This design comes from an exercise in tuning for small area on the open sky130 flow, not from production work. The RTL was checked by simulation tests, not by an equivalence proof against the original design. The series may have gaps, and a smaller design here may also do less where the tests do not look.

Figure 1. Drive-strength map (run 1).
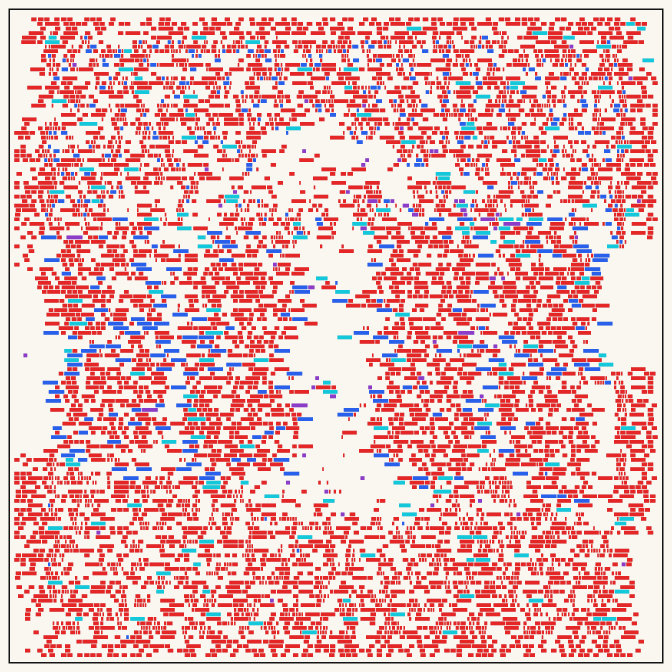
Figure 2. Final layout (run 1).
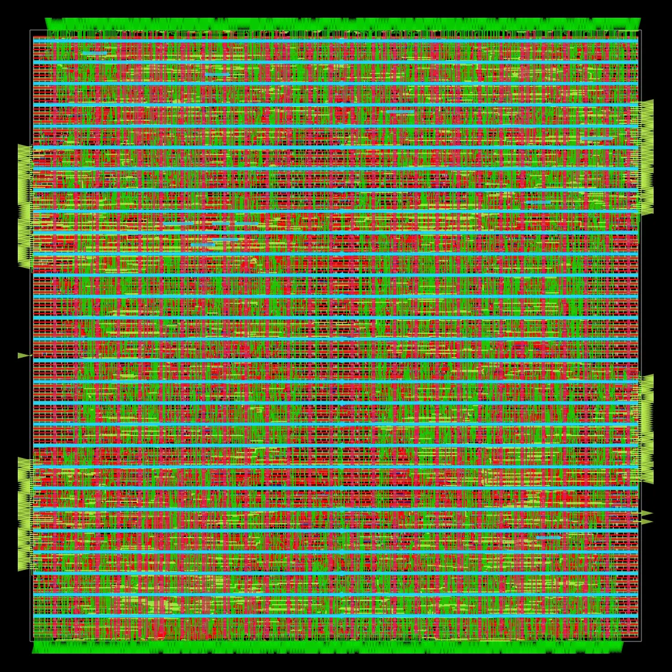
Figure 3. Met2 routing (run 1).
Scale bar: 100 um.
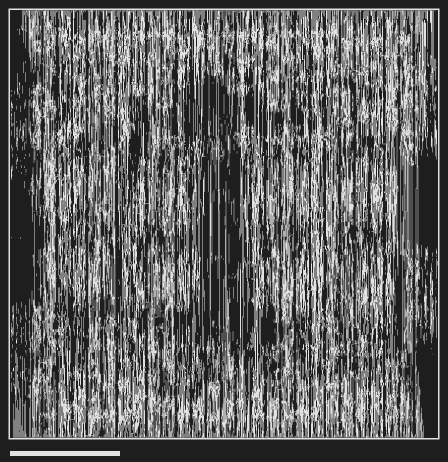
`flow/config.mk`:
```
export PLATFORM = sky130hd
export DESIGN_NAME = LFSR_Transmitter
export DESIGN_NICKNAME = LFSR_Transmitter
export VERILOG_FILES = /design/flow/design.v
export SDC_FILE = /design/flow/constraint.sdc
export NUM_CORES = 4
export LEC_CHECK = 0
export CAP_MARGIN = 20
export CORE_MARGIN = 2
export CORE_UTILIZATION = 40
export SLEW_MARGIN = 20
```
`flow/design.v`:
```
module LFSR_Transmitter #(
    parameter WIDTH = 32  
)(
    input wire i_clk,                       
    input wire i_rst_n,                     
    input wire [1:0] i_state,               
    input wire i_enable_scrambeling_pattern,  
    input wire [1:0] i_functional_tx_lanes,  
    input wire i_enable_reversal,           
    input wire [WIDTH-1:0] i_lane_0, input wire [WIDTH-1:0] i_lane_1,
    input wire [WIDTH-1:0] i_lane_2, input wire [WIDTH-1:0] i_lane_3,
    input wire [WIDTH-1:0] i_lane_4, input wire [WIDTH-1:0] i_lane_5,
    input wire [WIDTH-1:0] i_lane_6, input wire [WIDTH-1:0] i_lane_7,
    input wire [WIDTH-1:0] i_lane_8, input wire [WIDTH-1:0] i_lane_9,
    input wire [WIDTH-1:0] i_lane_10, input wire [WIDTH-1:0] i_lane_11,
    input wire [WIDTH-1:0] i_lane_12, input wire [WIDTH-1:0] i_lane_13,
    input wire [WIDTH-1:0] i_lane_14, input wire [WIDTH-1:0] i_lane_15,
    output reg [WIDTH-1:0] o_lane_0, output reg [WIDTH-1:0] o_lane_1,
    output reg [WIDTH-1:0] o_lane_2, output reg [WIDTH-1:0] o_lane_3,
    output reg [WIDTH-1:0] o_lane_4, output reg [WIDTH-1:0] o_lane_5,
    output reg [WIDTH-1:0] o_lane_6, output reg [WIDTH-1:0] o_lane_7,
    output reg [WIDTH-1:0] o_lane_8, output reg [WIDTH-1:0] o_lane_9,
    output reg [WIDTH-1:0] o_lane_10, output reg [WIDTH-1:0] o_lane_11,
    output reg [WIDTH-1:0] o_lane_12, output reg [WIDTH-1:0] o_lane_13,
    output reg [WIDTH-1:0] o_lane_14, output reg [WIDTH-1:0] o_lane_15,
    output reg o_Lfsr_tx_done,
    output reg o_enable_frame           
);
    localparam IDLE           = 2'b00;
    localparam Clear_lfsr     = 2'b01;
    localparam PATTERN_LFSR   = 2'b10;
    localparam PER_LANE_IDE   = 2'b11;
    localparam DEGRADE_LANES_0_TO_7   = 2'b01;
    localparam DEGRADE_LANES_8_TO_15  = 2'b10;
    localparam DEGRADE_LANES_0_TO_15  = 2'b11;
    reg [6:0] counter_lfsr;         
    reg [5:0] counter_per_lane;     
    localparam LANE_ID_0  = 16'b1010_00000000_1010;
    localparam LANE_ID_1  = 16'b1010_00000001_1010;
    localparam LANE_ID_2  = 16'b1010_00000010_1010;
    localparam LANE_ID_3  = 16'b1010_00000011_1010;
    localparam LANE_ID_4  = 16'b1010_00000100_1010;
    localparam LANE_ID_5  = 16'b1010_00000101_1010;
    localparam LANE_ID_6  = 16'b1010_00000110_1010;
    localparam LANE_ID_7  = 16'b1010_00000111_1010;
    localparam LANE_ID_8  = 16'b1010_00001000_1010;
    localparam LANE_ID_9  = 16'b1010_00001001_1010;
    localparam LANE_ID_10 = 16'b1010_00001010_1010;
    localparam LANE_ID_11 = 16'b1010_00001011_1010;
    localparam LANE_ID_12 = 16'b1010_00001100_1010;
    localparam LANE_ID_13 = 16'b1010_00001101_1010;
    localparam LANE_ID_14 = 16'b1010_00001110_1010;
    localparam LANE_ID_15 = 16'b1010_00001111_1010;
    reg [1:0] current_state;
    reg [1:0] i_state_reg;
    wire i_state_changed = (i_state_reg != i_state);
    always @ (posedge i_clk or negedge i_rst_n) begin
        if (~i_rst_n) begin
            current_state <= IDLE;
            i_state_reg   <= 2'b00;
        end else begin
            i_state_reg <= i_state;
            case (current_state)
                IDLE: begin
                    if (i_state_changed && (i_state == 2'b01)) begin  
                        current_state <= Clear_lfsr;
                    end else if (i_state_changed && i_state == 2'b10) begin
                        current_state <= PATTERN_LFSR;
                    end else if (i_state_changed && i_state == 2'b11) begin
                        current_state <= PER_LANE_IDE;
                    end else begin
                        current_state <= IDLE;
                    end
                end
                Clear_lfsr: begin
                    current_state <= IDLE;
                end
                PATTERN_LFSR: begin
                    if (&counter_lfsr) begin  
                        current_state <= IDLE;
                    end else begin
                        current_state <= PATTERN_LFSR;
                    end
                end
                PER_LANE_IDE: begin
                    if (&counter_per_lane) begin  
                        current_state <= IDLE;
                    end else begin
                        current_state <= PER_LANE_IDE;
                    end
                end
                default: begin
                    current_state <= IDLE;
                end
            endcase
        end
    end
    reg [22:0] tx_lfsr_lane_0, tx_lfsr_lane_1, tx_lfsr_lane_2, tx_lfsr_lane_3;
    reg [22:0] tx_lfsr_lane_4, tx_lfsr_lane_5, tx_lfsr_lane_6, tx_lfsr_lane_7;
    reg [8:0] o_lane_0_23, o_lane_1_23, o_lane_2_23, o_lane_3_23;
    reg [8:0] o_lane_4_23, o_lane_5_23, o_lane_6_23, o_lane_7_23;
    reg lane_reversal_enabled;
    function [31:0] next_lfsr_state;
        input [22:0] current_state;
        reg [31:0] next_state;
        begin
            next_state[0]  = current_state[1] ^ current_state[2] ^ current_state[3] ^ current_state[4] ^ current_state[7] ^ current_state[8] ^ current_state[10] ^ current_state[14] ^ current_state[15] ^ current_state[17] ^ current_state[18] ^ current_state[19] ^ current_state[20] ^ current_state[22];
            next_state[1]  = current_state[0] ^ current_state[3] ^ current_state[4] ^ current_state[9] ^ current_state[11] ^ current_state[15] ^ current_state[18] ^ current_state[19] ^ current_state[20];
            next_state[2]  = current_state[1] ^ current_state[4] ^ current_state[5] ^ current_state[10] ^ current_state[12] ^ current_state[16] ^ current_state[19] ^ current_state[20] ^ current_state[21];
            next_state[3]  = current_state[2] ^ current_state[5] ^ current_state[6] ^ current_state[11] ^ current_state[13] ^ current_state[17] ^ current_state[20] ^ current_state[21] ^ current_state[22];
            next_state[4]  = current_state[0] ^ current_state[2] ^ current_state[3] ^ current_state[5] ^ current_state[6] ^ current_state[7] ^ current_state[8] ^ current_state[12] ^ current_state[14] ^ current_state[16] ^ current_state[18] ^ current_state[22];
            next_state[5]  = current_state[0] ^ current_state[1] ^ current_state[2] ^ current_state[3] ^ current_state[4] ^ current_state[5] ^ current_state[6] ^ current_state[7] ^ current_state[9] ^ current_state[13] ^ current_state[15] ^ current_state[16] ^ current_state[17] ^ current_state[19] ^ current_state[21];
            next_state[6]  = current_state[1] ^  current_state[2] ^ current_state[3] ^ current_state[4] ^ current_state[5] ^ current_state[6] ^ current_state[7] ^ current_state[8] ^ current_state[10] ^ current_state[14] ^ current_state[16] ^ current_state[17] ^ current_state[18] ^ current_state[20] ^ current_state[22];            next_state[7]  = current_state[0] ^ current_state[3] ^ current_state[4] ^ current_state[6] ^ current_state[7] ^ current_state[9] ^ current_state[11] ^ current_state[15] ^ current_state[16] ^ current_state[17] ^ current_state[18] ^ current_state[19];            
            next_state[7]  = current_state[0] ^ current_state[3] ^current_state[4]  ^current_state[6]  ^current_state[7]  ^current_state[9]  ^current_state[11]  ^current_state[15]  ^current_state[16]  ^current_state[17]  ^current_state[18]  ^current_state[19]  ;
            next_state[8]  = current_state[1] ^ current_state[4] ^ current_state[5] ^ current_state[7] ^ current_state[8] ^ current_state[10] ^ current_state[12] ^ current_state[16] ^ current_state[17] ^ current_state[18] ^ current_state[19] ^ current_state[20];
            next_state[9]  = current_state[2] ^ current_state[5] ^ current_state[6] ^ current_state[8] ^ current_state[9] ^ current_state[11] ^ current_state[13] ^ current_state[17] ^ current_state[18] ^ current_state[19] ^ current_state[20] ^ current_state[21];
            next_state[10] = current_state[3] ^ current_state[6] ^ current_state[7] ^ current_state[9] ^ current_state[10] ^ current_state[12] ^ current_state[14] ^ current_state[18] ^ current_state[19] ^ current_state[20] ^ current_state[21] ^ current_state[22];
            next_state[11] = current_state[0] ^ current_state[2] ^ current_state[4] ^ current_state[5] ^ current_state[7] ^ current_state[10] ^ current_state[11] ^ current_state[13] ^ current_state[15] ^ current_state[16] ^ current_state[19] ^ current_state[20] ^ current_state[22];
            next_state[12] = current_state[0] ^ current_state[1] ^ current_state[2] ^ current_state[3] ^ current_state[6] ^ current_state[11] ^ current_state[12] ^ current_state[14] ^ current_state[17] ^ current_state[20];
            next_state[13] = current_state[1] ^ current_state[2] ^ current_state[3] ^ current_state[4] ^ current_state[7] ^ current_state[12] ^ current_state[13] ^ current_state[15] ^ current_state[18] ^ current_state[21];
            next_state[14] = current_state[2] ^ current_state[3] ^ current_state[4] ^ current_state[5] ^ current_state[8] ^ current_state[13] ^ current_state[14] ^ current_state[16] ^ current_state[19] ^ current_state[22];
            next_state[15] = current_state[0] ^ current_state[2] ^ current_state[3] ^ current_state[4] ^ current_state[6] ^ current_state[8] ^ current_state[9] ^ current_state[14] ^ current_state[15] ^ current_state[16] ^ current_state[17] ^ current_state[20] ^ current_state[21];
            next_state[16] = current_state[1] ^ current_state[3] ^ current_state[4] ^ current_state[5] ^ current_state[7] ^ current_state[9] ^ current_state[10] ^ current_state[15] ^ current_state[16] ^ current_state[17] ^ current_state[18] ^ current_state[21] ^ current_state[22];
            next_state[17] = current_state[0] ^ current_state[4] ^ current_state[6] ^ current_state[10] ^ current_state[11] ^ current_state[17] ^ current_state[18] ^ current_state[19] ^ current_state[21] ^ current_state[22];
            next_state[18] = current_state[0] ^ current_state[1] ^ current_state[2] ^ current_state[7] ^ current_state[8] ^ current_state[11] ^ current_state[12] ^ current_state[16] ^ current_state[18] ^ current_state[19] ^ current_state[20] ^ current_state[21] ^ current_state[22];
            next_state[19] = current_state[0] ^ current_state[1] ^ current_state[3] ^ current_state[5] ^ current_state[9] ^ current_state[12] ^ current_state[13] ^ current_state[16] ^ current_state[17] ^ current_state[19] ^ current_state[20] ^ current_state[22];
            next_state[20] = current_state[0] ^ current_state[1] ^ current_state[4] ^ current_state[5] ^ current_state[6] ^ current_state[8] ^ current_state[10] ^ current_state[13] ^ current_state[14] ^ current_state[16] ^ current_state[17] ^ current_state[18] ^ current_state[20];
            next_state[21] = current_state[1] ^ current_state[2] ^ current_state[5] ^ current_state[6] ^ current_state[7] ^ current_state[9] ^ current_state[11] ^ current_state[14] ^ current_state[15] ^ current_state[17] ^ current_state[18] ^ current_state[19] ^ current_state[21];
            next_state[22] = current_state[2] ^ current_state[3] ^ current_state[6] ^ current_state[7] ^ current_state[8] ^ current_state[10] ^ current_state[12] ^ current_state[15] ^ current_state[16] ^ current_state[18] ^ current_state[19] ^ current_state[20] ^ current_state[22];
            next_state[23] = next_state[0] ^ next_state[2] ^ next_state[3] ^ next_state[4] ^ next_state[5] ^ next_state[7] ^ next_state[9] ^ next_state[11] ^ next_state[13] ^ next_state[17] ^ next_state[19] ^ next_state[20];
            next_state[24] = next_state[1] ^ next_state[3] ^ next_state[4] ^ next_state[5] ^ next_state[6] ^ next_state[8] ^ next_state[10] ^ next_state[12] ^ next_state[14] ^ next_state[18] ^ next_state[20] ^ next_state[21];
            next_state[25] = next_state[2] ^ next_state[4] ^ next_state[5] ^ next_state[6] ^ next_state[7] ^ next_state[9] ^ next_state[11] ^ next_state[13] ^ next_state[15] ^ next_state[19] ^ next_state[21] ^ next_state[22];
            next_state[26] = next_state[0] ^ next_state[2] ^ next_state[3] ^ next_state[6] ^ next_state[7] ^ next_state[10] ^ next_state[12] ^ next_state[14] ^ next_state[20] ^ next_state[21] ^ next_state[22];
            next_state[27] = next_state[0] ^ next_state[1] ^ next_state[2] ^ next_state[3] ^ next_state[4] ^ next_state[5] ^ next_state[7] ^ next_state[11] ^ next_state[13] ^ next_state[15] ^ next_state[16] ^ next_state[22];
            next_state[28] = next_state[0] ^ next_state[1] ^ next_state[3] ^ next_state[4] ^ next_state[6] ^ next_state[12] ^ next_state[14] ^ next_state[17] ^ next_state[21];
            next_state[29] = next_state[1] ^ next_state[2] ^ next_state[4] ^ next_state[5] ^ next_state[7] ^ next_state[13] ^ next_state[15] ^ next_state[18] ^ next_state[22];
            next_state[30] = next_state[0] ^ next_state[3] ^ next_state[6] ^ next_state[14] ^ next_state[19] ^ next_state[21];
            next_state[31] = next_state[1] ^ next_state[4] ^ next_state[7] ^ next_state[15] ^ next_state[20] ^ next_state[22];
            next_lfsr_state = next_state;
        end
    endfunction
    wire [22:0] seed_0;
    wire [22:0] seed_1;
    wire [22:0] seed_2;
    wire [22:0] seed_3;
    wire [22:0] seed_4;
    wire [22:0] seed_5;
    wire [22:0] seed_6;
    wire [22:0] seed_7;
    assign seed_0 = 23'h1DBFBC;
    assign seed_1 = 23'h0607BB;
    assign seed_2 = 23'h1EC760;
    assign seed_3 = 23'h18C0DB;
    assign seed_4 = 23'h010F12;
    assign seed_5 = 23'h19CFC9;
    assign seed_6 = 23'h0277CE;
    assign seed_7 = 23'h1BB807;
    reg x_1, x_4 ,x_7 ,x_15 ,x_20 ,x_22;
    always @(posedge i_clk or negedge i_rst_n) begin
        if (!i_rst_n) begin
            counter_lfsr <= 0;
            counter_per_lane <= 0;
            o_Lfsr_tx_done <= 0;
            o_enable_frame <= 0;
            lane_reversal_enabled <= 0;
            o_lane_0 <= 0; o_lane_1 <= 0; o_lane_2 <= 0; o_lane_3 <= 0;
            o_lane_4 <= 0; o_lane_5 <= 0; o_lane_6 <= 0; o_lane_7 <= 0;
            o_lane_8 <= 0; o_lane_9 <= 0; o_lane_10 <= 0; o_lane_11 <= 0;
            o_lane_12 <= 0; o_lane_13 <= 0; o_lane_14 <= 0; o_lane_15 <= 0;
            o_lane_0_23 <= 0; o_lane_1_23 <= 0; o_lane_2_23 <= 0; o_lane_3_23 <= 0;
            o_lane_4_23 <= 0; o_lane_5_23 <= 0; o_lane_6_23 <= 0; o_lane_7_23 <= 0;
            tx_lfsr_lane_0 <= 23'h1DBFBC; tx_lfsr_lane_1 <= 23'h0607BB;
            tx_lfsr_lane_2 <= 23'h1EC760; tx_lfsr_lane_3 <= 23'h18C0DB;
            tx_lfsr_lane_4 <= 23'h010F12; tx_lfsr_lane_5 <= 23'h19CFC9;
            tx_lfsr_lane_6 <= 23'h0277CE; tx_lfsr_lane_7 <= 23'h1BB807;
                    o_lane_0_23[8] <= seed_0[22] ^ seed_0[20] ^ seed_0[15] ^ 
                                      seed_0[7]  ^ seed_0[4]  ^ seed_0[1];
                    o_lane_0_23[7] <= seed_0[21] ^ seed_0[19] ^ seed_0[14] ^ 
                                      seed_0[6]  ^ seed_0[3]  ^ seed_0[0];
                    o_lane_0_23[6] <= seed_0[20] ^ seed_0[18] ^ seed_0[13] ^ 
                                      seed_0[5]  ^ seed_0[2]  ^ seed_0[22] ^ seed_0[20] ^
                                      seed_0[15] ^ seed_0[7]  ^  seed_0[4] ^ 
                                      seed_0[1];
                    o_lane_0_23[5] <= seed_0[19] ^ seed_0[17] ^ seed_0[12] ^ seed_0[4]  ^ 
                                      seed_0[1]  ^ seed_0[21] ^ seed_0[19] ^ seed_0[14] ^
                                      seed_0[6]  ^  seed_0[3] ^ seed_0[0];
                    o_lane_0_23[4] <= seed_0[18] ^ seed_0[16] ^ seed_0[11] ^ 
                                      seed_0[3]  ^ seed_0[0]  ^ seed_0[20] ^ seed_0[18] ^
                                      seed_0[13] ^ seed_0[5]  ^ seed_0[2]  ^ seed_0[22] ^
                                      seed_0[20] ^ seed_0[15] ^ seed_0[7]  ^
                                      seed_0[4]  ^ seed_0[1];
                    o_lane_0_23[3] <= seed_0[17] ^ seed_0[15] ^ seed_0[10] ^ seed_0[0]  ^
                                      seed_0[2]  ^ seed_0[22] ^ seed_0[20] ^ seed_0[15] ^ 
                                      seed_0[7]  ^ seed_0[4]  ^ seed_0[1]  ^ seed_0[19] ^
                                      seed_0[17] ^ seed_0[12] ^ seed_0[4]  ^ seed_0[1]  ^ 
                                      seed_0[21] ^ seed_0[19] ^ seed_0[14] ^ seed_0[6]  ^
                                      seed_0[3]  ;
                    o_lane_0_23[2] <= seed_0[16] ^ seed_0[14] ^ seed_0[9]  ^ seed_0[1]  ^
                                      seed_0[21] ^ seed_0[19] ^ seed_0[14] ^ seed_0[6]  ^
                                      seed_0[3]  ^ seed_0[0]  ^ seed_0[18] ^ seed_0[16] ^ 
                                      seed_0[11] ^ seed_0[3]  ^ seed_0[0]  ^ seed_0[20] ^
                                      seed_0[18] ^ seed_0[13] ^ seed_0[5]  ^ seed_0[2]  ^
                                      seed_0[22] ^ seed_0[20] ^ seed_0[15] ^ seed_0[7]  ^
                                      seed_0[4]  ^ seed_0[1] ;
                    o_lane_0_23[1] <= seed_0[15] ^ seed_0[13] ^ seed_0[8]  ^  seed_0[0] ^
                                      seed_0[0]  ^ seed_0[20] ^ seed_0[18] ^ seed_0[13] ^
                                      seed_0[5]  ^ seed_0[2]  ^ seed_0[22] ^ seed_0[20] ^ 
                                      seed_0[15] ^ seed_0[7]  ^ seed_0[4]  ^ seed_0[1]  ^
                                      seed_0[17] ^ seed_0[15] ^ seed_0[10] ^ seed_0[2]  ^  
                                      seed_0[22] ^ seed_0[20] ^ seed_0[15] ^ seed_0[7]  ^ 
                                      seed_0[4]  ^ seed_0[1]  ^ seed_0[19] ^ seed_0[17] ^ 
                                      seed_0[12] ^ seed_0[4]  ^ seed_0[1]  ^ seed_0[21] ^
                                      seed_0[19] ^ seed_0[14] ^ seed_0[6]  ^ seed_0[3]  ;
                    o_lane_0_23[0] <= seed_0[14] ^ seed_0[12] ^ seed_0[7]  ^ seed_0[22] ^
                                      seed_0[20] ^ seed_0[15] ^ seed_0[7]  ^ seed_0[4]  ^ 
                                      seed_0[1]  ^ seed_0[19] ^ seed_0[17] ^ seed_0[12] ^
                                      seed_0[4]  ^ seed_0[1]  ^ seed_0[21] ^ seed_0[19] ^
                                      seed_0[14] ^ seed_0[6]  ^ seed_0[3]  ^ seed_0[0]  ^
                                      seed_0[16] ^ seed_0[14] ^ seed_0[9]  ^ seed_0[1]  ^
                                      seed_0[21] ^ seed_0[19] ^ seed_0[14] ^ seed_0[6]  ^ 
                                      seed_0[3]  ^ seed_0[0]  ^ seed_0[18] ^ seed_0[16] ^
                                      seed_0[11] ^ seed_0[3]  ^ seed_0[0]  ^ seed_0[20] ^
                                      seed_0[18] ^ seed_0[13] ^ seed_0[5]  ^ seed_0[2]  ^
                                      seed_0[22] ^ seed_0[20] ^ seed_0[15] ^ seed_0[7]  ^
                                      seed_0[4]  ^ seed_0[1]  ; 
                    o_lane_1_23[8] <= seed_1[22] ^ seed_1[20] ^ seed_1[15] ^ 
                                      seed_1[7]  ^ seed_1[4]  ^ seed_1[1];
                    o_lane_1_23[7] <= seed_1[21] ^ seed_1[19] ^ seed_1[14] ^ 
                                      seed_1[6]  ^ seed_1[3]  ^ seed_1[0];
                    o_lane_1_23[6] <= seed_1[20] ^ seed_1[18] ^ seed_1[13] ^ 
                                      seed_1[5]  ^ seed_1[2]  ^ seed_1[22] ^ seed_1[20] ^
                                      seed_1[15] ^ seed_1[7]  ^  seed_1[4] ^ 
                                      seed_1[1];
                    o_lane_1_23[5] <= seed_1[19] ^ seed_1[17] ^ seed_1[12] ^ seed_1[4]  ^ 
                                      seed_1[1]  ^ seed_1[21] ^ seed_1[19] ^ seed_1[14] ^
                                      seed_1[6]  ^  seed_1[3] ^ seed_1[0];
                    o_lane_1_23[4] <= seed_1[18] ^ seed_1[16] ^ seed_1[11] ^ 
                                      seed_1[3]  ^ seed_1[0]  ^ seed_1[20] ^ seed_1[18] ^
                                      seed_1[13] ^ seed_1[5]  ^ seed_1[2]  ^ seed_1[22] ^
                                      seed_1[20] ^ seed_1[15] ^ seed_1[7]  ^
                                      seed_1[4]  ^ seed_1[1];
                    o_lane_1_23[3] <= seed_1[17] ^ seed_1[15] ^ seed_1[10] ^ seed_1[0]  ^
                                      seed_1[2]  ^ seed_1[22] ^ seed_1[20] ^ seed_1[15] ^ 
                                      seed_1[7]  ^ seed_1[4]  ^ seed_1[1]  ^ seed_1[19] ^
                                      seed_1[17] ^ seed_1[12] ^ seed_1[4]  ^ seed_1[1]  ^ 
                                      seed_1[21] ^ seed_1[19] ^ seed_1[14] ^ seed_1[6]  ^
                                      seed_1[3]  ;
                    o_lane_1_23[2] <= seed_1[16] ^ seed_1[14] ^ seed_1[9]  ^ seed_1[1]  ^
                                      seed_1[21] ^ seed_1[19] ^ seed_1[14] ^ seed_1[6]  ^
                                      seed_1[3]  ^ seed_1[0]  ^ seed_1[18] ^ seed_1[16] ^ 
                                      seed_1[11] ^ seed_1[3]  ^ seed_1[0]  ^ seed_1[20] ^
                                      seed_1[18] ^ seed_1[13] ^ seed_1[5]  ^ seed_1[2]  ^
                                      seed_1[22] ^ seed_1[20] ^ seed_1[15] ^ seed_1[7]  ^
                                      seed_1[4]  ^ seed_1[1] ;
                    o_lane_1_23[1] <= seed_1[15] ^ seed_1[13] ^ seed_1[8]  ^  seed_1[0] ^
                                      seed_1[0]  ^ seed_1[20] ^ seed_1[18] ^ seed_1[13] ^
                                      seed_1[5]  ^ seed_1[2]  ^ seed_1[22] ^ seed_1[20] ^ 
                                      seed_1[15] ^ seed_1[7]  ^ seed_1[4]  ^ seed_1[1]  ^
                                      seed_1[17] ^ seed_1[15] ^ seed_1[10] ^ seed_1[2]  ^  
                                      seed_1[22] ^ seed_1[20] ^ seed_1[15] ^ seed_1[7]  ^ 
                                      seed_1[4]  ^ seed_1[1]  ^ seed_1[19] ^ seed_1[17] ^ 
                                      seed_1[12] ^ seed_1[4]  ^ seed_1[1]  ^ seed_1[21] ^
                                      seed_1[19] ^ seed_1[14] ^ seed_1[6]  ^ seed_1[3]  ;
                    o_lane_1_23[0] <= seed_1[14] ^ seed_1[12] ^ seed_1[7]  ^ seed_1[22] ^
                                      seed_1[20] ^ seed_1[15] ^ seed_1[7]  ^ seed_1[4]  ^ 
                                      seed_1[1]  ^ seed_1[19] ^ seed_1[17] ^ seed_1[12] ^
                                      seed_1[4]  ^ seed_1[1]  ^ seed_1[21] ^ seed_1[19] ^
                                      seed_1[14] ^ seed_1[6]  ^ seed_1[3]  ^ seed_1[0]  ^
                                      seed_1[16] ^ seed_1[14] ^ seed_1[9]  ^ seed_1[1]  ^
                                      seed_1[21] ^ seed_1[19] ^ seed_1[14] ^ seed_1[6]  ^ 
                                      seed_1[3]  ^ seed_1[0]  ^ seed_1[18] ^ seed_1[16] ^
                                      seed_1[11] ^ seed_1[3]  ^ seed_1[0]  ^ seed_1[20] ^
                                      seed_1[18] ^ seed_1[13] ^ seed_1[5]  ^ seed_1[2]  ^
                                      seed_1[22] ^ seed_1[20] ^ seed_1[15] ^ seed_1[7]  ^
                                      seed_1[4]  ^ seed_1[1]  ;  
                    o_lane_2_23[8] <= seed_2[22] ^ seed_2[20] ^ seed_2[15] ^ 
                                      seed_2[7]  ^ seed_2[4]  ^ seed_2[1];
                    o_lane_2_23[7] <= seed_2[21] ^ seed_2[19] ^ seed_2[14] ^ 
                                      seed_2[6]  ^ seed_2[3]  ^ seed_2[0];
                    o_lane_2_23[6] <= seed_2[20] ^ seed_2[18] ^ seed_2[13] ^ 
                                      seed_2[5]  ^ seed_2[2]  ^ seed_2[22] ^ seed_2[20] ^
                                      seed_2[15] ^ seed_2[7]  ^  seed_2[4] ^ 
                                      seed_2[1];
                    o_lane_2_23[5] <= seed_2[19] ^ seed_2[17] ^ seed_2[12] ^ seed_2[4]  ^ 
                                      seed_2[1]  ^ seed_2[21] ^ seed_2[19] ^ seed_2[14] ^
                                      seed_2[6]  ^  seed_2[3] ^ seed_2[0];
                    o_lane_2_23[4] <= seed_2[18] ^ seed_2[16] ^ seed_2[11] ^ 
                                      seed_2[3]  ^ seed_2[0]  ^ seed_2[20] ^ seed_2[18] ^
                                      seed_2[13] ^ seed_2[5]  ^ seed_2[2]  ^ seed_2[22] ^
                                      seed_2[20] ^ seed_2[15] ^ seed_2[7]  ^
                                      seed_2[4]  ^ seed_2[1];
                    o_lane_2_23[3] <= seed_2[17] ^ seed_2[15] ^ seed_2[10] ^ seed_2[0]  ^
                                      seed_2[2]  ^ seed_2[22] ^ seed_2[20] ^ seed_2[15] ^ 
                                      seed_2[7]  ^ seed_2[4]  ^ seed_2[1]  ^ seed_2[19] ^
                                      seed_2[17] ^ seed_2[12] ^ seed_2[4]  ^ seed_2[1]  ^ 
                                      seed_2[21] ^ seed_2[19] ^ seed_2[14] ^ seed_2[6]  ^
                                      seed_2[3]  ;
                    o_lane_2_23[2] <= seed_2[16] ^ seed_2[14] ^ seed_2[9]  ^ seed_2[1]  ^
                                      seed_2[21] ^ seed_2[19] ^ seed_2[14] ^ seed_2[6]  ^
                                      seed_2[3]  ^ seed_2[0]  ^ seed_2[18] ^ seed_2[16] ^ 
                                      seed_2[11] ^ seed_2[3]  ^ seed_2[0]  ^ seed_2[20] ^
                                      seed_2[18] ^ seed_2[13] ^ seed_2[5]  ^ seed_2[2]  ^
                                      seed_2[22] ^ seed_2[20] ^ seed_2[15] ^ seed_2[7]  ^
                                      seed_2[4]  ^ seed_2[1] ;
                    o_lane_2_23[1] <= seed_2[15] ^ seed_2[13] ^ seed_2[8]  ^  seed_2[0] ^
                                      seed_2[0]  ^ seed_2[20] ^ seed_2[18] ^ seed_2[13] ^
                                      seed_2[5]  ^ seed_2[2]  ^ seed_2[22] ^ seed_2[20] ^ 
                                      seed_2[15] ^ seed_2[7]  ^ seed_2[4]  ^ seed_2[1]  ^
                                      seed_2[17] ^ seed_2[15] ^ seed_2[10] ^ seed_2[2]  ^  
                                      seed_2[22] ^ seed_2[20] ^ seed_2[15] ^ seed_2[7]  ^ 
                                      seed_2[4]  ^ seed_2[1]  ^ seed_2[19] ^ seed_2[17] ^ 
                                      seed_2[12] ^ seed_2[4]  ^ seed_2[1]  ^ seed_2[21] ^
                                      seed_2[19] ^ seed_2[14] ^ seed_2[6]  ^ seed_2[3]  ;
                    o_lane_2_23[0] <= seed_2[14] ^ seed_2[12] ^ seed_2[7]  ^ seed_2[22] ^
                                      seed_2[20] ^ seed_2[15] ^ seed_2[7]  ^ seed_2[4]  ^ 
                                      seed_2[1]  ^ seed_2[19] ^ seed_2[17] ^ seed_2[12] ^
                                      seed_2[4]  ^ seed_2[1]  ^ seed_2[21] ^ seed_2[19] ^
                                      seed_2[14] ^ seed_2[6]  ^ seed_2[3]  ^ seed_2[0]  ^
                                      seed_2[16] ^ seed_2[14] ^ seed_2[9]  ^ seed_2[1]  ^
                                      seed_2[21] ^ seed_2[19] ^ seed_2[14] ^ seed_2[6]  ^ 
                                      seed_2[3]  ^ seed_2[0]  ^ seed_2[18] ^ seed_2[16] ^
                                      seed_2[11] ^ seed_2[3]  ^ seed_2[0]  ^ seed_2[20] ^
                                      seed_2[18] ^ seed_2[13] ^ seed_2[5]  ^ seed_2[2]  ^
                                      seed_2[22] ^ seed_2[20] ^ seed_2[15] ^ seed_2[7]  ^
                                      seed_2[4]  ^ seed_2[1]  ; 
                  o_lane_3_23[8] <= seed_3[22] ^ seed_3[20] ^ seed_3[15] ^ 
                                    seed_3[7]  ^ seed_3[4]  ^ seed_3[1];
                  o_lane_3_23[7] <= seed_3[21] ^ seed_3[19] ^ seed_3[14] ^ 
                                    seed_3[6]  ^ seed_3[3]  ^ seed_3[0];
                  o_lane_3_23[6] <= seed_3[20] ^ seed_3[18] ^ seed_3[13] ^ 
                                    seed_3[5]  ^ seed_3[2]  ^ seed_3[22] ^ seed_3[20] ^
                                    seed_3[15] ^ seed_3[7]  ^  seed_3[4] ^ 
                                    seed_3[1];
                  o_lane_3_23[5] <= seed_3[19] ^ seed_3[17] ^ seed_3[12] ^ seed_3[4]  ^ 
                                    seed_3[1]  ^ seed_3[21] ^ seed_3[19] ^ seed_3[14] ^
                                    seed_3[6]  ^  seed_3[3] ^ seed_3[0];
                  o_lane_3_23[4] <= seed_3[18] ^ seed_3[16] ^ seed_3[11] ^ 
                                    seed_3[3]  ^ seed_3[0]  ^ seed_3[20] ^ seed_3[18] ^
                                    seed_3[13] ^ seed_3[5]  ^ seed_3[2]  ^ seed_3[22] ^
                                    seed_3[20] ^ seed_3[15] ^ seed_3[7]  ^
                                    seed_3[4]  ^ seed_3[1];
                  o_lane_3_23[3] <= seed_3[17] ^ seed_3[15] ^ seed_3[10] ^ seed_3[0]  ^
                                    seed_3[2]  ^ seed_3[22] ^ seed_3[20] ^ seed_3[15] ^ 
                                    seed_3[7]  ^ seed_3[4]  ^ seed_3[1]  ^ seed_3[19] ^
                                    seed_3[17] ^ seed_3[12] ^ seed_3[4]  ^ seed_3[1]  ^ 
                                    seed_3[21] ^ seed_3[19] ^ seed_3[14] ^ seed_3[6]  ^
                                    seed_3[3]  ;
                  o_lane_3_23[2] <= seed_3[16] ^ seed_3[14] ^ seed_3[9]  ^ seed_3[1]  ^
                                    seed_3[21] ^ seed_3[19] ^ seed_3[14] ^ seed_3[6]  ^
                                    seed_3[3]  ^ seed_3[0]  ^ seed_3[18] ^ seed_3[16] ^ 
                                    seed_3[11] ^ seed_3[3]  ^ seed_3[0]  ^ seed_3[20] ^
                                    seed_3[18] ^ seed_3[13] ^ seed_3[5]  ^ seed_3[2]  ^
                                    seed_3[22] ^ seed_3[20] ^ seed_3[15] ^ seed_3[7]  ^
                                    seed_3[4]  ^ seed_3[1] ;
                  o_lane_3_23[1] <= seed_3[15] ^ seed_3[13] ^ seed_3[8]  ^  seed_3[0] ^
                                    seed_3[0]  ^ seed_3[20] ^ seed_3[18] ^ seed_3[13] ^
                                    seed_3[5]  ^ seed_3[2]  ^ seed_3[22] ^ seed_3[20] ^ 
                                    seed_3[15] ^ seed_3[7]  ^ seed_3[4]  ^ seed_3[1]  ^
                                    seed_3[17] ^ seed_3[15] ^ seed_3[10] ^ seed_3[2]  ^  
                                    seed_3[22] ^ seed_3[20] ^ seed_3[15] ^ seed_3[7]  ^ 
                                    seed_3[4]  ^ seed_3[1]  ^ seed_3[19] ^ seed_3[17] ^ 
                                    seed_3[12] ^ seed_3[4]  ^ seed_3[1]  ^ seed_3[21] ^
                                    seed_3[19] ^ seed_3[14] ^ seed_3[6]  ^ seed_3[3]  ;
                  o_lane_3_23[0] <= seed_3[14] ^ seed_3[12] ^ seed_3[7]  ^ seed_3[22] ^
                                    seed_3[20] ^ seed_3[15] ^ seed_3[7]  ^ seed_3[4]  ^ 
                                    seed_3[1]  ^ seed_3[19] ^ seed_3[17] ^ seed_3[12] ^
                                    seed_3[4]  ^ seed_3[1]  ^ seed_3[21] ^ seed_3[19] ^
                                    seed_3[14] ^ seed_3[6]  ^ seed_3[3]  ^ seed_3[0]  ^
                                    seed_3[16] ^ seed_3[14] ^ seed_3[9]  ^ seed_3[1]  ^
                                    seed_3[21] ^ seed_3[19] ^ seed_3[14] ^ seed_3[6]  ^ 
                                    seed_3[3]  ^ seed_3[0]  ^ seed_3[18] ^ seed_3[16] ^
                                    seed_3[11] ^ seed_3[3]  ^ seed_3[0]  ^ seed_3[20] ^
                                    seed_3[18] ^ seed_3[13] ^ seed_3[5]  ^ seed_3[2]  ^
                                    seed_3[22] ^ seed_3[20] ^ seed_3[15] ^ seed_3[7]  ^
                                    seed_3[4]  ^ seed_3[1]  ;
                  o_lane_4_23[8] <= seed_4[22] ^ seed_4[20] ^ seed_4[15] ^ 
                                    seed_4[7]  ^ seed_4[4]  ^ seed_4[1];
                  o_lane_4_23[7] <= seed_4[21] ^ seed_4[19] ^ seed_4[14] ^ 
                                    seed_4[6]  ^ seed_4[3]  ^ seed_4[0];
                  o_lane_4_23[6] <= seed_4[20] ^ seed_4[18] ^ seed_4[13] ^ 
                                    seed_4[5]  ^ seed_4[2]  ^ seed_4[22] ^ seed_4[20] ^
                                    seed_4[15] ^ seed_4[7]  ^  seed_4[4] ^ 
                                    seed_4[1];
                  o_lane_4_23[5] <= seed_4[19] ^ seed_4[17] ^ seed_4[12] ^ seed_4[4]  ^ 
                                    seed_4[1]  ^ seed_4[21] ^ seed_4[19] ^ seed_4[14] ^
                                    seed_4[6]  ^  seed_4[3] ^ seed_4[0];
                  o_lane_4_23[4] <= seed_4[18] ^ seed_4[16] ^ seed_4[11] ^ 
                                    seed_4[3]  ^ seed_4[0]  ^ seed_4[20] ^ seed_4[18] ^
                                    seed_4[13] ^ seed_4[5]  ^ seed_4[2]  ^ seed_4[22] ^
                                    seed_4[20] ^ seed_4[15] ^ seed_4[7]  ^
                                    seed_4[4]  ^ seed_4[1];
                  o_lane_4_23[3] <= seed_4[17] ^ seed_4[15] ^ seed_4[10] ^ seed_4[0]  ^
                                    seed_4[2]  ^ seed_4[22] ^ seed_4[20] ^ seed_4[15] ^ 
                                    seed_4[7]  ^ seed_4[4]  ^ seed_4[1]  ^ seed_4[19] ^
                                    seed_4[17] ^ seed_4[12] ^ seed_4[4]  ^ seed_4[1]  ^ 
                                    seed_4[21] ^ seed_4[19] ^ seed_4[14] ^ seed_4[6]  ^
                                    seed_4[3];
                  o_lane_4_23[2] <= seed_4[16] ^ seed_4[14] ^ seed_4[9]  ^ seed_4[1]  ^
                                    seed_4[21] ^ seed_4[19] ^ seed_4[14] ^ seed_4[6]  ^
                                    seed_4[3]  ^ seed_4[0]  ^ seed_4[18] ^ seed_4[16] ^ 
                                    seed_4[11] ^ seed_4[3]  ^ seed_4[0]  ^ seed_4[20] ^
                                    seed_4[18] ^ seed_4[13] ^ seed_4[5]  ^ seed_4[2]  ^
                                    seed_4[22] ^ seed_4[20] ^ seed_4[15] ^ seed_4[7]  ^
                                    seed_4[4]  ^ seed_4[1];
                  o_lane_4_23[1] <= seed_4[15] ^ seed_4[13] ^ seed_4[8]  ^  seed_4[0] ^
                                    seed_4[0]  ^ seed_4[20] ^ seed_4[18] ^ seed_4[13] ^
                                    seed_4[5]  ^ seed_4[2]  ^ seed_4[22] ^ seed_4[20] ^ 
                                    seed_4[15] ^ seed_4[7]  ^ seed_4[4]  ^ seed_4[1]  ^
                                    seed_4[17] ^ seed_4[15] ^ seed_4[10] ^ seed_4[2]  ^  
                                    seed_4[22] ^ seed_4[20] ^ seed_4[15] ^ seed_4[7]  ^ 
                                    seed_4[4]  ^ seed_4[1]  ^ seed_4[19] ^ seed_4[17] ^ 
                                    seed_4[12] ^ seed_4[4]  ^ seed_4[1]  ^ seed_4[21] ^
                                    seed_4[19] ^ seed_4[14] ^ seed_4[6]  ^ seed_4[3];
                  o_lane_4_23[0] <= seed_4[14] ^ seed_4[12] ^ seed_4[7]  ^ seed_4[22] ^
                                    seed_4[20] ^ seed_4[15] ^ seed_4[7]  ^ seed_4[4]  ^ 
                                    seed_4[1]  ^ seed_4[19] ^ seed_4[17] ^ seed_4[12] ^
                                    seed_4[4]  ^ seed_4[1]  ^ seed_4[21] ^ seed_4[19] ^
                                    seed_4[14] ^ seed_4[6]  ^ seed_4[3]  ^ seed_4[0]  ^
                                    seed_4[16] ^ seed_4[14] ^ seed_4[9]  ^ seed_4[1]  ^
                                    seed_4[21] ^ seed_4[19] ^ seed_4[14] ^ seed_4[6]  ^ 
                                    seed_4[3]  ^ seed_4[0]  ^ seed_4[18] ^ seed_4[16] ^
                                    seed_4[11] ^ seed_4[3]  ^ seed_4[0]  ^ seed_4[20] ^
                                    seed_4[18] ^ seed_4[13] ^ seed_4[5]  ^ seed_4[2]  ^
                                    seed_4[22] ^ seed_4[20] ^ seed_4[15] ^ seed_4[7]  ^
                                    seed_4[4]  ^ seed_4[1]; 
                    o_lane_5_23[8] <= seed_5[22] ^ seed_5[20] ^ seed_5[15] ^ 
                                      seed_5[7]  ^ seed_5[4]  ^ seed_5[1];
                    o_lane_5_23[7] <= seed_5[21] ^ seed_5[19] ^ seed_5[14] ^ 
                                      seed_5[6]  ^ seed_5[3]  ^ seed_5[0];
                    o_lane_5_23[6] <= seed_5[20] ^ seed_5[18] ^ seed_5[13] ^ 
                                      seed_5[5]  ^ seed_5[2]  ^ seed_5[22] ^ seed_5[20] ^
                                      seed_5[15] ^ seed_5[7]  ^  seed_5[4] ^ 
                                      seed_5[1];
                    o_lane_5_23[5] <= seed_5[19] ^ seed_5[17] ^ seed_5[12] ^ seed_5[4]  ^ 
                                      seed_5[1]  ^ seed_5[21] ^ seed_5[19] ^ seed_5[14] ^
                                      seed_5[6]  ^  seed_5[3] ^ seed_5[0];
                    o_lane_5_23[4] <= seed_5[18] ^ seed_5[16] ^ seed_5[11] ^ 
                                      seed_5[3]  ^ seed_5[0]  ^ seed_5[20] ^ seed_5[18] ^
                                      seed_5[13] ^ seed_5[5]  ^ seed_5[2]  ^ seed_5[22] ^
                                      seed_5[20] ^ seed_5[15] ^ seed_5[7]  ^
                                      seed_5[4]  ^ seed_5[1];
                    o_lane_5_23[3] <= seed_5[17] ^ seed_5[15] ^ seed_5[10] ^ seed_5[0]  ^
                                      seed_5[2]  ^ seed_5[22] ^ seed_5[20] ^ seed_5[15] ^ 
                                      seed_5[7]  ^ seed_5[4]  ^ seed_5[1]  ^ seed_5[19] ^
                                      seed_5[17] ^ seed_5[12] ^ seed_5[4]  ^ seed_5[1]  ^ 
                                      seed_5[21] ^ seed_5[19] ^ seed_5[14] ^ seed_5[6]  ^
                                      seed_5[3]  ;
                    o_lane_5_23[2] <= seed_5[16] ^ seed_5[14] ^ seed_5[9]  ^ seed_5[1]  ^
                                      seed_5[21] ^ seed_5[19] ^ seed_5[14] ^ seed_5[6]  ^
                                      seed_5[3]  ^ seed_5[0]  ^ seed_5[18] ^ seed_5[16] ^ 
                                      seed_5[11] ^ seed_5[3]  ^ seed_5[0]  ^ seed_5[20] ^
                                      seed_5[18] ^ seed_5[13] ^ seed_5[5]  ^ seed_5[2]  ^
                                      seed_5[22] ^ seed_5[20] ^ seed_5[15] ^ seed_5[7]  ^
                                      seed_5[4]  ^ seed_5[1] ;
                    o_lane_5_23[1] <= seed_5[15] ^ seed_5[13] ^ seed_5[8]  ^  seed_5[0] ^
                                      seed_5[0]  ^ seed_5[20] ^ seed_5[18] ^ seed_5[13] ^
                                      seed_5[5]  ^ seed_5[2]  ^ seed_5[22] ^ seed_5[20] ^ 
                                      seed_5[15] ^ seed_5[7]  ^ seed_5[4]  ^ seed_5[1]  ^
                                      seed_5[17] ^ seed_5[15] ^ seed_5[10] ^ seed_5[2]  ^  
                                      seed_5[22] ^ seed_5[20] ^ seed_5[15] ^ seed_5[7]  ^ 
                                      seed_5[4]  ^ seed_5[1]  ^ seed_5[19] ^ seed_5[17] ^ 
                                      seed_5[12] ^ seed_5[4]  ^ seed_5[1]  ^ seed_5[21] ^
                                      seed_5[19] ^ seed_5[14] ^ seed_5[6]  ^ seed_5[3]  ;
                    o_lane_5_23[0] <= seed_5[14] ^ seed_5[12] ^ seed_5[7]  ^ seed_5[22] ^
                                      seed_5[20] ^ seed_5[15] ^ seed_5[7]  ^ seed_5[4]  ^ 
                                      seed_5[1]  ^ seed_5[19] ^ seed_5[17] ^ seed_5[12] ^
                                      seed_5[4]  ^ seed_5[1]  ^ seed_5[21] ^ seed_5[19] ^
                                      seed_5[14] ^ seed_5[6]  ^ seed_5[3]  ^ seed_5[0]  ^
                                      seed_5[16] ^ seed_5[14] ^ seed_5[9]  ^ seed_5[1]  ^
                                      seed_5[21] ^ seed_5[19] ^ seed_5[14] ^ seed_5[6]  ^ 
                                      seed_5[3]  ^ seed_5[0]  ^ seed_5[18] ^ seed_5[16] ^
                                      seed_5[11] ^ seed_5[3]  ^ seed_5[0]  ^ seed_5[20] ^
                                      seed_5[18] ^ seed_5[13] ^ seed_5[5]  ^ seed_5[2]  ^
                                      seed_5[22] ^ seed_5[20] ^ seed_5[15] ^ seed_5[7]  ^
                                      seed_5[4]  ^ seed_5[1]  ; 
                  o_lane_6_23[8] <= seed_6[22] ^ seed_6[20] ^ seed_6[15] ^ 
                                    seed_6[7]  ^ seed_6[4]  ^ seed_6[1];
                  o_lane_6_23[7] <= seed_6[21] ^ seed_6[19] ^ seed_6[14] ^ 
                                    seed_6[6]  ^ seed_6[3]  ^ seed_6[0];
                  o_lane_6_23[6] <= seed_6[20] ^ seed_6[18] ^ seed_6[13] ^ 
                                    seed_6[5]  ^ seed_6[2]  ^ seed_6[22] ^ seed_6[20] ^
                                    seed_6[15] ^ seed_6[7]  ^  seed_6[4] ^ 
                                    seed_6[1];
                  o_lane_6_23[5] <= seed_6[19] ^ seed_6[17] ^ seed_6[12] ^ seed_6[4]  ^ 
                                    seed_6[1]  ^ seed_6[21] ^ seed_6[19] ^ seed_6[14] ^
                                    seed_6[6]  ^  seed_6[3] ^ seed_6[0];
                  o_lane_6_23[4] <= seed_6[18] ^ seed_6[16] ^ seed_6[11] ^ 
                                    seed_6[3]  ^ seed_6[0]  ^ seed_6[20] ^ seed_6[18] ^
                                    seed_6[13] ^ seed_6[5]  ^ seed_6[2]  ^ seed_6[22] ^
                                    seed_6[20] ^ seed_6[15] ^ seed_6[7]  ^
                                    seed_6[4]  ^ seed_6[1];
                  o_lane_6_23[3] <= seed_6[17] ^ seed_6[15] ^ seed_6[10] ^ seed_6[0]  ^
                                    seed_6[2]  ^ seed_6[22] ^ seed_6[20] ^ seed_6[15] ^ 
                                    seed_6[7]  ^ seed_6[4]  ^ seed_6[1]  ^ seed_6[19] ^
                                    seed_6[17] ^ seed_6[12] ^ seed_6[4]  ^ seed_6[1]  ^ 
                                    seed_6[21] ^ seed_6[19] ^ seed_6[14] ^ seed_6[6]  ^
                                    seed_6[3] ;
                  o_lane_6_23[2] <= seed_6[16] ^ seed_6[14] ^ seed_6[9]  ^ seed_6[1]  ^
                                    seed_6[21] ^ seed_6[19] ^ seed_6[14] ^ seed_6[6]  ^
                                    seed_6[3]  ^ seed_6[0]  ^ seed_6[18] ^ seed_6[16] ^ 
                                    seed_6[11] ^ seed_6[3]  ^ seed_6[0]  ^ seed_6[20] ^
                                    seed_6[18] ^ seed_6[13] ^ seed_6[5]  ^ seed_6[2]  ^
                                    seed_6[22] ^ seed_6[20] ^ seed_6[15] ^ seed_6[7]  ^
                                    seed_6[4]  ^ seed_6[1];
                  o_lane_6_23[1] <= seed_6[15] ^ seed_6[13] ^ seed_6[8]  ^  seed_6[0] ^
                                    seed_6[0]  ^ seed_6[20] ^ seed_6[18] ^ seed_6[13] ^
                                    seed_6[5]  ^ seed_6[2]  ^ seed_6[22] ^ seed_6[20] ^ 
                                    seed_6[15] ^ seed_6[7]  ^ seed_6[4]  ^ seed_6[1]  ^
                                    seed_6[17] ^ seed_6[15] ^ seed_6[10] ^ seed_6[2]  ^  
                                    seed_6[22] ^ seed_6[20] ^ seed_6[15] ^ seed_6[7]  ^ 
                                    seed_6[4]  ^ seed_6[1]  ^ seed_6[19] ^ seed_6[17] ^ 
                                    seed_6[12] ^ seed_6[4]  ^ seed_6[1]  ^ seed_6[21] ^
                                    seed_6[19] ^ seed_6[14] ^ seed_6[6]  ^ seed_6[3];
                  o_lane_6_23[0] <= seed_6[14] ^ seed_6[12] ^ seed_6[7]  ^ seed_6[22] ^
                                    seed_6[20] ^ seed_6[15] ^ seed_6[7]  ^ seed_6[4]  ^ 
                                    seed_6[1]  ^ seed_6[19] ^ seed_6[17] ^ seed_6[12] ^
                                    seed_6[4]  ^ seed_6[1]  ^ seed_6[21] ^ seed_6[19] ^
                                    seed_6[14] ^ seed_6[6]  ^ seed_6[3]  ^ seed_6[0]  ^
                                    seed_6[16] ^ seed_6[14] ^ seed_6[9]  ^ seed_6[1]  ^
                                    seed_6[21] ^ seed_6[19] ^ seed_6[14] ^ seed_6[6]  ^ 
                                    seed_6[3]  ^ seed_6[0]  ^ seed_6[18] ^ seed_6[16] ^
                                    seed_6[11] ^ seed_6[3]  ^ seed_6[0]  ^ seed_6[20] ^
                                    seed_6[18] ^ seed_6[13] ^ seed_6[5]  ^ seed_6[2]  ^
                                    seed_6[22] ^ seed_6[20] ^ seed_6[15] ^ seed_6[7]  ^
                                    seed_6[4]  ^ seed_6[1]; 
                    o_lane_7_23[8] <= seed_7[22] ^ seed_7[20] ^ seed_7[15] ^ 
                                      seed_7[7]  ^ seed_7[4]  ^ seed_7[1];
                    o_lane_7_23[7] <= seed_7[21] ^ seed_7[19] ^ seed_7[14] ^ 
                                      seed_7[6]  ^ seed_7[3]  ^ seed_7[0];
                    o_lane_7_23[6] <= seed_7[20] ^ seed_7[18] ^ seed_7[13] ^ 
                                      seed_7[5]  ^ seed_7[2]  ^ seed_7[22] ^ seed_7[20] ^
                                      seed_7[15] ^ seed_7[7]  ^  seed_7[4] ^ 
                                      seed_7[1];
                    o_lane_7_23[5] <= seed_7[19] ^ seed_7[17] ^ seed_7[12] ^ seed_7[4]  ^ 
                                      seed_7[1]  ^ seed_7[21] ^ seed_7[19] ^ seed_7[14] ^
                                      seed_7[6]  ^  seed_7[3] ^ seed_7[0];
                    o_lane_7_23[4] <= seed_7[18] ^ seed_7[16] ^ seed_7[11] ^ 
                                      seed_7[3]  ^ seed_7[0]  ^ seed_7[20] ^ seed_7[18] ^
                                      seed_7[13] ^ seed_7[5]  ^ seed_7[2]  ^ seed_7[22] ^
                                      seed_7[20] ^ seed_7[15] ^ seed_7[7]  ^
                                      seed_7[4]  ^ seed_7[1];
                    o_lane_7_23[3] <= seed_7[17] ^ seed_7[15] ^ seed_7[10] ^ seed_7[0]  ^
                                      seed_7[2]  ^ seed_7[22] ^ seed_7[20] ^ seed_7[15] ^ 
                                      seed_7[7]  ^ seed_7[4]  ^ seed_7[1]  ^ seed_7[19] ^
                                      seed_7[17] ^ seed_7[12] ^ seed_7[4]  ^ seed_7[1]  ^ 
                                      seed_7[21] ^ seed_7[19] ^ seed_7[14] ^ seed_7[6]  ^
                                      seed_7[3];
                    o_lane_7_23[2] <= seed_7[16] ^ seed_7[14] ^ seed_7[9]  ^ seed_7[1]  ^
                                      seed_7[21] ^ seed_7[19] ^ seed_7[14] ^ seed_7[6]  ^
                                      seed_7[3]  ^ seed_7[0]  ^ seed_7[18] ^ seed_7[16] ^ 
                                      seed_7[11] ^ seed_7[3]  ^ seed_7[0]  ^ seed_7[20] ^
                                      seed_7[18] ^ seed_7[13] ^ seed_7[5]  ^ seed_7[2]  ^
                                      seed_7[22] ^ seed_7[20] ^ seed_7[15] ^ seed_7[7]  ^
                                      seed_7[4]  ^ seed_7[1];
                    o_lane_7_23[1] <= seed_7[15] ^ seed_7[13] ^ seed_7[8]  ^  seed_7[0] ^
                                      seed_7[0]  ^ seed_7[20] ^ seed_7[18] ^ seed_7[13] ^
                                      seed_7[5]  ^ seed_7[2]  ^ seed_7[22] ^ seed_7[20] ^ 
                                      seed_7[15] ^ seed_7[7]  ^ seed_7[4]  ^ seed_7[1]  ^
                                      seed_7[17] ^ seed_7[15] ^ seed_7[10] ^ seed_7[2]  ^  
                                      seed_7[22] ^ seed_7[20] ^ seed_7[15] ^ seed_7[7]  ^ 
                                      seed_7[4]  ^ seed_7[1]  ^ seed_7[19] ^ seed_7[17] ^ 
                                      seed_7[12] ^ seed_7[4]  ^ seed_7[1]  ^ seed_7[21] ^
                                      seed_7[19] ^ seed_7[14] ^ seed_7[6]  ^ seed_7[3];
                    o_lane_7_23[0] <= seed_7[14] ^ seed_7[12] ^ seed_7[7]  ^ seed_7[22] ^
                                      seed_7[20] ^ seed_7[15] ^ seed_7[7]  ^ seed_7[4]  ^ 
                                      seed_7[1]  ^ seed_7[19] ^ seed_7[17] ^ seed_7[12] ^
                                      seed_7[4]  ^ seed_7[1]  ^ seed_7[21] ^ seed_7[19] ^
                                      seed_7[14] ^ seed_7[6]  ^ seed_7[3]  ^ seed_7[0]  ^
                                      seed_7[16] ^ seed_7[14] ^ seed_7[9]  ^ seed_7[1]  ^
                                      seed_7[21] ^ seed_7[19] ^ seed_7[14] ^ seed_7[6]  ^ 
                                      seed_7[3]  ^ seed_7[0]  ^ seed_7[18] ^ seed_7[16] ^
                                      seed_7[11] ^ seed_7[3]  ^ seed_7[0]  ^ seed_7[20] ^
                                      seed_7[18] ^ seed_7[13] ^ seed_7[5]  ^ seed_7[2]  ^
                                      seed_7[22] ^ seed_7[20] ^ seed_7[15] ^ seed_7[7]  ^
                                      seed_7[4]  ^ seed_7[1]; 
        end
        else begin
            o_lane_0 <= 0; o_lane_1 <= 0; o_lane_2 <= 0; o_lane_3 <= 0;
            o_lane_4 <= 0; o_lane_5 <= 0; o_lane_6 <= 0; o_lane_7 <= 0;
            o_lane_8 <= 0; o_lane_9 <= 0; o_lane_10 <= 0; o_lane_11 <= 0;
            o_lane_12 <= 0; o_lane_13 <= 0; o_lane_14 <= 0; o_lane_15 <= 0;
            case (current_state)
                IDLE: begin
                    counter_lfsr <= 0;
                    counter_per_lane <= 0;
                    o_enable_frame <= 0;
                    if (i_enable_reversal) begin
                        lane_reversal_enabled <= 1;
                        o_Lfsr_tx_done <= 1;
                    end else begin
                        o_Lfsr_tx_done <= 0;
                    end
                end
                Clear_lfsr: begin
                    tx_lfsr_lane_0 <= 23'h1DBFBC; tx_lfsr_lane_1 <= 23'h0607BB;
                    tx_lfsr_lane_2 <= 23'h1EC760; tx_lfsr_lane_3 <= 23'h18C0DB;
                    tx_lfsr_lane_4 <= 23'h010F12; tx_lfsr_lane_5 <= 23'h19CFC9;
                    tx_lfsr_lane_6 <= 23'h0277CE; tx_lfsr_lane_7 <= 23'h1BB807;
                            o_lane_0_23[8] <= seed_0[22] ^ seed_0[20] ^ seed_0[15] ^ 
                                              seed_0[7]  ^ seed_0[4]  ^ seed_0[1];
                            o_lane_0_23[7] <= seed_0[21] ^ seed_0[19] ^ seed_0[14] ^ 
                                              seed_0[6]  ^ seed_0[3]  ^ seed_0[0];
                            o_lane_0_23[6] <= seed_0[20] ^ seed_0[18] ^ seed_0[13] ^ 
                                              seed_0[5]  ^ seed_0[2]  ^ seed_0[22] ^ seed_0[20] ^
                                              seed_0[15] ^ seed_0[7]  ^  seed_0[4] ^ 
                                              seed_0[1];
                            o_lane_0_23[5] <= seed_0[19] ^ seed_0[17] ^ seed_0[12] ^ seed_0[4]  ^ 
                                              seed_0[1]  ^ seed_0[21] ^ seed_0[19] ^ seed_0[14] ^
                                              seed_0[6]  ^  seed_0[3] ^ seed_0[0];
                            o_lane_0_23[4] <= seed_0[18] ^ seed_0[16] ^ seed_0[11] ^ 
                                              seed_0[3]  ^ seed_0[0]  ^ seed_0[20] ^ seed_0[18] ^
                                              seed_0[13] ^ seed_0[5]  ^ seed_0[2]  ^ seed_0[22] ^
                                              seed_0[20] ^ seed_0[15] ^ seed_0[7]  ^
                                              seed_0[4]  ^ seed_0[1];
                            o_lane_0_23[3] <= seed_0[17] ^ seed_0[15] ^ seed_0[10] ^ seed_0[0]  ^
                                              seed_0[2]  ^ seed_0[22] ^ seed_0[20] ^ seed_0[15] ^ 
                                              seed_0[7]  ^ seed_0[4]  ^ seed_0[1]  ^ seed_0[19] ^
                                              seed_0[17] ^ seed_0[12] ^ seed_0[4]  ^ seed_0[1]  ^ 
                                              seed_0[21] ^ seed_0[19] ^ seed_0[14] ^ seed_0[6]  ^
                                              seed_0[3]  ;
                            o_lane_0_23[2] <= seed_0[16] ^ seed_0[14] ^ seed_0[9]  ^ seed_0[1]  ^
                                              seed_0[21] ^ seed_0[19] ^ seed_0[14] ^ seed_0[6]  ^
                                              seed_0[3]  ^ seed_0[0]  ^ seed_0[18] ^ seed_0[16] ^ 
                                              seed_0[11] ^ seed_0[3]  ^ seed_0[0]  ^ seed_0[20] ^
                                              seed_0[18] ^ seed_0[13] ^ seed_0[5]  ^ seed_0[2]  ^
                                              seed_0[22] ^ seed_0[20] ^ seed_0[15] ^ seed_0[7]  ^
                                              seed_0[4]  ^ seed_0[1] ;
                            o_lane_0_23[1] <= seed_0[15] ^ seed_0[13] ^ seed_0[8]  ^  seed_0[0] ^
                                              seed_0[0]  ^ seed_0[20] ^ seed_0[18] ^ seed_0[13] ^
                                              seed_0[5]  ^ seed_0[2]  ^ seed_0[22] ^ seed_0[20] ^ 
                                              seed_0[15] ^ seed_0[7]  ^ seed_0[4]  ^ seed_0[1]  ^
                                              seed_0[17] ^ seed_0[15] ^ seed_0[10] ^ seed_0[2]  ^  
                                              seed_0[22] ^ seed_0[20] ^ seed_0[15] ^ seed_0[7]  ^ 
                                              seed_0[4]  ^ seed_0[1]  ^ seed_0[19] ^ seed_0[17] ^ 
                                              seed_0[12] ^ seed_0[4]  ^ seed_0[1]  ^ seed_0[21] ^
                                              seed_0[19] ^ seed_0[14] ^ seed_0[6]  ^ seed_0[3]  ;
                            o_lane_0_23[0] <= seed_0[14] ^ seed_0[12] ^ seed_0[7]  ^ seed_0[22] ^
                                              seed_0[20] ^ seed_0[15] ^ seed_0[7]  ^ seed_0[4]  ^ 
                                              seed_0[1]  ^ seed_0[19] ^ seed_0[17] ^ seed_0[12] ^
                                              seed_0[4]  ^ seed_0[1]  ^ seed_0[21] ^ seed_0[19] ^
                                              seed_0[14] ^ seed_0[6]  ^ seed_0[3]  ^ seed_0[0]  ^
                                              seed_0[16] ^ seed_0[14] ^ seed_0[9]  ^ seed_0[1]  ^
                                              seed_0[21] ^ seed_0[19] ^ seed_0[14] ^ seed_0[6]  ^ 
                                              seed_0[3]  ^ seed_0[0]  ^ seed_0[18] ^ seed_0[16] ^
                                              seed_0[11] ^ seed_0[3]  ^ seed_0[0]  ^ seed_0[20] ^
                                              seed_0[18] ^ seed_0[13] ^ seed_0[5]  ^ seed_0[2]  ^
                                              seed_0[22] ^ seed_0[20] ^ seed_0[15] ^ seed_0[7]  ^
                                              seed_0[4]  ^ seed_0[1]  ; 
                            o_lane_1_23[8] <= seed_1[22] ^ seed_1[20] ^ seed_1[15] ^ 
                                              seed_1[7]  ^ seed_1[4]  ^ seed_1[1];
                            o_lane_1_23[7] <= seed_1[21] ^ seed_1[19] ^ seed_1[14] ^ 
                                              seed_1[6]  ^ seed_1[3]  ^ seed_1[0];
                            o_lane_1_23[6] <= seed_1[20] ^ seed_1[18] ^ seed_1[13] ^ 
                                              seed_1[5]  ^ seed_1[2]  ^ seed_1[22] ^ seed_1[20] ^
                                              seed_1[15] ^ seed_1[7]  ^  seed_1[4] ^ 
                                              seed_1[1];
                            o_lane_1_23[5] <= seed_1[19] ^ seed_1[17] ^ seed_1[12] ^ seed_1[4]  ^ 
                                              seed_1[1]  ^ seed_1[21] ^ seed_1[19] ^ seed_1[14] ^
                                              seed_1[6]  ^  seed_1[3] ^ seed_1[0];
                            o_lane_1_23[4] <= seed_1[18] ^ seed_1[16] ^ seed_1[11] ^ 
                                              seed_1[3]  ^ seed_1[0]  ^ seed_1[20] ^ seed_1[18] ^
                                              seed_1[13] ^ seed_1[5]  ^ seed_1[2]  ^ seed_1[22] ^
                                              seed_1[20] ^ seed_1[15] ^ seed_1[7]  ^
                                              seed_1[4]  ^ seed_1[1];
                            o_lane_1_23[3] <= seed_1[17] ^ seed_1[15] ^ seed_1[10] ^ seed_1[0]  ^
                                              seed_1[2]  ^ seed_1[22] ^ seed_1[20] ^ seed_1[15] ^ 
                                              seed_1[7]  ^ seed_1[4]  ^ seed_1[1]  ^ seed_1[19] ^
                                              seed_1[17] ^ seed_1[12] ^ seed_1[4]  ^ seed_1[1]  ^ 
                                              seed_1[21] ^ seed_1[19] ^ seed_1[14] ^ seed_1[6]  ^
                                              seed_1[3]  ;
                            o_lane_1_23[2] <= seed_1[16] ^ seed_1[14] ^ seed_1[9]  ^ seed_1[1]  ^
                                              seed_1[21] ^ seed_1[19] ^ seed_1[14] ^ seed_1[6]  ^
                                              seed_1[3]  ^ seed_1[0]  ^ seed_1[18] ^ seed_1[16] ^ 
                                              seed_1[11] ^ seed_1[3]  ^ seed_1[0]  ^ seed_1[20] ^
                                              seed_1[18] ^ seed_1[13] ^ seed_1[5]  ^ seed_1[2]  ^
                                              seed_1[22] ^ seed_1[20] ^ seed_1[15] ^ seed_1[7]  ^
                                              seed_1[4]  ^ seed_1[1] ;
                            o_lane_1_23[1] <= seed_1[15] ^ seed_1[13] ^ seed_1[8]  ^  seed_1[0] ^
                                              seed_1[0]  ^ seed_1[20] ^ seed_1[18] ^ seed_1[13] ^
                                              seed_1[5]  ^ seed_1[2]  ^ seed_1[22] ^ seed_1[20] ^ 
                                              seed_1[15] ^ seed_1[7]  ^ seed_1[4]  ^ seed_1[1]  ^
                                              seed_1[17] ^ seed_1[15] ^ seed_1[10] ^ seed_1[2]  ^  
                                              seed_1[22] ^ seed_1[20] ^ seed_1[15] ^ seed_1[7]  ^ 
                                              seed_1[4]  ^ seed_1[1]  ^ seed_1[19] ^ seed_1[17] ^ 
                                              seed_1[12] ^ seed_1[4]  ^ seed_1[1]  ^ seed_1[21] ^
                                              seed_1[19] ^ seed_1[14] ^ seed_1[6]  ^ seed_1[3]  ;
                            o_lane_1_23[0] <= seed_1[14] ^ seed_1[12] ^ seed_1[7]  ^ seed_1[22] ^
                                              seed_1[20] ^ seed_1[15] ^ seed_1[7]  ^ seed_1[4]  ^ 
                                              seed_1[1]  ^ seed_1[19] ^ seed_1[17] ^ seed_1[12] ^
                                              seed_1[4]  ^ seed_1[1]  ^ seed_1[21] ^ seed_1[19] ^
                                              seed_1[14] ^ seed_1[6]  ^ seed_1[3]  ^ seed_1[0]  ^
                                              seed_1[16] ^ seed_1[14] ^ seed_1[9]  ^ seed_1[1]  ^
                                              seed_1[21] ^ seed_1[19] ^ seed_1[14] ^ seed_1[6]  ^ 
                                              seed_1[3]  ^ seed_1[0]  ^ seed_1[18] ^ seed_1[16] ^
                                              seed_1[11] ^ seed_1[3]  ^ seed_1[0]  ^ seed_1[20] ^
                                              seed_1[18] ^ seed_1[13] ^ seed_1[5]  ^ seed_1[2]  ^
                                              seed_1[22] ^ seed_1[20] ^ seed_1[15] ^ seed_1[7]  ^
                                              seed_1[4]  ^ seed_1[1]  ;  
                            o_lane_2_23[8] <= seed_2[22] ^ seed_2[20] ^ seed_2[15] ^ 
                                              seed_2[7]  ^ seed_2[4]  ^ seed_2[1];
                            o_lane_2_23[7] <= seed_2[21] ^ seed_2[19] ^ seed_2[14] ^ 
                                              seed_2[6]  ^ seed_2[3]  ^ seed_2[0];
                            o_lane_2_23[6] <= seed_2[20] ^ seed_2[18] ^ seed_2[13] ^ 
                                              seed_2[5]  ^ seed_2[2]  ^ seed_2[22] ^ seed_2[20] ^
                                              seed_2[15] ^ seed_2[7]  ^  seed_2[4] ^ 
                                              seed_2[1];
                            o_lane_2_23[5] <= seed_2[19] ^ seed_2[17] ^ seed_2[12] ^ seed_2[4]  ^ 
                                              seed_2[1]  ^ seed_2[21] ^ seed_2[19] ^ seed_2[14] ^
                                              seed_2[6]  ^  seed_2[3] ^ seed_2[0];
                            o_lane_2_23[4] <= seed_2[18] ^ seed_2[16] ^ seed_2[11] ^ 
                                              seed_2[3]  ^ seed_2[0]  ^ seed_2[20] ^ seed_2[18] ^
                                              seed_2[13] ^ seed_2[5]  ^ seed_2[2]  ^ seed_2[22] ^
                                              seed_2[20] ^ seed_2[15] ^ seed_2[7]  ^
                                              seed_2[4]  ^ seed_2[1];
                            o_lane_2_23[3] <= seed_2[17] ^ seed_2[15] ^ seed_2[10] ^ seed_2[0]  ^
                                              seed_2[2]  ^ seed_2[22] ^ seed_2[20] ^ seed_2[15] ^ 
                                              seed_2[7]  ^ seed_2[4]  ^ seed_2[1]  ^ seed_2[19] ^
                                              seed_2[17] ^ seed_2[12] ^ seed_2[4]  ^ seed_2[1]  ^ 
                                              seed_2[21] ^ seed_2[19] ^ seed_2[14] ^ seed_2[6]  ^
                                              seed_2[3]  ;
                            o_lane_2_23[2] <= seed_2[16] ^ seed_2[14] ^ seed_2[9]  ^ seed_2[1]  ^
                                              seed_2[21] ^ seed_2[19] ^ seed_2[14] ^ seed_2[6]  ^
                                              seed_2[3]  ^ seed_2[0]  ^ seed_2[18] ^ seed_2[16] ^ 
                                              seed_2[11] ^ seed_2[3]  ^ seed_2[0]  ^ seed_2[20] ^
                                              seed_2[18] ^ seed_2[13] ^ seed_2[5]  ^ seed_2[2]  ^
                                              seed_2[22] ^ seed_2[20] ^ seed_2[15] ^ seed_2[7]  ^
                                              seed_2[4]  ^ seed_2[1] ;
                            o_lane_2_23[1] <= seed_2[15] ^ seed_2[13] ^ seed_2[8]  ^  seed_2[0] ^
                                              seed_2[0]  ^ seed_2[20] ^ seed_2[18] ^ seed_2[13] ^
                                              seed_2[5]  ^ seed_2[2]  ^ seed_2[22] ^ seed_2[20] ^ 
                                              seed_2[15] ^ seed_2[7]  ^ seed_2[4]  ^ seed_2[1]  ^
                                              seed_2[17] ^ seed_2[15] ^ seed_2[10] ^ seed_2[2]  ^  
                                              seed_2[22] ^ seed_2[20] ^ seed_2[15] ^ seed_2[7]  ^ 
                                              seed_2[4]  ^ seed_2[1]  ^ seed_2[19] ^ seed_2[17] ^ 
                                              seed_2[12] ^ seed_2[4]  ^ seed_2[1]  ^ seed_2[21] ^
                                              seed_2[19] ^ seed_2[14] ^ seed_2[6]  ^ seed_2[3]  ;
                            o_lane_2_23[0] <= seed_2[14] ^ seed_2[12] ^ seed_2[7]  ^ seed_2[22] ^
                                              seed_2[20] ^ seed_2[15] ^ seed_2[7]  ^ seed_2[4]  ^ 
                                              seed_2[1]  ^ seed_2[19] ^ seed_2[17] ^ seed_2[12] ^
                                              seed_2[4]  ^ seed_2[1]  ^ seed_2[21] ^ seed_2[19] ^
                                              seed_2[14] ^ seed_2[6]  ^ seed_2[3]  ^ seed_2[0]  ^
                                              seed_2[16] ^ seed_2[14] ^ seed_2[9]  ^ seed_2[1]  ^
                                              seed_2[21] ^ seed_2[19] ^ seed_2[14] ^ seed_2[6]  ^ 
                                              seed_2[3]  ^ seed_2[0]  ^ seed_2[18] ^ seed_2[16] ^
                                              seed_2[11] ^ seed_2[3]  ^ seed_2[0]  ^ seed_2[20] ^
                                              seed_2[18] ^ seed_2[13] ^ seed_2[5]  ^ seed_2[2]  ^
                                              seed_2[22] ^ seed_2[20] ^ seed_2[15] ^ seed_2[7]  ^
                                              seed_2[4]  ^ seed_2[1]  ; 
                          o_lane_3_23[8] <= seed_3[22] ^ seed_3[20] ^ seed_3[15] ^ 
                                            seed_3[7]  ^ seed_3[4]  ^ seed_3[1];
                          o_lane_3_23[7] <= seed_3[21] ^ seed_3[19] ^ seed_3[14] ^ 
                                            seed_3[6]  ^ seed_3[3]  ^ seed_3[0];
                          o_lane_3_23[6] <= seed_3[20] ^ seed_3[18] ^ seed_3[13] ^ 
                                            seed_3[5]  ^ seed_3[2]  ^ seed_3[22] ^ seed_3[20] ^
                                            seed_3[15] ^ seed_3[7]  ^  seed_3[4] ^ 
                                            seed_3[1];
                          o_lane_3_23[5] <= seed_3[19] ^ seed_3[17] ^ seed_3[12] ^ seed_3[4]  ^ 
                                            seed_3[1]  ^ seed_3[21] ^ seed_3[19] ^ seed_3[14] ^
                                            seed_3[6]  ^  seed_3[3] ^ seed_3[0];
                          o_lane_3_23[4] <= seed_3[18] ^ seed_3[16] ^ seed_3[11] ^ 
                                            seed_3[3]  ^ seed_3[0]  ^ seed_3[20] ^ seed_3[18] ^
                                            seed_3[13] ^ seed_3[5]  ^ seed_3[2]  ^ seed_3[22] ^
                                            seed_3[20] ^ seed_3[15] ^ seed_3[7]  ^
                                            seed_3[4]  ^ seed_3[1];
                          o_lane_3_23[3] <= seed_3[17] ^ seed_3[15] ^ seed_3[10] ^ seed_3[0]  ^
                                            seed_3[2]  ^ seed_3[22] ^ seed_3[20] ^ seed_3[15] ^ 
                                            seed_3[7]  ^ seed_3[4]  ^ seed_3[1]  ^ seed_3[19] ^
                                            seed_3[17] ^ seed_3[12] ^ seed_3[4]  ^ seed_3[1]  ^ 
                                            seed_3[21] ^ seed_3[19] ^ seed_3[14] ^ seed_3[6]  ^
                                            seed_3[3]  ;
                          o_lane_3_23[2] <= seed_3[16] ^ seed_3[14] ^ seed_3[9]  ^ seed_3[1]  ^
                                            seed_3[21] ^ seed_3[19] ^ seed_3[14] ^ seed_3[6]  ^
                                            seed_3[3]  ^ seed_3[0]  ^ seed_3[18] ^ seed_3[16] ^ 
                                            seed_3[11] ^ seed_3[3]  ^ seed_3[0]  ^ seed_3[20] ^
                                            seed_3[18] ^ seed_3[13] ^ seed_3[5]  ^ seed_3[2]  ^
                                            seed_3[22] ^ seed_3[20] ^ seed_3[15] ^ seed_3[7]  ^
                                            seed_3[4]  ^ seed_3[1] ;
                          o_lane_3_23[1] <= seed_3[15] ^ seed_3[13] ^ seed_3[8]  ^  seed_3[0] ^
                                            seed_3[0]  ^ seed_3[20] ^ seed_3[18] ^ seed_3[13] ^
                                            seed_3[5]  ^ seed_3[2]  ^ seed_3[22] ^ seed_3[20] ^ 
                                            seed_3[15] ^ seed_3[7]  ^ seed_3[4]  ^ seed_3[1]  ^
                                            seed_3[17] ^ seed_3[15] ^ seed_3[10] ^ seed_3[2]  ^  
                                            seed_3[22] ^ seed_3[20] ^ seed_3[15] ^ seed_3[7]  ^ 
                                            seed_3[4]  ^ seed_3[1]  ^ seed_3[19] ^ seed_3[17] ^ 
                                            seed_3[12] ^ seed_3[4]  ^ seed_3[1]  ^ seed_3[21] ^
                                            seed_3[19] ^ seed_3[14] ^ seed_3[6]  ^ seed_3[3]  ;
                          o_lane_3_23[0] <= seed_3[14] ^ seed_3[12] ^ seed_3[7]  ^ seed_3[22] ^
                                            seed_3[20] ^ seed_3[15] ^ seed_3[7]  ^ seed_3[4]  ^ 
                                            seed_3[1]  ^ seed_3[19] ^ seed_3[17] ^ seed_3[12] ^
                                            seed_3[4]  ^ seed_3[1]  ^ seed_3[21] ^ seed_3[19] ^
                                            seed_3[14] ^ seed_3[6]  ^ seed_3[3]  ^ seed_3[0]  ^
                                            seed_3[16] ^ seed_3[14] ^ seed_3[9]  ^ seed_3[1]  ^
                                            seed_3[21] ^ seed_3[19] ^ seed_3[14] ^ seed_3[6]  ^ 
                                            seed_3[3]  ^ seed_3[0]  ^ seed_3[18] ^ seed_3[16] ^
                                            seed_3[11] ^ seed_3[3]  ^ seed_3[0]  ^ seed_3[20] ^
                                            seed_3[18] ^ seed_3[13] ^ seed_3[5]  ^ seed_3[2]  ^
                                            seed_3[22] ^ seed_3[20] ^ seed_3[15] ^ seed_3[7]  ^
                                            seed_3[4]  ^ seed_3[1]  ;
                          o_lane_4_23[8] <= seed_4[22] ^ seed_4[20] ^ seed_4[15] ^ 
                                            seed_4[7]  ^ seed_4[4]  ^ seed_4[1];
                          o_lane_4_23[7] <= seed_4[21] ^ seed_4[19] ^ seed_4[14] ^ 
                                            seed_4[6]  ^ seed_4[3]  ^ seed_4[0];
                          o_lane_4_23[6] <= seed_4[20] ^ seed_4[18] ^ seed_4[13] ^ 
                                            seed_4[5]  ^ seed_4[2]  ^ seed_4[22] ^ seed_4[20] ^
                                            seed_4[15] ^ seed_4[7]  ^  seed_4[4] ^ 
                                            seed_4[1];
                          o_lane_4_23[5] <= seed_4[19] ^ seed_4[17] ^ seed_4[12] ^ seed_4[4]  ^ 
                                            seed_4[1]  ^ seed_4[21] ^ seed_4[19] ^ seed_4[14] ^
                                            seed_4[6]  ^  seed_4[3] ^ seed_4[0];
                          o_lane_4_23[4] <= seed_4[18] ^ seed_4[16] ^ seed_4[11] ^ 
                                            seed_4[3]  ^ seed_4[0]  ^ seed_4[20] ^ seed_4[18] ^
                                            seed_4[13] ^ seed_4[5]  ^ seed_4[2]  ^ seed_4[22] ^
                                            seed_4[20] ^ seed_4[15] ^ seed_4[7]  ^
                                            seed_4[4]  ^ seed_4[1];
                          o_lane_4_23[3] <= seed_4[17] ^ seed_4[15] ^ seed_4[10] ^ seed_4[0]  ^
                                            seed_4[2]  ^ seed_4[22] ^ seed_4[20] ^ seed_4[15] ^ 
                                            seed_4[7]  ^ seed_4[4]  ^ seed_4[1]  ^ seed_4[19] ^
                                            seed_4[17] ^ seed_4[12] ^ seed_4[4]  ^ seed_4[1]  ^ 
                                            seed_4[21] ^ seed_4[19] ^ seed_4[14] ^ seed_4[6]  ^
                                            seed_4[3];
                          o_lane_4_23[2] <= seed_4[16] ^ seed_4[14] ^ seed_4[9]  ^ seed_4[1]  ^
                                            seed_4[21] ^ seed_4[19] ^ seed_4[14] ^ seed_4[6]  ^
                                            seed_4[3]  ^ seed_4[0]  ^ seed_4[18] ^ seed_4[16] ^ 
                                            seed_4[11] ^ seed_4[3]  ^ seed_4[0]  ^ seed_4[20] ^
                                            seed_4[18] ^ seed_4[13] ^ seed_4[5]  ^ seed_4[2]  ^
                                            seed_4[22] ^ seed_4[20] ^ seed_4[15] ^ seed_4[7]  ^
                                            seed_4[4]  ^ seed_4[1];
                          o_lane_4_23[1] <= seed_4[15] ^ seed_4[13] ^ seed_4[8]  ^  seed_4[0] ^
                                            seed_4[0]  ^ seed_4[20] ^ seed_4[18] ^ seed_4[13] ^
                                            seed_4[5]  ^ seed_4[2]  ^ seed_4[22] ^ seed_4[20] ^ 
                                            seed_4[15] ^ seed_4[7]  ^ seed_4[4]  ^ seed_4[1]  ^
                                            seed_4[17] ^ seed_4[15] ^ seed_4[10] ^ seed_4[2]  ^  
                                            seed_4[22] ^ seed_4[20] ^ seed_4[15] ^ seed_4[7]  ^ 
                                            seed_4[4]  ^ seed_4[1]  ^ seed_4[19] ^ seed_4[17] ^ 
                                            seed_4[12] ^ seed_4[4]  ^ seed_4[1]  ^ seed_4[21] ^
                                            seed_4[19] ^ seed_4[14] ^ seed_4[6]  ^ seed_4[3];
                          o_lane_4_23[0] <= seed_4[14] ^ seed_4[12] ^ seed_4[7]  ^ seed_4[22] ^
                                            seed_4[20] ^ seed_4[15] ^ seed_4[7]  ^ seed_4[4]  ^ 
                                            seed_4[1]  ^ seed_4[19] ^ seed_4[17] ^ seed_4[12] ^
                                            seed_4[4]  ^ seed_4[1]  ^ seed_4[21] ^ seed_4[19] ^
                                            seed_4[14] ^ seed_4[6]  ^ seed_4[3]  ^ seed_4[0]  ^
                                            seed_4[16] ^ seed_4[14] ^ seed_4[9]  ^ seed_4[1]  ^
                                            seed_4[21] ^ seed_4[19] ^ seed_4[14] ^ seed_4[6]  ^ 
                                            seed_4[3]  ^ seed_4[0]  ^ seed_4[18] ^ seed_4[16] ^
                                            seed_4[11] ^ seed_4[3]  ^ seed_4[0]  ^ seed_4[20] ^
                                            seed_4[18] ^ seed_4[13] ^ seed_4[5]  ^ seed_4[2]  ^
                                            seed_4[22] ^ seed_4[20] ^ seed_4[15] ^ seed_4[7]  ^
                                            seed_4[4]  ^ seed_4[1]; 
                            o_lane_5_23[8] <= seed_5[22] ^ seed_5[20] ^ seed_5[15] ^ 
                                              seed_5[7]  ^ seed_5[4]  ^ seed_5[1];
                            o_lane_5_23[7] <= seed_5[21] ^ seed_5[19] ^ seed_5[14] ^ 
                                              seed_5[6]  ^ seed_5[3]  ^ seed_5[0];
                            o_lane_5_23[6] <= seed_5[20] ^ seed_5[18] ^ seed_5[13] ^ 
                                              seed_5[5]  ^ seed_5[2]  ^ seed_5[22] ^ seed_5[20] ^
                                              seed_5[15] ^ seed_5[7]  ^  seed_5[4] ^ 
                                              seed_5[1];
                            o_lane_5_23[5] <= seed_5[19] ^ seed_5[17] ^ seed_5[12] ^ seed_5[4]  ^ 
                                              seed_5[1]  ^ seed_5[21] ^ seed_5[19] ^ seed_5[14] ^
                                              seed_5[6]  ^  seed_5[3] ^ seed_5[0];
                            o_lane_5_23[4] <= seed_5[18] ^ seed_5[16] ^ seed_5[11] ^ 
                                              seed_5[3]  ^ seed_5[0]  ^ seed_5[20] ^ seed_5[18] ^
                                              seed_5[13] ^ seed_5[5]  ^ seed_5[2]  ^ seed_5[22] ^
                                              seed_5[20] ^ seed_5[15] ^ seed_5[7]  ^
                                              seed_5[4]  ^ seed_5[1];
                            o_lane_5_23[3] <= seed_5[17] ^ seed_5[15] ^ seed_5[10] ^ seed_5[0]  ^
                                              seed_5[2]  ^ seed_5[22] ^ seed_5[20] ^ seed_5[15] ^ 
                                              seed_5[7]  ^ seed_5[4]  ^ seed_5[1]  ^ seed_5[19] ^
                                              seed_5[17] ^ seed_5[12] ^ seed_5[4]  ^ seed_5[1]  ^ 
                                              seed_5[21] ^ seed_5[19] ^ seed_5[14] ^ seed_5[6]  ^
                                              seed_5[3]  ;
                            o_lane_5_23[2] <= seed_5[16] ^ seed_5[14] ^ seed_5[9]  ^ seed_5[1]  ^
                                              seed_5[21] ^ seed_5[19] ^ seed_5[14] ^ seed_5[6]  ^
                                              seed_5[3]  ^ seed_5[0]  ^ seed_5[18] ^ seed_5[16] ^ 
                                              seed_5[11] ^ seed_5[3]  ^ seed_5[0]  ^ seed_5[20] ^
                                              seed_5[18] ^ seed_5[13] ^ seed_5[5]  ^ seed_5[2]  ^
                                              seed_5[22] ^ seed_5[20] ^ seed_5[15] ^ seed_5[7]  ^
                                              seed_5[4]  ^ seed_5[1] ;
                            o_lane_5_23[1] <= seed_5[15] ^ seed_5[13] ^ seed_5[8]  ^  seed_5[0] ^
                                              seed_5[0]  ^ seed_5[20] ^ seed_5[18] ^ seed_5[13] ^
                                              seed_5[5]  ^ seed_5[2]  ^ seed_5[22] ^ seed_5[20] ^ 
                                              seed_5[15] ^ seed_5[7]  ^ seed_5[4]  ^ seed_5[1]  ^
                                              seed_5[17] ^ seed_5[15] ^ seed_5[10] ^ seed_5[2]  ^  
                                              seed_5[22] ^ seed_5[20] ^ seed_5[15] ^ seed_5[7]  ^ 
                                              seed_5[4]  ^ seed_5[1]  ^ seed_5[19] ^ seed_5[17] ^ 
                                              seed_5[12] ^ seed_5[4]  ^ seed_5[1]  ^ seed_5[21] ^
                                              seed_5[19] ^ seed_5[14] ^ seed_5[6]  ^ seed_5[3]  ;
                            o_lane_5_23[0] <= seed_5[14] ^ seed_5[12] ^ seed_5[7]  ^ seed_5[22] ^
                                              seed_5[20] ^ seed_5[15] ^ seed_5[7]  ^ seed_5[4]  ^ 
                                              seed_5[1]  ^ seed_5[19] ^ seed_5[17] ^ seed_5[12] ^
                                              seed_5[4]  ^ seed_5[1]  ^ seed_5[21] ^ seed_5[19] ^
                                              seed_5[14] ^ seed_5[6]  ^ seed_5[3]  ^ seed_5[0]  ^
                                              seed_5[16] ^ seed_5[14] ^ seed_5[9]  ^ seed_5[1]  ^
                                              seed_5[21] ^ seed_5[19] ^ seed_5[14] ^ seed_5[6]  ^ 
                                              seed_5[3]  ^ seed_5[0]  ^ seed_5[18] ^ seed_5[16] ^
                                              seed_5[11] ^ seed_5[3]  ^ seed_5[0]  ^ seed_5[20] ^
                                              seed_5[18] ^ seed_5[13] ^ seed_5[5]  ^ seed_5[2]  ^
                                              seed_5[22] ^ seed_5[20] ^ seed_5[15] ^ seed_5[7]  ^
                                              seed_5[4]  ^ seed_5[1]  ; 
                          o_lane_6_23[8] <= seed_6[22] ^ seed_6[20] ^ seed_6[15] ^ 
                                            seed_6[7]  ^ seed_6[4]  ^ seed_6[1];
                          o_lane_6_23[7] <= seed_6[21] ^ seed_6[19] ^ seed_6[14] ^ 
                                            seed_6[6]  ^ seed_6[3]  ^ seed_6[0];
                          o_lane_6_23[6] <= seed_6[20] ^ seed_6[18] ^ seed_6[13] ^ 
                                            seed_6[5]  ^ seed_6[2]  ^ seed_6[22] ^ seed_6[20] ^
                                            seed_6[15] ^ seed_6[7]  ^  seed_6[4] ^ 
                                            seed_6[1];
                          o_lane_6_23[5] <= seed_6[19] ^ seed_6[17] ^ seed_6[12] ^ seed_6[4]  ^ 
                                            seed_6[1]  ^ seed_6[21] ^ seed_6[19] ^ seed_6[14] ^
                                            seed_6[6]  ^  seed_6[3] ^ seed_6[0];
                          o_lane_6_23[4] <= seed_6[18] ^ seed_6[16] ^ seed_6[11] ^ 
                                            seed_6[3]  ^ seed_6[0]  ^ seed_6[20] ^ seed_6[18] ^
                                            seed_6[13] ^ seed_6[5]  ^ seed_6[2]  ^ seed_6[22] ^
                                            seed_6[20] ^ seed_6[15] ^ seed_6[7]  ^
                                            seed_6[4]  ^ seed_6[1];
                          o_lane_6_23[3] <= seed_6[17] ^ seed_6[15] ^ seed_6[10] ^ seed_6[0]  ^
                                            seed_6[2]  ^ seed_6[22] ^ seed_6[20] ^ seed_6[15] ^ 
                                            seed_6[7]  ^ seed_6[4]  ^ seed_6[1]  ^ seed_6[19] ^
                                            seed_6[17] ^ seed_6[12] ^ seed_6[4]  ^ seed_6[1]  ^ 
                                            seed_6[21] ^ seed_6[19] ^ seed_6[14] ^ seed_6[6]  ^
                                            seed_6[3] ;
                          o_lane_6_23[2] <= seed_6[16] ^ seed_6[14] ^ seed_6[9]  ^ seed_6[1]  ^
                                            seed_6[21] ^ seed_6[19] ^ seed_6[14] ^ seed_6[6]  ^
                                            seed_6[3]  ^ seed_6[0]  ^ seed_6[18] ^ seed_6[16] ^ 
                                            seed_6[11] ^ seed_6[3]  ^ seed_6[0]  ^ seed_6[20] ^
                                            seed_6[18] ^ seed_6[13] ^ seed_6[5]  ^ seed_6[2]  ^
                                            seed_6[22] ^ seed_6[20] ^ seed_6[15] ^ seed_6[7]  ^
                                            seed_6[4]  ^ seed_6[1];
                          o_lane_6_23[1] <= seed_6[15] ^ seed_6[13] ^ seed_6[8]  ^  seed_6[0] ^
                                            seed_6[0]  ^ seed_6[20] ^ seed_6[18] ^ seed_6[13] ^
                                            seed_6[5]  ^ seed_6[2]  ^ seed_6[22] ^ seed_6[20] ^ 
                                            seed_6[15] ^ seed_6[7]  ^ seed_6[4]  ^ seed_6[1]  ^
                                            seed_6[17] ^ seed_6[15] ^ seed_6[10] ^ seed_6[2]  ^  
                                            seed_6[22] ^ seed_6[20] ^ seed_6[15] ^ seed_6[7]  ^ 
                                            seed_6[4]  ^ seed_6[1]  ^ seed_6[19] ^ seed_6[17] ^ 
                                            seed_6[12] ^ seed_6[4]  ^ seed_6[1]  ^ seed_6[21] ^
                                            seed_6[19] ^ seed_6[14] ^ seed_6[6]  ^ seed_6[3];
                          o_lane_6_23[0] <= seed_6[14] ^ seed_6[12] ^ seed_6[7]  ^ seed_6[22] ^
                                            seed_6[20] ^ seed_6[15] ^ seed_6[7]  ^ seed_6[4]  ^ 
                                            seed_6[1]  ^ seed_6[19] ^ seed_6[17] ^ seed_6[12] ^
                                            seed_6[4]  ^ seed_6[1]  ^ seed_6[21] ^ seed_6[19] ^
                                            seed_6[14] ^ seed_6[6]  ^ seed_6[3]  ^ seed_6[0]  ^
                                            seed_6[16] ^ seed_6[14] ^ seed_6[9]  ^ seed_6[1]  ^
                                            seed_6[21] ^ seed_6[19] ^ seed_6[14] ^ seed_6[6]  ^ 
                                            seed_6[3]  ^ seed_6[0]  ^ seed_6[18] ^ seed_6[16] ^
                                            seed_6[11] ^ seed_6[3]  ^ seed_6[0]  ^ seed_6[20] ^
                                            seed_6[18] ^ seed_6[13] ^ seed_6[5]  ^ seed_6[2]  ^
                                            seed_6[22] ^ seed_6[20] ^ seed_6[15] ^ seed_6[7]  ^
                                            seed_6[4]  ^ seed_6[1]; 
                            o_lane_7_23[8] <= seed_7[22] ^ seed_7[20] ^ seed_7[15] ^ 
                                              seed_7[7]  ^ seed_7[4]  ^ seed_7[1];
                            o_lane_7_23[7] <= seed_7[21] ^ seed_7[19] ^ seed_7[14] ^ 
                                              seed_7[6]  ^ seed_7[3]  ^ seed_7[0];
                            o_lane_7_23[6] <= seed_7[20] ^ seed_7[18] ^ seed_7[13] ^ 
                                              seed_7[5]  ^ seed_7[2]  ^ seed_7[22] ^ seed_7[20] ^
                                              seed_7[15] ^ seed_7[7]  ^  seed_7[4] ^ 
                                              seed_7[1];
                            o_lane_7_23[5] <= seed_7[19] ^ seed_7[17] ^ seed_7[12] ^ seed_7[4]  ^ 
                                              seed_7[1]  ^ seed_7[21] ^ seed_7[19] ^ seed_7[14] ^
                                              seed_7[6]  ^  seed_7[3] ^ seed_7[0];
                            o_lane_7_23[4] <= seed_7[18] ^ seed_7[16] ^ seed_7[11] ^ 
                                              seed_7[3]  ^ seed_7[0]  ^ seed_7[20] ^ seed_7[18] ^
                                              seed_7[13] ^ seed_7[5]  ^ seed_7[2]  ^ seed_7[22] ^
                                              seed_7[20] ^ seed_7[15] ^ seed_7[7]  ^
                                              seed_7[4]  ^ seed_7[1];
                            o_lane_7_23[3] <= seed_7[17] ^ seed_7[15] ^ seed_7[10] ^ seed_7[0]  ^
                                              seed_7[2]  ^ seed_7[22] ^ seed_7[20] ^ seed_7[15] ^ 
                                              seed_7[7]  ^ seed_7[4]  ^ seed_7[1]  ^ seed_7[19] ^
                                              seed_7[17] ^ seed_7[12] ^ seed_7[4]  ^ seed_7[1]  ^ 
                                              seed_7[21] ^ seed_7[19] ^ seed_7[14] ^ seed_7[6]  ^
                                              seed_7[3];
                            o_lane_7_23[2] <= seed_7[16] ^ seed_7[14] ^ seed_7[9]  ^ seed_7[1]  ^
                                              seed_7[21] ^ seed_7[19] ^ seed_7[14] ^ seed_7[6]  ^
                                              seed_7[3]  ^ seed_7[0]  ^ seed_7[18] ^ seed_7[16] ^ 
                                              seed_7[11] ^ seed_7[3]  ^ seed_7[0]  ^ seed_7[20] ^
                                              seed_7[18] ^ seed_7[13] ^ seed_7[5]  ^ seed_7[2]  ^
                                              seed_7[22] ^ seed_7[20] ^ seed_7[15] ^ seed_7[7]  ^
                                              seed_7[4]  ^ seed_7[1];
                            o_lane_7_23[1] <= seed_7[15] ^ seed_7[13] ^ seed_7[8]  ^  seed_7[0] ^
                                              seed_7[0]  ^ seed_7[20] ^ seed_7[18] ^ seed_7[13] ^
                                              seed_7[5]  ^ seed_7[2]  ^ seed_7[22] ^ seed_7[20] ^ 
                                              seed_7[15] ^ seed_7[7]  ^ seed_7[4]  ^ seed_7[1]  ^
                                              seed_7[17] ^ seed_7[15] ^ seed_7[10] ^ seed_7[2]  ^  
                                              seed_7[22] ^ seed_7[20] ^ seed_7[15] ^ seed_7[7]  ^ 
                                              seed_7[4]  ^ seed_7[1]  ^ seed_7[19] ^ seed_7[17] ^ 
                                              seed_7[12] ^ seed_7[4]  ^ seed_7[1]  ^ seed_7[21] ^
                                              seed_7[19] ^ seed_7[14] ^ seed_7[6]  ^ seed_7[3];
                            o_lane_7_23[0] <= seed_7[14] ^ seed_7[12] ^ seed_7[7]  ^ seed_7[22] ^
                                              seed_7[20] ^ seed_7[15] ^ seed_7[7]  ^ seed_7[4]  ^ 
                                              seed_7[1]  ^ seed_7[19] ^ seed_7[17] ^ seed_7[12] ^
                                              seed_7[4]  ^ seed_7[1]  ^ seed_7[21] ^ seed_7[19] ^
                                              seed_7[14] ^ seed_7[6]  ^ seed_7[3]  ^ seed_7[0]  ^
                                              seed_7[16] ^ seed_7[14] ^ seed_7[9]  ^ seed_7[1]  ^
                                              seed_7[21] ^ seed_7[19] ^ seed_7[14] ^ seed_7[6]  ^ 
                                              seed_7[3]  ^ seed_7[0]  ^ seed_7[18] ^ seed_7[16] ^
                                              seed_7[11] ^ seed_7[3]  ^ seed_7[0]  ^ seed_7[20] ^
                                              seed_7[18] ^ seed_7[13] ^ seed_7[5]  ^ seed_7[2]  ^
                                              seed_7[22] ^ seed_7[20] ^ seed_7[15] ^ seed_7[7]  ^
                                              seed_7[4]  ^ seed_7[1]; 
                end
                PATTERN_LFSR: begin
                    {o_lane_0_23, tx_lfsr_lane_0} <= next_lfsr_state(tx_lfsr_lane_0);
                    {o_lane_1_23, tx_lfsr_lane_1} <= next_lfsr_state(tx_lfsr_lane_1);
                    {o_lane_2_23, tx_lfsr_lane_2} <= next_lfsr_state(tx_lfsr_lane_2);
                    {o_lane_3_23, tx_lfsr_lane_3} <= next_lfsr_state(tx_lfsr_lane_3);
                    {o_lane_4_23, tx_lfsr_lane_4} <= next_lfsr_state(tx_lfsr_lane_4);
                    {o_lane_5_23, tx_lfsr_lane_5} <= next_lfsr_state(tx_lfsr_lane_5);
                    {o_lane_6_23, tx_lfsr_lane_6} <= next_lfsr_state(tx_lfsr_lane_6);
                    {o_lane_7_23, tx_lfsr_lane_7} <= next_lfsr_state(tx_lfsr_lane_7);
                    if (i_enable_scrambeling_pattern) begin
                        o_enable_frame <= 1;
                        case (i_functional_tx_lanes)
                            DEGRADE_LANES_0_TO_7: begin
                                if (lane_reversal_enabled) begin
                                    o_lane_0 <= {tx_lfsr_lane_7, o_lane_7_23} ^ i_lane_15;
                                    o_lane_1 <= {tx_lfsr_lane_6, o_lane_6_23} ^ i_lane_14;
                                    o_lane_2 <= {tx_lfsr_lane_5, o_lane_5_23} ^ i_lane_13;
                                    o_lane_3 <= {tx_lfsr_lane_4, o_lane_4_23} ^ i_lane_12;
                                    o_lane_4 <= {tx_lfsr_lane_3, o_lane_3_23} ^ i_lane_11;
                                    o_lane_5 <= {tx_lfsr_lane_2, o_lane_2_23} ^ i_lane_10;
                                    o_lane_6 <= {tx_lfsr_lane_1, o_lane_1_23} ^ i_lane_9;
                                    o_lane_7 <= {tx_lfsr_lane_0, o_lane_0_23} ^ i_lane_8;
                                end else begin
                                    o_lane_0 <= {tx_lfsr_lane_0, o_lane_0_23} ^ i_lane_0;
                                    o_lane_1 <= {tx_lfsr_lane_1, o_lane_1_23} ^ i_lane_1;
                                    o_lane_2 <= {tx_lfsr_lane_2, o_lane_2_23} ^ i_lane_2;
                                    o_lane_3 <= {tx_lfsr_lane_3, o_lane_3_23} ^ i_lane_3;
                                    o_lane_4 <= {tx_lfsr_lane_4, o_lane_4_23} ^ i_lane_4;
                                    o_lane_5 <= {tx_lfsr_lane_5, o_lane_5_23} ^ i_lane_5;
                                    o_lane_6 <= {tx_lfsr_lane_6, o_lane_6_23} ^ i_lane_6;
                                    o_lane_7 <= {tx_lfsr_lane_7, o_lane_7_23} ^ i_lane_7;
                                end
                            end
                            DEGRADE_LANES_8_TO_15: begin
                                if (lane_reversal_enabled) begin
                                    o_lane_8  <= {tx_lfsr_lane_7, o_lane_7_23} ^ i_lane_7;
                                    o_lane_9  <= {tx_lfsr_lane_6, o_lane_6_23} ^ i_lane_6;
                                    o_lane_10 <= {tx_lfsr_lane_5, o_lane_5_23} ^ i_lane_5;
                                    o_lane_11 <= {tx_lfsr_lane_4, o_lane_4_23} ^ i_lane_4;
                                    o_lane_12 <= {tx_lfsr_lane_3, o_lane_3_23} ^ i_lane_3;
                                    o_lane_13 <= {tx_lfsr_lane_2, o_lane_2_23} ^ i_lane_2;
                                    o_lane_14 <= {tx_lfsr_lane_1, o_lane_1_23} ^ i_lane_1;
                                    o_lane_15 <= {tx_lfsr_lane_0, o_lane_0_23} ^ i_lane_0;
                                end else begin
                                    o_lane_8  <= {tx_lfsr_lane_0, o_lane_0_23} ^ i_lane_8;
                                    o_lane_9  <= {tx_lfsr_lane_1, o_lane_1_23} ^ i_lane_9;
                                    o_lane_10 <= {tx_lfsr_lane_2, o_lane_2_23} ^ i_lane_10;
                                    o_lane_11 <= {tx_lfsr_lane_3, o_lane_3_23} ^ i_lane_11;
                                    o_lane_12 <= {tx_lfsr_lane_4, o_lane_4_23} ^ i_lane_12;
                                    o_lane_13 <= {tx_lfsr_lane_5, o_lane_5_23} ^ i_lane_13;
                                    o_lane_14 <= {tx_lfsr_lane_6, o_lane_6_23} ^ i_lane_14;
                                    o_lane_15 <= {tx_lfsr_lane_7, o_lane_7_23} ^ i_lane_15;
                                end
                            end
                            DEGRADE_LANES_0_TO_15: begin
                                if (lane_reversal_enabled) begin
                                    o_lane_0  <= {tx_lfsr_lane_7, o_lane_7_23} ^ i_lane_15;
                                    o_lane_1  <= {tx_lfsr_lane_6, o_lane_6_23} ^ i_lane_14;
                                    o_lane_2  <= {tx_lfsr_lane_5, o_lane_5_23} ^ i_lane_13;
                                    o_lane_3  <= {tx_lfsr_lane_4, o_lane_4_23} ^ i_lane_12;
                                    o_lane_4  <= {tx_lfsr_lane_3, o_lane_3_23} ^ i_lane_11;
                                    o_lane_5  <= {tx_lfsr_lane_2, o_lane_2_23} ^ i_lane_10;
                                    o_lane_6  <= {tx_lfsr_lane_1, o_lane_1_23} ^ i_lane_9;
                                    o_lane_7  <= {tx_lfsr_lane_0, o_lane_0_23} ^ i_lane_8;
                                    o_lane_8  <= {tx_lfsr_lane_7, o_lane_7_23} ^ i_lane_7;
                                    o_lane_9  <= {tx_lfsr_lane_6, o_lane_6_23} ^ i_lane_6;
                                    o_lane_10 <= {tx_lfsr_lane_5, o_lane_5_23} ^ i_lane_5;
                                    o_lane_11 <= {tx_lfsr_lane_4, o_lane_4_23} ^ i_lane_4;
                                    o_lane_12 <= {tx_lfsr_lane_3, o_lane_3_23} ^ i_lane_3;
                                    o_lane_13 <= {tx_lfsr_lane_2, o_lane_2_23} ^ i_lane_2;
                                    o_lane_14 <= {tx_lfsr_lane_1, o_lane_1_23} ^ i_lane_1;
                                    o_lane_15 <= {tx_lfsr_lane_0, o_lane_0_23} ^ i_lane_0;
                                end else begin
                                    o_lane_0  <= {tx_lfsr_lane_0, o_lane_0_23} ^ i_lane_0;
                                    o_lane_1  <= {tx_lfsr_lane_1, o_lane_1_23} ^ i_lane_1;
                                    o_lane_2  <= {tx_lfsr_lane_2, o_lane_2_23} ^ i_lane_2;
                                    o_lane_3  <= {tx_lfsr_lane_3, o_lane_3_23} ^ i_lane_3;
                                    o_lane_4  <= {tx_lfsr_lane_4, o_lane_4_23} ^ i_lane_4;
                                    o_lane_5  <= {tx_lfsr_lane_5, o_lane_5_23} ^ i_lane_5;
                                    o_lane_6  <= {tx_lfsr_lane_6, o_lane_6_23} ^ i_lane_6;
                                    o_lane_7  <= {tx_lfsr_lane_7, o_lane_7_23} ^ i_lane_7;
                                    o_lane_8  <= {tx_lfsr_lane_0, o_lane_0_23} ^ i_lane_8;
                                    o_lane_9  <= {tx_lfsr_lane_1, o_lane_1_23} ^ i_lane_9;
                                    o_lane_10 <= {tx_lfsr_lane_2, o_lane_2_23} ^ i_lane_10;
                                    o_lane_11 <= {tx_lfsr_lane_3, o_lane_3_23} ^ i_lane_11;
                                    o_lane_12 <= {tx_lfsr_lane_4, o_lane_4_23} ^ i_lane_12;
                                    o_lane_13 <= {tx_lfsr_lane_5, o_lane_5_23} ^ i_lane_13;
                                    o_lane_14 <= {tx_lfsr_lane_6, o_lane_6_23} ^ i_lane_14;
                                    o_lane_15 <= {tx_lfsr_lane_7, o_lane_7_23} ^ i_lane_15;
                                end
                            end
                        endcase
                    end
                    else begin
                        case (i_functional_tx_lanes)
                            DEGRADE_LANES_0_TO_7: begin
                                if (counter_lfsr == 127) begin
                                    counter_lfsr <= 0;
                                    o_Lfsr_tx_done <= 1;
                                    o_enable_frame <= 0;
                                end else begin
                                    if (lane_reversal_enabled) begin
                                        o_lane_0 <= {tx_lfsr_lane_7, o_lane_7_23};
                                        o_lane_1 <= {tx_lfsr_lane_6, o_lane_6_23};
                                        o_lane_2 <= {tx_lfsr_lane_5, o_lane_5_23};
                                        o_lane_3 <= {tx_lfsr_lane_4, o_lane_4_23};
                                        o_lane_4 <= {tx_lfsr_lane_3, o_lane_3_23};
                                        o_lane_5 <= {tx_lfsr_lane_2, o_lane_2_23};
                                        o_lane_6 <= {tx_lfsr_lane_1, o_lane_1_23};
                                        o_lane_7 <= {tx_lfsr_lane_0, o_lane_0_23};
                                    end else begin
                                        o_lane_0 <= {tx_lfsr_lane_0, o_lane_0_23};
                                        o_lane_1 <= {tx_lfsr_lane_1, o_lane_1_23};
                                        o_lane_2 <= {tx_lfsr_lane_2, o_lane_2_23};
                                        o_lane_3 <= {tx_lfsr_lane_3, o_lane_3_23};
                                        o_lane_4 <= {tx_lfsr_lane_4, o_lane_4_23};
                                        o_lane_5 <= {tx_lfsr_lane_5, o_lane_5_23};
                                        o_lane_6 <= {tx_lfsr_lane_6, o_lane_6_23};
                                        o_lane_7 <= {tx_lfsr_lane_7, o_lane_7_23};
                                    end
                                    counter_lfsr <= counter_lfsr + 1;
                                    o_Lfsr_tx_done <= 0;
                                    o_enable_frame <= 1;
                                end
                            end
                            DEGRADE_LANES_8_TO_15: begin
                                if (counter_lfsr == 127) begin
                                    counter_lfsr <= 0;
                                    o_Lfsr_tx_done <= 1;
                                    o_enable_frame <= 0;
                                end else begin
                                    if (lane_reversal_enabled) begin
                                        o_lane_8  <= {tx_lfsr_lane_7, o_lane_7_23};
                                        o_lane_9  <= {tx_lfsr_lane_6, o_lane_6_23};
                                        o_lane_10 <= {tx_lfsr_lane_5, o_lane_5_23};
                                        o_lane_11 <= {tx_lfsr_lane_4, o_lane_4_23};
                                        o_lane_12 <= {tx_lfsr_lane_3, o_lane_3_23};
                                        o_lane_13 <= {tx_lfsr_lane_2, o_lane_2_23};
                                        o_lane_14 <= {tx_lfsr_lane_1, o_lane_1_23};
                                        o_lane_15 <= {tx_lfsr_lane_0, o_lane_0_23};
                                    end else begin
                                        o_lane_8  <= {tx_lfsr_lane_0, o_lane_0_23};
                                        o_lane_9  <= {tx_lfsr_lane_1, o_lane_1_23};
                                        o_lane_10 <= {tx_lfsr_lane_2, o_lane_2_23};
                                        o_lane_11 <= {tx_lfsr_lane_3, o_lane_3_23};
                                        o_lane_12 <= {tx_lfsr_lane_4, o_lane_4_23};
                                        o_lane_13 <= {tx_lfsr_lane_5, o_lane_5_23};
                                        o_lane_14 <= {tx_lfsr_lane_6, o_lane_6_23};
                                        o_lane_15 <= {tx_lfsr_lane_7, o_lane_7_23};
                                    end
                                    counter_lfsr <= counter_lfsr + 1;
                                    o_Lfsr_tx_done <= 0;
                                    o_enable_frame <= 1;
                                end
                            end
                            DEGRADE_LANES_0_TO_15: begin
                                if (counter_lfsr == 127) begin
                                    counter_lfsr <= 0;
                                    o_Lfsr_tx_done <= 1;
                                    o_enable_frame <= 0;
                                end else begin
                                    if (lane_reversal_enabled) begin
                                        o_lane_0  <= {tx_lfsr_lane_7, o_lane_7_23};
                                        o_lane_1  <= {tx_lfsr_lane_6, o_lane_6_23};
                                        o_lane_2  <= {tx_lfsr_lane_5, o_lane_5_23};
                                        o_lane_3  <= {tx_lfsr_lane_4, o_lane_4_23};
                                        o_lane_4  <= {tx_lfsr_lane_3, o_lane_3_23};
                                        o_lane_5  <= {tx_lfsr_lane_2, o_lane_2_23};
                                        o_lane_6  <= {tx_lfsr_lane_1, o_lane_1_23};
                                        o_lane_7  <= {tx_lfsr_lane_0, o_lane_0_23};
                                        o_lane_8  <= {tx_lfsr_lane_7, o_lane_7_23};
                                        o_lane_9  <= {tx_lfsr_lane_6, o_lane_6_23};
                                        o_lane_10 <= {tx_lfsr_lane_5, o_lane_5_23};
                                        o_lane_11 <= {tx_lfsr_lane_4, o_lane_4_23};
                                        o_lane_12 <= {tx_lfsr_lane_3, o_lane_3_23};
                                        o_lane_13 <= {tx_lfsr_lane_2, o_lane_2_23};
                                        o_lane_14 <= {tx_lfsr_lane_1, o_lane_1_23};
                                        o_lane_15 <= {tx_lfsr_lane_0, o_lane_0_23};
                                    end else begin
                                        o_lane_0  <= {tx_lfsr_lane_0, o_lane_0_23};
                                        o_lane_1  <= {tx_lfsr_lane_1, o_lane_1_23};
                                        o_lane_2  <= {tx_lfsr_lane_2, o_lane_2_23};
                                        o_lane_3  <= {tx_lfsr_lane_3, o_lane_3_23};
                                        o_lane_4  <= {tx_lfsr_lane_4, o_lane_4_23};
                                        o_lane_5  <= {tx_lfsr_lane_5, o_lane_5_23};
                                        o_lane_6  <= {tx_lfsr_lane_6, o_lane_6_23};
                                        o_lane_7  <= {tx_lfsr_lane_7, o_lane_7_23};
                                        o_lane_8  <= {tx_lfsr_lane_0, o_lane_0_23};
                                        o_lane_9  <= {tx_lfsr_lane_1, o_lane_1_23};
                                        o_lane_10 <= {tx_lfsr_lane_2, o_lane_2_23};
                                        o_lane_11 <= {tx_lfsr_lane_3, o_lane_3_23};
                                        o_lane_12 <= {tx_lfsr_lane_4, o_lane_4_23};
                                        o_lane_13 <= {tx_lfsr_lane_5, o_lane_5_23};
                                        o_lane_14 <= {tx_lfsr_lane_6, o_lane_6_23};
                                        o_lane_15 <= {tx_lfsr_lane_7, o_lane_7_23};
                                    end
                                    counter_lfsr <= counter_lfsr + 1;
                                    o_Lfsr_tx_done <= 0;
                                    o_enable_frame <= 1;
                                end
                            end
                        endcase
                    end
                end
                PER_LANE_IDE: begin
                    case (i_functional_tx_lanes)
                        DEGRADE_LANES_0_TO_7: begin
                            if (counter_per_lane == 63) begin
                                counter_per_lane <= 0;
                                o_Lfsr_tx_done <= 1;
                                o_enable_frame <= 0;
                            end else begin
                                if (lane_reversal_enabled) begin
                                    o_lane_0 <= {LANE_ID_15, LANE_ID_15};
                                    o_lane_1 <= {LANE_ID_14, LANE_ID_14};
                                    o_lane_2 <= {LANE_ID_13, LANE_ID_13};
                                    o_lane_3 <= {LANE_ID_12, LANE_ID_12};
                                    o_lane_4 <= {LANE_ID_11, LANE_ID_11};
                                    o_lane_5 <= {LANE_ID_10, LANE_ID_10};
                                    o_lane_6 <= {LANE_ID_9, LANE_ID_9};
                                    o_lane_7 <= {LANE_ID_8, LANE_ID_8};
                                end else begin
                                    o_lane_0 <= {LANE_ID_0, LANE_ID_0};
                                    o_lane_1 <= {LANE_ID_1, LANE_ID_1};
                                    o_lane_2 <= {LANE_ID_2, LANE_ID_2};
                                    o_lane_3 <= {LANE_ID_3, LANE_ID_3};
                                    o_lane_4 <= {LANE_ID_4, LANE_ID_4};
                                    o_lane_5 <= {LANE_ID_5, LANE_ID_5};
                                    o_lane_6 <= {LANE_ID_6, LANE_ID_6};
                                    o_lane_7 <= {LANE_ID_7, LANE_ID_7};
                                end
                                counter_per_lane <= counter_per_lane + 1;
                                o_Lfsr_tx_done <= 0;
                                o_enable_frame <= 1;
                            end
                        end
                        DEGRADE_LANES_8_TO_15: begin
                            if (counter_per_lane == 63) begin
                                counter_per_lane <= 0;
                                o_Lfsr_tx_done <= 1;
                                o_enable_frame <= 0;
                            end else begin
                                if (lane_reversal_enabled) begin
                                    o_lane_8  <= {LANE_ID_7, LANE_ID_7};
                                    o_lane_9  <= {LANE_ID_6, LANE_ID_6};
                                    o_lane_10 <= {LANE_ID_5, LANE_ID_5};
                                    o_lane_11 <= {LANE_ID_4, LANE_ID_4};
                                    o_lane_12 <= {LANE_ID_3, LANE_ID_3};
                                    o_lane_13 <= {LANE_ID_2, LANE_ID_2};
                                    o_lane_14 <= {LANE_ID_1, LANE_ID_1};
                                    o_lane_15 <= {LANE_ID_0, LANE_ID_0};
                                end else begin
                                    o_lane_8  <= {LANE_ID_8, LANE_ID_8};
                                    o_lane_9  <= {LANE_ID_9, LANE_ID_9};
                                    o_lane_10 <= {LANE_ID_10, LANE_ID_10};
                                    o_lane_11 <= {LANE_ID_11, LANE_ID_11};
                                    o_lane_12 <= {LANE_ID_12, LANE_ID_12};
                                    o_lane_13 <= {LANE_ID_13, LANE_ID_13};
                                    o_lane_14 <= {LANE_ID_14, LANE_ID_14};
                                    o_lane_15 <= {LANE_ID_15, LANE_ID_15};
                                end
                                counter_per_lane <= counter_per_lane + 1;
                                o_Lfsr_tx_done <= 0;
                                o_enable_frame <= 1;
                            end
                        end
                        DEGRADE_LANES_0_TO_15: begin
                            if (counter_per_lane == 63) begin
                                counter_per_lane <= 0;
                                o_Lfsr_tx_done <= 1;
                                o_enable_frame <= 0;
                            end else begin
                                if (lane_reversal_enabled) begin
                                    o_lane_0  <= {LANE_ID_15, LANE_ID_15};
                                    o_lane_1  <= {LANE_ID_14, LANE_ID_14};
                                    o_lane_2  <= {LANE_ID_13, LANE_ID_13};
                                    o_lane_3  <= {LANE_ID_12, LANE_ID_12};
                                    o_lane_4  <= {LANE_ID_11, LANE_ID_11};
                                    o_lane_5  <= {LANE_ID_10, LANE_ID_10};
                                    o_lane_6  <= {LANE_ID_9, LANE_ID_9};
                                    o_lane_7  <= {LANE_ID_8, LANE_ID_8};
                                    o_lane_8  <= {LANE_ID_7, LANE_ID_7};
                                    o_lane_9  <= {LANE_ID_6, LANE_ID_6};
                                    o_lane_10 <= {LANE_ID_5, LANE_ID_5};
                                    o_lane_11 <= {LANE_ID_4, LANE_ID_4};
                                    o_lane_12 <= {LANE_ID_3, LANE_ID_3};
                                    o_lane_13 <= {LANE_ID_2, LANE_ID_2};
                                    o_lane_14 <= {LANE_ID_1, LANE_ID_1};
                                    o_lane_15 <= {LANE_ID_0, LANE_ID_0};
                                end else begin
                                    o_lane_0  <= {LANE_ID_0, LANE_ID_0};
                                    o_lane_1  <= {LANE_ID_1, LANE_ID_1};
                                    o_lane_2  <= {LANE_ID_2, LANE_ID_2};
                                    o_lane_3  <= {LANE_ID_3, LANE_ID_3};
                                    o_lane_4  <= {LANE_ID_4, LANE_ID_4};
                                    o_lane_5  <= {LANE_ID_5, LANE_ID_5};
                                    o_lane_6  <= {LANE_ID_6, LANE_ID_6};
                                    o_lane_7  <= {LANE_ID_7, LANE_ID_7};
                                    o_lane_8  <= {LANE_ID_8, LANE_ID_8};
                                    o_lane_9  <= {LANE_ID_9, LANE_ID_9};
                                    o_lane_10 <= {LANE_ID_10, LANE_ID_10};
                                    o_lane_11 <= {LANE_ID_11, LANE_ID_11};
                                    o_lane_12 <= {LANE_ID_12, LANE_ID_12};
                                    o_lane_13 <= {LANE_ID_13, LANE_ID_13};
                                    o_lane_14 <= {LANE_ID_14, LANE_ID_14};
                                    o_lane_15 <= {LANE_ID_15, LANE_ID_15};
                                end
                                counter_per_lane <= counter_per_lane + 1;
                                o_Lfsr_tx_done <= 0;
                                o_enable_frame <= 1;
                            end
                        end
                    endcase
                end
            endcase
        end
    end
endmodule
```
`flow/run.sh`:
```
#!/bin/bash
# synth_recipe.tcl (not shown) runs the flow's synth.tcl, then flattens the netlist and writes it again
# the make line also repeats each setting of config.mk as NAME=value (left out here)
make -C /OpenROAD-flow-scripts/flow DESIGN_CONFIG=/design/flow/config.mk WORK_HOME=/design/flow/orfs CLKGATE_MAP_FILE= SYNTH_SCRIPT=/design/flow/synth_recipe.tcl finish
```
`flow/constraint.sdc`:
```
create_clock -name core_clock -period 6.0 [get_ports {i_clk}]
set_input_delay 1.2000 -clock core_clock [delete_from_list [all_inputs] [get_ports {i_clk}]]
set_output_delay 1.2000 -clock core_clock [all_outputs]
set_load 0.01 [all_outputs]
```
==> results.rst, run 1 <==
.. list-table::
   :header-rows: 1

   * - Metric
     - Value
   * - Net Count, Synth
     - about 6,500
   * - Sequential cell count
     - just under 800
   * - Last weighted congestion value of the routability-driven placer
     - 0.983
   * - Fraction of final layout cells with drive strength greater than 1
     - 9.48%
   * - Number of detailed-routing iterations run before antenna repair
     - 8
   * - Antenna violations before repair
     - 62
   * - Number of fill cells in the layout
     - 13,481
   * - Warnings from Yosys
     - 1
   * - TritonCTS clock tree
     - done
   * - Crit path arrival time
     - 4.18 ns
   * - Number of vias per cell after detailed routing
     - between 5 and 6
   * - Aggregate global-route resource usage
     - about a third
   * - Wire length per cell
     - 30.3 um
   * - Commonest cells in the netlist
     - xnor2_1, nand2_1, dfrtp_1, a21oi_1, xor2_1
   * - Final #Nets
     - 7,145
   * - Core Box Area
     - between 0.1 and 0.15 mm^2
   * - Number of levels in the clock H-tree
     - 3
   * - Number of gates resized after cts
     - 0
   * - Setup TNS Final
     - 0 ns
   * - Crit path kind
     - register to register
   * - Prevailing post-synth register cell
     - dfrtp_1
   * - Number of buffers added on ports
     - 1,033
   * - Inverters
     - 38
   * - Final max-slew violation count
     - 0
   * - Maximum number of pins on one net before global-route repair
     - 197
   * - Sequential share of cell area
     - 26.8%
   * - Initial standard-cell utilization of the core
     - between 40% and 50%
   * - Fraction of standard cell area in multi-input logic
     - 50.3%
   * - Reg clk slew, reported paths
     - 0.06 ns
   * - Multi-input logic area
     - 0.0374 mm^2
   * - Sequential cell area
     - 0.0199 mm^2
   * - Count of buffering cells on the critical path with inverters included
     - 0
   * - Outcome
     - finished clean
   * - Flops & latches, synth
     - 788
   * - Post-DP Area
     - approximately 0.071 mm^2
   * - Biggest cell delay along the critical path
     - between 0.7 and 0.8 ns
   * - Clock buffer cells
     - 161
   * - Biggest area consumer among synthesized cells
     - dfrtp_1
   * - Slew margin rel.
     - 21.0%
   * - Setup crit end kind
     - register
   * - Maximum root-to-sink buffer count
     - 3
   * - Fraction of synthesized cell area taken by the top area cell type
     - 27.7%
   * - Transition at the pin with the smallest max-transition slack
     - approximately 1.2 ns
   * - Unrepaired setup endpoints after global routing
     - false
   * - Setup violators final
     - 0
   * - Multi-input gates
     - between 4,000 and 5,000
   * - WP data required
     - 6.55 ns
   * - Layout Skew
     - 0.0314 ns
   * - Number of buffers inserted for hold repair after clock tree synthesis
     - 0
   * - Crit-path cells
     - xnor3_1 -> xnor3_1 -> xnor3_1 -> xnor3_1 -> xnor2_1 -> xnor2_1 -> o22ai_1
   * - Num CTS Buffers
     - 100
   * - Half-perimeter wire length after placement
     - ~190 mm
   * - Cell types occupying the most area after synthesis
     - dfrtp_1, xnor2_1, xnor3_1
   * - Post-Synthesis Mean Instance Area
     - 9.94 um^2
   * - Number of violations of the max-capacitance limit
     - 0
   * - Initial drt markers
     - 4,649
   * - Clock net sink count
     - between 700 and 800
   * - Post-route DRC violation count
     - 0
   * - Cell variety after synth
     - 54
   * - Fraction of the yosys area taken by sequential cells
     - 33.3%
   * - Num tapcells
     - about 1,900
   * - Post-CTS Setup Bufs
     - 0
   * - Largest driver fanout on the critical path
     - 9
   * - Slowest stage cell on the critical path
     - dfrtp_1
   * - Final-layout clock-cell area share
     - under 10%
   * - Asr flop ratio synth
     - 100%
   * - Floorplan die area
     - 0.153 mm^2
   * - Total gr overflow
     - 0
   * - CP delay by family, top
     - XOR/XNOR gates
   * - Wire length of the first global-routing pass
     - 369 mm
   * - Hold violation count in the final report
     - 0
   * - Synthesized area
     - 0.0598 mm^2
   * - Final critical-path required period
     - 3.64 ns
   * - Final critical-path share of the clock period
     - 60.6%
   * - Remaining antenna violation count
     - 0
   * - Most frequent cell after synthesis
     - xnor2_1
   * - Most area-hungry cell class in the final design
     - multi-input combinational cells
   * - Clock insertion delay at the later pin of the skew report
     - 0.74 ns
   * - Critical Path Source Type
     - register
   * - Cell count after synthesis
     - 6,014
   * - Most frequent cell on the critical path
     - xnor3_1
   * - Achievable clock frequency
     - 275 MHz
   * - Number of diodes added for antenna fixing
     - 48
   * - Data-path buffer share of cell area in the final layout
     - between 10 and 15%
   * - Number of enable flip-flop cells after synthesis
     - 0
   * - Number of global-route vias before repair
     - ~48,000
   * - Worst hold path class
     - register to register
   * - CTS Root Cell
     - clkbuf_16
About Figure 1:
Key: blue = _2 cells [cells 419, share 6.2%]; cyan = _6 and larger [cells 158, share 2.4%]; purple = _3 and _4 cells [cells 59, share 0.88%]; red = _0 and _1 cells [cells 6,070, share 91%]
final worst-path setup slack: 2.36 ns
total non-filler cell area in the finished layout: 0.0742 mm^2
layout buffer count excluding clock buffers: 1,086
area growth from synthesis to final layout: 24.2%

About Figure 2:
standard-cell rows: 141
Final Core Density: 50.2%
total I/O pin count: 1,034
post-layout instance count excluding filler cells: 8,684
Horiz. Die Dim: 391 um

About Figure 3:
The layer carries 127 mm of wire. 5,931 nets have wire on it.
Final Routed Wirelength: 264 mm
global-route track usage on met2: 55.4%
via count of the routed design: 49,422

==> run 1: cell usage in the layout, fill, tap and decap left out, drive strengths merged, types with 108 or more instances in the layout <==
master,count
o31ai,125
xor2,462
o21ai,449
xnor2,866
o211a,116
xnor3,299
mux2,108
nor2,221
clkdlybuf4s50,1029
clkbuf,161
and3,126
a211o,126
or2,121
dfrtp,662
a21oi,454
mux2i,130
nand2,714
dfstp,126
==> run 1: final timing paths <==
kind | startpoint | endpoint | slack, ns | depth (start not counted)
min in group asynchronous | i_rst_n | o_lane_12[31] | 0.51 | 1
setup / recovery | tx_lfsr_lane_6[19] | o_lane_6_23[6] | 2.36 | 7
max in group asynchronous | i_rst_n | o_lane_7[16] | 4.01 | 2
hold / removal | counter_per_lane[5] | counter_per_lane[5] | 0.49 | 1
setup reg to reg | tx_lfsr_lane_6[19] | o_lane_6_23[6] | 2.36 | 7
hold reg to reg | counter_per_lane[5] | counter_per_lane[5] | 0.49 | 1
==> run 1: per-layer routing <==
layer,routed length (um),track usage [%],vias to the layer above,share of wire (%)
met5,157,0,-,0.060
met4,16600,19.0,22,6.3
met3,17900,5.69,587,6.8
met2,127000,55.4,2341,48
met1,102000,41.7,24753,39
li1,-,-,21719,-
==> run 1: kinds of logic (layout without fill, tap and decap cells) <==
family | after synthesis | count (layout) | synth area share [%]
multiplexers | 238 | 238 | 4.21
flip-flops | 788 | 788 | 33.3
other | 0 | 48 | 0
AND/OR/NAND/NOR | 1207 | 1207 | 8.69
adder cells (fa/ha/maj) | 6 | 6 | 0.126
AO/OA/AOI/OAI | 1470 | 1470 | 15.7
XOR/XNOR | 1684 | 1684 | 33.6
buffers and inverters | 621 | 1313 | 4.38
==> run 1: metrics by stage <==
| step | instances | utilization [%] | setup slack, ns | hold slack (ns) |
|---|---|---|---|---|
| after floorplan | 6014 | - | 2.86 | 0.445 |
| final | 8684 | 50.2 | 2.36 | 0.491 |
| after global placement | 8447 | 47.8 | 2.36 | 0.478 |
| after CTS | 8636 | 50.1 | 2.37 | 0.487 |
| after detailed placement | 8447 | 47.8 | 2.38 | 0.473 |
| after global routing | 8682 | 50.2 | 2.21 | 0.514 |
--- run 2 (changed files replaced; the others as in run 1) ---
==> flow/design.v <==
module lfsr_step (
    input  wire [31:0] w,
    output wire [31:0] nw
);
    wire [31:0] a;
    genvar j;
    generate
        for (j = 0; j < 32; j = j + 1) begin : g_a
            assign a[j] = w[31-j];
        end
    endgenerate
    wire t32 = a[5] ^ a[6];
    wire t33 = a[10] ^ a[30];
    wire t34 = a[21] ^ a[27];
    wire t35 = a[10] ^ a[17];
    wire t36 = a[9] ^ a[16];
    wire t37 = a[0] ^ a[1];
    wire t38 = a[2] ^ a[11];
    wire t39 = a[6] ^ a[31];
    wire t40 = t32 ^ t33;
    wire t41 = a[23] ^ a[29];
    wire t42 = a[22] ^ a[28];
    wire t43 = a[2] ^ a[12];
    wire t44 = a[3] ^ a[7];
    wire t45 = a[14] ^ a[18];
    wire t46 = a[3] ^ a[13];
    wire t47 = a[19] ^ a[26];
    wire t48 = a[0] ^ a[5];
    wire t49 = a[7] ^ t39;
    wire t50 = a[8] ^ t44;
    wire t51 = a[1] ^ a[26];
    wire t52 = a[25] ^ t35;
    wire t53 = a[24] ^ t32;
    wire t54 = a[8] ^ a[13];
    wire t55 = a[27] ^ t37;
    wire t56 = a[11] ^ a[14];
    wire t57 = a[23] ^ t49;
    wire t58 = a[25] ^ t48;
    wire t59 = t42 ^ t46;
    wire t60 = a[4] ^ t35;
    wire t61 = a[4] ^ a[14];
    wire t62 = t38 ^ t41;
    wire t63 = t34 ^ t50;
    wire t64 = a[15] ^ a[22];
    wire t65 = a[20] ^ t38;
    wire t66 = a[15] ^ t33;
    wire t67 = a[21] ^ t41;
    wire t68 = a[21] ^ t40;
    wire t69 = a[30] ^ t36;
    wire t70 = t69 ^ a[27];
    wire t71 = t70 ^ a[24];
    wire t72 = t71 ^ a[11];
    wire t73 = t52 ^ a[31];
    wire t74 = t73 ^ a[28];
    wire t75 = t74 ^ a[12];
    wire t76 = t40 ^ a[22];
    wire t77 = t76 ^ a[19];
    wire t78 = t77 ^ a[9];
    wire t79 = t78 ^ a[1];
    wire t80 = t65 ^ t57;
    wire t81 = t80 ^ a[10];
    wire t82 = t69 ^ t63;
    wire t83 = t82 ^ a[12];
    wire t84 = t60 ^ t54;
    wire t85 = t84 ^ t42;
    wire t86 = t85 ^ a[31];
    wire t87 = t86 ^ a[9];
    wire t88 = t68 ^ t54;
    wire t89 = t88 ^ t45;
    wire t90 = t89 ^ a[23];
    wire t91 = t90 ^ a[16];
    wire t92 = t45 ^ t34;
    wire t93 = t92 ^ a[31];
    wire t94 = t93 ^ a[24];
    wire t95 = t94 ^ a[20];
    wire t96 = t95 ^ a[0];
    wire t97 = t64 ^ t63;
    wire t98 = t97 ^ t56;
    wire t99 = t52 ^ t37;
    wire t100 = t99 ^ a[19];
    wire t101 = t65 ^ t51;
    wire t102 = t101 ^ a[18];
    wire t103 = t43 ^ t34;
    wire t104 = t103 ^ a[19];
    wire t105 = t104 ^ a[3];
    wire t106 = t59 ^ a[20];
    wire t107 = t106 ^ a[4];
    wire t108 = t67 ^ t61;
    wire t109 = t108 ^ a[5];
    wire t110 = t64 ^ t53;
    wire t111 = t110 ^ a[30];
    wire t112 = t57 ^ a[25];
    wire t113 = t112 ^ a[16];
    wire t114 = t40 ^ t37;
    wire t115 = t114 ^ a[20];
    wire t116 = t115 ^ a[15];
    wire t117 = t58 ^ t34;
    wire t118 = t117 ^ a[29];
    wire t119 = t118 ^ a[4];
    wire t120 = t51 ^ t42;
    wire t121 = t120 ^ t32;
    wire t122 = t121 ^ a[30];
    wire t123 = t67 ^ t48;
    wire t124 = t123 ^ t46;
    wire t125 = t53 ^ t51;
    wire t126 = t125 ^ t43;
    wire t127 = t126 ^ a[17];
    wire t128 = t58 ^ a[31];
    wire t129 = t128 ^ a[21];
    wire t130 = t129 ^ a[18];
    wire t131 = t61 ^ t50;
    wire t132 = t131 ^ t47;
    wire t133 = t132 ^ a[28];
    wire t134 = t56 ^ t39;
    wire t135 = t134 ^ t33;
    wire t136 = t135 ^ a[19];
    wire t137 = t136 ^ a[12];
    wire t138 = t68 ^ t36;
    wire t139 = t138 ^ a[28];
    wire t140 = t49 ^ t35;
    wire t141 = t140 ^ a[29];
    wire t142 = t141 ^ a[22];
    wire t143 = t142 ^ a[11];
    wire t144 = t43 ^ t36;
    wire t145 = t144 ^ a[29];
    wire t146 = t145 ^ a[15];
    wire t147 = t146 ^ a[13];
    wire t148 = t147 ^ a[6];
    wire t149 = t148 ^ a[0];
    wire t150 = t59 ^ t52;
    wire t151 = t150 ^ t36;
    wire t152 = t151 ^ a[1];
    wire t153 = t62 ^ t60;
    wire t154 = t153 ^ t45;
    wire t155 = t154 ^ a[26];
    wire t156 = t66 ^ t47;
    wire t157 = t156 ^ t34;
    wire t158 = t157 ^ a[12];
    wire t159 = t158 ^ a[11];
    wire t160 = t62 ^ t55;
    wire t161 = t160 ^ t47;
    wire t162 = t161 ^ a[13];
    wire t163 = t66 ^ t55;
    wire t164 = t163 ^ a[14];
    assign nw[31] = t72;
    assign nw[30] = t75;
    assign nw[29] = t79;
    assign nw[28] = t81;
    assign nw[27] = t83;
    assign nw[26] = t87;
    assign nw[25] = t91;
    assign nw[24] = t96;
    assign nw[23] = t98;
    assign nw[22] = t100;
    assign nw[21] = t102;
    assign nw[20] = t105;
    assign nw[19] = t107;
    assign nw[18] = t109;
    assign nw[17] = t111;
    assign nw[16] = t113;
    assign nw[15] = t116;
    assign nw[14] = t119;
    assign nw[13] = t122;
    assign nw[12] = t124;
    assign nw[11] = t127;
    assign nw[10] = t130;
    assign nw[9] = t133;
    assign nw[8] = t137;
    assign nw[7] = t139;
    assign nw[6] = t143;
    assign nw[5] = t149;
    assign nw[4] = t152;
    assign nw[3] = t155;
    assign nw[2] = t159;
    assign nw[1] = t162;
    assign nw[0] = t164;
endmodule
module LFSR_Transmitter #(
    parameter WIDTH = 32
)(
    input  wire i_clk,
    input  wire i_rst_n,
    input  wire [1:0] i_state,
    input  wire i_enable_scrambeling_pattern,
    input  wire [1:0] i_functional_tx_lanes,
    input  wire i_enable_reversal,
    input  wire [WIDTH-1:0] i_lane_0,
    input  wire [WIDTH-1:0] i_lane_1,
    input  wire [WIDTH-1:0] i_lane_2,
    input  wire [WIDTH-1:0] i_lane_3,
    input  wire [WIDTH-1:0] i_lane_4,
    input  wire [WIDTH-1:0] i_lane_5,
    input  wire [WIDTH-1:0] i_lane_6,
    input  wire [WIDTH-1:0] i_lane_7,
    input  wire [WIDTH-1:0] i_lane_8,
    input  wire [WIDTH-1:0] i_lane_9,
    input  wire [WIDTH-1:0] i_lane_10,
    input  wire [WIDTH-1:0] i_lane_11,
    input  wire [WIDTH-1:0] i_lane_12,
    input  wire [WIDTH-1:0] i_lane_13,
    input  wire [WIDTH-1:0] i_lane_14,
    input  wire [WIDTH-1:0] i_lane_15,
    output wire [WIDTH-1:0] o_lane_0,
    output wire [WIDTH-1:0] o_lane_1,
    output wire [WIDTH-1:0] o_lane_2,
    output wire [WIDTH-1:0] o_lane_3,
    output wire [WIDTH-1:0] o_lane_4,
    output wire [WIDTH-1:0] o_lane_5,
    output wire [WIDTH-1:0] o_lane_6,
    output wire [WIDTH-1:0] o_lane_7,
    output wire [WIDTH-1:0] o_lane_8,
    output wire [WIDTH-1:0] o_lane_9,
    output wire [WIDTH-1:0] o_lane_10,
    output wire [WIDTH-1:0] o_lane_11,
    output wire [WIDTH-1:0] o_lane_12,
    output wire [WIDTH-1:0] o_lane_13,
    output wire [WIDTH-1:0] o_lane_14,
    output wire [WIDTH-1:0] o_lane_15,
    output reg o_Lfsr_tx_done,
    output reg o_enable_frame
);
    localparam IDLE         = 2'b00;
    localparam CLEAR_LFSR   = 2'b01;
    localparam PATTERN_LFSR = 2'b10;
    localparam PER_LANE_IDE = 2'b11;
    localparam [255:0] SEED_WORDS = {32'h37700F17, 32'h04EF9C9E, 32'h339F9389, 32'h021E240D, 32'h3181B784, 32'h3D8EC0E7, 32'h0C0F7763, 32'h3B7F7874};
    reg [1:0] current_state;
    reg [1:0] i_state_reg;
    reg [6:0] counter;
    reg lane_reversal_enabled;
    reg [255:0] lfsr;       
    reg [511:0] olr;        
    wire st_idle = (current_state == IDLE);
    wire st_clr  = (current_state == CLEAR_LFSR);
    wire st_pat  = (current_state == PATTERN_LFSR);
    wire st_pl   = (current_state == PER_LANE_IDE);
    wire c127    = &counter;
    wire c63     = &counter[5:0];
    wire any_lane = |i_functional_tx_lanes;
    wire scr     = i_enable_scrambeling_pattern;
    wire rev     = lane_reversal_enabled;
    always @(posedge i_clk or negedge i_rst_n) begin
        if (!i_rst_n) begin
            current_state <= IDLE;
            i_state_reg   <= 2'b00;
        end else begin
            i_state_reg <= i_state;
            case (current_state)
                IDLE:         if (i_state_reg != i_state) current_state <= i_state;
                CLEAR_LFSR:   current_state <= IDLE;
                PATTERN_LFSR: if (c127) current_state <= IDLE;
                default:      if (c63)  current_state <= IDLE;
            endcase
        end
    end
    always @(posedge i_clk or negedge i_rst_n) begin
        if (!i_rst_n) begin
            counter <= 7'd0;
            o_Lfsr_tx_done <= 1'b0;
            o_enable_frame <= 1'b0;
            lane_reversal_enabled <= 1'b0;
        end else begin
            if (st_idle) begin
                counter <= 7'd0;
                o_enable_frame <= 1'b0;
                o_Lfsr_tx_done <= i_enable_reversal;
                if (i_enable_reversal) lane_reversal_enabled <= 1'b1;
            end else if (st_pat) begin
                if (scr) o_enable_frame <= 1'b1;
                else if (any_lane) begin
                    counter <= counter + 7'd1;
                    o_Lfsr_tx_done <= c127;
                    o_enable_frame <= ~c127;
                end
            end else if (st_pl) begin
                if (any_lane) begin
                    counter <= {1'b0, counter[5:0] + 6'd1};
                    o_Lfsr_tx_done <= c63;
                    o_enable_frame <= ~c63;
                end
            end
        end
    end
    wire [255:0] lfsr_next;
    genvar k, b, n;
    generate
        for (k = 0; k < 8; k = k + 1) begin : g_lfsr
            lfsr_step u_step (.w(lfsr[32*k +: 32]), .nw(lfsr_next[32*k +: 32]));
        end
    endgenerate
    always @(posedge i_clk or negedge i_rst_n) begin
        if (!i_rst_n)    lfsr <= SEED_WORDS;
        else if (st_clr) lfsr <= SEED_WORDS;
        else if (st_pat) lfsr <= lfsr_next;
    end
    wire [511:0] il;
    assign il[31:0] = i_lane_0;
    assign il[63:32] = i_lane_1;
    assign il[95:64] = i_lane_2;
    assign il[127:96] = i_lane_3;
    assign il[159:128] = i_lane_4;
    assign il[191:160] = i_lane_5;
    assign il[223:192] = i_lane_6;
    assign il[255:224] = i_lane_7;
    assign il[287:256] = i_lane_8;
    assign il[319:288] = i_lane_9;
    assign il[351:320] = i_lane_10;
    assign il[383:352] = i_lane_11;
    assign il[415:384] = i_lane_12;
    assign il[447:416] = i_lane_13;
    assign il[479:448] = i_lane_14;
    assign il[511:480] = i_lane_15;
    wire wp = st_pat & (scr | ~c127);    
    wire wi = st_pat & scr;              
    wire wd = st_pl & ~c63;              
    wire [1:0] wpg = {2{wp}} & i_functional_tx_lanes;
    wire [1:0] wdg = {2{wd}} & i_functional_tx_lanes;
    wire [1:0] sel_r  = wpg & {2{rev}};
    wire [1:0] sel_n  = wpg & {2{~rev}};
    wire [1:0] id_r   = wdg & {2{rev}};
    wire [1:0] id_n   = wdg & {2{~rev}};
    wire [511:0] olr_next;
    generate
        for (n = 0; n < 8; n = n + 1) begin : g_pair
            localparam integer M = 15 - n;
            localparam [3:0] NN = n;
            wire [31:0] x = lfsr[32*n +: 32]     ^ ({32{wi}} & il[32*n +: 32]);
            wire [31:0] y = lfsr[32*(7-n) +: 32] ^ ({32{wi}} & il[32*M +: 32]);
            for (b = 0; b < 32; b = b + 1) begin : g_bit
                localparam integer IB = b % 16;
                wire idn, idm;
                if (IB == 15 || IB == 13 || IB == 3 || IB == 1) begin : g_one
                    assign idn = wdg[0];
                    assign idm = wdg[1];
                end else if (IB == 7) begin : g_b3
                    assign idn = id_r[0];         
                    assign idm = id_n[1];         
                end else if (IB >= 4 && IB <= 6) begin : g_bj
                    if (NN[IB-4]) begin : g_1
                        assign idn = id_n[0];
                        assign idm = id_r[1];
                    end else begin : g_0
                        assign idn = id_r[0];
                        assign idm = id_n[1];
                    end
                end else begin : g_zero
                    assign idn = 1'b0;
                    assign idm = 1'b0;
                end
                assign olr_next[32*n + b] = (sel_n[0] & x[b]) | (sel_r[0] & y[b]) | idn;
                assign olr_next[32*M + b] = (sel_n[1] & y[b]) | (sel_r[1] & x[b]) | idm;
            end
        end
    endgenerate
    always @(posedge i_clk or negedge i_rst_n) begin
        if (!i_rst_n) olr <= 512'd0;
        else          olr <= olr_next;
    end
    assign o_lane_0 = olr[31:0];
    assign o_lane_1 = olr[63:32];
    assign o_lane_2 = olr[95:64];
    assign o_lane_3 = olr[127:96];
    assign o_lane_4 = olr[159:128];
    assign o_lane_5 = olr[191:160];
    assign o_lane_6 = olr[223:192];
    assign o_lane_7 = olr[255:224];
    assign o_lane_8 = olr[287:256];
    assign o_lane_9 = olr[319:288];
    assign o_lane_10 = olr[351:320];
    assign o_lane_11 = olr[383:352];
    assign o_lane_12 = olr[415:384];
    assign o_lane_13 = olr[447:416];
    assign o_lane_14 = olr[479:448];
    assign o_lane_15 = olr[511:480];
endmodule
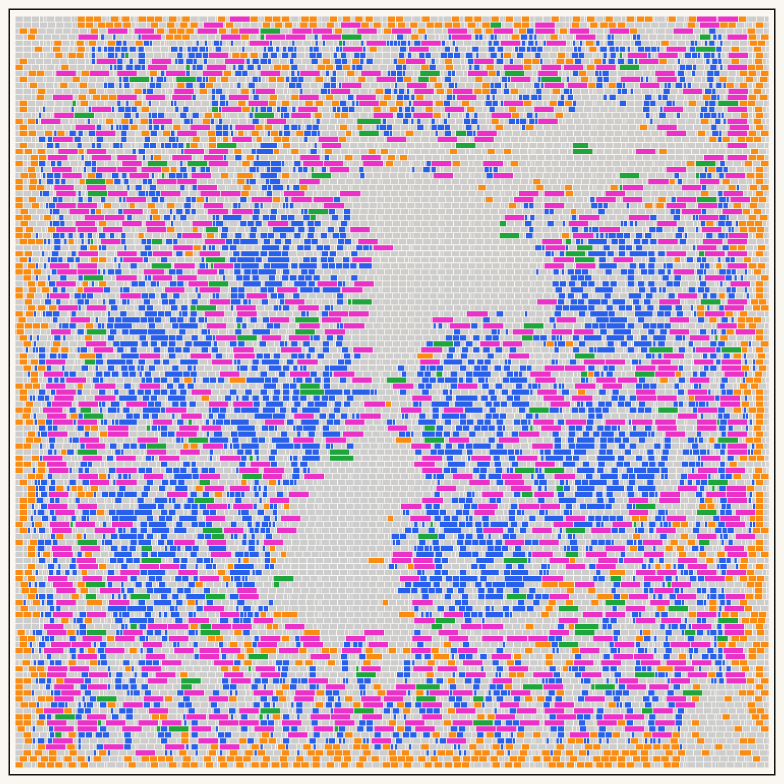
Figure 4: run 2, placed cells, one colour a class.
Fill, decap, tap and diode cells in grey.
Key: blue = combinational and other logic [cells 3,157, share of their area 42%]; magenta = sequential cells [cells 782, share of their area 34%]; green = clock drivers and dummy loads [cells 175, share of their area 5.5%]; orange = remaining buffers and delay cells [cells 1,109, share of their area 19%]
Core Box Area: 0.116 mm^2
sequential share of cell area: 32.5%

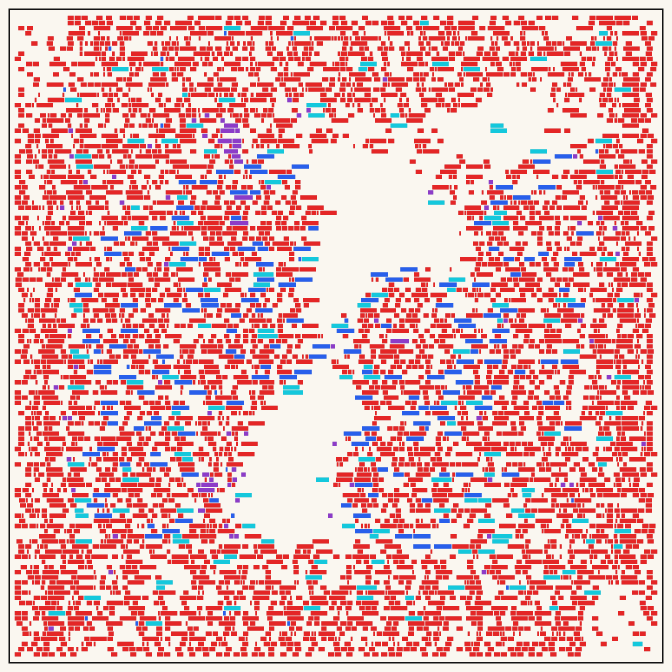
Figure 5: run 2, drive-strength map.
layout buffer count excluding clock buffers: 1,109
final worst-path setup slack: 2.20 ns
area growth from synthesis to final layout: 30.1%

==> results.rst, run 2 <==
.. list-table::
   :header-rows: 1

   * - Metric
     - Value
   * - Biggest cell delay along the critical path
     - 0.82 ns (+0.05 ns)
   * - Multiplexer share of the synthesized area
     - 0.636% (-3.6 points)
   * - Largest register FFs
     - 512
   * - Critical Path Source Type
     - input pin
   * - Cell types occupying the most area after synthesis
     - dfrtp_1, xnor2_1, xor2_1
   * - Outcome
     - finished clean
   * - TritonCTS clock tree
     - done
   * - Hold violation count in the final report
     - 0 (unchanged)
   * - Initial standard-cell utilization of the core
     - 40.3% (-0.12 points)
   * - Post-route DRC violation count
     - 0 (unchanged)
   * - CP delay by family, top
     - simple AND/OR/NAND/NOR gates
   * - Wire length of the first global-routing pass
     - 284 mm (-23%)
   * - Commonest cells after routing, fill and taps aside
     - clkdlybuf4s50_1, xnor2_1, dfrtp_1
   * - Fraction of final layout cells with drive strength greater than 1
     - 8.23% (-1.3 points)
   * - Cell count after synthesis
     - 4,465 (-26%)
   * - Commonest cells in the netlist
     - xnor2_1, dfrtp_1, nand2_1, xor2_1, buf_2
   * - Commonest non-fill, non-tap cell in the layout
     - clkdlybuf4s50_1
   * - Net Count, Synth
     - 4,990 (-24%)
   * - Post-synthesis share of cell area spent on full adders, half adders and majority gates
     - 0.134% (+0.0085 points)
   * - Total gr overflow
     - 0 (unchanged)
   * - Cell variety after synth
     - 55 (+1.9%)
   * - Biggest area consumer among synthesized cells
     - dfrtp_1
   * - Number of violations of the max-capacitance limit
     - 0 (unchanged)
   * - Most frequent cell after synthesis
     - xnor2_1
   * - Final critical-path required period
     - 3.80 ns (+0.164 ns)
   * - Regs by FF count
     - olr: 512 flops, lfsr: 256 flops, counter: 7 flops
   * - Synthesized area
     - 0.0467 mm^2 (-22%)
   * - Simple-gate share of the synthesized area
     - 7.60% (-1.1 points)
   * - Initial drt markers
     - 3,084 (-34%)
   * - Number of fill cells in the layout
     - 10,476 (-22%)
   * - Clock net sink count
     - 782 (-0.76%)
   * - Slack of the worst reg-to-reg path
     - 2.60 ns (+0.24 ns)
   * - Final critical-path share of the clock period
     - 63.3% (+2.7 points)
   * - Setup violators final
     - 0 (unchanged)
   * - Number of detailed-routing iterations run before antenna repair
     - 8 (unchanged)
   * - Horiz. Die Dim
     - 346 um (-12%)
   * - Num CTS Buffers
     - 93 (-7.0%)
   * - Count of buffering cells on the critical path with inverters included
     - 2 (+2)
   * - Setup crit end kind
     - register
   * - Floorplan die area
     - 0.119 mm^2 (-22%)
   * - Maximum number of pins on one net before global-route repair
     - 178 (-9.6%)
   * - Total I/O pin count
     - 1,034 (unchanged)
   * - Final max-slew violation count
     - 0 (unchanged)
   * - Post-synthesis compound-gate area fraction
     - 12.1% (-3.6 points)
   * - Number of gates resized after cts
     - 0 (unchanged)
   * - Final #Nets
     - 5,668 (-21%)
   * - Capturing point of the worst reg2reg path
     - olr[5]
   * - WP data required
     - 6.49 ns (-0.06 ns)
   * - Crit path arrival time
     - 4.29 ns (+0.11 ns)
   * - Largest family of logic cells by synthesized area
     - XOR/XNOR gates
   * - Warnings from Yosys
     - 1 (unchanged)
   * - Maximum root-to-sink buffer count
     - 3 (unchanged)
   * - Post-placement worst setup slack
     - 1.61 ns (-0.768 ns)
   * - Slowest stage cell on the critical path
     - nand2b_4
   * - Flops & latches, synth
     - 782 (-0.76%)
   * - Fraction of synthesized cell area taken by the top area cell type
     - 35.2% (+7.5 points)
   * - Post-CTS Setup Bufs
     - 0 (unchanged)
   * - Setup TNS Final
     - 0 ns (unchanged)
   * - Reg2reg path depth
     - 5 (-2)
   * - Number of global-route vias before repair
     - 38,120 (-21%)
   * - Aggregate global-route resource usage
     - 32.8% (-0.77 points)
   * - Number of enable flip-flop cells after synthesis
     - 0 (unchanged)
   * - Via count of the routed design
     - 37,471 (-24%)
   * - Number of vias per cell after detailed routing
     - 5.55 (-2.5%)
   * - CTS Root Cell
     - clkbuf_16
   * - Largest driver fanout on the critical path
     - 62 (+53)
   * - Half-perimeter wire length after placement
     - 148 mm (-24%)
   * - Startpoint of the worst-slack reg-to-reg timing path
     - counter[6]
   * - Clock insertion delay at the later pin of the skew report
     - 0.69 ns (-0.05 ns)
   * - Number of levels in the clock H-tree
     - 3 (unchanged)
   * - Transition at the pin with the smallest max-transition slack
     - 1.14 ns (-0.0459 ns)
   * - Xor/xnor cell area share of the yosys netlist
     - 32.0% (-1.6 points)
   * - Reg clk slew, reported paths
     - 0.06 ns (about the same)
   * - Antenna violations before repair
     - 20 (-68%)
   * - Worst hold path class
     - input pin to asynchronous set/reset pin
   * - Unrepaired setup endpoints after global routing
     - false
   * - Last weighted congestion value of the routability-driven placer
     - 0.926 (-5.8%)
   * - Register with the most flip-flops
     - olr
   * - Crit-path cells
     - buf_4 -> nor2b_1 -> nand3_1 -> nand2b_4 -> buf_12 -> o221ai_1
   * - Layout Skew
     - 0.0196 ns (-0.0119 ns)
   * - Achievable clock frequency
     - 263 MHz (-4.3%)
   * - Number of buffers added on ports
     - 1,033 (unchanged)
   * - Wire length per cell
     - 29.7 um (-2.1%)
   * - Post-Synthesis Mean Instance Area
     - 10.4 um^2 (+5.1%)
   * - Slew margin rel.
     - 23.9% (+2.9 points)
   * - Number of buffers inserted for hold repair after clock tree synthesis
     - 0 (unchanged)
   * - Prevailing post-synth register cell
     - dfrtp_1
   * - Fraction of the yosys area taken by sequential cells
     - 42.3% (+9.0 points)
   * - Asr flop ratio synth
     - 100% (unchanged)
   * - Remaining antenna violation count
     - 0 (unchanged)
   * - Crit path kind
     - input pin to register
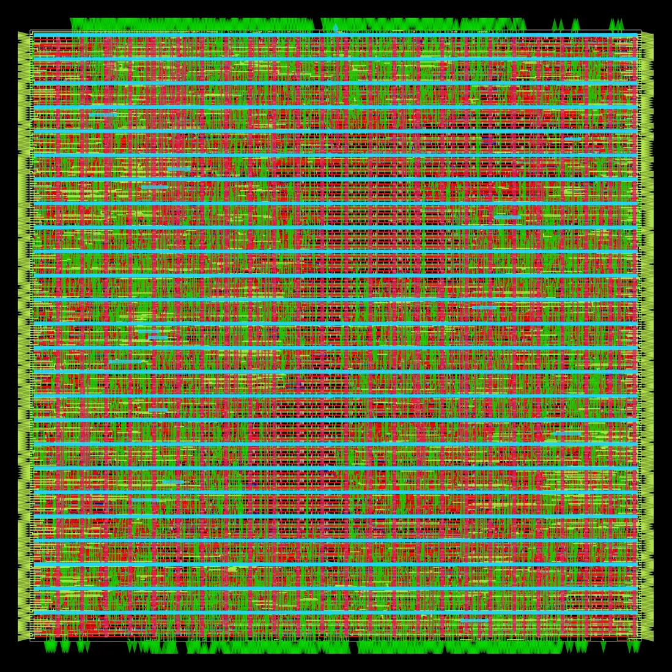
Figure 6: run 2, final layout.
Final Routed Wirelength: 201 mm
total non-filler cell area in the finished layout: 0.0607 mm^2
standard-cell rows: 125
die boundary height: 346 um

run 2: changes by cell type after synthesis, moves of 123 or more:
cell      delta
and3_1     -123
nand3_1    +126
o21ai_0    -446
a211o_1    -126
o22ai_1    +241
buf_2      +130
a21oi_1    -395
xnor3_1    -178
clkbuf_1   -142
a22oi_1    +124
nand2_1    -138
o221ai_1   +128
run 2: logic make-up (layout without fill, tap and decap cells):
| kind of cell | Yosys count | after routing |
|---|---|---|
| XOR/XNOR | 1458 | 1458 |
| AND/OR/NAND/NOR | 868 | 868 |
| AO/OA/AOI/OAI | 782 | 782 |
| flip-flops | 782 | 782 |
| buffers and inverters | 541 | 1299 |
| multiplexers | 29 | 29 |
| adder cells (fa/ha/maj) | 5 | 5 |
| other | 0 | 6 |
run 2: cell type report:
class	instances	area, um^2	area share (%)
diodes	6	15.0	0.0247
clock buffers	132	2720	4.47
inverters	15	58.8	0.0969
multi-input cells	3142	24600	40.5
clock inverters	43	517	0.851
repair buffers	1109	11200	18.4
flip-flops and latches	782	19700	32.5
well taps	1524	1910	3.14
run 2: how the worst max path moves through the flow:
stage,start,end,cells past startpoint
floorplan,i_enable_scrambeling_pattern,olr[102],7
global placement,i_enable_scrambeling_pattern,olr[118],6
detailed placement,i_enable_scrambeling_pattern,olr[5],6
CTS,i_enable_scrambeling_pattern,olr[5],6
global route,i_enable_scrambeling_pattern,olr[502],6
finish,i_enable_scrambeling_pattern,olr[5],6
run 2: through the flow:
stage	instances	hold slack [ns]	cell area [um^2]	util (%)
floorplan	4465	0.477	46700	-
global placement	6572	0.487	57400	49.6
detailed placement	6572	0.488	57400	49.6
CTS	6747	0.487	60700	52.4
global route	6749	0.519	60700	52.4
finish	6753	0.490	60700	52.4
run 2: layer usage:
layer  part of all wire (%)  track usage, %  vias up  wire [um]
li1                       -               -    16358          -
met1                     37            38.8    18832      74400
met2                     49            55.8     1872      98600
met3                    7.6            6.90      381      15300
met4                    6.1            18.0       28      12200
met5                  0.083               0        -        166
## Run 3: files that changed since run 2, shown whole
removed: flow/run.sh
==> flow/design.v <==
module xr (
    input  wire a,
    input  wire b,
    output wire y
);
    assign y = a ^ b;
endmodule
module opair (
    input  wire pn,
    input  wire pm,
    input  wire in_n,
    input  wire in_m,
    input  wire wi,
    input  wire sn0,
    input  wire sr0,
    input  wire sn1,
    input  wire sr1,
    output wire on,
    output wire om
);
    wire x = pn ^ (wi & in_n);
    wire y = pm ^ (wi & in_m);
    assign on = (sn0 & x) | (sr0 & y);
    assign om = (sn1 & y) | (sr1 & x);
endmodule
module opair_id (
    input  wire pn,
    input  wire pm,
    input  wire in_n,
    input  wire in_m,
    input  wire wi,
    input  wire sn0,
    input  wire sr0,
    input  wire sn1,
    input  wire sr1,
    input  wire idn,
    input  wire idm,
    output wire on,
    output wire om
);
    wire x = pn ^ (wi & in_n);
    wire y = pm ^ (wi & in_m);
    assign on = (sn0 & x) | (sr0 & y) | idn;
    assign om = (sn1 & y) | (sr1 & x) | idm;
endmodule
module lfsr_word (
    input  wire [22:0] s,       
    output wire [31:0] w,       
    output wire [22:0] ns       
);
    wire [54:0] a;
    genvar j;
    generate
        for (j = 0; j < 23; j = j + 1) begin : g_a
            assign a[j] = s[22-j];
        end
        for (j = 0; j < 32; j = j + 1) begin : g_w
            assign w[31-j] = a[j];
        end
        for (j = 0; j < 23; j = j + 1) begin : g_ns
            assign ns[j] = a[54-j];
        end
    endgenerate
    wire t23;
    xr u_x23 (.a(a[15]), .b(a[20]), .y(t23));
    wire t24;
    xr u_x24 (.a(a[18]), .b(a[21]), .y(t24));
    wire t25;
    xr u_x25 (.a(a[19]), .b(a[22]), .y(t25));
    wire t26;
    xr u_x26 (.a(a[1]), .b(a[16]), .y(t26));
    wire t27;
    xr u_x27 (.a(a[9]), .b(a[17]), .y(t27));
    wire t28;
    xr u_x28 (.a(a[2]), .b(a[3]), .y(t28));
    wire t29;
    xr u_x29 (.a(a[0]), .b(t23), .y(t29));
    wire t30;
    xr u_x30 (.a(a[4]), .b(a[14]), .y(t30));
    wire t31;
    xr u_x31 (.a(a[7]), .b(t29), .y(t31));
    wire t32;
    xr u_x32 (.a(a[5]), .b(a[13]), .y(t32));
    wire t33;
    xr u_x33 (.a(t24), .b(t31), .y(t33));
    wire t34;
    xr u_x34 (.a(a[8]), .b(t26), .y(t34));
    wire t35;
    xr u_x35 (.a(a[11]), .b(a[18]), .y(t35));
    wire t36;
    xr u_x36 (.a(a[6]), .b(a[12]), .y(t36));
    wire t37;
    xr u_x37 (.a(t25), .b(t34), .y(t37));
    wire t38;
    xr u_x38 (.a(a[3]), .b(t37), .y(t38));
    wire t39;
    xr u_x39 (.a(a[10]), .b(t28), .y(t39));
    wire t40;
    xr u_x40 (.a(t24), .b(t39), .y(t40));
    wire t41;
    xr u_x41 (.a(t30), .b(t40), .y(t41));
    wire t42;
    xr u_x42 (.a(a[5]), .b(t38), .y(t42));
    wire t43;
    xr u_x43 (.a(a[17]), .b(t36), .y(t43));
    wire t44;
    xr u_x44 (.a(a[1]), .b(t43), .y(t44));
    wire t45;
    xr u_x45 (.a(t40), .b(t44), .y(t45));
    wire t46;
    xr u_x46 (.a(a[6]), .b(t38), .y(t46));
    wire t47;
    xr u_x47 (.a(a[4]), .b(t33), .y(t47));
    wire t48;
    xr u_x48 (.a(t27), .b(t47), .y(t48));
    wire t49;
    xr u_x49 (.a(a[10]), .b(t44), .y(t49));
    wire t50;
    xr u_x50 (.a(t27), .b(t32), .y(t50));
    wire t51;
    xr u_x51 (.a(t25), .b(t50), .y(t51));
    wire t52;
    xr u_x52 (.a(a[22]), .b(t29), .y(t52));
    wire t53;
    xr u_x53 (.a(t35), .b(t51), .y(t53));
    wire t54;
    xr u_x54 (.a(t28), .b(t53), .y(t54));
    wire t55;
    xr u_x55 (.a(t23), .b(t54), .y(t55));
    wire t56;
    xr u_x56 (.a(a[0]), .b(t48), .y(t56));
    wire t57;
    xr u_x57 (.a(a[15]), .b(a[18]), .y(t57));
    wire t58;
    xr u_x58 (.a(a[19]), .b(t36), .y(t58));
    wire t59;
    xr u_x59 (.a(a[8]), .b(t42), .y(t59));
    wire t60;
    xr u_x60 (.a(t41), .b(t46), .y(t60));
    wire t61;
    xr u_x61 (.a(a[4]), .b(a[6]), .y(t61));
    wire t62;
    xr u_x62 (.a(t59), .b(t61), .y(t62));
    wire t63;
    xr u_x63 (.a(a[1]), .b(t35), .y(t63));
    wire t64;
    xr u_x64 (.a(t40), .b(t42), .y(t64));
    wire t65;
    xr u_x65 (.a(a[2]), .b(t64), .y(t65));
    wire t66;
    xr u_x66 (.a(t30), .b(t49), .y(t66));
    wire t67;
    xr u_x67 (.a(t64), .b(t66), .y(t67));
    wire t68;
    xr u_x68 (.a(t52), .b(t67), .y(t68));
    wire t69;
    xr u_x69 (.a(a[13]), .b(t62), .y(t69));
    wire t70;
    xr u_x70 (.a(t56), .b(t69), .y(t70));
    wire t71;
    xr u_x71 (.a(t26), .b(t57), .y(t71));
    wire t72;
    xr u_x72 (.a(a[12]), .b(t29), .y(t72));
    wire t73;
    xr u_x73 (.a(t31), .b(t59), .y(t73));
    wire t74;
    xr u_x74 (.a(t53), .b(t73), .y(t74));
    wire t75;
    xr u_x75 (.a(a[10]), .b(t60), .y(t75));
    wire t76;
    xr u_x76 (.a(t32), .b(t54), .y(t76));
    wire t77;
    xr u_x77 (.a(a[0]), .b(t58), .y(t77));
    wire t78;
    xr u_x78 (.a(t38), .b(t39), .y(t78));
    wire t79;
    xr u_x79 (.a(t72), .b(t78), .y(t79));
    wire t80;
    xr u_x80 (.a(t49), .b(t77), .y(t80));
    wire t81;
    xr u_x81 (.a(t48), .b(t80), .y(t81));
    wire t82;
    xr u_x82 (.a(t37), .b(t72), .y(t82));
    wire t83;
    xr u_x83 (.a(t66), .b(t82), .y(t83));
    wire t84;
    xr u_x84 (.a(a[9]), .b(a[19]), .y(t84));
    wire t85;
    xr u_x85 (.a(t67), .b(t84), .y(t85));
    wire t86;
    xr u_x86 (.a(a[2]), .b(a[20]), .y(t86));
    wire t87;
    xr u_x87 (.a(t33), .b(t86), .y(t87));
    wire t88;
    xr u_x88 (.a(t63), .b(t64), .y(t88));
    wire t89;
    xr u_x89 (.a(a[20]), .b(t88), .y(t89));
    wire t90;
    xr u_x90 (.a(a[22]), .b(t43), .y(t90));
    wire t91;
    xr u_x91 (.a(t60), .b(t90), .y(t91));
    wire t92;
    xr u_x92 (.a(t58), .b(t73), .y(t92));
    wire t93;
    xr u_x93 (.a(t75), .b(t92), .y(t93));
    wire t94;
    xr u_x94 (.a(t59), .b(t76), .y(t94));
    wire t95;
    xr u_x95 (.a(t92), .b(t94), .y(t95));
    wire t96;
    xr u_x96 (.a(t57), .b(t94), .y(t96));
    wire t97;
    xr u_x97 (.a(t29), .b(t96), .y(t97));
    wire t98;
    xr u_x98 (.a(t35), .b(t62), .y(t98));
    wire t99;
    xr u_x99 (.a(t77), .b(t98), .y(t99));
    wire t100;
    xr u_x100 (.a(t55), .b(t78), .y(t100));
    wire t101;
    xr u_x101 (.a(t56), .b(t100), .y(t101));
    wire t102;
    xr u_x102 (.a(t64), .b(t101), .y(t102));
    wire t103;
    xr u_x103 (.a(t52), .b(t63), .y(t103));
    wire t104;
    xr u_x104 (.a(a[15]), .b(t43), .y(t104));
    wire t105;
    xr u_x105 (.a(t53), .b(t56), .y(t105));
    wire t106;
    xr u_x106 (.a(a[11]), .b(t48), .y(t106));
    wire t107;
    xr u_x107 (.a(a[5]), .b(t104), .y(t107));
    wire t108;
    xr u_x108 (.a(t41), .b(t107), .y(t108));
    wire t109;
    xr u_x109 (.a(t104), .b(t105), .y(t109));
    wire t110;
    xr u_x110 (.a(t103), .b(t109), .y(t110));
    wire t111;
    xr u_x111 (.a(t38), .b(t60), .y(t111));
    wire t112;
    xr u_x112 (.a(t103), .b(t111), .y(t112));
    wire t113;
    xr u_x113 (.a(t65), .b(t96), .y(t113));
    wire t114;
    xr u_x114 (.a(t61), .b(t106), .y(t114));
    wire t115;
    xr u_x115 (.a(t25), .b(t114), .y(t115));
    wire t116;
    xr u_x116 (.a(a[17]), .b(t38), .y(t116));
    wire t117;
    xr u_x117 (.a(t105), .b(t116), .y(t117));
    wire t118;
    xr u_x118 (.a(a[4]), .b(t113), .y(t118));
    wire t119;
    xr u_x119 (.a(t112), .b(t118), .y(t119));
    wire t120;
    xr u_x120 (.a(a[1]), .b(t119), .y(t120));
    wire t121;
    xr u_x121 (.a(t40), .b(t114), .y(t121));
    wire t122;
    xr u_x122 (.a(t105), .b(t121), .y(t122));
    wire t123;
    xr u_x123 (.a(a[4]), .b(t122), .y(t123));
    wire t124;
    xr u_x124 (.a(a[14]), .b(t69), .y(t124));
    wire t125;
    xr u_x125 (.a(t115), .b(t124), .y(t125));
    wire t126;
    xr u_x126 (.a(t87), .b(t125), .y(t126));
    wire t127;
    xr u_x127 (.a(t50), .b(t56), .y(t127));
    wire t128;
    xr u_x128 (.a(t57), .b(t127), .y(t128));
    wire t129;
    xr u_x129 (.a(t75), .b(t128), .y(t129));
    wire t130;
    xr u_x130 (.a(a[7]), .b(t63), .y(t130));
    wire t131;
    xr u_x131 (.a(a[15]), .b(t130), .y(t131));
    wire t132;
    xr u_x132 (.a(t69), .b(t131), .y(t132));
    wire t133;
    xr u_x133 (.a(t50), .b(t99), .y(t133));
    wire t134;
    xr u_x134 (.a(a[21]), .b(t133), .y(t134));
    wire t135;
    xr u_x135 (.a(t113), .b(t134), .y(t135));
    wire t136;
    xr u_x136 (.a(a[16]), .b(t58), .y(t136));
    wire t137;
    xr u_x137 (.a(t33), .b(t41), .y(t137));
    wire t138;
    xr u_x138 (.a(t136), .b(t137), .y(t138));
    assign a[23] = t87;
    assign a[24] = t38;
    assign a[25] = t48;
    assign a[26] = t65;
    assign a[27] = t115;
    assign a[28] = t79;
    assign a[29] = t74;
    assign a[30] = t91;
    assign a[31] = t55;
    assign a[32] = t138;
    assign a[33] = t117;
    assign a[34] = t85;
    assign a[35] = t123;
    assign a[36] = t112;
    assign a[37] = t99;
    assign a[38] = t110;
    assign a[39] = t129;
    assign a[40] = t120;
    assign a[41] = t81;
    assign a[42] = t89;
    assign a[43] = t95;
    assign a[44] = t135;
    assign a[45] = t126;
    assign a[46] = t108;
    assign a[47] = t132;
    assign a[48] = t68;
    assign a[49] = t70;
    assign a[50] = t83;
    assign a[51] = t97;
    assign a[52] = t45;
    assign a[53] = t102;
    assign a[54] = t93;
endmodule
module LFSR_Transmitter #(
    parameter WIDTH = 32
)(
    input  wire i_clk,
    input  wire i_rst_n,
    input  wire [1:0] i_state,
    input  wire i_enable_scrambeling_pattern,
    input  wire [1:0] i_functional_tx_lanes,
    input  wire i_enable_reversal,
    input  wire [WIDTH-1:0] i_lane_0,
    input  wire [WIDTH-1:0] i_lane_1,
    input  wire [WIDTH-1:0] i_lane_2,
    input  wire [WIDTH-1:0] i_lane_3,
    input  wire [WIDTH-1:0] i_lane_4,
    input  wire [WIDTH-1:0] i_lane_5,
    input  wire [WIDTH-1:0] i_lane_6,
    input  wire [WIDTH-1:0] i_lane_7,
    input  wire [WIDTH-1:0] i_lane_8,
    input  wire [WIDTH-1:0] i_lane_9,
    input  wire [WIDTH-1:0] i_lane_10,
    input  wire [WIDTH-1:0] i_lane_11,
    input  wire [WIDTH-1:0] i_lane_12,
    input  wire [WIDTH-1:0] i_lane_13,
    input  wire [WIDTH-1:0] i_lane_14,
    input  wire [WIDTH-1:0] i_lane_15,
    output wire [WIDTH-1:0] o_lane_0,
    output wire [WIDTH-1:0] o_lane_1,
    output wire [WIDTH-1:0] o_lane_2,
    output wire [WIDTH-1:0] o_lane_3,
    output wire [WIDTH-1:0] o_lane_4,
    output wire [WIDTH-1:0] o_lane_5,
    output wire [WIDTH-1:0] o_lane_6,
    output wire [WIDTH-1:0] o_lane_7,
    output wire [WIDTH-1:0] o_lane_8,
    output wire [WIDTH-1:0] o_lane_9,
    output wire [WIDTH-1:0] o_lane_10,
    output wire [WIDTH-1:0] o_lane_11,
    output wire [WIDTH-1:0] o_lane_12,
    output wire [WIDTH-1:0] o_lane_13,
    output wire [WIDTH-1:0] o_lane_14,
    output wire [WIDTH-1:0] o_lane_15,
    output reg o_Lfsr_tx_done,
    output reg o_enable_frame
);
    localparam IDLE         = 2'b00;
    localparam CLEAR_LFSR   = 2'b01;
    localparam PATTERN_LFSR = 2'b10;
    localparam PER_LANE_IDE = 2'b11;
    localparam [183:0] SEEDS = {23'h1BB807, 23'h0277CE, 23'h19CFC9, 23'h010F12, 23'h18C0DB, 23'h1EC760, 23'h0607BB, 23'h1DBFBC};
    reg [1:0] current_state;
    reg [1:0] i_state_reg;
    reg [6:0] counter;
    reg lane_reversal_enabled;
    reg [183:0] lfsr_x;
    wire [183:0] lfsr = lfsr_x ^ SEEDS;
    reg [511:0] olr;        
    wire st_idle = (current_state == IDLE);
    wire st_clr  = (current_state == CLEAR_LFSR);
    wire st_pat  = (current_state == PATTERN_LFSR);
    wire st_pl   = (current_state == PER_LANE_IDE);
    wire c127    = &counter;
    wire c63     = &counter[5:0];
    wire any_lane = |i_functional_tx_lanes;
    wire scr     = i_enable_scrambeling_pattern;
    wire rev     = lane_reversal_enabled;
    always @(posedge i_clk or negedge i_rst_n) begin
        if (!i_rst_n) begin
            current_state <= IDLE;
            i_state_reg   <= 2'b00;
        end else begin
            i_state_reg <= i_state;
            case (current_state)
                IDLE:         if (i_state_reg != i_state) current_state <= i_state;
                CLEAR_LFSR:   current_state <= IDLE;
                PATTERN_LFSR: if (c127) current_state <= IDLE;
                default:      if (c63)  current_state <= IDLE;
            endcase
        end
    end
    always @(posedge i_clk or negedge i_rst_n) begin
        if (!i_rst_n) begin
            counter <= 7'd0;
            o_Lfsr_tx_done <= 1'b0;
            o_enable_frame <= 1'b0;
            lane_reversal_enabled <= 1'b0;
        end else begin
            if (st_idle) begin
                counter <= 7'd0;
                o_enable_frame <= 1'b0;
                o_Lfsr_tx_done <= i_enable_reversal;
                if (i_enable_reversal) lane_reversal_enabled <= 1'b1;
            end else if (st_pat) begin
                if (scr) o_enable_frame <= 1'b1;
                else if (any_lane) begin
                    counter <= counter + 7'd1;
                    o_Lfsr_tx_done <= c127;
                    o_enable_frame <= ~c127;
                end
            end else if (st_pl) begin
                if (any_lane) begin
                    counter <= {1'b0, counter[5:0] + 6'd1};
                    o_Lfsr_tx_done <= c63;
                    o_enable_frame <= ~c63;
                end
            end
        end
    end
    wire [183:0] lfsr_next;
    wire [255:0] pw;        
    genvar k, b, n;
    generate
        for (k = 0; k < 8; k = k + 1) begin : g_lfsr
            lfsr_word u_word (.s(lfsr[23*k +: 23]), .w(pw[32*k +: 32]), .ns(lfsr_next[23*k +: 23]));
        end
    endgenerate
    always @(posedge i_clk or negedge i_rst_n) begin
        if (!i_rst_n)    lfsr_x <= 184'd0;
        else if (st_clr) lfsr_x <= 184'd0;
        else if (st_pat) lfsr_x <= lfsr_next ^ SEEDS;
    end
    wire [511:0] il;
    assign il[31:0] = i_lane_0;
    assign il[63:32] = i_lane_1;
    assign il[95:64] = i_lane_2;
    assign il[127:96] = i_lane_3;
    assign il[159:128] = i_lane_4;
    assign il[191:160] = i_lane_5;
    assign il[223:192] = i_lane_6;
    assign il[255:224] = i_lane_7;
    assign il[287:256] = i_lane_8;
    assign il[319:288] = i_lane_9;
    assign il[351:320] = i_lane_10;
    assign il[383:352] = i_lane_11;
    assign il[415:384] = i_lane_12;
    assign il[447:416] = i_lane_13;
    assign il[479:448] = i_lane_14;
    assign il[511:480] = i_lane_15;
    wire wp = st_pat & (scr | ~c127);    
    wire wi = st_pat & scr;              
    wire wd = st_pl & ~c63;              
    wire [1:0] wpg = {2{wp}} & i_functional_tx_lanes;
    wire [1:0] wdg = {2{wd}} & i_functional_tx_lanes;
    wire [1:0] sel_r  = wpg & {2{rev}};
    wire [1:0] sel_n  = wpg & {2{~rev}};
    wire [1:0] id_r   = wdg & {2{rev}};
    wire [1:0] id_n   = wdg & {2{~rev}};
    wire [511:0] olr_next;
    generate
        for (n = 0; n < 8; n = n + 1) begin : g_pair
            localparam integer M = 15 - n;
            localparam [3:0] NN = n;
            for (b = 0; b < 32; b = b + 1) begin : g_bit
                localparam integer IB = b % 16;
                wire idn, idm;
                if (IB == 15 || IB == 13 || IB == 3 || IB == 1) begin : g_one
                    assign idn = wdg[0];
                    assign idm = wdg[1];
                end else if (IB == 7) begin : g_b3
                    assign idn = id_r[0];         
                    assign idm = id_n[1];         
                end else if (IB >= 4 && IB <= 6) begin : g_bj
                    if (NN[IB-4]) begin : g_1
                        assign idn = id_n[0];
                        assign idm = id_r[1];
                    end else begin : g_0
                        assign idn = id_r[0];
                        assign idm = id_n[1];
                    end
                end else begin : g_zero
                    assign idn = 1'b0;
                    assign idm = 1'b0;
                end
                if (IB == 15 || IB == 13 || IB == 3 || IB == 1 || (IB >= 4 && IB <= 7)) begin : g_id
                    opair_id u_o (.pn(pw[32*n + b]), .pm(pw[32*(7-n) + b]),
                                  .in_n(il[32*n + b]), .in_m(il[32*M + b]), .wi(wi),
                                  .sn0(sel_n[0]), .sr0(sel_r[0]), .sn1(sel_n[1]), .sr1(sel_r[1]),
                                  .idn(idn), .idm(idm),
                                  .on(olr_next[32*n + b]), .om(olr_next[32*M + b]));
                end else begin : g_noid
                    opair u_o (.pn(pw[32*n + b]), .pm(pw[32*(7-n) + b]),
                               .in_n(il[32*n + b]), .in_m(il[32*M + b]), .wi(wi),
                               .sn0(sel_n[0]), .sr0(sel_r[0]), .sn1(sel_n[1]), .sr1(sel_r[1]),
                               .on(olr_next[32*n + b]), .om(olr_next[32*M + b]));
                end
            end
        end
    endgenerate
    always @(posedge i_clk or negedge i_rst_n) begin
        if (!i_rst_n) olr <= 512'd0;
        else          olr <= olr_next;
    end
    assign o_lane_0 = olr[31:0];
    assign o_lane_1 = olr[63:32];
    assign o_lane_2 = olr[95:64];
    assign o_lane_3 = olr[127:96];
    assign o_lane_4 = olr[159:128];
    assign o_lane_5 = olr[191:160];
    assign o_lane_6 = olr[223:192];
    assign o_lane_7 = olr[255:224];
    assign o_lane_8 = olr[287:256];
    assign o_lane_9 = olr[319:288];
    assign o_lane_10 = olr[351:320];
    assign o_lane_11 = olr[383:352];
    assign o_lane_12 = olr[415:384];
    assign o_lane_13 = olr[447:416];
    assign o_lane_14 = olr[479:448];
    assign o_lane_15 = olr[511:480];
endmodule
==> flow/flow/run.sh <==
#!/bin/bash
# Layout flow: the standard ORFS flow (standard.sh, unchanged synthesis, floorplan, power
# grid, placement, CTS and routing), except that the port buffers that global placement adds to
# every input and output are sky130_fd_sc_hd__buf_1 instead of the default clkdlybuf4s50_1.
# make's output goes to make_finish.log here; ORFS keeps each step's log under orfs/logs/.
set -euo pipefail
bash standard.sh "BUFFER_PORTS_ARGS=-buffer_cell sky130_fd_sc_hd__buf_1" finish > make_finish.log 2>&1
==> flow/standard.sh <==
#!/bin/bash
# synth_recipe.tcl (not shown) runs the flow's synth.tcl, then flattens the netlist and writes it again
# the make line also repeats each setting of config.mk as NAME=value (left out here)
make -C /OpenROAD-flow-scripts/flow DESIGN_CONFIG=/design/flow/config.mk WORK_HOME=/design/flow/orfs CLKGATE_MAP_FILE= SYNTH_SCRIPT=/design/flow/synth_recipe.tcl "${@:-finish}"
==> flow/config.mk <==
export PLATFORM = sky130hd
export DESIGN_NAME = LFSR_Transmitter
export DESIGN_NICKNAME = LFSR_Transmitter
export VERILOG_FILES = /design/flow/design.v
export SDC_FILE = /design/flow/constraint.sdc
export NUM_CORES = 4
export LEC_CHECK = 0
export CAP_MARGIN = 20
export CORE_MARGIN = 2
export CORE_UTILIZATION = 40
export CTS_BUF_LIST = sky130_fd_sc_hd__clkbuf_16
export CTS_CLUSTER_DIAMETER = 100
export CTS_CLUSTER_SIZE = 20
export SLEW_MARGIN = 20
export SYNTH_HIERARCHICAL = 1
export SYNTH_MINIMUM_KEEP_SIZE = 0
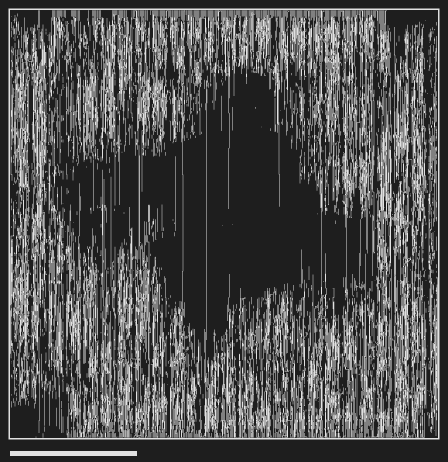
Figure 7: run 3, met2 routing.
Scale bar: 100 um.
The layer holds 49% of the routed length. 4,689 nets have wire on it. The wires run mostly vertical. The layer carries 77.5 mm of wire. The longest straight run is 204 um.
via count of the routed design: 34,325
global-route track usage on met2: 46.1%

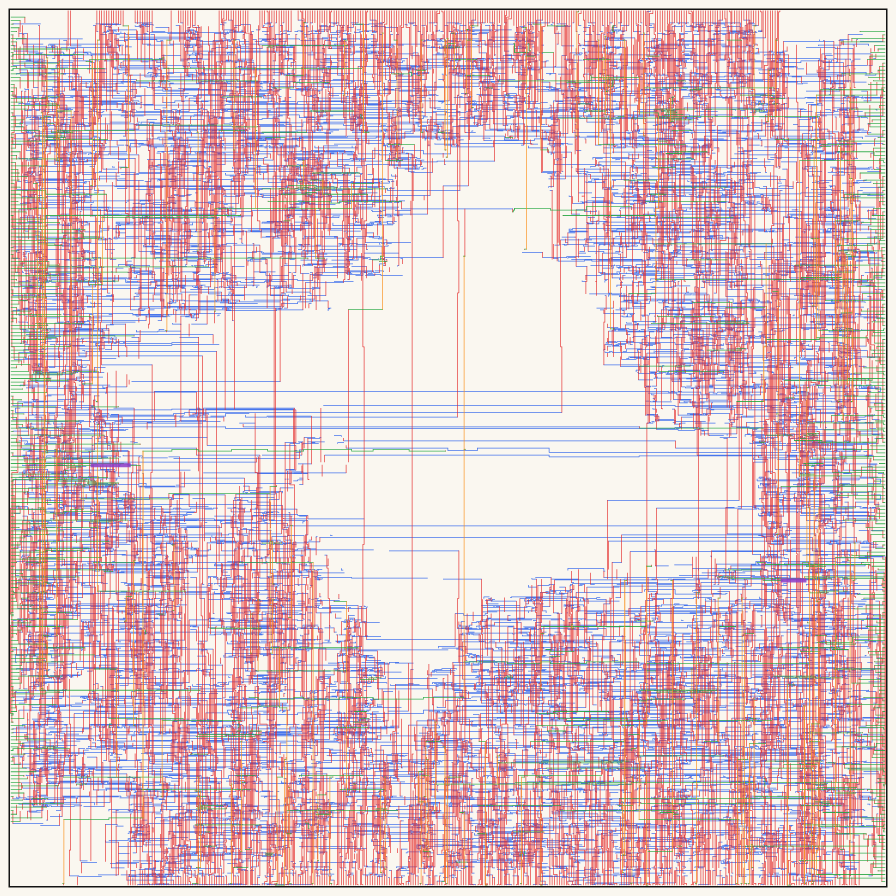
Figure 8: run 3, routed metal, one colour a layer.
Key: green = metal 3 [wire length 9,680 um]; blue = metal 1 [wire length 64.4 mm]; orange = metal 4 [wire length 7,070 um]; purple = metal 5 [wire length 22.1 um]; red = metal 2 [wire length 77.5 mm]
wire length per cell: 24.3 um
aggregate global-route resource usage: 27.1%
Final Routed Wirelength: 159 mm

==> results.rst, run 3 <==
.. list-table::
   :header-rows: 1

   * - Metric
     - Value
   * - Outcome
     - finished clean
   * - Half-perimeter wire length after placement
     - 119 mm (-20%)
   * - Post-CTS Setup Bufs
     - 0 (unchanged)
   * - Floorplan die area
     - 0.113 mm^2 (-5.3%)
   * - Die boundary height
     - 336 um (-2.7%)
   * - Xor/xnor cell area share of the yosys netlist
     - 28.5% (-3.5 points)
   * - Wire length of the first global-routing pass
     - 230 mm (-19%)
   * - Prevailing post-synth register cell
     - dfrtp_1
   * - Reg clk slew, reported paths
     - 0.09 ns (+0.03 ns)
   * - Asr flop ratio synth
     - 100% (unchanged)
   * - Total gr overflow
     - 0 (unchanged)
   * - Length of routed wiring on met1
     - 64.4 mm (-13%)
   * - Capturing point of the worst reg2reg path
     - lfsr_x[9]
   * - WL met3
     - 9.68 mm (-37%)
   * - Slowest stage cell on the critical path
     - xor2_1
   * - Cell types occupying the most area after synthesis
     - dfrtp_1, xor2_1, xnor2_1
   * - Startpoint of the worst-slack reg-to-reg timing path
     - lfsr_x[7]
   * - Commonest cells after routing, fill and taps aside
     - buf_1, xor2_1, dfrtp_1
   * - Number of violations of the max-capacitance limit
     - 0 (unchanged)
   * - Register with the most flip-flops
     - olr
   * - Reg2reg path depth
     - 15 (+10)
   * - Number of vias per cell after detailed routing
     - 5.25 (-5.4%)
   * - Setup crit end kind
     - register
   * - Remaining antenna violation count
     - 0 (unchanged)
   * - CP delay by family, top
     - XOR/XNOR gates
   * - Multiplexer share of the synthesized area
     - 0.0510% (-0.58 points)
   * - Number of buffers added on ports
     - 1,033 (unchanged)
   * - Crit path kind
     - register to register
   * - Sequential cell area
     - 0.0178 mm^2 (-9.9%)
   * - Post-route DRC violation count
     - 0 (unchanged)
   * - Setup violators final
     - 0 (unchanged)
   * - Fraction of final layout cells with drive strength greater than 1
     - 2.83% (-5.4 points)
   * - Count of buffering cells on the critical path with inverters included
     - 1 (-1)
   * - Cell variety after synth
     - 38 (-31%)
   * - Final max-slew violation count
     - 0 (unchanged)
   * - Slack of the worst reg-to-reg path
     - 1.43 ns (-1.17 ns)
   * - Post-synthesis share of cell area spent on full adders, half adders and majority gates
     - 0.170% (+0.036 points)
   * - Largest register FFs
     - 512 (unchanged)
   * - TritonCTS clock tree
     - done
   * - Fraction of the yosys area taken by sequential cells
     - 40.2% (-2.1 points)
   * - Slew margin rel.
     - 19.0% (-5.0 points)
   * - Clock net sink count
     - 710 (-9.2%)
   * - Cell count after synthesis
     - 4,400 (-1.5%)
   * - Antenna violations before repair
     - 16 (-20%)
   * - Post-synthesis compound-gate area fraction
     - 13.3% (+1.2 points)
   * - Biggest area consumer among synthesized cells
     - dfrtp_1
   * - Maximum number of pins on one net before global-route repair
     - 185 (+3.9%)
   * - Flops & latches, synth
     - 710 (-9.2%)
   * - Maximum root-to-sink buffer count
     - 3 (unchanged)
   * - Post-DP Area
     - 0.0471 mm^2 (-18%)
   * - Number of detailed-routing iterations run before antenna repair
     - 6 (-2)
   * - Commonest cells in the netlist
     - xor2_1, dfrtp_1, nand2_1, xnor2_1, buf_4
   * - Final critical-path required period
     - 4.57 ns (+0.768 ns)
   * - Setup TNS Final
     - 0 ns (unchanged)
   * - Number of enable flip-flop cells after synthesis
     - 0 (unchanged)
   * - Transition at the pin with the smallest max-transition slack
     - 1.22 ns (+0.0770 ns)
   * - Hold violation count in the final report
     - 0 (unchanged)
   * - Number of global-route vias before repair
     - 34,828 (-8.6%)
   * - Initial standard-cell utilization of the core
     - 40.5% (+0.20 points)
   * - CTS Root Cell
     - clkbuf_16
   * - Multi-input logic area
     - 0.0222 mm^2 (-9.7%)
   * - Synthesized area
     - 0.0442 mm^2 (-5.3%)
   * - Achievable clock frequency
     - 219 MHz (-17%)
   * - Post-Synthesis Mean Instance Area
     - 10.0 um^2 (-3.9%)
   * - Crit-path cells
     - inv_1 -> xor2_1 -> xor2_1 -> xor2_1 -> xor2_1 -> xor2_1 -> xor2_1 -> xor2_1 -> xor2_1 -> xor2_1 -> xor2_1 -> xor2_1 -> nor2_1 -> nand2_1 -> o21ai_0
   * - Final #Nets
     - 5,561 (-1.9%)
   * - Net Count, Synth
     - 4,926 (-1.3%)
   * - Last weighted congestion value of the routability-driven placer
     - 0.942 (+1.7%)
   * - Biggest cell delay along the critical path
     - 0.65 ns (-0.17 ns)
   * - Number of fill cells in the layout
     - 10,876 (+3.8%)
   * - Number of levels in the clock H-tree
     - 2 (-1)
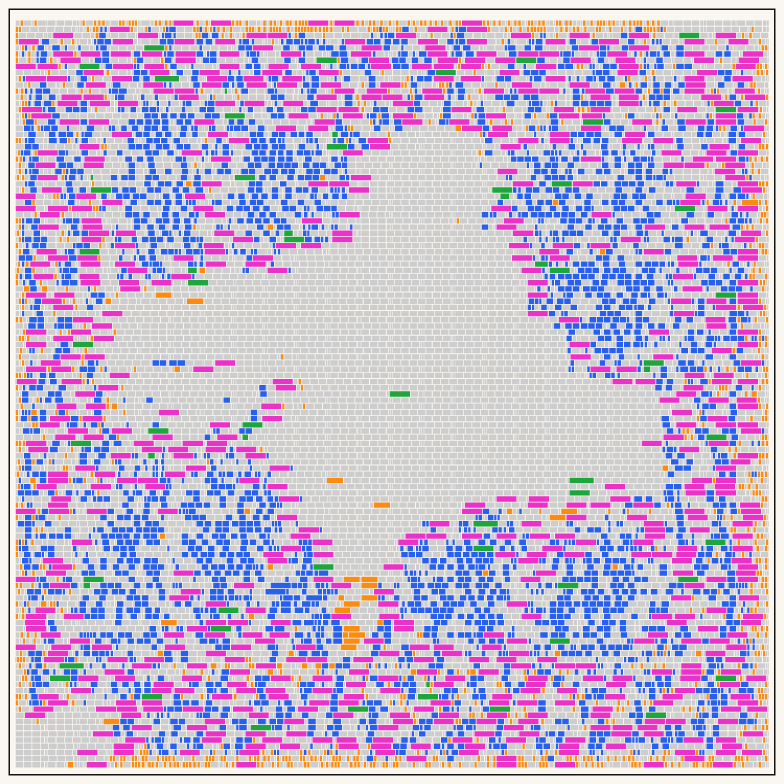
Figure 9: run 3, placed cells, one colour a class.
Fill, decap, tap and diode cells in grey.
total non-filler cell area in the finished layout: 0.0485 mm^2
sequential share of cell area: 36.6%
Final Core Density: 44.4%
standard-cell rows: 121
Core Box Area: 0.109 mm^2

run 3: cell count changes after synthesis, moves of 186 or more:
cell	before	now
a22o_1	48	256
o22ai_1	264	0
buf_2	277	6
buf_4	10	440
xnor2_1	776	512
a221o_1	0	259
xor2_1	508	924
o21ai_0	1	187
run 3: worst max path at each step:
stage	startpoint	endpoint	cells after the start
2_1_floorplan	i_enable_scrambeling_pattern	olr[353]	5
3_3_place_gp	lfsr_x[7]	lfsr_x[9]	15
3_5_place_dp	lfsr_x[7]	lfsr_x[9]	15
4_1_cts	lfsr_x[7]	lfsr_x[9]	15
5_1_grt	lfsr_x[7]	lfsr_x[9]	15
6_report	lfsr_x[7]	lfsr_x[9]	15
run 3: final cells by class:
cell class / count / area share (%)
Clock inverter: 16 / 0.462
Sequential cell: 710 / 36.6
Tap cell: 1476 / 3.81
Timing Repair Buffer: 1092 / 9.41
Inverter: 192 / 1.50
Clock buffer: 45 / 2.32
Antenna cell: 14 / 0.0722
Multi-Input combinational cell: 2994 / 45.8
run 3: stage by stage:
step | setup slack [ns] | std cells | hold slack (ns)
finish | 1.43 | 6539 | 0.526
global placement | 1.58 | 6464 | 0.493
detailed placement | 1.49 | 6464 | 0.503
CTS | 1.45 | 6525 | 0.522
global route | 1.01 | 6535 | 0.537
floorplan | -0.837 | 4400 | 0.492
run 3: per-module statistics from Yosys, one instance, submodules excluded:
module / cells inside / times used
lfsr_word: 55 / 8
opair: 6 / 128
LFSR_Transmitter: 1504 / 1
xr: 1 / 920
opair_id: 6 / 128
run 3: layer usage:
metal,global-route usage [%],vias to the layer above
li1,-,15504
met1,33.7,17179
met2,46.1,1327
met3,4.64,311
met4,12.3,4
met5,0,-
run 3: kinds of logic (layout without fill, tap and decap cells):
logic type      after synthesis  in the layout
xor+xnor                   1436           1436
simple gates                834            834
compound gates              716            716
flops                       710            710
buf+inv                     696           1345
fa+ha+maj                     6              6
mux                           2              2
other cells                   0             14
==> run 4: too many edits to list; what changed since run 3 <==
flow/design.v: 536 -> 2406 lines; modules unchanged: 1
  xnr: new, 7 lines
  upd: new, 9 lines
  opair: edited, 18 -> 21 lines
  opair_id: edited, 20 -> 23 lines
  lfsr_word_0: new, 264 lines
  lfsr_word_1: new, 264 lines
  lfsr_word_2: new, 264 lines
  lfsr_word_3: new, 264 lines
  lfsr_word_4: new, 264 lines
  lfsr_word_5: new, 264 lines
  lfsr_word_6: new, 264 lines
  lfsr_word_7: new, 264 lines
  LFSR_Transmitter: edited, 208 -> 227 lines
  removed: lfsr_word
==> module lfsr_word_4 as of run 4 <==
module lfsr_word_4 (
    input  wire [22:0] r,
    output wire [8:0]  ext,
    output wire [22:0] ns_x
);
    wire t23;
    xr u_x23 (.a(r[7]), .b(r[2]), .y(t23));
    wire t24;
    xr u_x24 (.a(r[4]), .b(r[1]), .y(t24));
    wire t25;
    xr u_x25 (.a(r[3]), .b(r[0]), .y(t25));
    wire t26;
    xr u_x26 (.a(r[21]), .b(r[6]), .y(t26));
    wire t27;
    xr u_x27 (.a(r[13]), .b(r[5]), .y(t27));
    wire t28;
    xr u_x28 (.a(r[20]), .b(r[19]), .y(t28));
    wire t29;
    xr u_x29 (.a(r[22]), .b(t23), .y(t29));
    wire t30;
    xr u_x30 (.a(r[18]), .b(r[8]), .y(t30));
    wire t31;
    xr u_x31 (.a(r[15]), .b(t29), .y(t31));
    wire t32;
    xr u_x32 (.a(r[17]), .b(r[16]), .y(t32));
    wire t33;
    xr u_x33 (.a(t24), .b(t31), .y(t33));
    wire t34;
    xr u_x34 (.a(r[14]), .b(t26), .y(t34));
    wire t35;
    xr u_x35 (.a(r[11]), .b(r[4]), .y(t35));
    wire t36;
    xr u_x36 (.a(r[12]), .b(t24), .y(t36));
    wire t37;
    xr u_x37 (.a(t25), .b(t34), .y(t37));
    wire t38;
    xr u_x38 (.a(r[19]), .b(t37), .y(t38));
    wire t39;
    xr u_x39 (.a(r[10]), .b(t28), .y(t39));
    wire t40;
    xr u_x40 (.a(t30), .b(t39), .y(t40));
    wire t41;
    xr u_x41 (.a(r[9]), .b(t27), .y(t41));
    wire t42;
    xr u_x42 (.a(r[0]), .b(t40), .y(t42));
    wire t43;
    xr u_x43 (.a(t32), .b(t38), .y(t43));
    wire t44;
    xr u_x44 (.a(r[17]), .b(t26), .y(t44));
    wire t45;
    xr u_x45 (.a(r[16]), .b(t36), .y(t45));
    wire t46;
    xr u_x46 (.a(r[21]), .b(t45), .y(t46));
    wire t47;
    xr u_x47 (.a(r[18]), .b(t33), .y(t47));
    wire t48;
    xr u_x48 (.a(t27), .b(t47), .y(t48));
    wire t49;
    xr u_x49 (.a(r[22]), .b(t44), .y(t49));
    wire t50;
    xr u_x50 (.a(t33), .b(t42), .y(t50));
    wire t51;
    xr u_x51 (.a(r[15]), .b(r[9]), .y(t51));
    wire t52;
    xr u_x52 (.a(t37), .b(t50), .y(t52));
    wire t53;
    xr u_x53 (.a(t44), .b(t52), .y(t53));
    wire t54;
    xr u_x54 (.a(t35), .b(t42), .y(t54));
    wire t55;
    xr u_x55 (.a(r[8]), .b(t54), .y(t55));
    wire t56;
    xr u_x56 (.a(r[20]), .b(t49), .y(t56));
    wire t57;
    xnr u_x57 (.a(t55), .b(t56), .y(t57));
    wire t58;
    xr u_x58 (.a(r[14]), .b(t41), .y(t58));
    wire t59;
    xr u_x59 (.a(r[2]), .b(t28), .y(t59));
    wire t60;
    xr u_x60 (.a(t38), .b(t58), .y(t60));
    wire t61;
    xr u_x61 (.a(t43), .b(t59), .y(t61));
    wire t62;
    xr u_x62 (.a(t35), .b(t60), .y(t62));
    wire t63;
    xr u_x63 (.a(t29), .b(t46), .y(t63));
    wire t64;
    xr u_x64 (.a(r[11]), .b(t27), .y(t64));
    wire t65;
    xr u_x65 (.a(r[12]), .b(t48), .y(t65));
    wire t66;
    xr u_x66 (.a(t56), .b(t62), .y(t66));
    wire t67;
    xnr u_x67 (.a(t29), .b(t66), .y(t67));
    wire t68;
    xr u_x68 (.a(r[5]), .b(t38), .y(t68));
    wire t69;
    xr u_x69 (.a(t36), .b(t68), .y(t69));
    wire t70;
    xr u_x70 (.a(t42), .b(t69), .y(t70));
    wire t71;
    xr u_x71 (.a(t24), .b(t63), .y(t71));
    wire t72;
    xr u_x72 (.a(r[8]), .b(t51), .y(t72));
    wire t73;
    xr u_x73 (.a(r[10]), .b(t54), .y(t73));
    wire t74;
    xr u_x74 (.a(t63), .b(t73), .y(t74));
    wire t75;
    xr u_x75 (.a(t61), .b(t72), .y(t75));
    wire t76;
    xr u_x76 (.a(r[4]), .b(t75), .y(t76));
    wire t77;
    xr u_x77 (.a(t70), .b(t71), .y(t77));
    wire t78;
    xnr u_x78 (.a(r[17]), .b(t77), .y(t78));
    wire t79;
    xr u_x79 (.a(t25), .b(t78), .y(t79));
    wire t80;
    xr u_x80 (.a(t66), .b(t68), .y(t80));
    wire t81;
    xr u_x81 (.a(t32), .b(t37), .y(t81));
    wire t82;
    xr u_x82 (.a(t45), .b(t81), .y(t82));
    wire t83;
    xr u_x83 (.a(t59), .b(t64), .y(t83));
    wire t84;
    xr u_x84 (.a(r[11]), .b(t45), .y(t84));
    wire t85;
    xnr u_x85 (.a(t66), .b(t84), .y(t85));
    wire t86;
    xr u_x86 (.a(t46), .b(t52), .y(t86));
    wire t87;
    xnr u_x87 (.a(r[14]), .b(t86), .y(t87));
    wire t88;
    xr u_x88 (.a(t31), .b(t62), .y(t88));
    wire t89;
    xnr u_x89 (.a(t25), .b(t88), .y(t89));
    wire t90;
    xr u_x90 (.a(t35), .b(t61), .y(t90));
    wire t91;
    xr u_x91 (.a(t46), .b(t90), .y(t91));
    wire t92;
    xr u_x92 (.a(r[5]), .b(t39), .y(t92));
    wire t93;
    xr u_x93 (.a(t46), .b(t92), .y(t93));
    wire t94;
    xr u_x94 (.a(t72), .b(t73), .y(t94));
    wire t95;
    xr u_x95 (.a(r[3]), .b(t94), .y(t95));
    wire t96;
    xr u_x96 (.a(r[2]), .b(t56), .y(t96));
    wire t97;
    xnr u_x97 (.a(t64), .b(t96), .y(t97));
    wire t98;
    xr u_x98 (.a(t33), .b(t61), .y(t98));
    wire t99;
    xr u_x99 (.a(t81), .b(t98), .y(t99));
    wire t100;
    xr u_x100 (.a(r[22]), .b(t98), .y(t100));
    wire t101;
    xr u_x101 (.a(t55), .b(t65), .y(t101));
    wire t102;
    xnr u_x102 (.a(t45), .b(t101), .y(t102));
    wire t103;
    xr u_x103 (.a(t42), .b(t77), .y(t103));
    wire t104;
    xnr u_x104 (.a(t93), .b(t103), .y(t104));
    wire t105;
    xr u_x105 (.a(t97), .b(t100), .y(t105));
    wire t106;
    xnr u_x106 (.a(r[14]), .b(t105), .y(t106));
    wire t107;
    xr u_x107 (.a(t32), .b(t75), .y(t107));
    wire t108;
    xnr u_x108 (.a(t79), .b(t107), .y(t108));
    wire t109;
    xr u_x109 (.a(r[13]), .b(t79), .y(t109));
    wire t110;
    xr u_x110 (.a(t29), .b(t109), .y(t110));
    wire t111;
    xr u_x111 (.a(t59), .b(t100), .y(t111));
    wire t112;
    xr u_x112 (.a(t58), .b(t111), .y(t112));
    wire t113;
    xr u_x113 (.a(t48), .b(t80), .y(t113));
    wire t114;
    xnr u_x114 (.a(t28), .b(t113), .y(t114));
    wire t115;
    xr u_x115 (.a(r[9]), .b(t83), .y(t115));
    wire t116;
    xr u_x116 (.a(t30), .b(t115), .y(t116));
    wire t117;
    xr u_x117 (.a(t44), .b(t116), .y(t117));
    wire t118;
    xr u_x118 (.a(r[0]), .b(t52), .y(t118));
    wire t119;
    xr u_x119 (.a(r[15]), .b(t118), .y(t119));
    wire t120;
    xnr u_x120 (.a(t93), .b(t119), .y(t120));
    wire t121;
    xr u_x121 (.a(r[18]), .b(t81), .y(t121));
    wire t122;
    xr u_x122 (.a(t73), .b(t97), .y(t122));
    wire t123;
    xr u_x123 (.a(t121), .b(t122), .y(t123));
    wire t124;
    xr u_x124 (.a(r[2]), .b(t36), .y(t124));
    wire t125;
    xr u_x125 (.a(t52), .b(t72), .y(t125));
    wire t126;
    xnr u_x126 (.a(t124), .b(t125), .y(t126));
    wire t127;
    xr u_x127 (.a(r[0]), .b(t43), .y(t127));
    wire t128;
    xr u_x128 (.a(t56), .b(t124), .y(t128));
    wire t129;
    xr u_x129 (.a(r[7]), .b(t70), .y(t129));
    wire t130;
    xr u_x130 (.a(t127), .b(t129), .y(t130));
    wire t131;
    xr u_x131 (.a(t63), .b(t95), .y(t131));
    wire t132;
    xr u_x132 (.a(t128), .b(t131), .y(t132));
    wire t133;
    xr u_x133 (.a(t63), .b(t80), .y(t133));
    wire t134;
    xr u_x134 (.a(t94), .b(t133), .y(t134));
    wire t135;
    xr u_x135 (.a(t43), .b(t134), .y(t135));
    assign ext[8] = t99;
    assign ext[7] = t38;
    assign ext[6] = t48;
    assign ext[5] = t82;
    assign ext[4] = t106;
    assign ext[3] = t104;
    assign ext[2] = t89;
    assign ext[1] = t70;
    assign ext[0] = t67;
    assign ns_x[22] = t87;
    assign ns_x[21] = t114;
    assign ns_x[20] = t110;
    assign ns_x[19] = t85;
    assign ns_x[18] = t74;
    assign ns_x[17] = t57;
    assign ns_x[16] = t108;
    assign ns_x[15] = t76;
    assign ns_x[14] = t123;
    assign ns_x[13] = t135;
    assign ns_x[12] = t91;
    assign ns_x[11] = t102;
    assign ns_x[10] = t126;
    assign ns_x[9] = t117;
    assign ns_x[8] = t130;
    assign ns_x[7] = t132;
    assign ns_x[6] = t78;
    assign ns_x[5] = t112;
    assign ns_x[4] = t120;
    assign ns_x[3] = t97;
    assign ns_x[2] = t93;
    assign ns_x[1] = t95;
    assign ns_x[0] = t53;
endmodule
==> module xnr as of run 4 <==
module xnr (
    input  wire a,
    input  wire b,
    output wire y
);
    assign y = ~(a ^ b);
endmodule
==> module opair_id as of run 4 <==
module opair_id #(
    parameter INV_N = 0,
    parameter INV_M = 0
)(
    input  wire pn,
    input  wire pm,
    input  wire in_n,
    input  wire in_m,
    input  wire wi,
    input  wire sn0,
    input  wire sr0,
    input  wire sn1,
    input  wire sr1,
    input  wire idn,
    input  wire idm,
    output wire on,
    output wire om
);
    wire x = (pn ^ INV_N[0]) ^ (wi & in_n);
    wire y = (pm ^ INV_M[0]) ^ (wi & in_m);
    assign on = (sn0 & x) | (sr0 & y) | idn;
    assign om = (sn1 & y) | (sr1 & x) | idm;
endmodule
==> module opair as of run 4 <==
module opair #(
    parameter INV_N = 0,
    parameter INV_M = 0
)(
    input  wire pn,
    input  wire pm,
    input  wire in_n,
    input  wire in_m,
    input  wire wi,
    input  wire sn0,
    input  wire sr0,
    input  wire sn1,
    input  wire sr1,
    output wire on,
    output wire om
);
    wire x = (pn ^ INV_N[0]) ^ (wi & in_n);
    wire y = (pm ^ INV_M[0]) ^ (wi & in_m);
    assign on = (sn0 & x) | (sr0 & y);
    assign om = (sn1 & y) | (sr1 & x);
endmodule
==> module upd as of run 4 <==
module upd (
    input  wire ld,
    input  wire n,
    input  wire hold,
    input  wire q,
    output wire d
);
    assign d = (ld & n) | (hold & q);
endmodule
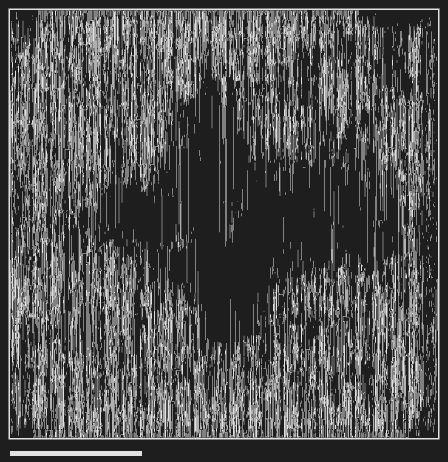
Figure 10: run 4, met2 routing.
Scale bar: 100 um.
The longest straight run is 144 um. The layer holds 46% of the routed length.
via count of the routed design: 32,895
global-route track usage on met2: 47.8%
Final Routed Wirelength: 166 mm

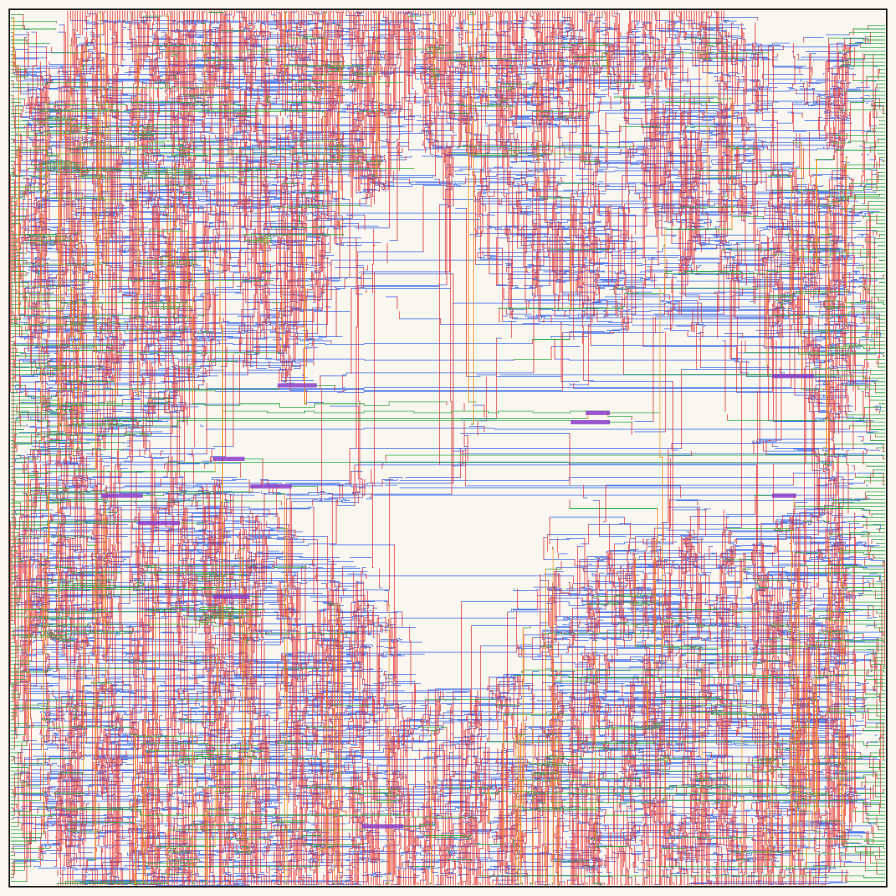
Figure 11: run 4, routed metal, one colour a layer.
Key: orange = metal 4 [wire length 7,510 um]; red = metal 2 [wire length 75.9 mm]; green = metal 3 [wire length 14,100 um]; blue = metal 1 [wire length 68.4 mm]; purple = metal 5 [wire length 132 um]
aggregate global-route resource usage: 30.4%
wire length per cell: 27.9 um

==> results.rst, run 4 <==
.. list-table::
   :header-rows: 1

   * - Metric
     - Value
   * - Post-DP Area
     - 0.0454 mm^2 (-3.7%)
   * - Fraction of the yosys area taken by sequential cells
     - 43.3% (+3.1 points)
   * - Critical Path Source Type
     - register
   * - Commonest cells after routing, fill and taps aside
     - buf_1, xor2_1, dfrtp_1
   * - Slew margin rel.
     - 15.6% (-3.3 points)
   * - Number of buffers inserted for hold repair after clock tree synthesis
     - 0
   * - Number of detailed-routing iterations run before antenna repair
     - 7 (+1)
   * - Crit path arrival time
     - around 5.3 ns
   * - Crit path kind
     - register to register
   * - Crit-path cells
     - xor2_1 -> xor2_1 -> xor2_1 -> xor2_1 -> xor2_1 -> xor2_1 -> xnor2_1 -> xor2_1 -> xor2_1 -> xnor2_1 -> xnor2_1 -> a221o_1
   * - Post-route DRC violation count
     - 0 (unchanged)
   * - Wire length of the first global-routing pass
     - 233 mm (+1.4%)
   * - Last weighted congestion value of the routability-driven placer
     - 0.927 (-1.6%)
   * - Number of vias per cell after detailed routing
     - 5.54 (+5.4%)
   * - Post-CTS Setup Bufs
     - 0 (unchanged)
   * - Maximum number of pins on one net before global-route repair
     - 173 (-6.5%)
   * - Regs by FF count
     - olr: 512 flops, lfsr_x: 184 flops, counter: 7 flops
   * - Number of buffers added on ports
     - 1,033 (unchanged)
   * - Initial drt markers
     - about 2,800
   * - Largest driver fanout on the critical path
     - 5
   * - Hold depth
     - 1
   * - Remaining antenna violation count
     - 0 (unchanged)
   * - Number of levels in the clock H-tree
     - 2 (unchanged)
   * - Commonest cells in the netlist
     - xor2_1, dfrtp_1, nand2_1, xnor2_1, a22o_1
   * - Worst hold margin
     - 0.520 ns (-0.00542 ns)
   * - Unrepaired setup endpoints after global routing
     - false
   * - Hold violation count in the final report
     - 0 (unchanged)
   * - Achievable clock frequency
     - 210 MHz (-3.9%)
   * - Post-Synthesis Mean Instance Area
     - 11.1 um^2 (+11%)
   * - Final worst-path setup slack
     - 1.25 ns (-0.186 ns)
   * - DP Cell Count
     - 5,873 (-9.1%)
   * - Biggest area consumer among synthesized cells
     - dfrtp_1
   * - Cell count after synthesis
     - 3,681 (-16%)
   * - Flops & latches, synth
     - 710 (unchanged)
   * - Number of global-route vias before repair
     - 32,771 (-5.9%)
   * - Final critical-path required period
     - 4.75 ns (+0.186 ns)
   * - Floorplan die area
     - 0.105 mm^2 (-7.0%)
   * - Slack of the worst reg-to-reg path
     - 1.25 ns (-0.19 ns)
   * - Cell types occupying the most area after synthesis
     - dfrtp_1, xor2_1, xnor2_1
   * - Cell variety after synth
     - 36 (-5.3%)
   * - Layout Skew
     - around 0.021 ns
   * - Core Box Area
     - 0.102 mm^2 (-6.8%)
   * - Transition at the pin with the smallest max-transition slack
     - 1.26 ns (+0.0457 ns)
   * - Post-layout instance count excluding filler cells
     - 5,943 (-9.1%)
   * - Reg clk slew, reported paths
     - 0.09 ns (about the same)
   * - Hold Crit Start
     - o_Lfsr_tx_done
   * - Biggest cell delay along the critical path
     - 0.67 ns (+0.02 ns)
   * - Synthesized area
     - 0.0410 mm^2 (-7.1%)
   * - Net Count, Synth
     - 4,207 (-15%)
   * - CTS Root Cell
     - clkbuf_16
   * - Number of gates resized after cts
     - 0
   * - Final #Nets
     - 5,079 (-8.7%)
   * - TritonCTS clock tree
     - done
   * - Half-perimeter wire length after placement
     - 125 mm (+5.1%)
   * - Final critical-path share of the clock period
     - 79.2%
   * - Post-placement worst setup slack
     - 1.37 ns (-0.120 ns)
   * - Worst hold endpoint
     - o_Lfsr_tx_done
   * - Setup TNS Final
     - 0 ns (unchanged)
   * - Area growth from synthesis to final layout
     - 14.2%
   * - Initial standard-cell utilization of the core
     - 40.3% (-0.13 points)
   * - Largest register FFs
     - 512 (unchanged)
   * - Horiz. Die Dim
     - 324 um
   * - Reg2reg path depth
     - 12 (-3)
   * - Prevailing post-synth register cell
     - dfrtp_1
   * - Final max-slew violation count
     - 0 (unchanged)
   * - Outcome
     - finished clean
   * - Antenna violations before repair
     - 22 (+6)
   * - Warnings from Yosys
     - 7
   * - Maximum root-to-sink buffer count
     - 3 (unchanged)
   * - Number of violations of the max-capacitance limit
     - 0 (unchanged)
   * - Setup crit end kind
     - register
   * - Most frequent cell on the critical path
     - xor2_1
   * - WP data required
     - 6.53 ns
   * - Fraction of final layout cells with drive strength greater than 1
     - 2.98% (+0.15 points)
   * - Fraction of synthesized cell area taken by the top area cell type
     - a little over two fifths
   * - Most frequent cell after synthesis
     - xor2_1
   * - Num CTS Buffers
     - 46
   * - Worst hold path class
     - register to register
   * - Clock net sink count
     - 710 (unchanged)
   * - Clock insertion delay at the later pin of the skew report
     - ~0.64 ns
   * - Die boundary height
     - 324 um (-3.6%)
   * - Commonest non-fill, non-tap cell in the layout
     - buf_1
   * - Total gr overflow
     - 0 (unchanged)
   * - Setup violators final
     - 0 (unchanged)
   * - Number of enable flip-flop cells after synthesis
     - 0 (unchanged)
   * - Capturing point of the worst reg2reg path
     - olr[291]
   * - Register with the most flip-flops
     - olr
   * - Asr flop ratio synth
     - 100% (unchanged)
   * - Slowest stage cell on the critical path
     - xnor2_1
   * - Total I/O pin count
     - 1,034
   * - Startpoint of the worst-slack reg-to-reg timing path
     - lfsr_x[44]
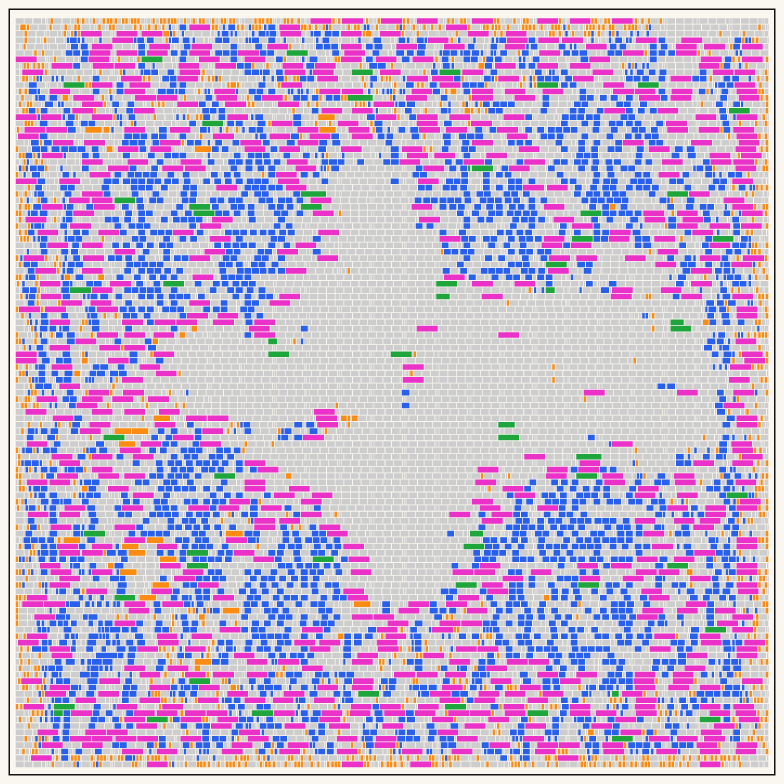
Figure 12: run 4, placed cells, one colour a class.
Fill, decap, tap and diode cells in grey.
standard-cell rows: 117
total non-filler cell area in the finished layout: 0.0468 mm^2
Final Core Density: 46.0%

[run 4: worst max path at each step]
stage	from	slack [ns]	endpoint	cells after the start
final	lfsr_x[44]	1.25	olr[291]	12
after global routing	lfsr_x[44]	0.94	olr[195]	12
after CTS	lfsr_x[44]	1.31	olr[291]	12
after detailed placement	lfsr_x[23]	1.37	olr[195]	11
after global placement	lfsr_x[23]	1.47	olr[195]	11
after floorplan	current_state[0]	-1.03	olr[389]	8
[run 4: logic make-up after synthesis]
group | count (synthesis) | share of synthesized area, %
and+or+nand+nor | 559 | 5.34
xor gates and xnor gates | 1420 | 30.3
AOI/OAI and AO/OA | 716 | 16.0
buffers and inverters | 268 | 4.81
DFF | 710 | 43.3
muxes | 2 | 0.0549
adders and majority gates | 6 | 0.183
[run 4: metal layers]
metal | vias up | share of wire [%] | GRT usage, %
li1 | 14346 | - | -
met5 | - | 0.079 | 0
met2 | 1605 | 46 | 47.8
met1 | 16624 | 41 | 40.3
met4 | 22 | 4.5 | 12.8
met3 | 298 | 8.5 | 6.64
[run 4: per-module statistics from Yosys (local to each module, per instance), a selection]
module | flops+latches | cells
LFSR_Transmitter | 710 | 801
lfsr_word_0 | 0 | 32
lfsr_word_1 | 0 | 32
lfsr_word_2 | 0 | 32
lfsr_word_3 | 0 | 32
lfsr_word_4 | 0 | 32
lfsr_word_5 | 0 | 32
lfsr_word_6 | 0 | 32
lfsr_word_7 | 0 | 32
upd | 0 | 1
xnr | 0 | 1
xr | 0 | 1
[run 4: critical path: cells and delay by family, from the launching register on]
kind | cells | cell delay (ns)
XOR/XNOR | 11 | 3.75
flip-flops | 1 | 0.51
AO/OA/AOI/OAI | 1 | 0.37
[run 4: area by class of cell]
class                           count  area, um^2
Tap cell                         1368        1710
Sequential cell                   710       17800
Clock inverter                     12         205
Inverter                            9        43.8
Antenna cell                        9        22.5
Timing Repair Buffer             1083        4510
Clock buffer                       49        1230
Multi-Input combinational cell   2703       21400
Fill cell                        9926       54900
==> run 5, diff against run 4 <==
--- a/flow/config.mk
+++ b/flow/config.mk
@@ -9,8 +9,8 @@
 export CORE_MARGIN = 2
 export CORE_UTILIZATION = 40
 export CTS_BUF_LIST = sky130_fd_sc_hd__clkbuf_16
-export CTS_CLUSTER_DIAMETER = 100
-export CTS_CLUSTER_SIZE = 20
+export CTS_CLUSTER_DIAMETER = 150
+export CTS_CLUSTER_SIZE = 22
 export SLEW_MARGIN = 20
 export SYNTH_HIERARCHICAL = 1
 export SYNTH_MINIMUM_KEEP_SIZE = 0
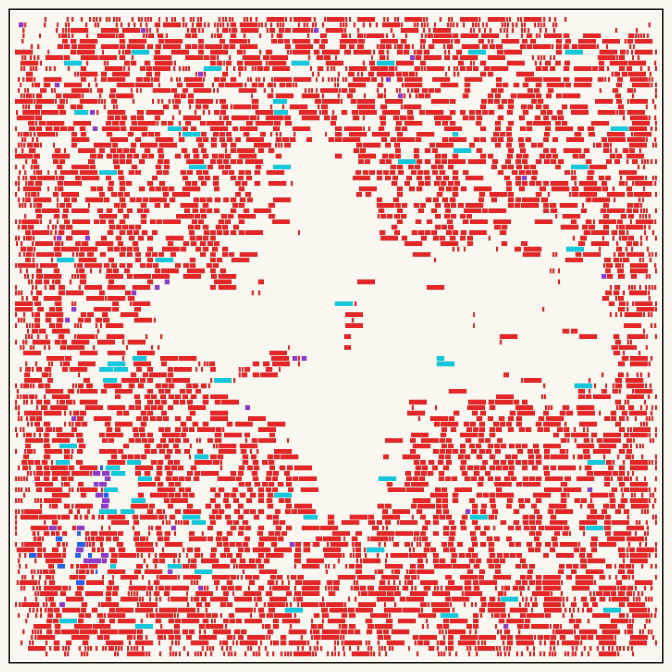
Figure 13: run 5, drive-strength map.
Key: blue = _2 cells [cells 11, share 0.24%]; cyan = _6 and larger [cells 62, share 1.4%]; purple = _3 and _4 cells [cells 45, share 0.99%]; red = _0 and _1 cells [cells 4,429, share 97%]
layout buffer count excluding clock buffers: 1,083
area growth from synthesis to final layout: 13.1%
total non-filler cell area in the finished layout: 0.0464 mm^2
final worst-path setup slack: 1.24 ns

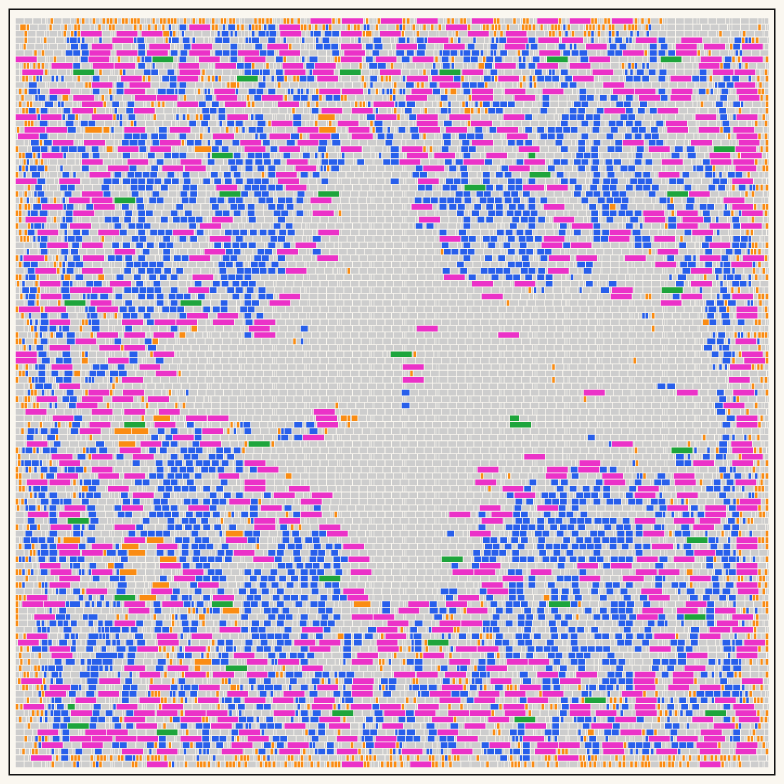
Figure 14: run 5, placed cells, one colour a class.
Fill, decap, tap and diode cells in grey.
Key: magenta = sequential cells [cells 710, share of their area 40%]; blue = combinational and other logic [cells 2,712, share of their area 48%]; green = clock drivers and dummy loads [cells 42, share of their area 2.2%]; orange = remaining buffers and delay cells [cells 1,083, share of their area 10%]
sequential share of cell area: 38.3%
Final Core Density: 45.6%
Core Box Area: 0.102 mm^2

==> results.rst, run 5 <==
.. list-table::
   :header-rows: 1

   * - Metric
     - Value
   * - Outcome
     - finished clean
   * - Prevailing post-synth register cell
     - dfrtp_1
   * - Achievable clock frequency
     - 210 MHz (-0.16%)
   * - Warnings from Yosys
     - 7 (unchanged)
   * - Count of buffering cells on the critical path with inverters included
     - 0 (unchanged)
   * - Highest layer used for signal routing
     - met5
   * - Wire length of the first global-routing pass
     - 232 mm (-0.44%)
   * - Global routing usage on met3
     - 6.97% (+0.34 points)
   * - Critical Path Source Type
     - register
   * - Biggest cell delay along the critical path
     - 0.70 ns (+0.03 ns)
   * - Initial standard-cell utilization of the core
     - 40.3% (unchanged)
   * - Standard-cell rows
     - 117 (unchanged)
   * - Met2 Routed Length
     - 75.8 mm (-0.14%)
   * - Number of global-route vias before repair
     - 32,578 (-0.59%)
   * - Final critical-path share of the clock period
     - 79.4% (+0.13 points)
   * - Post-Synthesis Mean Instance Area
     - 11.1 um^2 (unchanged)
   * - Global-route track usage on met2
     - 47.7% (-0.095 points)
   * - Wire length per cell
     - 28.0 um (about the same)
   * - Flops & latches, synth
     - 710 (unchanged)
   * - Total I/O pin count
     - 1,034 (unchanged)
   * - Slew margin rel.
     - 19.8% (+4.2 points)
   * - Commonest cells in the netlist
     - xor2_1, dfrtp_1, nand2_1, xnor2_1, a22o_1
   * - Asr flop ratio synth
     - 100% (unchanged)
   * - Number of gates resized after cts
     - 0 (unchanged)
   * - Fraction of synthesized cell area taken by the top area cell type
     - 43.3% (unchanged)
   * - Met1 Resource Use GR
     - 40.3% (-0.041 points)
   * - Crit path kind
     - register to register
   * - Layout Skew
     - 0.0465 ns (+0.0252 ns)
   * - Num CTS Buffers
     - 38 (-17%)
   * - CP delay by family, top
     - XOR/XNOR gates
   * - Maximum number of pins on one net before global-route repair
     - 173 (unchanged)
   * - Final #Nets
     - 5,071 (-0.16%)
   * - Final critical-path required period
     - 4.76 ns (+0.00757 ns)
   * - Final max-slew violation count
     - 0 (unchanged)
   * - Hold depth
     - 1 (unchanged)
   * - Net Count, Synth
     - 4,207 (unchanged)
   * - Half-perimeter wire length after placement
     - 125 mm (unchanged)
   * - Last weighted congestion value of the routability-driven placer
     - 0.927 (unchanged)
   * - Length of routed wiring on met1
     - 68.8 mm (+0.70%)
   * - WL met3
     - 13.7 mm (-2.7%)
   * - Startpoint of the worst-slack reg-to-reg timing path
     - lfsr_x[44]
   * - Biggest area consumer among synthesized cells
     - dfrtp_1
   * - DP Cell Count
     - 5,873 (unchanged)
   * - Cell count after synthesis
     - 3,681 (unchanged)
   * - Maximum root-to-sink buffer count
     - 3 (unchanged)
   * - Clock net sink count
     - 710 (unchanged)
   * - Reg clk slew, reported paths
     - 0.09 ns (about the same)
   * - Slack of the worst reg-to-reg path
     - 1.24 ns (about the same)
   * - Largest driver fanout on the critical path
     - 5 (unchanged)
   * - Number of vias per cell after detailed routing
     - 5.52 (-0.24%)
   * - Cell variety after synth
     - 36 (unchanged)
   * - Aggregate global-route resource usage
     - 30.3% (-0.11 points)
   * - Most frequent cell on the critical path
     - xor2_1
   * - Antenna violations before repair
     - 19 (-14%)
   * - Via count of the routed design
     - 32,689 (-0.63%)
   * - Post-layout instance count excluding filler cells
     - 5,920 (-0.39%)
   * - Worst hold path class
     - register to register
   * - Regs by FF count
     - olr: 512 flops, lfsr_x: 184 flops, counter: 7 flops
   * - Post-DP Area
     - 0.0454 mm^2 (unchanged)
   * - Number of levels in the clock H-tree
     - 2 (unchanged)
   * - Worst hold endpoint
     - o_Lfsr_tx_done
   * - WP data required
     - 6.50 ns (-0.03 ns)
   * - Setup violators final
     - 0 (unchanged)
   * - Crit-path cells
     - xor2_1 -> xor2_1 -> xor2_1 -> xor2_1 -> xor2_1 -> xor2_1 -> xnor2_1 -> xor2_1 -> xor2_1 -> xnor2_1 -> xnor2_1 -> a221o_1
   * - Post-placement worst setup slack
     - 1.37 ns (unchanged)
   * - TritonCTS clock tree
     - done
   * - Reg2reg path depth
     - 12 (unchanged)
   * - Worst hold margin
     - 0.522 ns (+0.00187 ns)
   * - Crit path arrival time
     - 5.26 ns (-0.02 ns)
   * - Post-route DRC violation count
     - 0 (unchanged)
   * - Clock insertion delay at the later pin of the skew report
     - 0.64 ns (about the same)
   * - Commonest cells after routing, fill and taps aside
     - buf_1, xor2_1, dfrtp_1
   * - Post-CTS Setup Bufs
     - 0 (unchanged)
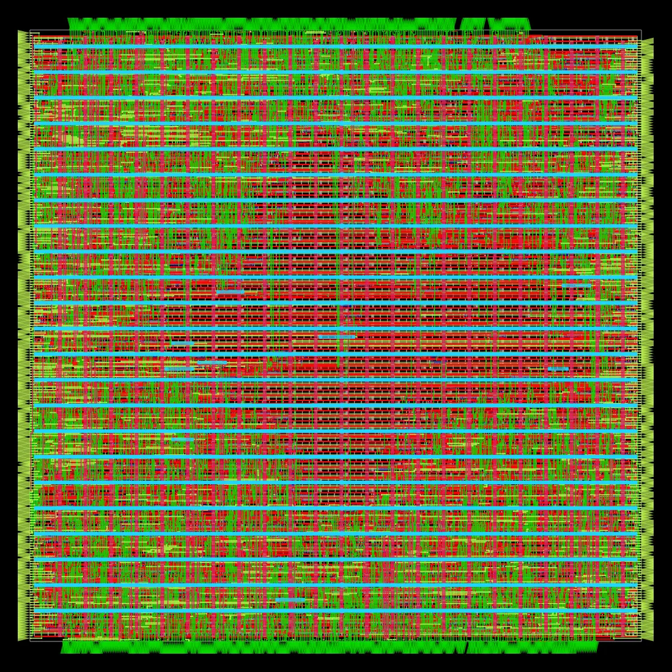
Figure 15: run 5, final layout.
Horiz. Die Dim: 324 um
Final Routed Wirelength: 165 mm
die boundary height: 324 um
floorplan die area: 0.105 mm^2

==> run 5: cell types whose count changed in the layout (fill, tap and decap cells not counted) <==
cell	delta
inv_8	-2
inv_12	-3
inv_16	-1
clkbuf_16	-10
clkinv_1	-1
diode_2	-4
bufinv_16	-3
inv_6	+1
==> run 5: cells by family (layout without fill, tap and decap cells) <==
logic type                 after synthesis  in the layout  synth area share (%)
AOI/OAI and AO/OA                      716            716                  16.0
other                                    0              5                     0
DFF                                    710            710                  43.3
adders and majority gates                6              6                 0.183
muxes                                    2              2                0.0549
and+or+nand+nor                        559            559                  5.34
buffers and inverters                  268           1134                  4.81
xor gates and xnor gates              1420           1420                  30.3
==> run 5: modules after synthesis (local to each module, per instance), a selection <==
module / cell area [um^2] / flops+latches
xnr: 8.76 / 0
lfsr_word_0: 240 / 0
LFSR_Transmitter: 18400 / 710
lfsr_word_1: 240 / 0
lfsr_word_3: 240 / 0
upd: 8.76 / 0
lfsr_word_2: 240 / 0
lfsr_word_4: 240 / 0
xr: 8.76 / 0
lfsr_word_7: 240 / 0
lfsr_word_5: 240 / 0
==> run 5: worst max path at each step <==
stage | from | end | cells past startpoint
floorplan | current_state[0] | olr[389] | 8
global placement | lfsr_x[23] | olr[195] | 11
detailed placement | lfsr_x[23] | olr[195] | 11
CTS | lfsr_x[44] | olr[291] | 12
global route | lfsr_x[44] | olr[195] | 12
finish | lfsr_x[44] | olr[291] | 12
==> run 5: area by class of cell <==
type | instances | area, um^2
antenna | 5 | 12.5
clock buffer | 39 | 976
clock inverter | 3 | 28.8
fill | 9951 | 55300
inverter | 9 | 43.8
multi-input combinational | 2703 | 21400
sequential | 710 | 17800
tap | 1368 | 1710
timing repair buffer | 1083 | 4510
==> run 5: stage by stage <==
step	setup TNS, ns
3_5_place_dp	0
3_3_place_gp	0
4_1_cts	0
2_1_floorplan	-487.07
5_1_grt	0
6_report	0
==> run 6, diff against run 5 <==
--- a/flow/design.v
+++ b/flow/design.v
@@ -21,15 +21,21 @@
 );
     assign d = (ld & n) | (hold & q);
 endmodule
+module nd2 (
+    input  wire a,
+    input  wire b,
+    output wire y
+);
+    assign y = ~(a & b);
+endmodule
 module opair #(
     parameter INV_N = 0,
     parameter INV_M = 0
 )(
     input  wire pn,
     input  wire pm,
-    input  wire in_n,
-    input  wire in_m,
-    input  wire wi,
+    input  wire jn,
+    input  wire jm,
     input  wire sn0,
     input  wire sr0,
     input  wire sn1,
@@ -37,8 +43,8 @@
     output wire on,
     output wire om
 );
-    wire x = (pn ^ INV_N[0]) ^ (wi & in_n);
-    wire y = (pm ^ INV_M[0]) ^ (wi & in_m);
+    wire x = (pn ^ INV_N[0]) ^ ~jn;
+    wire y = (pm ^ INV_M[0]) ^ ~jm;
     assign on = (sn0 & x) | (sr0 & y);
     assign om = (sn1 & y) | (sr1 & x);
 endmodule
@@ -48,9 +54,8 @@
 )(
     input  wire pn,
     input  wire pm,
-    input  wire in_n,
-    input  wire in_m,
-    input  wire wi,
+    input  wire jn,
+    input  wire jm,
     input  wire sn0,
     input  wire sr0,
     input  wire sn1,
@@ -60,8 +65,8 @@
     output wire on,
     output wire om
 );
-    wire x = (pn ^ INV_N[0]) ^ (wi & in_n);
-    wire y = (pm ^ INV_M[0]) ^ (wi & in_m);
+    wire x = (pn ^ INV_N[0]) ^ ~jn;
+    wire y = (pm ^ INV_M[0]) ^ ~jm;
     assign on = (sn0 & x) | (sr0 & y) | idn;
     assign om = (sn1 & y) | (sr1 & x) | idm;
 endmodule
@@ -2231,8 +2236,11 @@
     reg [1:0] i_state_reg;
     reg [6:0] counter;
     reg lane_reversal_enabled;
-    reg [183:0] lfsr_x;     
-    reg [511:0] olr;        
+    reg [183:0] lfsr_x;
+    reg adv_q;              
+    reg clr_q;              
+    reg [511:0] jq;         
+    reg [1:0] sn_q, sr_q, id_q, idr_q, idn_q;
     wire st_idle = (current_state == IDLE);
     wire st_clr  = (current_state == CLEAR_LFSR);
     wire st_pat  = (current_state == PATTERN_LFSR);
@@ -2295,11 +2303,20 @@
     lfsr_word_5 u_word5 (.r(lfsr_x[23*5 +: 23]), .ext(ext[9*5 +: 9]), .ns_x(lfsr_next_x[23*5 +: 23]));
     lfsr_word_6 u_word6 (.r(lfsr_x[23*6 +: 23]), .ext(ext[9*6 +: 9]), .ns_x(lfsr_next_x[23*6 +: 23]));
     lfsr_word_7 u_word7 (.r(lfsr_x[23*7 +: 23]), .ext(ext[9*7 +: 9]), .ns_x(lfsr_next_x[23*7 +: 23]));
-    wire lfsr_hold = ~(st_pat | st_clr);
+    always @(posedge i_clk or negedge i_rst_n) begin
+        if (!i_rst_n) begin
+            adv_q <= 1'b0;
+            clr_q <= 1'b0;
+        end else begin
+            adv_q <= st_pat;
+            clr_q <= st_clr;
+        end
+    end
+    wire lfsr_hold = ~(adv_q | clr_q);
     wire [183:0] lfsr_d;
     generate
         for (k = 0; k < 184; k = k + 1) begin : g_upd
-            upd u_upd (.ld(st_pat), .n(lfsr_next_x[k]), .hold(lfsr_hold), .q(lfsr_x[k]), .d(lfsr_d[k]));
+            upd u_upd (.ld(adv_q), .n(lfsr_next_x[k]), .hold(lfsr_hold), .q(lfsr_x[k]), .d(lfsr_d[k]));
         end
     endgenerate
     always @(posedge i_clk or negedge i_rst_n) begin
@@ -2334,11 +2351,29 @@
     wire wd = st_pl & ~c63;              
     wire [1:0] wpg = {2{wp}} & i_functional_tx_lanes;
     wire [1:0] wdg = {2{wd}} & i_functional_tx_lanes;
-    wire [1:0] sel_r  = wpg & {2{rev}};
-    wire [1:0] sel_n  = wpg & {2{~rev}};
-    wire [1:0] id_r   = wdg & {2{rev}};
-    wire [1:0] id_n   = wdg & {2{~rev}};
-    wire [511:0] olr_next;
+    always @(posedge i_clk or negedge i_rst_n) begin
+        if (!i_rst_n) begin
+            sn_q  <= 2'b00;
+            sr_q  <= 2'b00;
+            id_q  <= 2'b00;
+            idr_q <= 2'b00;
+            idn_q <= 2'b00;
+        end else begin
+            sn_q  <= wpg & {2{~rev}};
+            sr_q  <= wpg & {2{rev}};
+            id_q  <= wdg;
+            idr_q <= wdg & {2{rev}};
+            idn_q <= wdg & {2{~rev}};
+        end
+    end
+    wire [511:0] jd;
+    generate
+        for (k = 0; k < 512; k = k + 1) begin : g_j
+            nd2 u_nd (.a(wi), .b(il[k]), .y(jd[k]));
+        end
+    endgenerate
+    always @(posedge i_clk) jq <= jd;
+    wire [511:0] olr;
     generate
         for (n = 0; n < 8; n = n + 1) begin : g_pair
             localparam integer M = 15 - n;
@@ -2349,18 +2384,18 @@
                 localparam INVM = POL[32*(7-n) + b];
                 wire idn, idm;
                 if (IB == 15 || IB == 13 || IB == 3 || IB == 1) begin : g_one
-                    assign idn = wdg[0];
-                    assign idm = wdg[1];
+                    assign idn = id_q[0];
+                    assign idm = id_q[1];
                 end else if (IB == 7) begin : g_b3
-                    assign idn = id_r[0];         
-                    assign idm = id_n[1];         
+                    assign idn = idr_q[0];        
+                    assign idm = idn_q[1];        
                 end else if (IB >= 4 && IB <= 6) begin : g_bj
                     if (NN[IB-4]) begin : g_1
-                        assign idn = id_n[0];
-                        assign idm = id_r[1];
+                        assign idn = idn_q[0];
+                        assign idm = idr_q[1];
                     end else begin : g_0
-                        assign idn = id_r[0];
-                        assign idm = id_n[1];
+                        assign idn = idr_q[0];
+                        assign idm = idn_q[1];
                     end
                 end else begin : g_zero
                     assign idn = 1'b0;
@@ -2369,24 +2404,20 @@
                 if (IB == 15 || IB == 13 || IB == 3 || IB == 1 || (IB >= 4 && IB <= 7)) begin : g_id
                     opair_id #(.INV_N(INVN), .INV_M(INVM)) u_o (
                         .pn(pw[32*n + b]), .pm(pw[32*(7-n) + b]),
-                        .in_n(il[32*n + b]), .in_m(il[32*M + b]), .wi(wi),
-                        .sn0(sel_n[0]), .sr0(sel_r[0]), .sn1(sel_n[1]), .sr1(sel_r[1]),
+                        .jn(jq[32*n + b]), .jm(jq[32*M + b]),
+                        .sn0(sn_q[0]), .sr0(sr_q[0]), .sn1(sn_q[1]), .sr1(sr_q[1]),
                         .idn(idn), .idm(idm),
-                        .on(olr_next[32*n + b]), .om(olr_next[32*M + b]));
+                        .on(olr[32*n + b]), .om(olr[32*M + b]));
                 end else begin : g_noid
                     opair #(.INV_N(INVN), .INV_M(INVM)) u_o (
                         .pn(pw[32*n + b]), .pm(pw[32*(7-n) + b]),
-                        .in_n(il[32*n + b]), .in_m(il[32*M + b]), .wi(wi),
-                        .sn0(sel_n[0]), .sr0(sel_r[0]), .sn1(sel_n[1]), .sr1(sel_r[1]),
-                        .on(olr_next[32*n + b]), .om(olr_next[32*M + b]));
+                        .jn(jq[32*n + b]), .jm(jq[32*M + b]),
+                        .sn0(sn_q[0]), .sr0(sr_q[0]), .sn1(sn_q[1]), .sr1(sr_q[1]),
+                        .on(olr[32*n + b]), .om(olr[32*M + b]));
                 end
             end
         end
     endgenerate
-    always @(posedge i_clk or negedge i_rst_n) begin
-        if (!i_rst_n) olr <= 512'd0;
-        else          olr <= olr_next;
-    end
     assign o_lane_0 = olr[31:0];
     assign o_lane_1 = olr[63:32];
     assign o_lane_2 = olr[95:64];
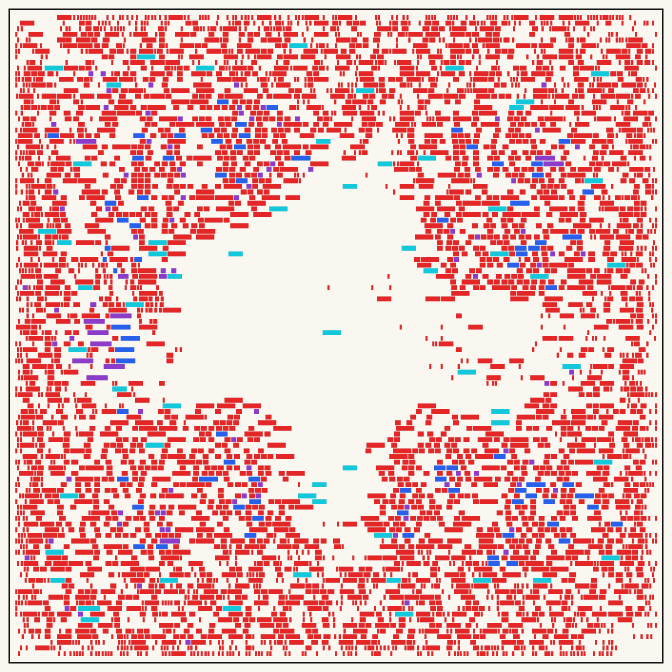
Figure 16: run 6, drive-strength map.
total non-filler cell area in the finished layout: 0.0450 mm^2
final worst-path setup slack: 0.165 ns
layout buffer count excluding clock buffers: 1,138

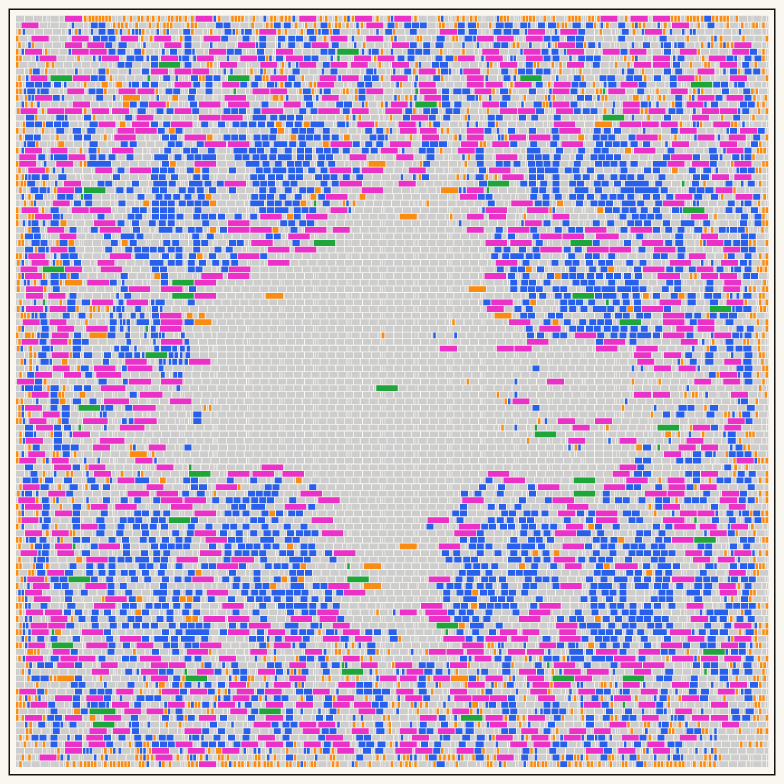
Figure 17: run 6, placed cells, one colour a class.
Fill, decap, tap and diode cells in grey.
Key: green = clock drivers and dummy loads [cells 68, share of their area 2.7%]; magenta = sequential cells [cells 722, share of their area 36%]; orange = remaining buffers and delay cells [cells 1,138, share of their area 11%]; blue = combinational and other logic [cells 2,706, share of their area 50%]
sequential share of cell area: 34.5%
standard-cell rows: 114
Final Core Density: 46.8%
Core Box Area: 0.0963 mm^2

==> results.rst, run 6 <==
.. list-table::
   :header-rows: 1

   * - Metric
     - Value
   * - Worst hold path class
     - register to register
   * - Hold Crit Start
     - o_Lfsr_tx_done
   * - Worst hold endpoint
     - o_Lfsr_tx_done
   * - Register with the most flip-flops
     - jq
   * - Maximum number of pins on one net before global-route repair
     - 115 (-34%)
   * - Setup crit end kind
     - output pin
   * - Half-perimeter wire length after placement
     - 116 mm (-6.8%)
   * - Capturing point of the worst reg2reg path
     - lfsr_x[20]
   * - TritonCTS clock tree
     - done
   * - Number of buffers inserted for hold repair after clock tree synthesis
     - 0
   * - Setup TNS Final
     - 0 ns (unchanged)
   * - Most frequent cell on the critical path
     - xor2_1
   * - Horiz. Die Dim
     - 315 um (-2.8%)
   * - Die boundary height
     - 315 um (-2.8%)
   * - Crit path kind
     - register to output pin
   * - Clock net sink count
     - 722 (+1.7%)
   * - Cell variety after synth
     - 41 (+14%)
   * - Number of global-route vias before repair
     - 31,217 (-4.2%)
   * - Commonest cells in the netlist
     - xor2_1, nand2_1, dfxtp_1, xnor2_1, a22o_1
   * - Prevailing post-synth register cell
     - dfxtp_1
   * - Crit-path cells
     - xor2_1 -> xor2_1 -> xor2_1 -> xnor2_2 -> buf_4 -> xor2_1 -> xor2_1 -> xor2_1 -> xor2_2 -> xor2_1 -> xor2_2 -> xnor2_1 -> a221o_1 -> buf_1
   * - Last weighted congestion value of the routability-driven placer
     - 0.946 (+2.0%)
   * - Number of buffers added on ports
     - 1,033
   * - Transition at the pin with the smallest max-transition slack
     - between 1 and 1.5 ns
   * - Final critical-path share of the clock period
     - 97.2% (+18 points)
   * - Total gr overflow
     - 0
   * - Initial drt markers
     - about 2,700
   * - Maximum root-to-sink buffer count
     - 3 (unchanged)
   * - Final #Nets
     - 5,127 (+1.1%)
   * - Endpoint of the worst setup timing path
     - o_lane_1[3]
   * - Reg2reg path depth
     - 15 (+3)
   * - Instance count on the critical path
     - 14 (+2)
   * - Number of fill cells in the layout
     - 9,516 (-4.4%)
   * - Fraction of final layout cells with drive strength greater than 1
     - 5.20%
   * - Remaining antenna violation count
     - 0
   * - Number of violations of the max-capacitance limit
     - 0
   * - Final max-slew violation count
     - 0 (unchanged)
   * - WP data required
     - 4.80 ns (-1.70 ns)
   * - Total I/O pin count
     - 1,034 (unchanged)
   * - Regs by FF count
     - jq: 512 flops, lfsr_x: 184 flops, counter: 7 flops
   * - Wire length per cell
     - 26.0 um (-7.1%)
   * - Biggest cell delay along the critical path
     - 0.52 ns (-0.18 ns)
   * - Post-placement worst setup slack
     - 0.422 ns (-0.949 ns)
   * - Slowest stage cell on the critical path
     - dfrtp_1
   * - Crit path arrival time
     - 4.63 ns (-0.63 ns)
   * - Number of detailed-routing iterations run before antenna repair
     - 6
   * - Biggest area consumer among synthesized cells
     - dfxtp_1
   * - Asr flop ratio synth
     - 29.1% (-71 points)
   * - Cell count after synthesis
     - 3,689 (+0.22%)
   * - Reg clk slew, reported paths
     - 0.10 ns (about the same)
   * - Number of levels in the clock H-tree
     - 2 (unchanged)
   * - Net Count, Synth
     - 4,210 (+0.071%)
   * - Largest register FFs
     - 512
   * - Setup violators final
     - 0 (unchanged)
   * - Hold violation count in the final report
     - 0
   * - Slack of the worst reg-to-reg path
     - 1.85 ns (+0.61 ns)
   * - Flops & latches, synth
     - 722 (+1.7%)
   * - Hold depth
     - 1 (unchanged)
   * - Slew margin rel.
     - 25.1% (+5.3 points)
   * - Final critical-path required period
     - 5.83 ns (+1.07 ns)
   * - Achievable clock frequency
     - 171 MHz (-18%)
   * - Critical Path Source Type
     - register
   * - Layout Skew
     - 0.0360 ns (-0.0105 ns)
   * - Antenna violations before repair
     - 32 (+13)
   * - Fraction of the yosys area taken by sequential cells
     - 40.1%
   * - Clock insertion delay at the later pin of the skew report
     - 0.63 ns (about the same)
   * - Post-Synthesis Mean Instance Area
     - 10.5 um^2 (-5.9%)
   * - CP delay by family, top
     - XOR/XNOR gates
   * - Aggregate global-route resource usage
     - 29.4% (-0.87 points)
   * - DP Cell Count
     - 5,830 (-0.73%)
   * - Commonest cells after routing, fill and taps aside
     - buf_1, xor2_1, nand2_1
   * - Count of buffering cells on the critical path with inverters included
     - 2 (+2)
   * - Fraction of synthesized cell area taken by the top area cell type
     - 26.5% (-17 points)
   * - Post-layout instance count excluding filler cells
     - 5,924 (+0.068%)
   * - Startpoint of the worst-slack reg-to-reg timing path
     - lfsr_x[6]
   * - Startpoint of the worst setup timing path
     - lfsr_x[144]
   * - Outcome
     - finished clean
   * - Largest driver fanout on the critical path
     - 4 (-1)
   * - Number of vias per cell after detailed routing
     - 5.43 (-1.6%)
   * - Most frequent cell after synthesis
     - xor2_1
   * - Synthesized area
     - 0.0387 mm^2
   * - Area growth from synthesis to final layout
     - 16.4%
   * - Commonest non-fill, non-tap cell in the layout
     - buf_1
   * - Number of enable flip-flop cells after synthesis
     - 0
   * - Post-route DRC violation count
     - 0 (unchanged)
   * - Wire length of the first global-routing pass
     - 216 mm (-7.0%)
   * - CTS Root Cell
     - clkbuf_16
   * - Cell types occupying the most area after synthesis
     - dfxtp_1, xor2_1, dfrtp_1
   * - Initial standard-cell utilization of the core
     - 40.2% (-0.13 points)
   * - Warnings from Yosys
     - 7 (unchanged)
   * - Num CTS Buffers
     - 38 (unchanged)
   * - Floorplan die area
     - 0.0993 mm^2 (-5.6%)
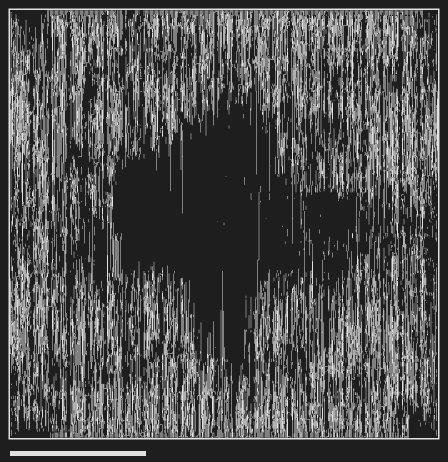
Figure 18: run 6, met2 routing.
Scale bar: 100 um.
The layer holds 47% of the routed length. The layer carries 72.1 mm of wire.
global-route track usage on met2: 47.8%
via count of the routed design: 32,178
Final Routed Wirelength: 154 mm

## run 6: metal layers
| layer | vias up | wire length [um] | global-route usage (%) |
|---|---|---|---|
| met5 | - | 162 | 0 |
| met4 | 26 | 5240 | 10.0 |
| met3 | 244 | 12200 | 6.58 |
| met2 | 1367 | 72100 | 47.8 |
| met1 | 16090 | 64100 | 38.3 |
| li1 | 14451 | - | - |
## run 6: final cells by class
class                      instances  area, um^2  area share, %
multi-input combinational       2703       21800           48.4
sequential                       722       15500           34.5
timing repair buffer            1138        4880           10.8
tap                             1276        1600           3.54
clock buffer                      41        1030           2.28
clock inverter                    27         128          0.283
antenna                           14        35.0         0.0778
inverter                           3        11.3         0.0250
## run 6: kinds of logic after synthesis
logic type / share of synthesized area [%]
flops: 40.1
mux: 0.0550
simple gates: 5.61
compound gates: 17.1
xor+xnor: 32.1
fa+ha+maj: 0.0323
buf+inv: 5.05
## run 6: repair_timing
item,CTS,global route
buffers inserted,1,11
pin swaps,4,16
endpoints found under the hold margin,0,0
resized for setup,29,50
setup endpoints to repair,32,34
gates cloned,0,0
## run 6: per-module statistics from Yosys (local to each module, per instance), a selection
module / times used / cell area, um^2
LFSR_Transmitter: 1 / 16000
lfsr_word_0: 1 / 240
lfsr_word_1: 1 / 240
lfsr_word_2: 1 / 240
lfsr_word_3: 1 / 240
lfsr_word_4: 1 / 240
lfsr_word_5: 1 / 240
lfsr_word_6: 1 / 240
lfsr_word_7: 1 / 240
nd2: 512 / 3.75
upd: 184 / 8.76
xnr: 134 / 8.76
xr: 770 / 8.76
## run 6: per-stage QoR
stage / cell area (um^2) / hold slack [ns]
6_report: 45000 / 0.532
3_3_place_gp: 43200 / 0.495
2_1_floorplan: 38700 / 0.514
5_1_grt: 45000 / 0.561
3_5_place_dp: 43200 / 0.503
4_1_cts: 44600 / 0.531
==> run 7, diff against run 6 <==
--- a/flow/design.v
+++ b/flow/design.v
@@ -2238,6 +2238,7 @@
     reg lane_reversal_enabled;
     reg [183:0] lfsr_x;
     reg adv_q;              
+    reg seed_q;             
     reg clr_q;              
     reg [511:0] jq;         
     reg [1:0] sn_q, sr_q, id_q, idr_q, idn_q;
@@ -2307,22 +2308,21 @@
         if (!i_rst_n) begin
             adv_q <= 1'b0;
             clr_q <= 1'b0;
+            seed_q <= 1'b1;
         end else begin
             adv_q <= st_pat;
             clr_q <= st_clr;
+            seed_q <= 1'b0;
         end
     end
-    wire lfsr_hold = ~(adv_q | clr_q);
+    wire lfsr_hold = ~(adv_q | clr_q | seed_q);
     wire [183:0] lfsr_d;
     generate
         for (k = 0; k < 184; k = k + 1) begin : g_upd
             upd u_upd (.ld(adv_q), .n(lfsr_next_x[k]), .hold(lfsr_hold), .q(lfsr_x[k]), .d(lfsr_d[k]));
         end
     endgenerate
-    always @(posedge i_clk or negedge i_rst_n) begin
-        if (!i_rst_n) lfsr_x <= 184'd0;
-        else          lfsr_x <= lfsr_d;
-    end
+    always @(posedge i_clk) lfsr_x <= lfsr_d;
     wire [255:0] pw;
     generate
         for (k = 0; k < 8; k = k + 1) begin : g_pw
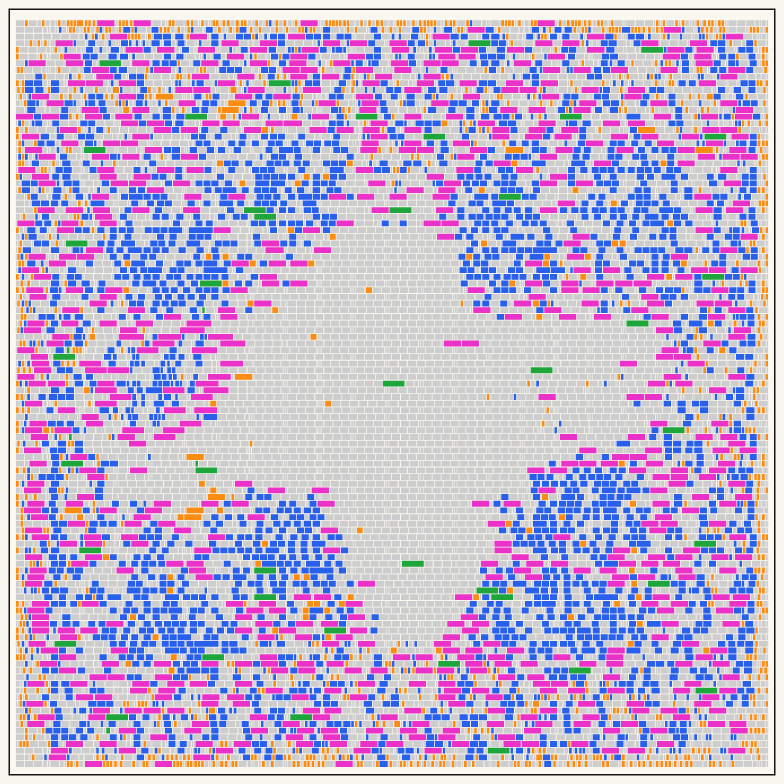
Figure 19: run 7, placed cells, one colour a class.
Fill, decap, tap and diode cells in grey.
Key: green = clock drivers and dummy loads [cells 46, share of their area 2.5%]; orange = remaining buffers and delay cells [cells 1,150, share of their area 12%]; magenta = sequential cells [cells 723, share of their area 35%]; blue = combinational and other logic [cells 2,703, share of their area 51%]
total non-filler cell area in the finished layout: 0.0441 mm^2
sequential share of cell area: 33.2%
standard-cell rows: 112
Core Box Area: 0.0935 mm^2

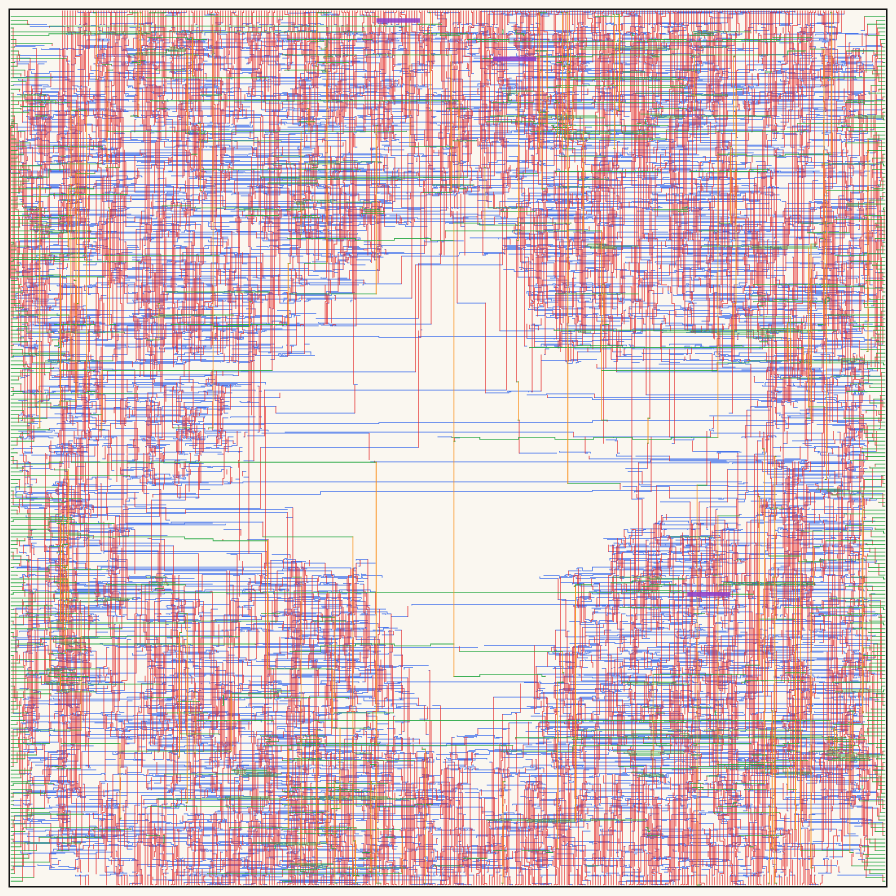
Figure 20: run 7, routed metal, one colour a layer.
Key: orange = metal 4 [wire length 5,360 um]; green = metal 3 [wire length 11,600 um]; blue = metal 1 [wire length 63.4 mm]; purple = metal 5 [wire length 41.4 um]; red = metal 2 [wire length 70.1 mm]
aggregate global-route resource usage: 29.3%
via count of the routed design: 31,850
wire length per cell: 25.5 um
Final Routed Wirelength: 150 mm

==> results.rst, run 7 <==
.. list-table::
   :header-rows: 1

   * - Metric
     - Value
   * - Net Count, Synth
     - 4,207 (-0.071%)
   * - Crit path arrival time
     - 4.60 ns (-0.03 ns)
   * - Post-Synthesis Mean Instance Area
     - 10.3 um^2 (-2.3%)
   * - Number of levels in the clock H-tree
     - 2 (unchanged)
   * - Total I/O pin count
     - 1,034 (unchanged)
   * - Antenna violations before repair
     - 19 (-41%)
   * - Reg2reg path depth
     - 12 (-3)
   * - Number of detailed-routing iterations run before antenna repair
     - 6 (unchanged)
   * - Crit-path cells
     - xor2_1 -> xor2_1 -> xor2_2 -> buf_4 -> xor2_4 -> xor2_2 -> xor2_2 -> xor2_1 -> xor2_1 -> xor2_1 -> xor2_2 -> xnor2_1 -> a221o_1 -> buf_1
   * - Setup TNS Final
     - 0 ns (unchanged)
   * - Num CTS Buffers
     - 38 (unchanged)
   * - Worst hold path class
     - register to register
   * - Maximum number of pins on one net before global-route repair
     - 109 (-5.2%)
   * - Hold Crit Start
     - counter[0]
   * - Wire length of the first global-routing pass
     - 214 mm (-0.85%)
   * - Number of buffers inserted for hold repair after clock tree synthesis
     - 0 (unchanged)
   * - Setup violators final
     - 0 (unchanged)
   * - Horiz. Die Dim
     - 311 um (-1.2%)
   * - Commonest cells after routing, fill and taps aside
     - buf_1, xor2_1, dfxtp_1
   * - Remaining antenna violation count
     - 0 (unchanged)
   * - Cell types occupying the most area after synthesis
     - dfxtp_1, xor2_1, xnor2_1
   * - Biggest cell delay along the critical path
     - 0.44 ns (-0.08 ns)
   * - Commonest non-fill, non-tap cell in the layout
     - buf_1
   * - Post-route DRC violation count
     - 0 (unchanged)
   * - Flops & latches, synth
     - 723 (+0.14%)
   * - Post-placement worst setup slack
     - 0.388 ns (-0.0341 ns)
   * - Capturing point of the worst reg2reg path
     - lfsr_x[43]
   * - Last weighted congestion value of the routability-driven placer
     - 0.954 (+0.89%)
   * - Final #Nets
     - 5,137 (+0.20%)
   * - Unrepaired setup endpoints after global routing
     - true
   * - Number of enable flip-flop cells after synthesis
     - 0 (unchanged)
   * - Synthesized area
     - 0.0378 mm^2 (-2.3%)
   * - Outcome
     - finished clean
   * - Worst hold endpoint
     - counter[0]
   * - Clock net sink count
     - 723 (+0.14%)
   * - Cell count after synthesis
     - 3,686 (-0.081%)
   * - Layout Skew
     - 0.0344 ns (-0.00162 ns)
   * - WP data required
     - 4.80 ns (about the same)
   * - Number of violations of the max-capacitance limit
     - 0 (unchanged)
   * - Final critical-path share of the clock period
     - 96.7% (-0.51 points)
   * - Warnings from Yosys
     - 7 (unchanged)
   * - Number of buffers added on ports
     - 1,033 (unchanged)
   * - Largest driver fanout on the critical path
     - 4 (unchanged)
   * - TritonCTS clock tree
     - done
   * - Register with the most flip-flops
     - jq
   * - Commonest cells in the netlist
     - xor2_1, dfxtp_1, nand2_1, xnor2_1, a22o_1
   * - Final max-slew violation count
     - 0 (unchanged)
   * - Critical Path Source Type
     - register
   * - Initial standard-cell utilization of the core
     - 40.4% (+0.24 points)
   * - Number of global-route vias before repair
     - 31,069 (-0.47%)
   * - Regs by FF count
     - jq: 512 flops, lfsr_x: 184 flops, counter: 7 flops
   * - Biggest area consumer among synthesized cells
     - dfxtp_1
   * - Crit path kind
     - register to output pin
   * - Achievable clock frequency
     - 172 MHz (+0.53%)
   * - Post-CTS Setup Bufs
     - 0 (-1)
   * - Prevailing post-synth register cell
     - dfxtp_1
   * - Transition at the pin with the smallest max-transition slack
     - 1.14 ns (+0.0158 ns)
   * - Hold violation count in the final report
     - 0 (unchanged)
   * - Half-perimeter wire length after placement
     - 115 mm (-0.85%)
   * - Reg clk slew, reported paths
     - 0.10 ns (about the same)
   * - Fraction of final layout cells with drive strength greater than 1
     - 5.54% (+0.34 points)
   * - Most frequent cell on the critical path
     - xor2_1
   * - Die boundary height
     - 311 um (-1.2%)
   * - Fraction of synthesized cell area taken by the top area cell type
     - 36.9% (+10 points)
   * - Cell variety after synth
     - 39 (-4.9%)
   * - Slack of the worst reg-to-reg path
     - 1.78 ns (-0.07 ns)
   * - Startpoint of the worst-slack reg-to-reg timing path
     - lfsr_x[27]
   * - Largest register FFs
     - 512 (unchanged)
   * - Slew margin rel.
     - 24.1% (-1.1 points)
   * - CTS Root Cell
     - clkbuf_16
   * - Maximum root-to-sink buffer count
     - 3 (unchanged)
   * - Fraction of the yosys area taken by sequential cells
     - 38.7% (-1.4 points)
   * - Slowest stage cell on the critical path
     - dfxtp_1
   * - Initial drt markers
     - 2,906 (+8.4%)
   * - Hold depth
     - 1 (unchanged)
   * - Clock insertion delay at the later pin of the skew report
     - 0.63 ns (about the same)
   * - Asr flop ratio synth
     - 3.73% (-25 points)
   * - Count of buffering cells on the critical path with inverters included
     - 2 (unchanged)
   * - Setup crit end kind
     - output pin
   * - Floorplan die area
     - 0.0970 mm^2 (-2.3%)
   * - Number of gates resized after cts
     - 31 (+6.9%)
   * - Final critical-path required period
     - 5.80 ns (-0.0308 ns)
   * - Number of vias per cell after detailed routing
     - 5.41 (-0.46%)
   * - Most frequent cell after synthesis
     - xor2_1
   * - Total gr overflow
     - 0 (unchanged)
   * - CP delay by family, top
     - XOR/XNOR gates
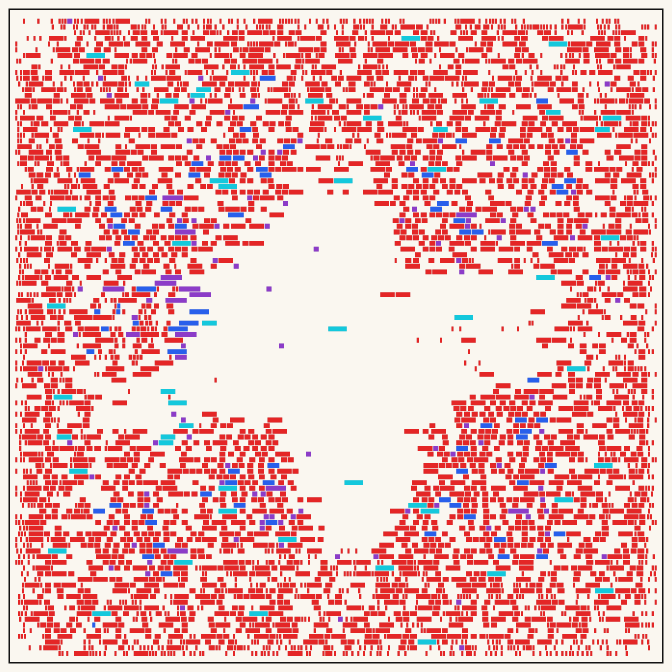
Figure 21: run 7, drive-strength map.
Key: blue = _2 cells [cells 81, share 1.8%]; cyan = _6 and larger [cells 53, share 1.1%]; purple = _3 and _4 cells [cells 122, share 2.6%]; red = _0 and _1 cells [cells 4,366, share 94%]
area growth from synthesis to final layout: 16.6%
layout buffer count excluding clock buffers: 1,150
final worst-path setup slack: 0.196 ns

==> run 7: worst max-delay path by stage <==
stage | slack, ns | startpoint | endpoint | cells past startpoint
3_3_place_gp | 0.54 | lfsr_x[75] | o_lane_4[4] | 13
2_1_floorplan | 0.03 | sr_q[0] | o_lane_0[13] | 1
6_report | 0.20 | lfsr_x[167] | o_lane_0[4] | 14
4_1_cts | 0.003 | lfsr_x[121] | o_lane_10[4] | 14
3_5_place_dp | 0.39 | lfsr_x[75] | o_lane_4[4] | 13
5_1_grt | -0.02 | lfsr_x[75] | o_lane_11[3] | 13
==> run 7: stage by stage <==
step	std cells	util, %	hold WS [ns]	instance area (um^2)
finish	5891	47.1	0.528	44100
global route	5887	47.1	0.576	44000
CTS	5867	46.6	0.529	43600
detailed placement	5821	45.2	0.517	42300
global placement	5821	45.2	0.506	42300
floorplan	3686	-	0.478	37800
==> run 7: cell type report <==
cell class	instances	area, um^2
Antenna cell	15	37.5
Timing Repair Buffer	1150	4910
Fill cell	9212	49400
Sequential cell	723	14600
Tap cell	1254	1570
Inverter	2	8.76
Multi-Input combinational cell	2701	21800
Clock buffer	41	1030
Clock inverter	5	20.0
==> run 7: routing by layer <==
| metal | vias up | GRT usage [%] | wire length, um | share of wire [%] |
|---|---|---|---|---|
| met5 | - | 0 | 41 | 0.027 |
| met2 | 1466 | 48.2 | 70100 | 47 |
| li1 | 14434 | - | - | - |
| met3 | 251 | 5.68 | 11600 | 7.7 |
| met4 | 6 | 10.2 | 5360 | 3.6 |
| met1 | 15693 | 38.3 | 63400 | 42 |
==> run 7: per-module statistics from Yosys (local to each module, per instance), a selection <==
module,copies in the design,flip-flops and latches,cells
lfsr_word_1,1,0,32
lfsr_word_3,1,0,32
lfsr_word_0,1,0,32
lfsr_word_2,1,0,32
lfsr_word_7,1,0,32
lfsr_word_4,1,0,32
lfsr_word_5,1,0,32
xnr,134,0,1
upd,184,0,1
==> run 7: cell families (layout without fill, tap and decap cells) <==
kind of cell	after synthesis	in the layout	share of synthesized area, %
XOR/XNOR	1419	1419	32.9
flip-flops	723	723	38.7
AO/OA/AOI/OAI	718	718	17.4
AND/OR/NAND/NOR	560	560	5.81
buffers and inverters	262	1198	5.19
multiplexers	2	2	0.0596
adder cells (fa/ha/maj)	1	1	0.0331
other	1	16	0.00992
## Run 8: large edit since run 7, in outline
flow/design.v: 2437 -> 2453 lines; modules unchanged: 7
  lfsr_word_0: edited, 264 -> 266 lines
  lfsr_word_1: edited, 264 -> 266 lines
  lfsr_word_2: edited, 264 -> 266 lines
  lfsr_word_3: edited, 264 -> 266 lines
  lfsr_word_4: edited, 264 -> 266 lines
  lfsr_word_5: edited, 264 -> 266 lines
  lfsr_word_6: edited, 264 -> 266 lines
  lfsr_word_7: edited, 264 -> 266 lines
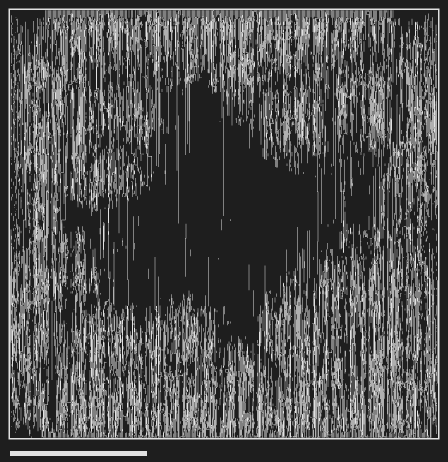
Figure 22: run 8, met2 routing.
Scale bar: 100 um.
4,412 nets have wire on it. The longest straight run is 116 um. The layer carries 68.9 mm of wire. The layer holds 48% of the routed length.
global-route track usage on met2: 47.6%
Final Routed Wirelength: 145 mm

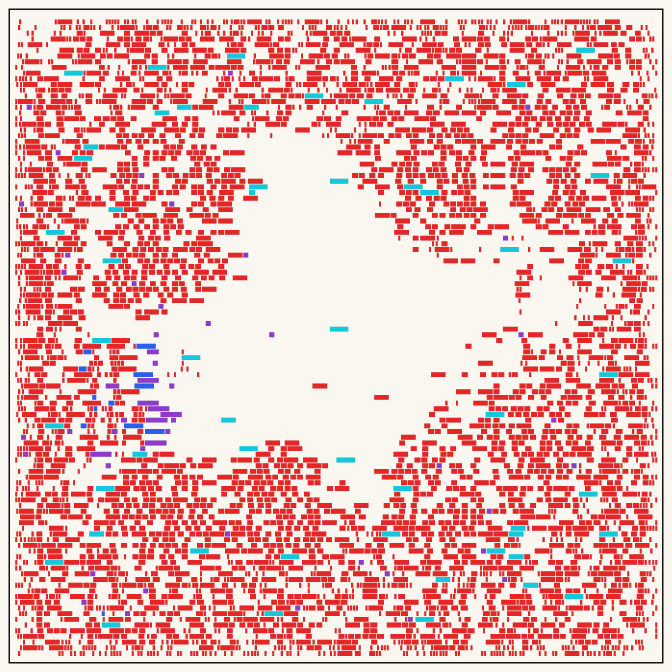
Figure 23: run 8, drive-strength map.
Key: cyan = _6 and larger [cells 53, share 1.2%]; red = _0 and _1 cells [cells 4,449, share 97%]; blue = _2 cells [cells 12, share 0.26%]; purple = _3 and _4 cells [cells 52, share 1.1%]
total non-filler cell area in the finished layout: 0.0430 mm^2
layout buffer count excluding clock buffers: 1,087
area growth from synthesis to final layout: 13.6%
final worst-path setup slack: 0.864 ns

==> results.rst, run 8 <==
.. list-table::
   :header-rows: 1

   * - Metric
     - Value
   * - Number of levels in the clock H-tree
     - 2 (unchanged)
   * - Capturing point of the worst reg2reg path
     - lfsr_x[150]
   * - Length of routed wiring on met1
     - 61.2 mm (-3.5%)
   * - Slew margin rel.
     - 24.4% (+0.28 points)
   * - Largest driver fanout on the critical path
     - 5 (+1)
   * - Reg clk slew, reported paths
     - 0.10 ns (about the same)
   * - Setup violators final
     - 0 (unchanged)
   * - Post-route DRC violation count
     - 0 (unchanged)
   * - Post-Synthesis Mean Instance Area
     - 10.3 um^2 (about the same)
   * - Hold depth
     - 1 (unchanged)
   * - Commonest non-fill, non-tap cell in the layout
     - buf_1
   * - Worst hold path class
     - register to register
   * - Setup crit end kind
     - output pin
   * - Biggest area consumer among synthesized cells
     - dfxtp_1
   * - Total I/O pin count
     - 1,034 (unchanged)
   * - Final Core Density
     - 45.9% (-1.2 points)
   * - Crit path kind
     - register to output pin
   * - Number of enable flip-flop cells after synthesis
     - 0 (unchanged)
   * - Critical Path Source Type
     - register
   * - Asr flop ratio synth
     - 3.73% (unchanged)
   * - Half-perimeter wire length after placement
     - 111 mm (-3.8%)
   * - Register with the most flip-flops
     - jq
   * - Fraction of synthesized cell area taken by the top area cell type
     - 36.8% (-0.068 points)
   * - Via count of the routed design
     - 31,682 (-0.53%)
   * - Regs by FF count
     - jq: 512 flops, lfsr_x: 184 flops, counter: 7 flops
   * - Number of buffers inserted for hold repair after clock tree synthesis
     - 0 (unchanged)
   * - Fraction of final layout cells with drive strength greater than 1
     - 2.56% (-3.0 points)
   * - Outcome
     - finished clean
   * - Unrepaired setup endpoints after global routing
     - false
   * - Achievable clock frequency
     - 195 MHz (+13%)
   * - WP data required
     - 4.80 ns (about the same)
   * - Largest register FFs
     - 512 (unchanged)
   * - Core Box Area
     - 0.0936 mm^2 (+0.15%)
   * - Number of gates resized after cts
     - 0 (-100%)
   * - Cell count after synthesis
     - 3,694 (+0.22%)
   * - Reg2reg path depth
     - 14 (+2)
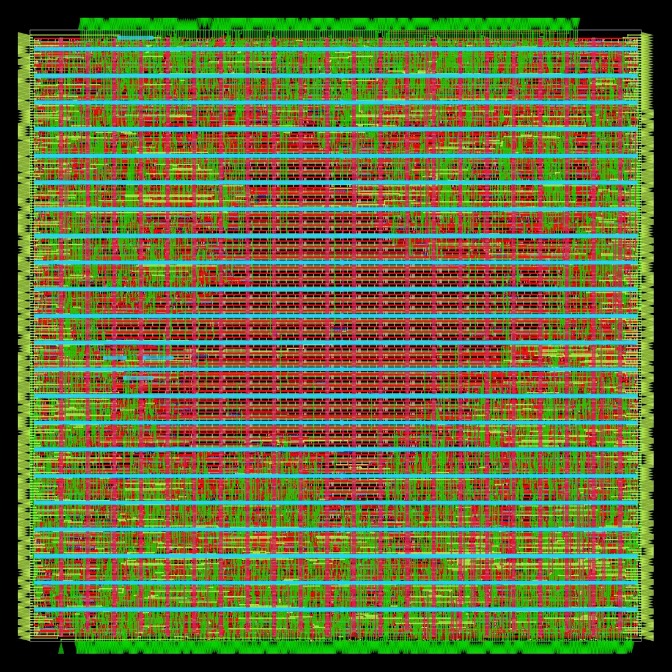
Figure 24: run 8, final layout.
floorplan die area: 0.0971 mm^2
die boundary height: 312 um

[run 8: layout make-up]
type	instances	area [um^2]	share of cell area [%]
multi-input combinational	2709	21300	49.5
sequential	723	14600	34.0
clock buffer	39	976	2.27
inverter	2	8.76	0.0204
tap	1254	1570	3.65
clock inverter	6	28.8	0.0669
antenna	12	30.0	0.0698
timing repair buffer	1087	4450	10.3
[run 8: per-stage QoR]
| stage | hold WS, ns | instances | worst slack (ns) |
|---|---|---|---|
| 4_1_cts | 0.528 | 5820 | 0.929 |
| 2_1_floorplan | 0.478 | 3694 | 0.0315 |
| 3_3_place_gp | 0.502 | 5775 | 1.19 |
| 5_1_grt | 0.560 | 5831 | 0.585 |
| 3_5_place_dp | 0.515 | 5775 | 1.05 |
| 6_report | 0.525 | 5832 | 0.864 |
[run 8: worst max-delay path, delay by kind of cell (launching register included)]
kind	cells	cell delay, ns
DFF	1	0.64
AOI/OAI and AO/OA	1	0.43
buffers and inverters	1	0.14
xor gates and xnor gates	4	2.10
[run 8: modules after synthesis (local to each module, per instance), a selection]
module	area, um^2	flops+latches
LFSR_Transmitter	15100	723
lfsr_word_2	240	0
lfsr_word_5	240	0
xr	8.76	0
lfsr_word_1	240	0
lfsr_word_3	240	0
lfsr_word_7	240	0
[run 8: how the worst min path moves through the flow]
stage                               from  slack, ns        endpoint
after global routing      o_enable_frame       0.56  o_enable_frame
final                         counter[0]       0.52      counter[0]
after global placement    o_Lfsr_tx_done       0.50  o_Lfsr_tx_done
after CTS                     counter[0]       0.53      counter[0]
after floorplan               counter[0]       0.48      counter[0]
after detailed placement      counter[0]       0.51      counter[0]
[run 8: kinds of logic after synthesis]
logic type,Yosys count,synth area share [%]
adders and majority gates,1,0.0330
other,1,0.00990
and+or+nand+nor,560,5.80
buffers and inverters,262,5.18
muxes,2,0.0595
DFF,723,38.6
xor gates and xnor gates,1427,33.0
AOI/OAI and AO/OA,718,17.3
[run 8: per-layer routing]
layer | track usage (%) | vias to the layer above
met1 | 37.0 | 15684
met3 | 4.63 | 212
met5 | 0 | -
met4 | 8.21 | 8
met2 | 47.6 | 1407
li1 | - | 14371

## Gallery

Final layout.
picture 1
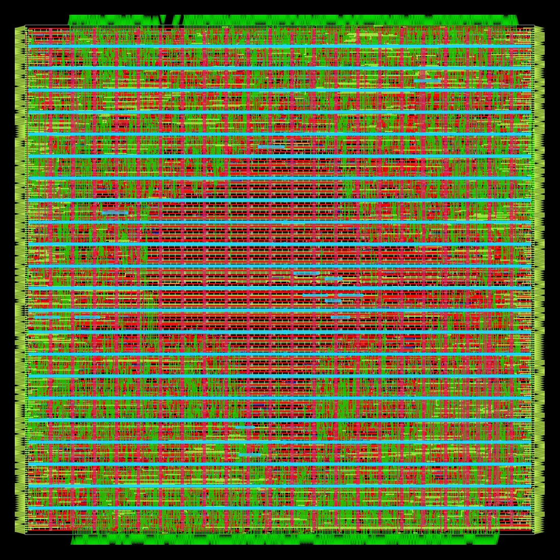
picture 2
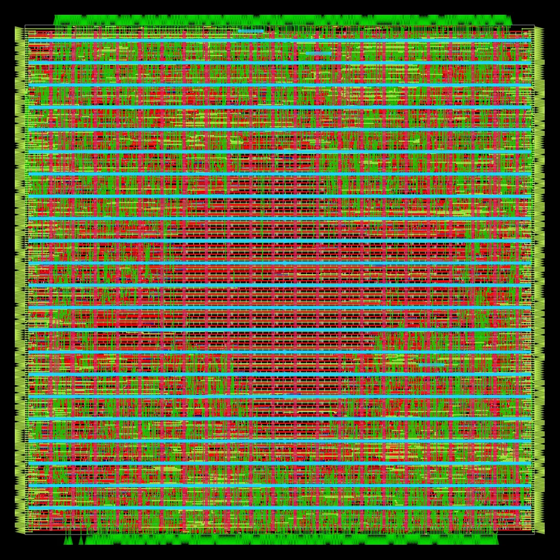
picture 3
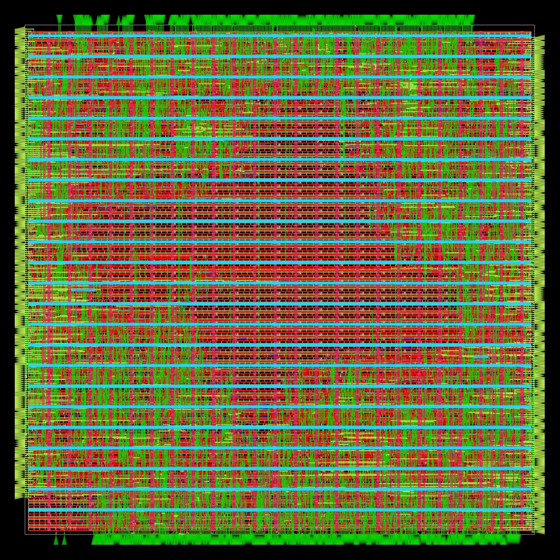
picture 4
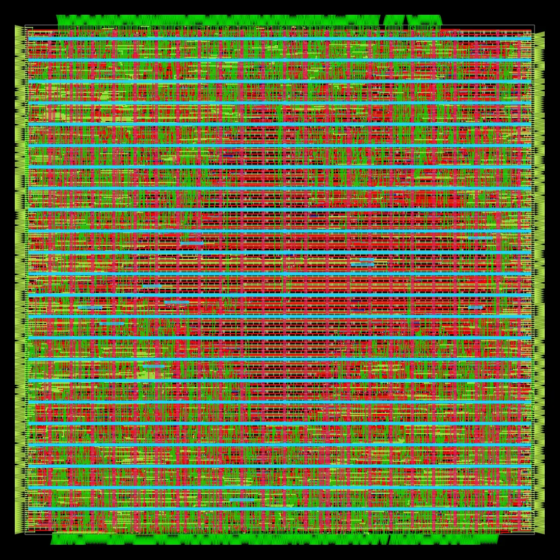
- run 6 = picture 1
- run 4 = picture 4
- run 3 = picture 3
- run 7 = picture 2


## Gallery

Routed metal, one colour a layer.
Plate I
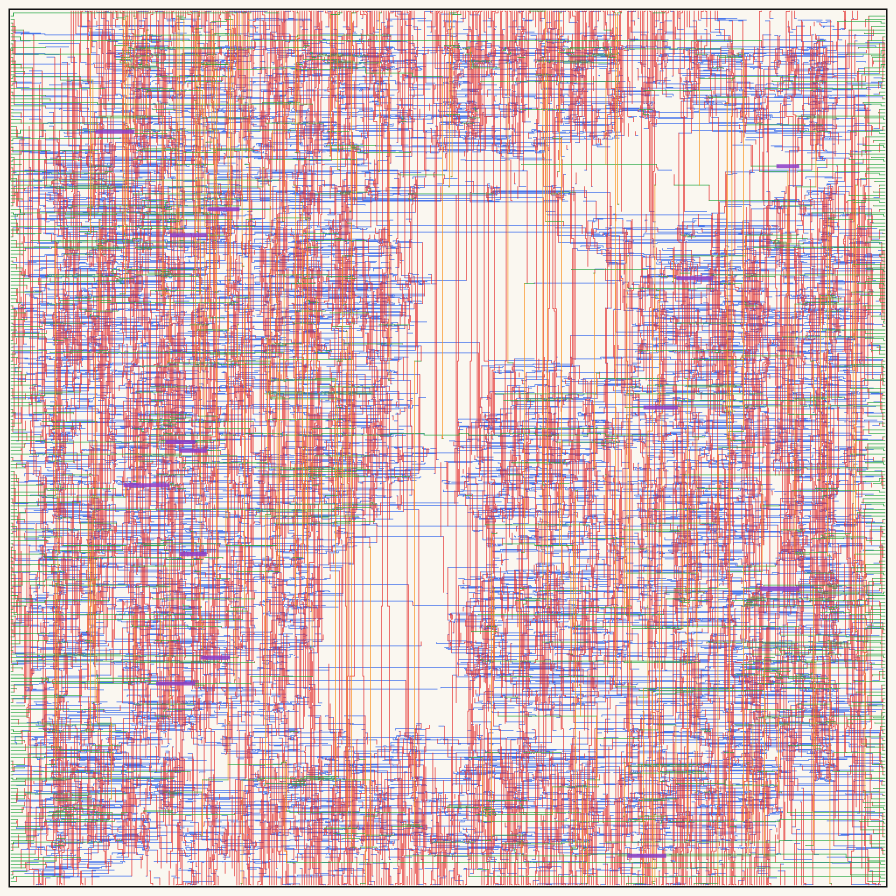
Plate II
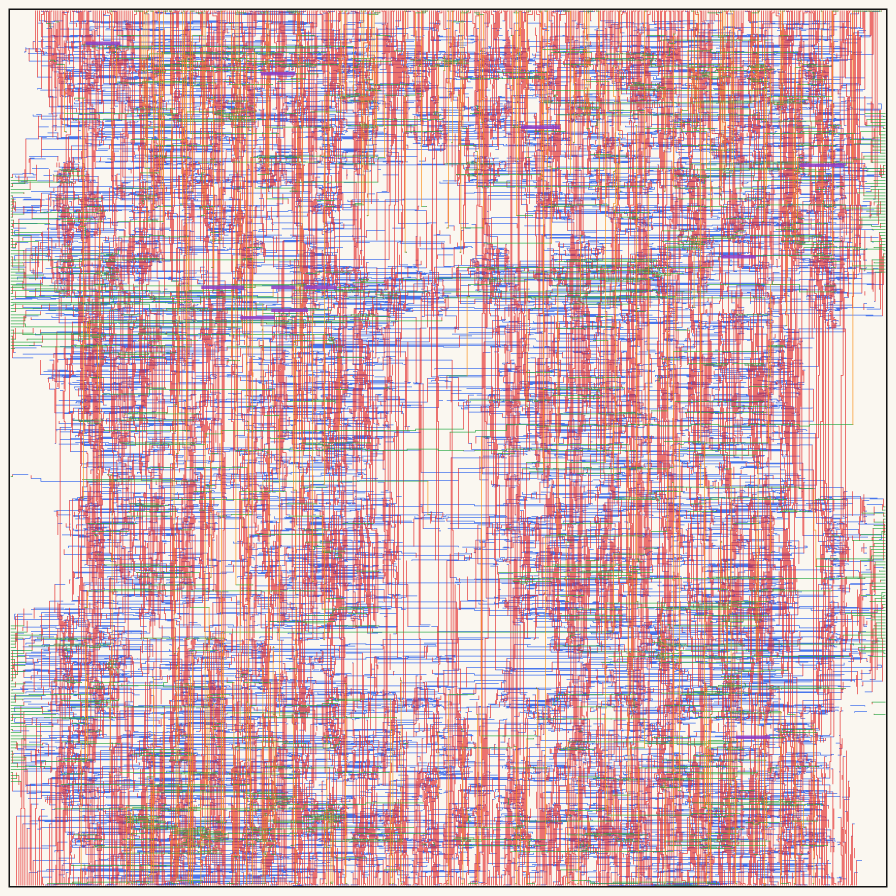
Plate I comes from run 2.
Plate II comes from run 1.
Of these, most wire: Plate II

Key to Plate I:
Key: purple = metal 5 [wire length 167 um]; orange = metal 4 [wire length 12,200 um]; red = metal 2 [wire length 98.6 mm]; blue = metal 1 [wire length 74.4 mm]; green = metal 3 [wire length 15,300 um]

[static timing again, ports no longer ideal]
Ports are ideal in the flow. The routed layouts listed here were re-timed in OpenROAD.
Step 1 sets driving cells, clkbuf_16 on the clock port and buf_2 on the other inputs (assumed; they add their load-dependent delay and slew).
Step 2 also shifts input and output timing later by t, the mid clock arrival at the registers, as if the neighbouring blocks saw the same clock.
a / b / c = ideal / step 1 / step 2; a / b = the first two.
run | shift t [ns] | slack for setup (ns) | latest minus earliest clock arrival (ns) | cell pins on the clock port's net
run 1 | 0.815 | 2.365 / 2.365 / 2.365 | 0.034 / 0.033 | 1
run 2 | 0.754 | 2.200 / 2.238 / 1.484 | 0.025 / 0.024 | 1
run 3 | 0.708 | 1.432 / 1.432 / 1.432 | 0.023 / 0.023 | 1
run 4 | 0.709 | 1.246 / 1.246 / 1.246 | 0.022 / 0.022 | 1
run 5 | 0.701 | 1.238 / 1.238 / 1.238 | 0.056 / 0.056 | 1
run 6 | 0.682 | 0.165 / 0.092 / 0.774 | 0.041 / 0.041 | 1
run 7 | 0.680 | 0.196 / 0.124 / 0.805 | 0.035 / 0.035 | 1
run 8 | 0.657 | 0.864 / 0.796 / 0.970 | 0.030 / 0.030 | 1
After both steps every run listed still meets setup and hold. For run 2, which loses most, drivers alone change the setup slack by +0.038 ns; drivers and shift together by -0.716 ns.
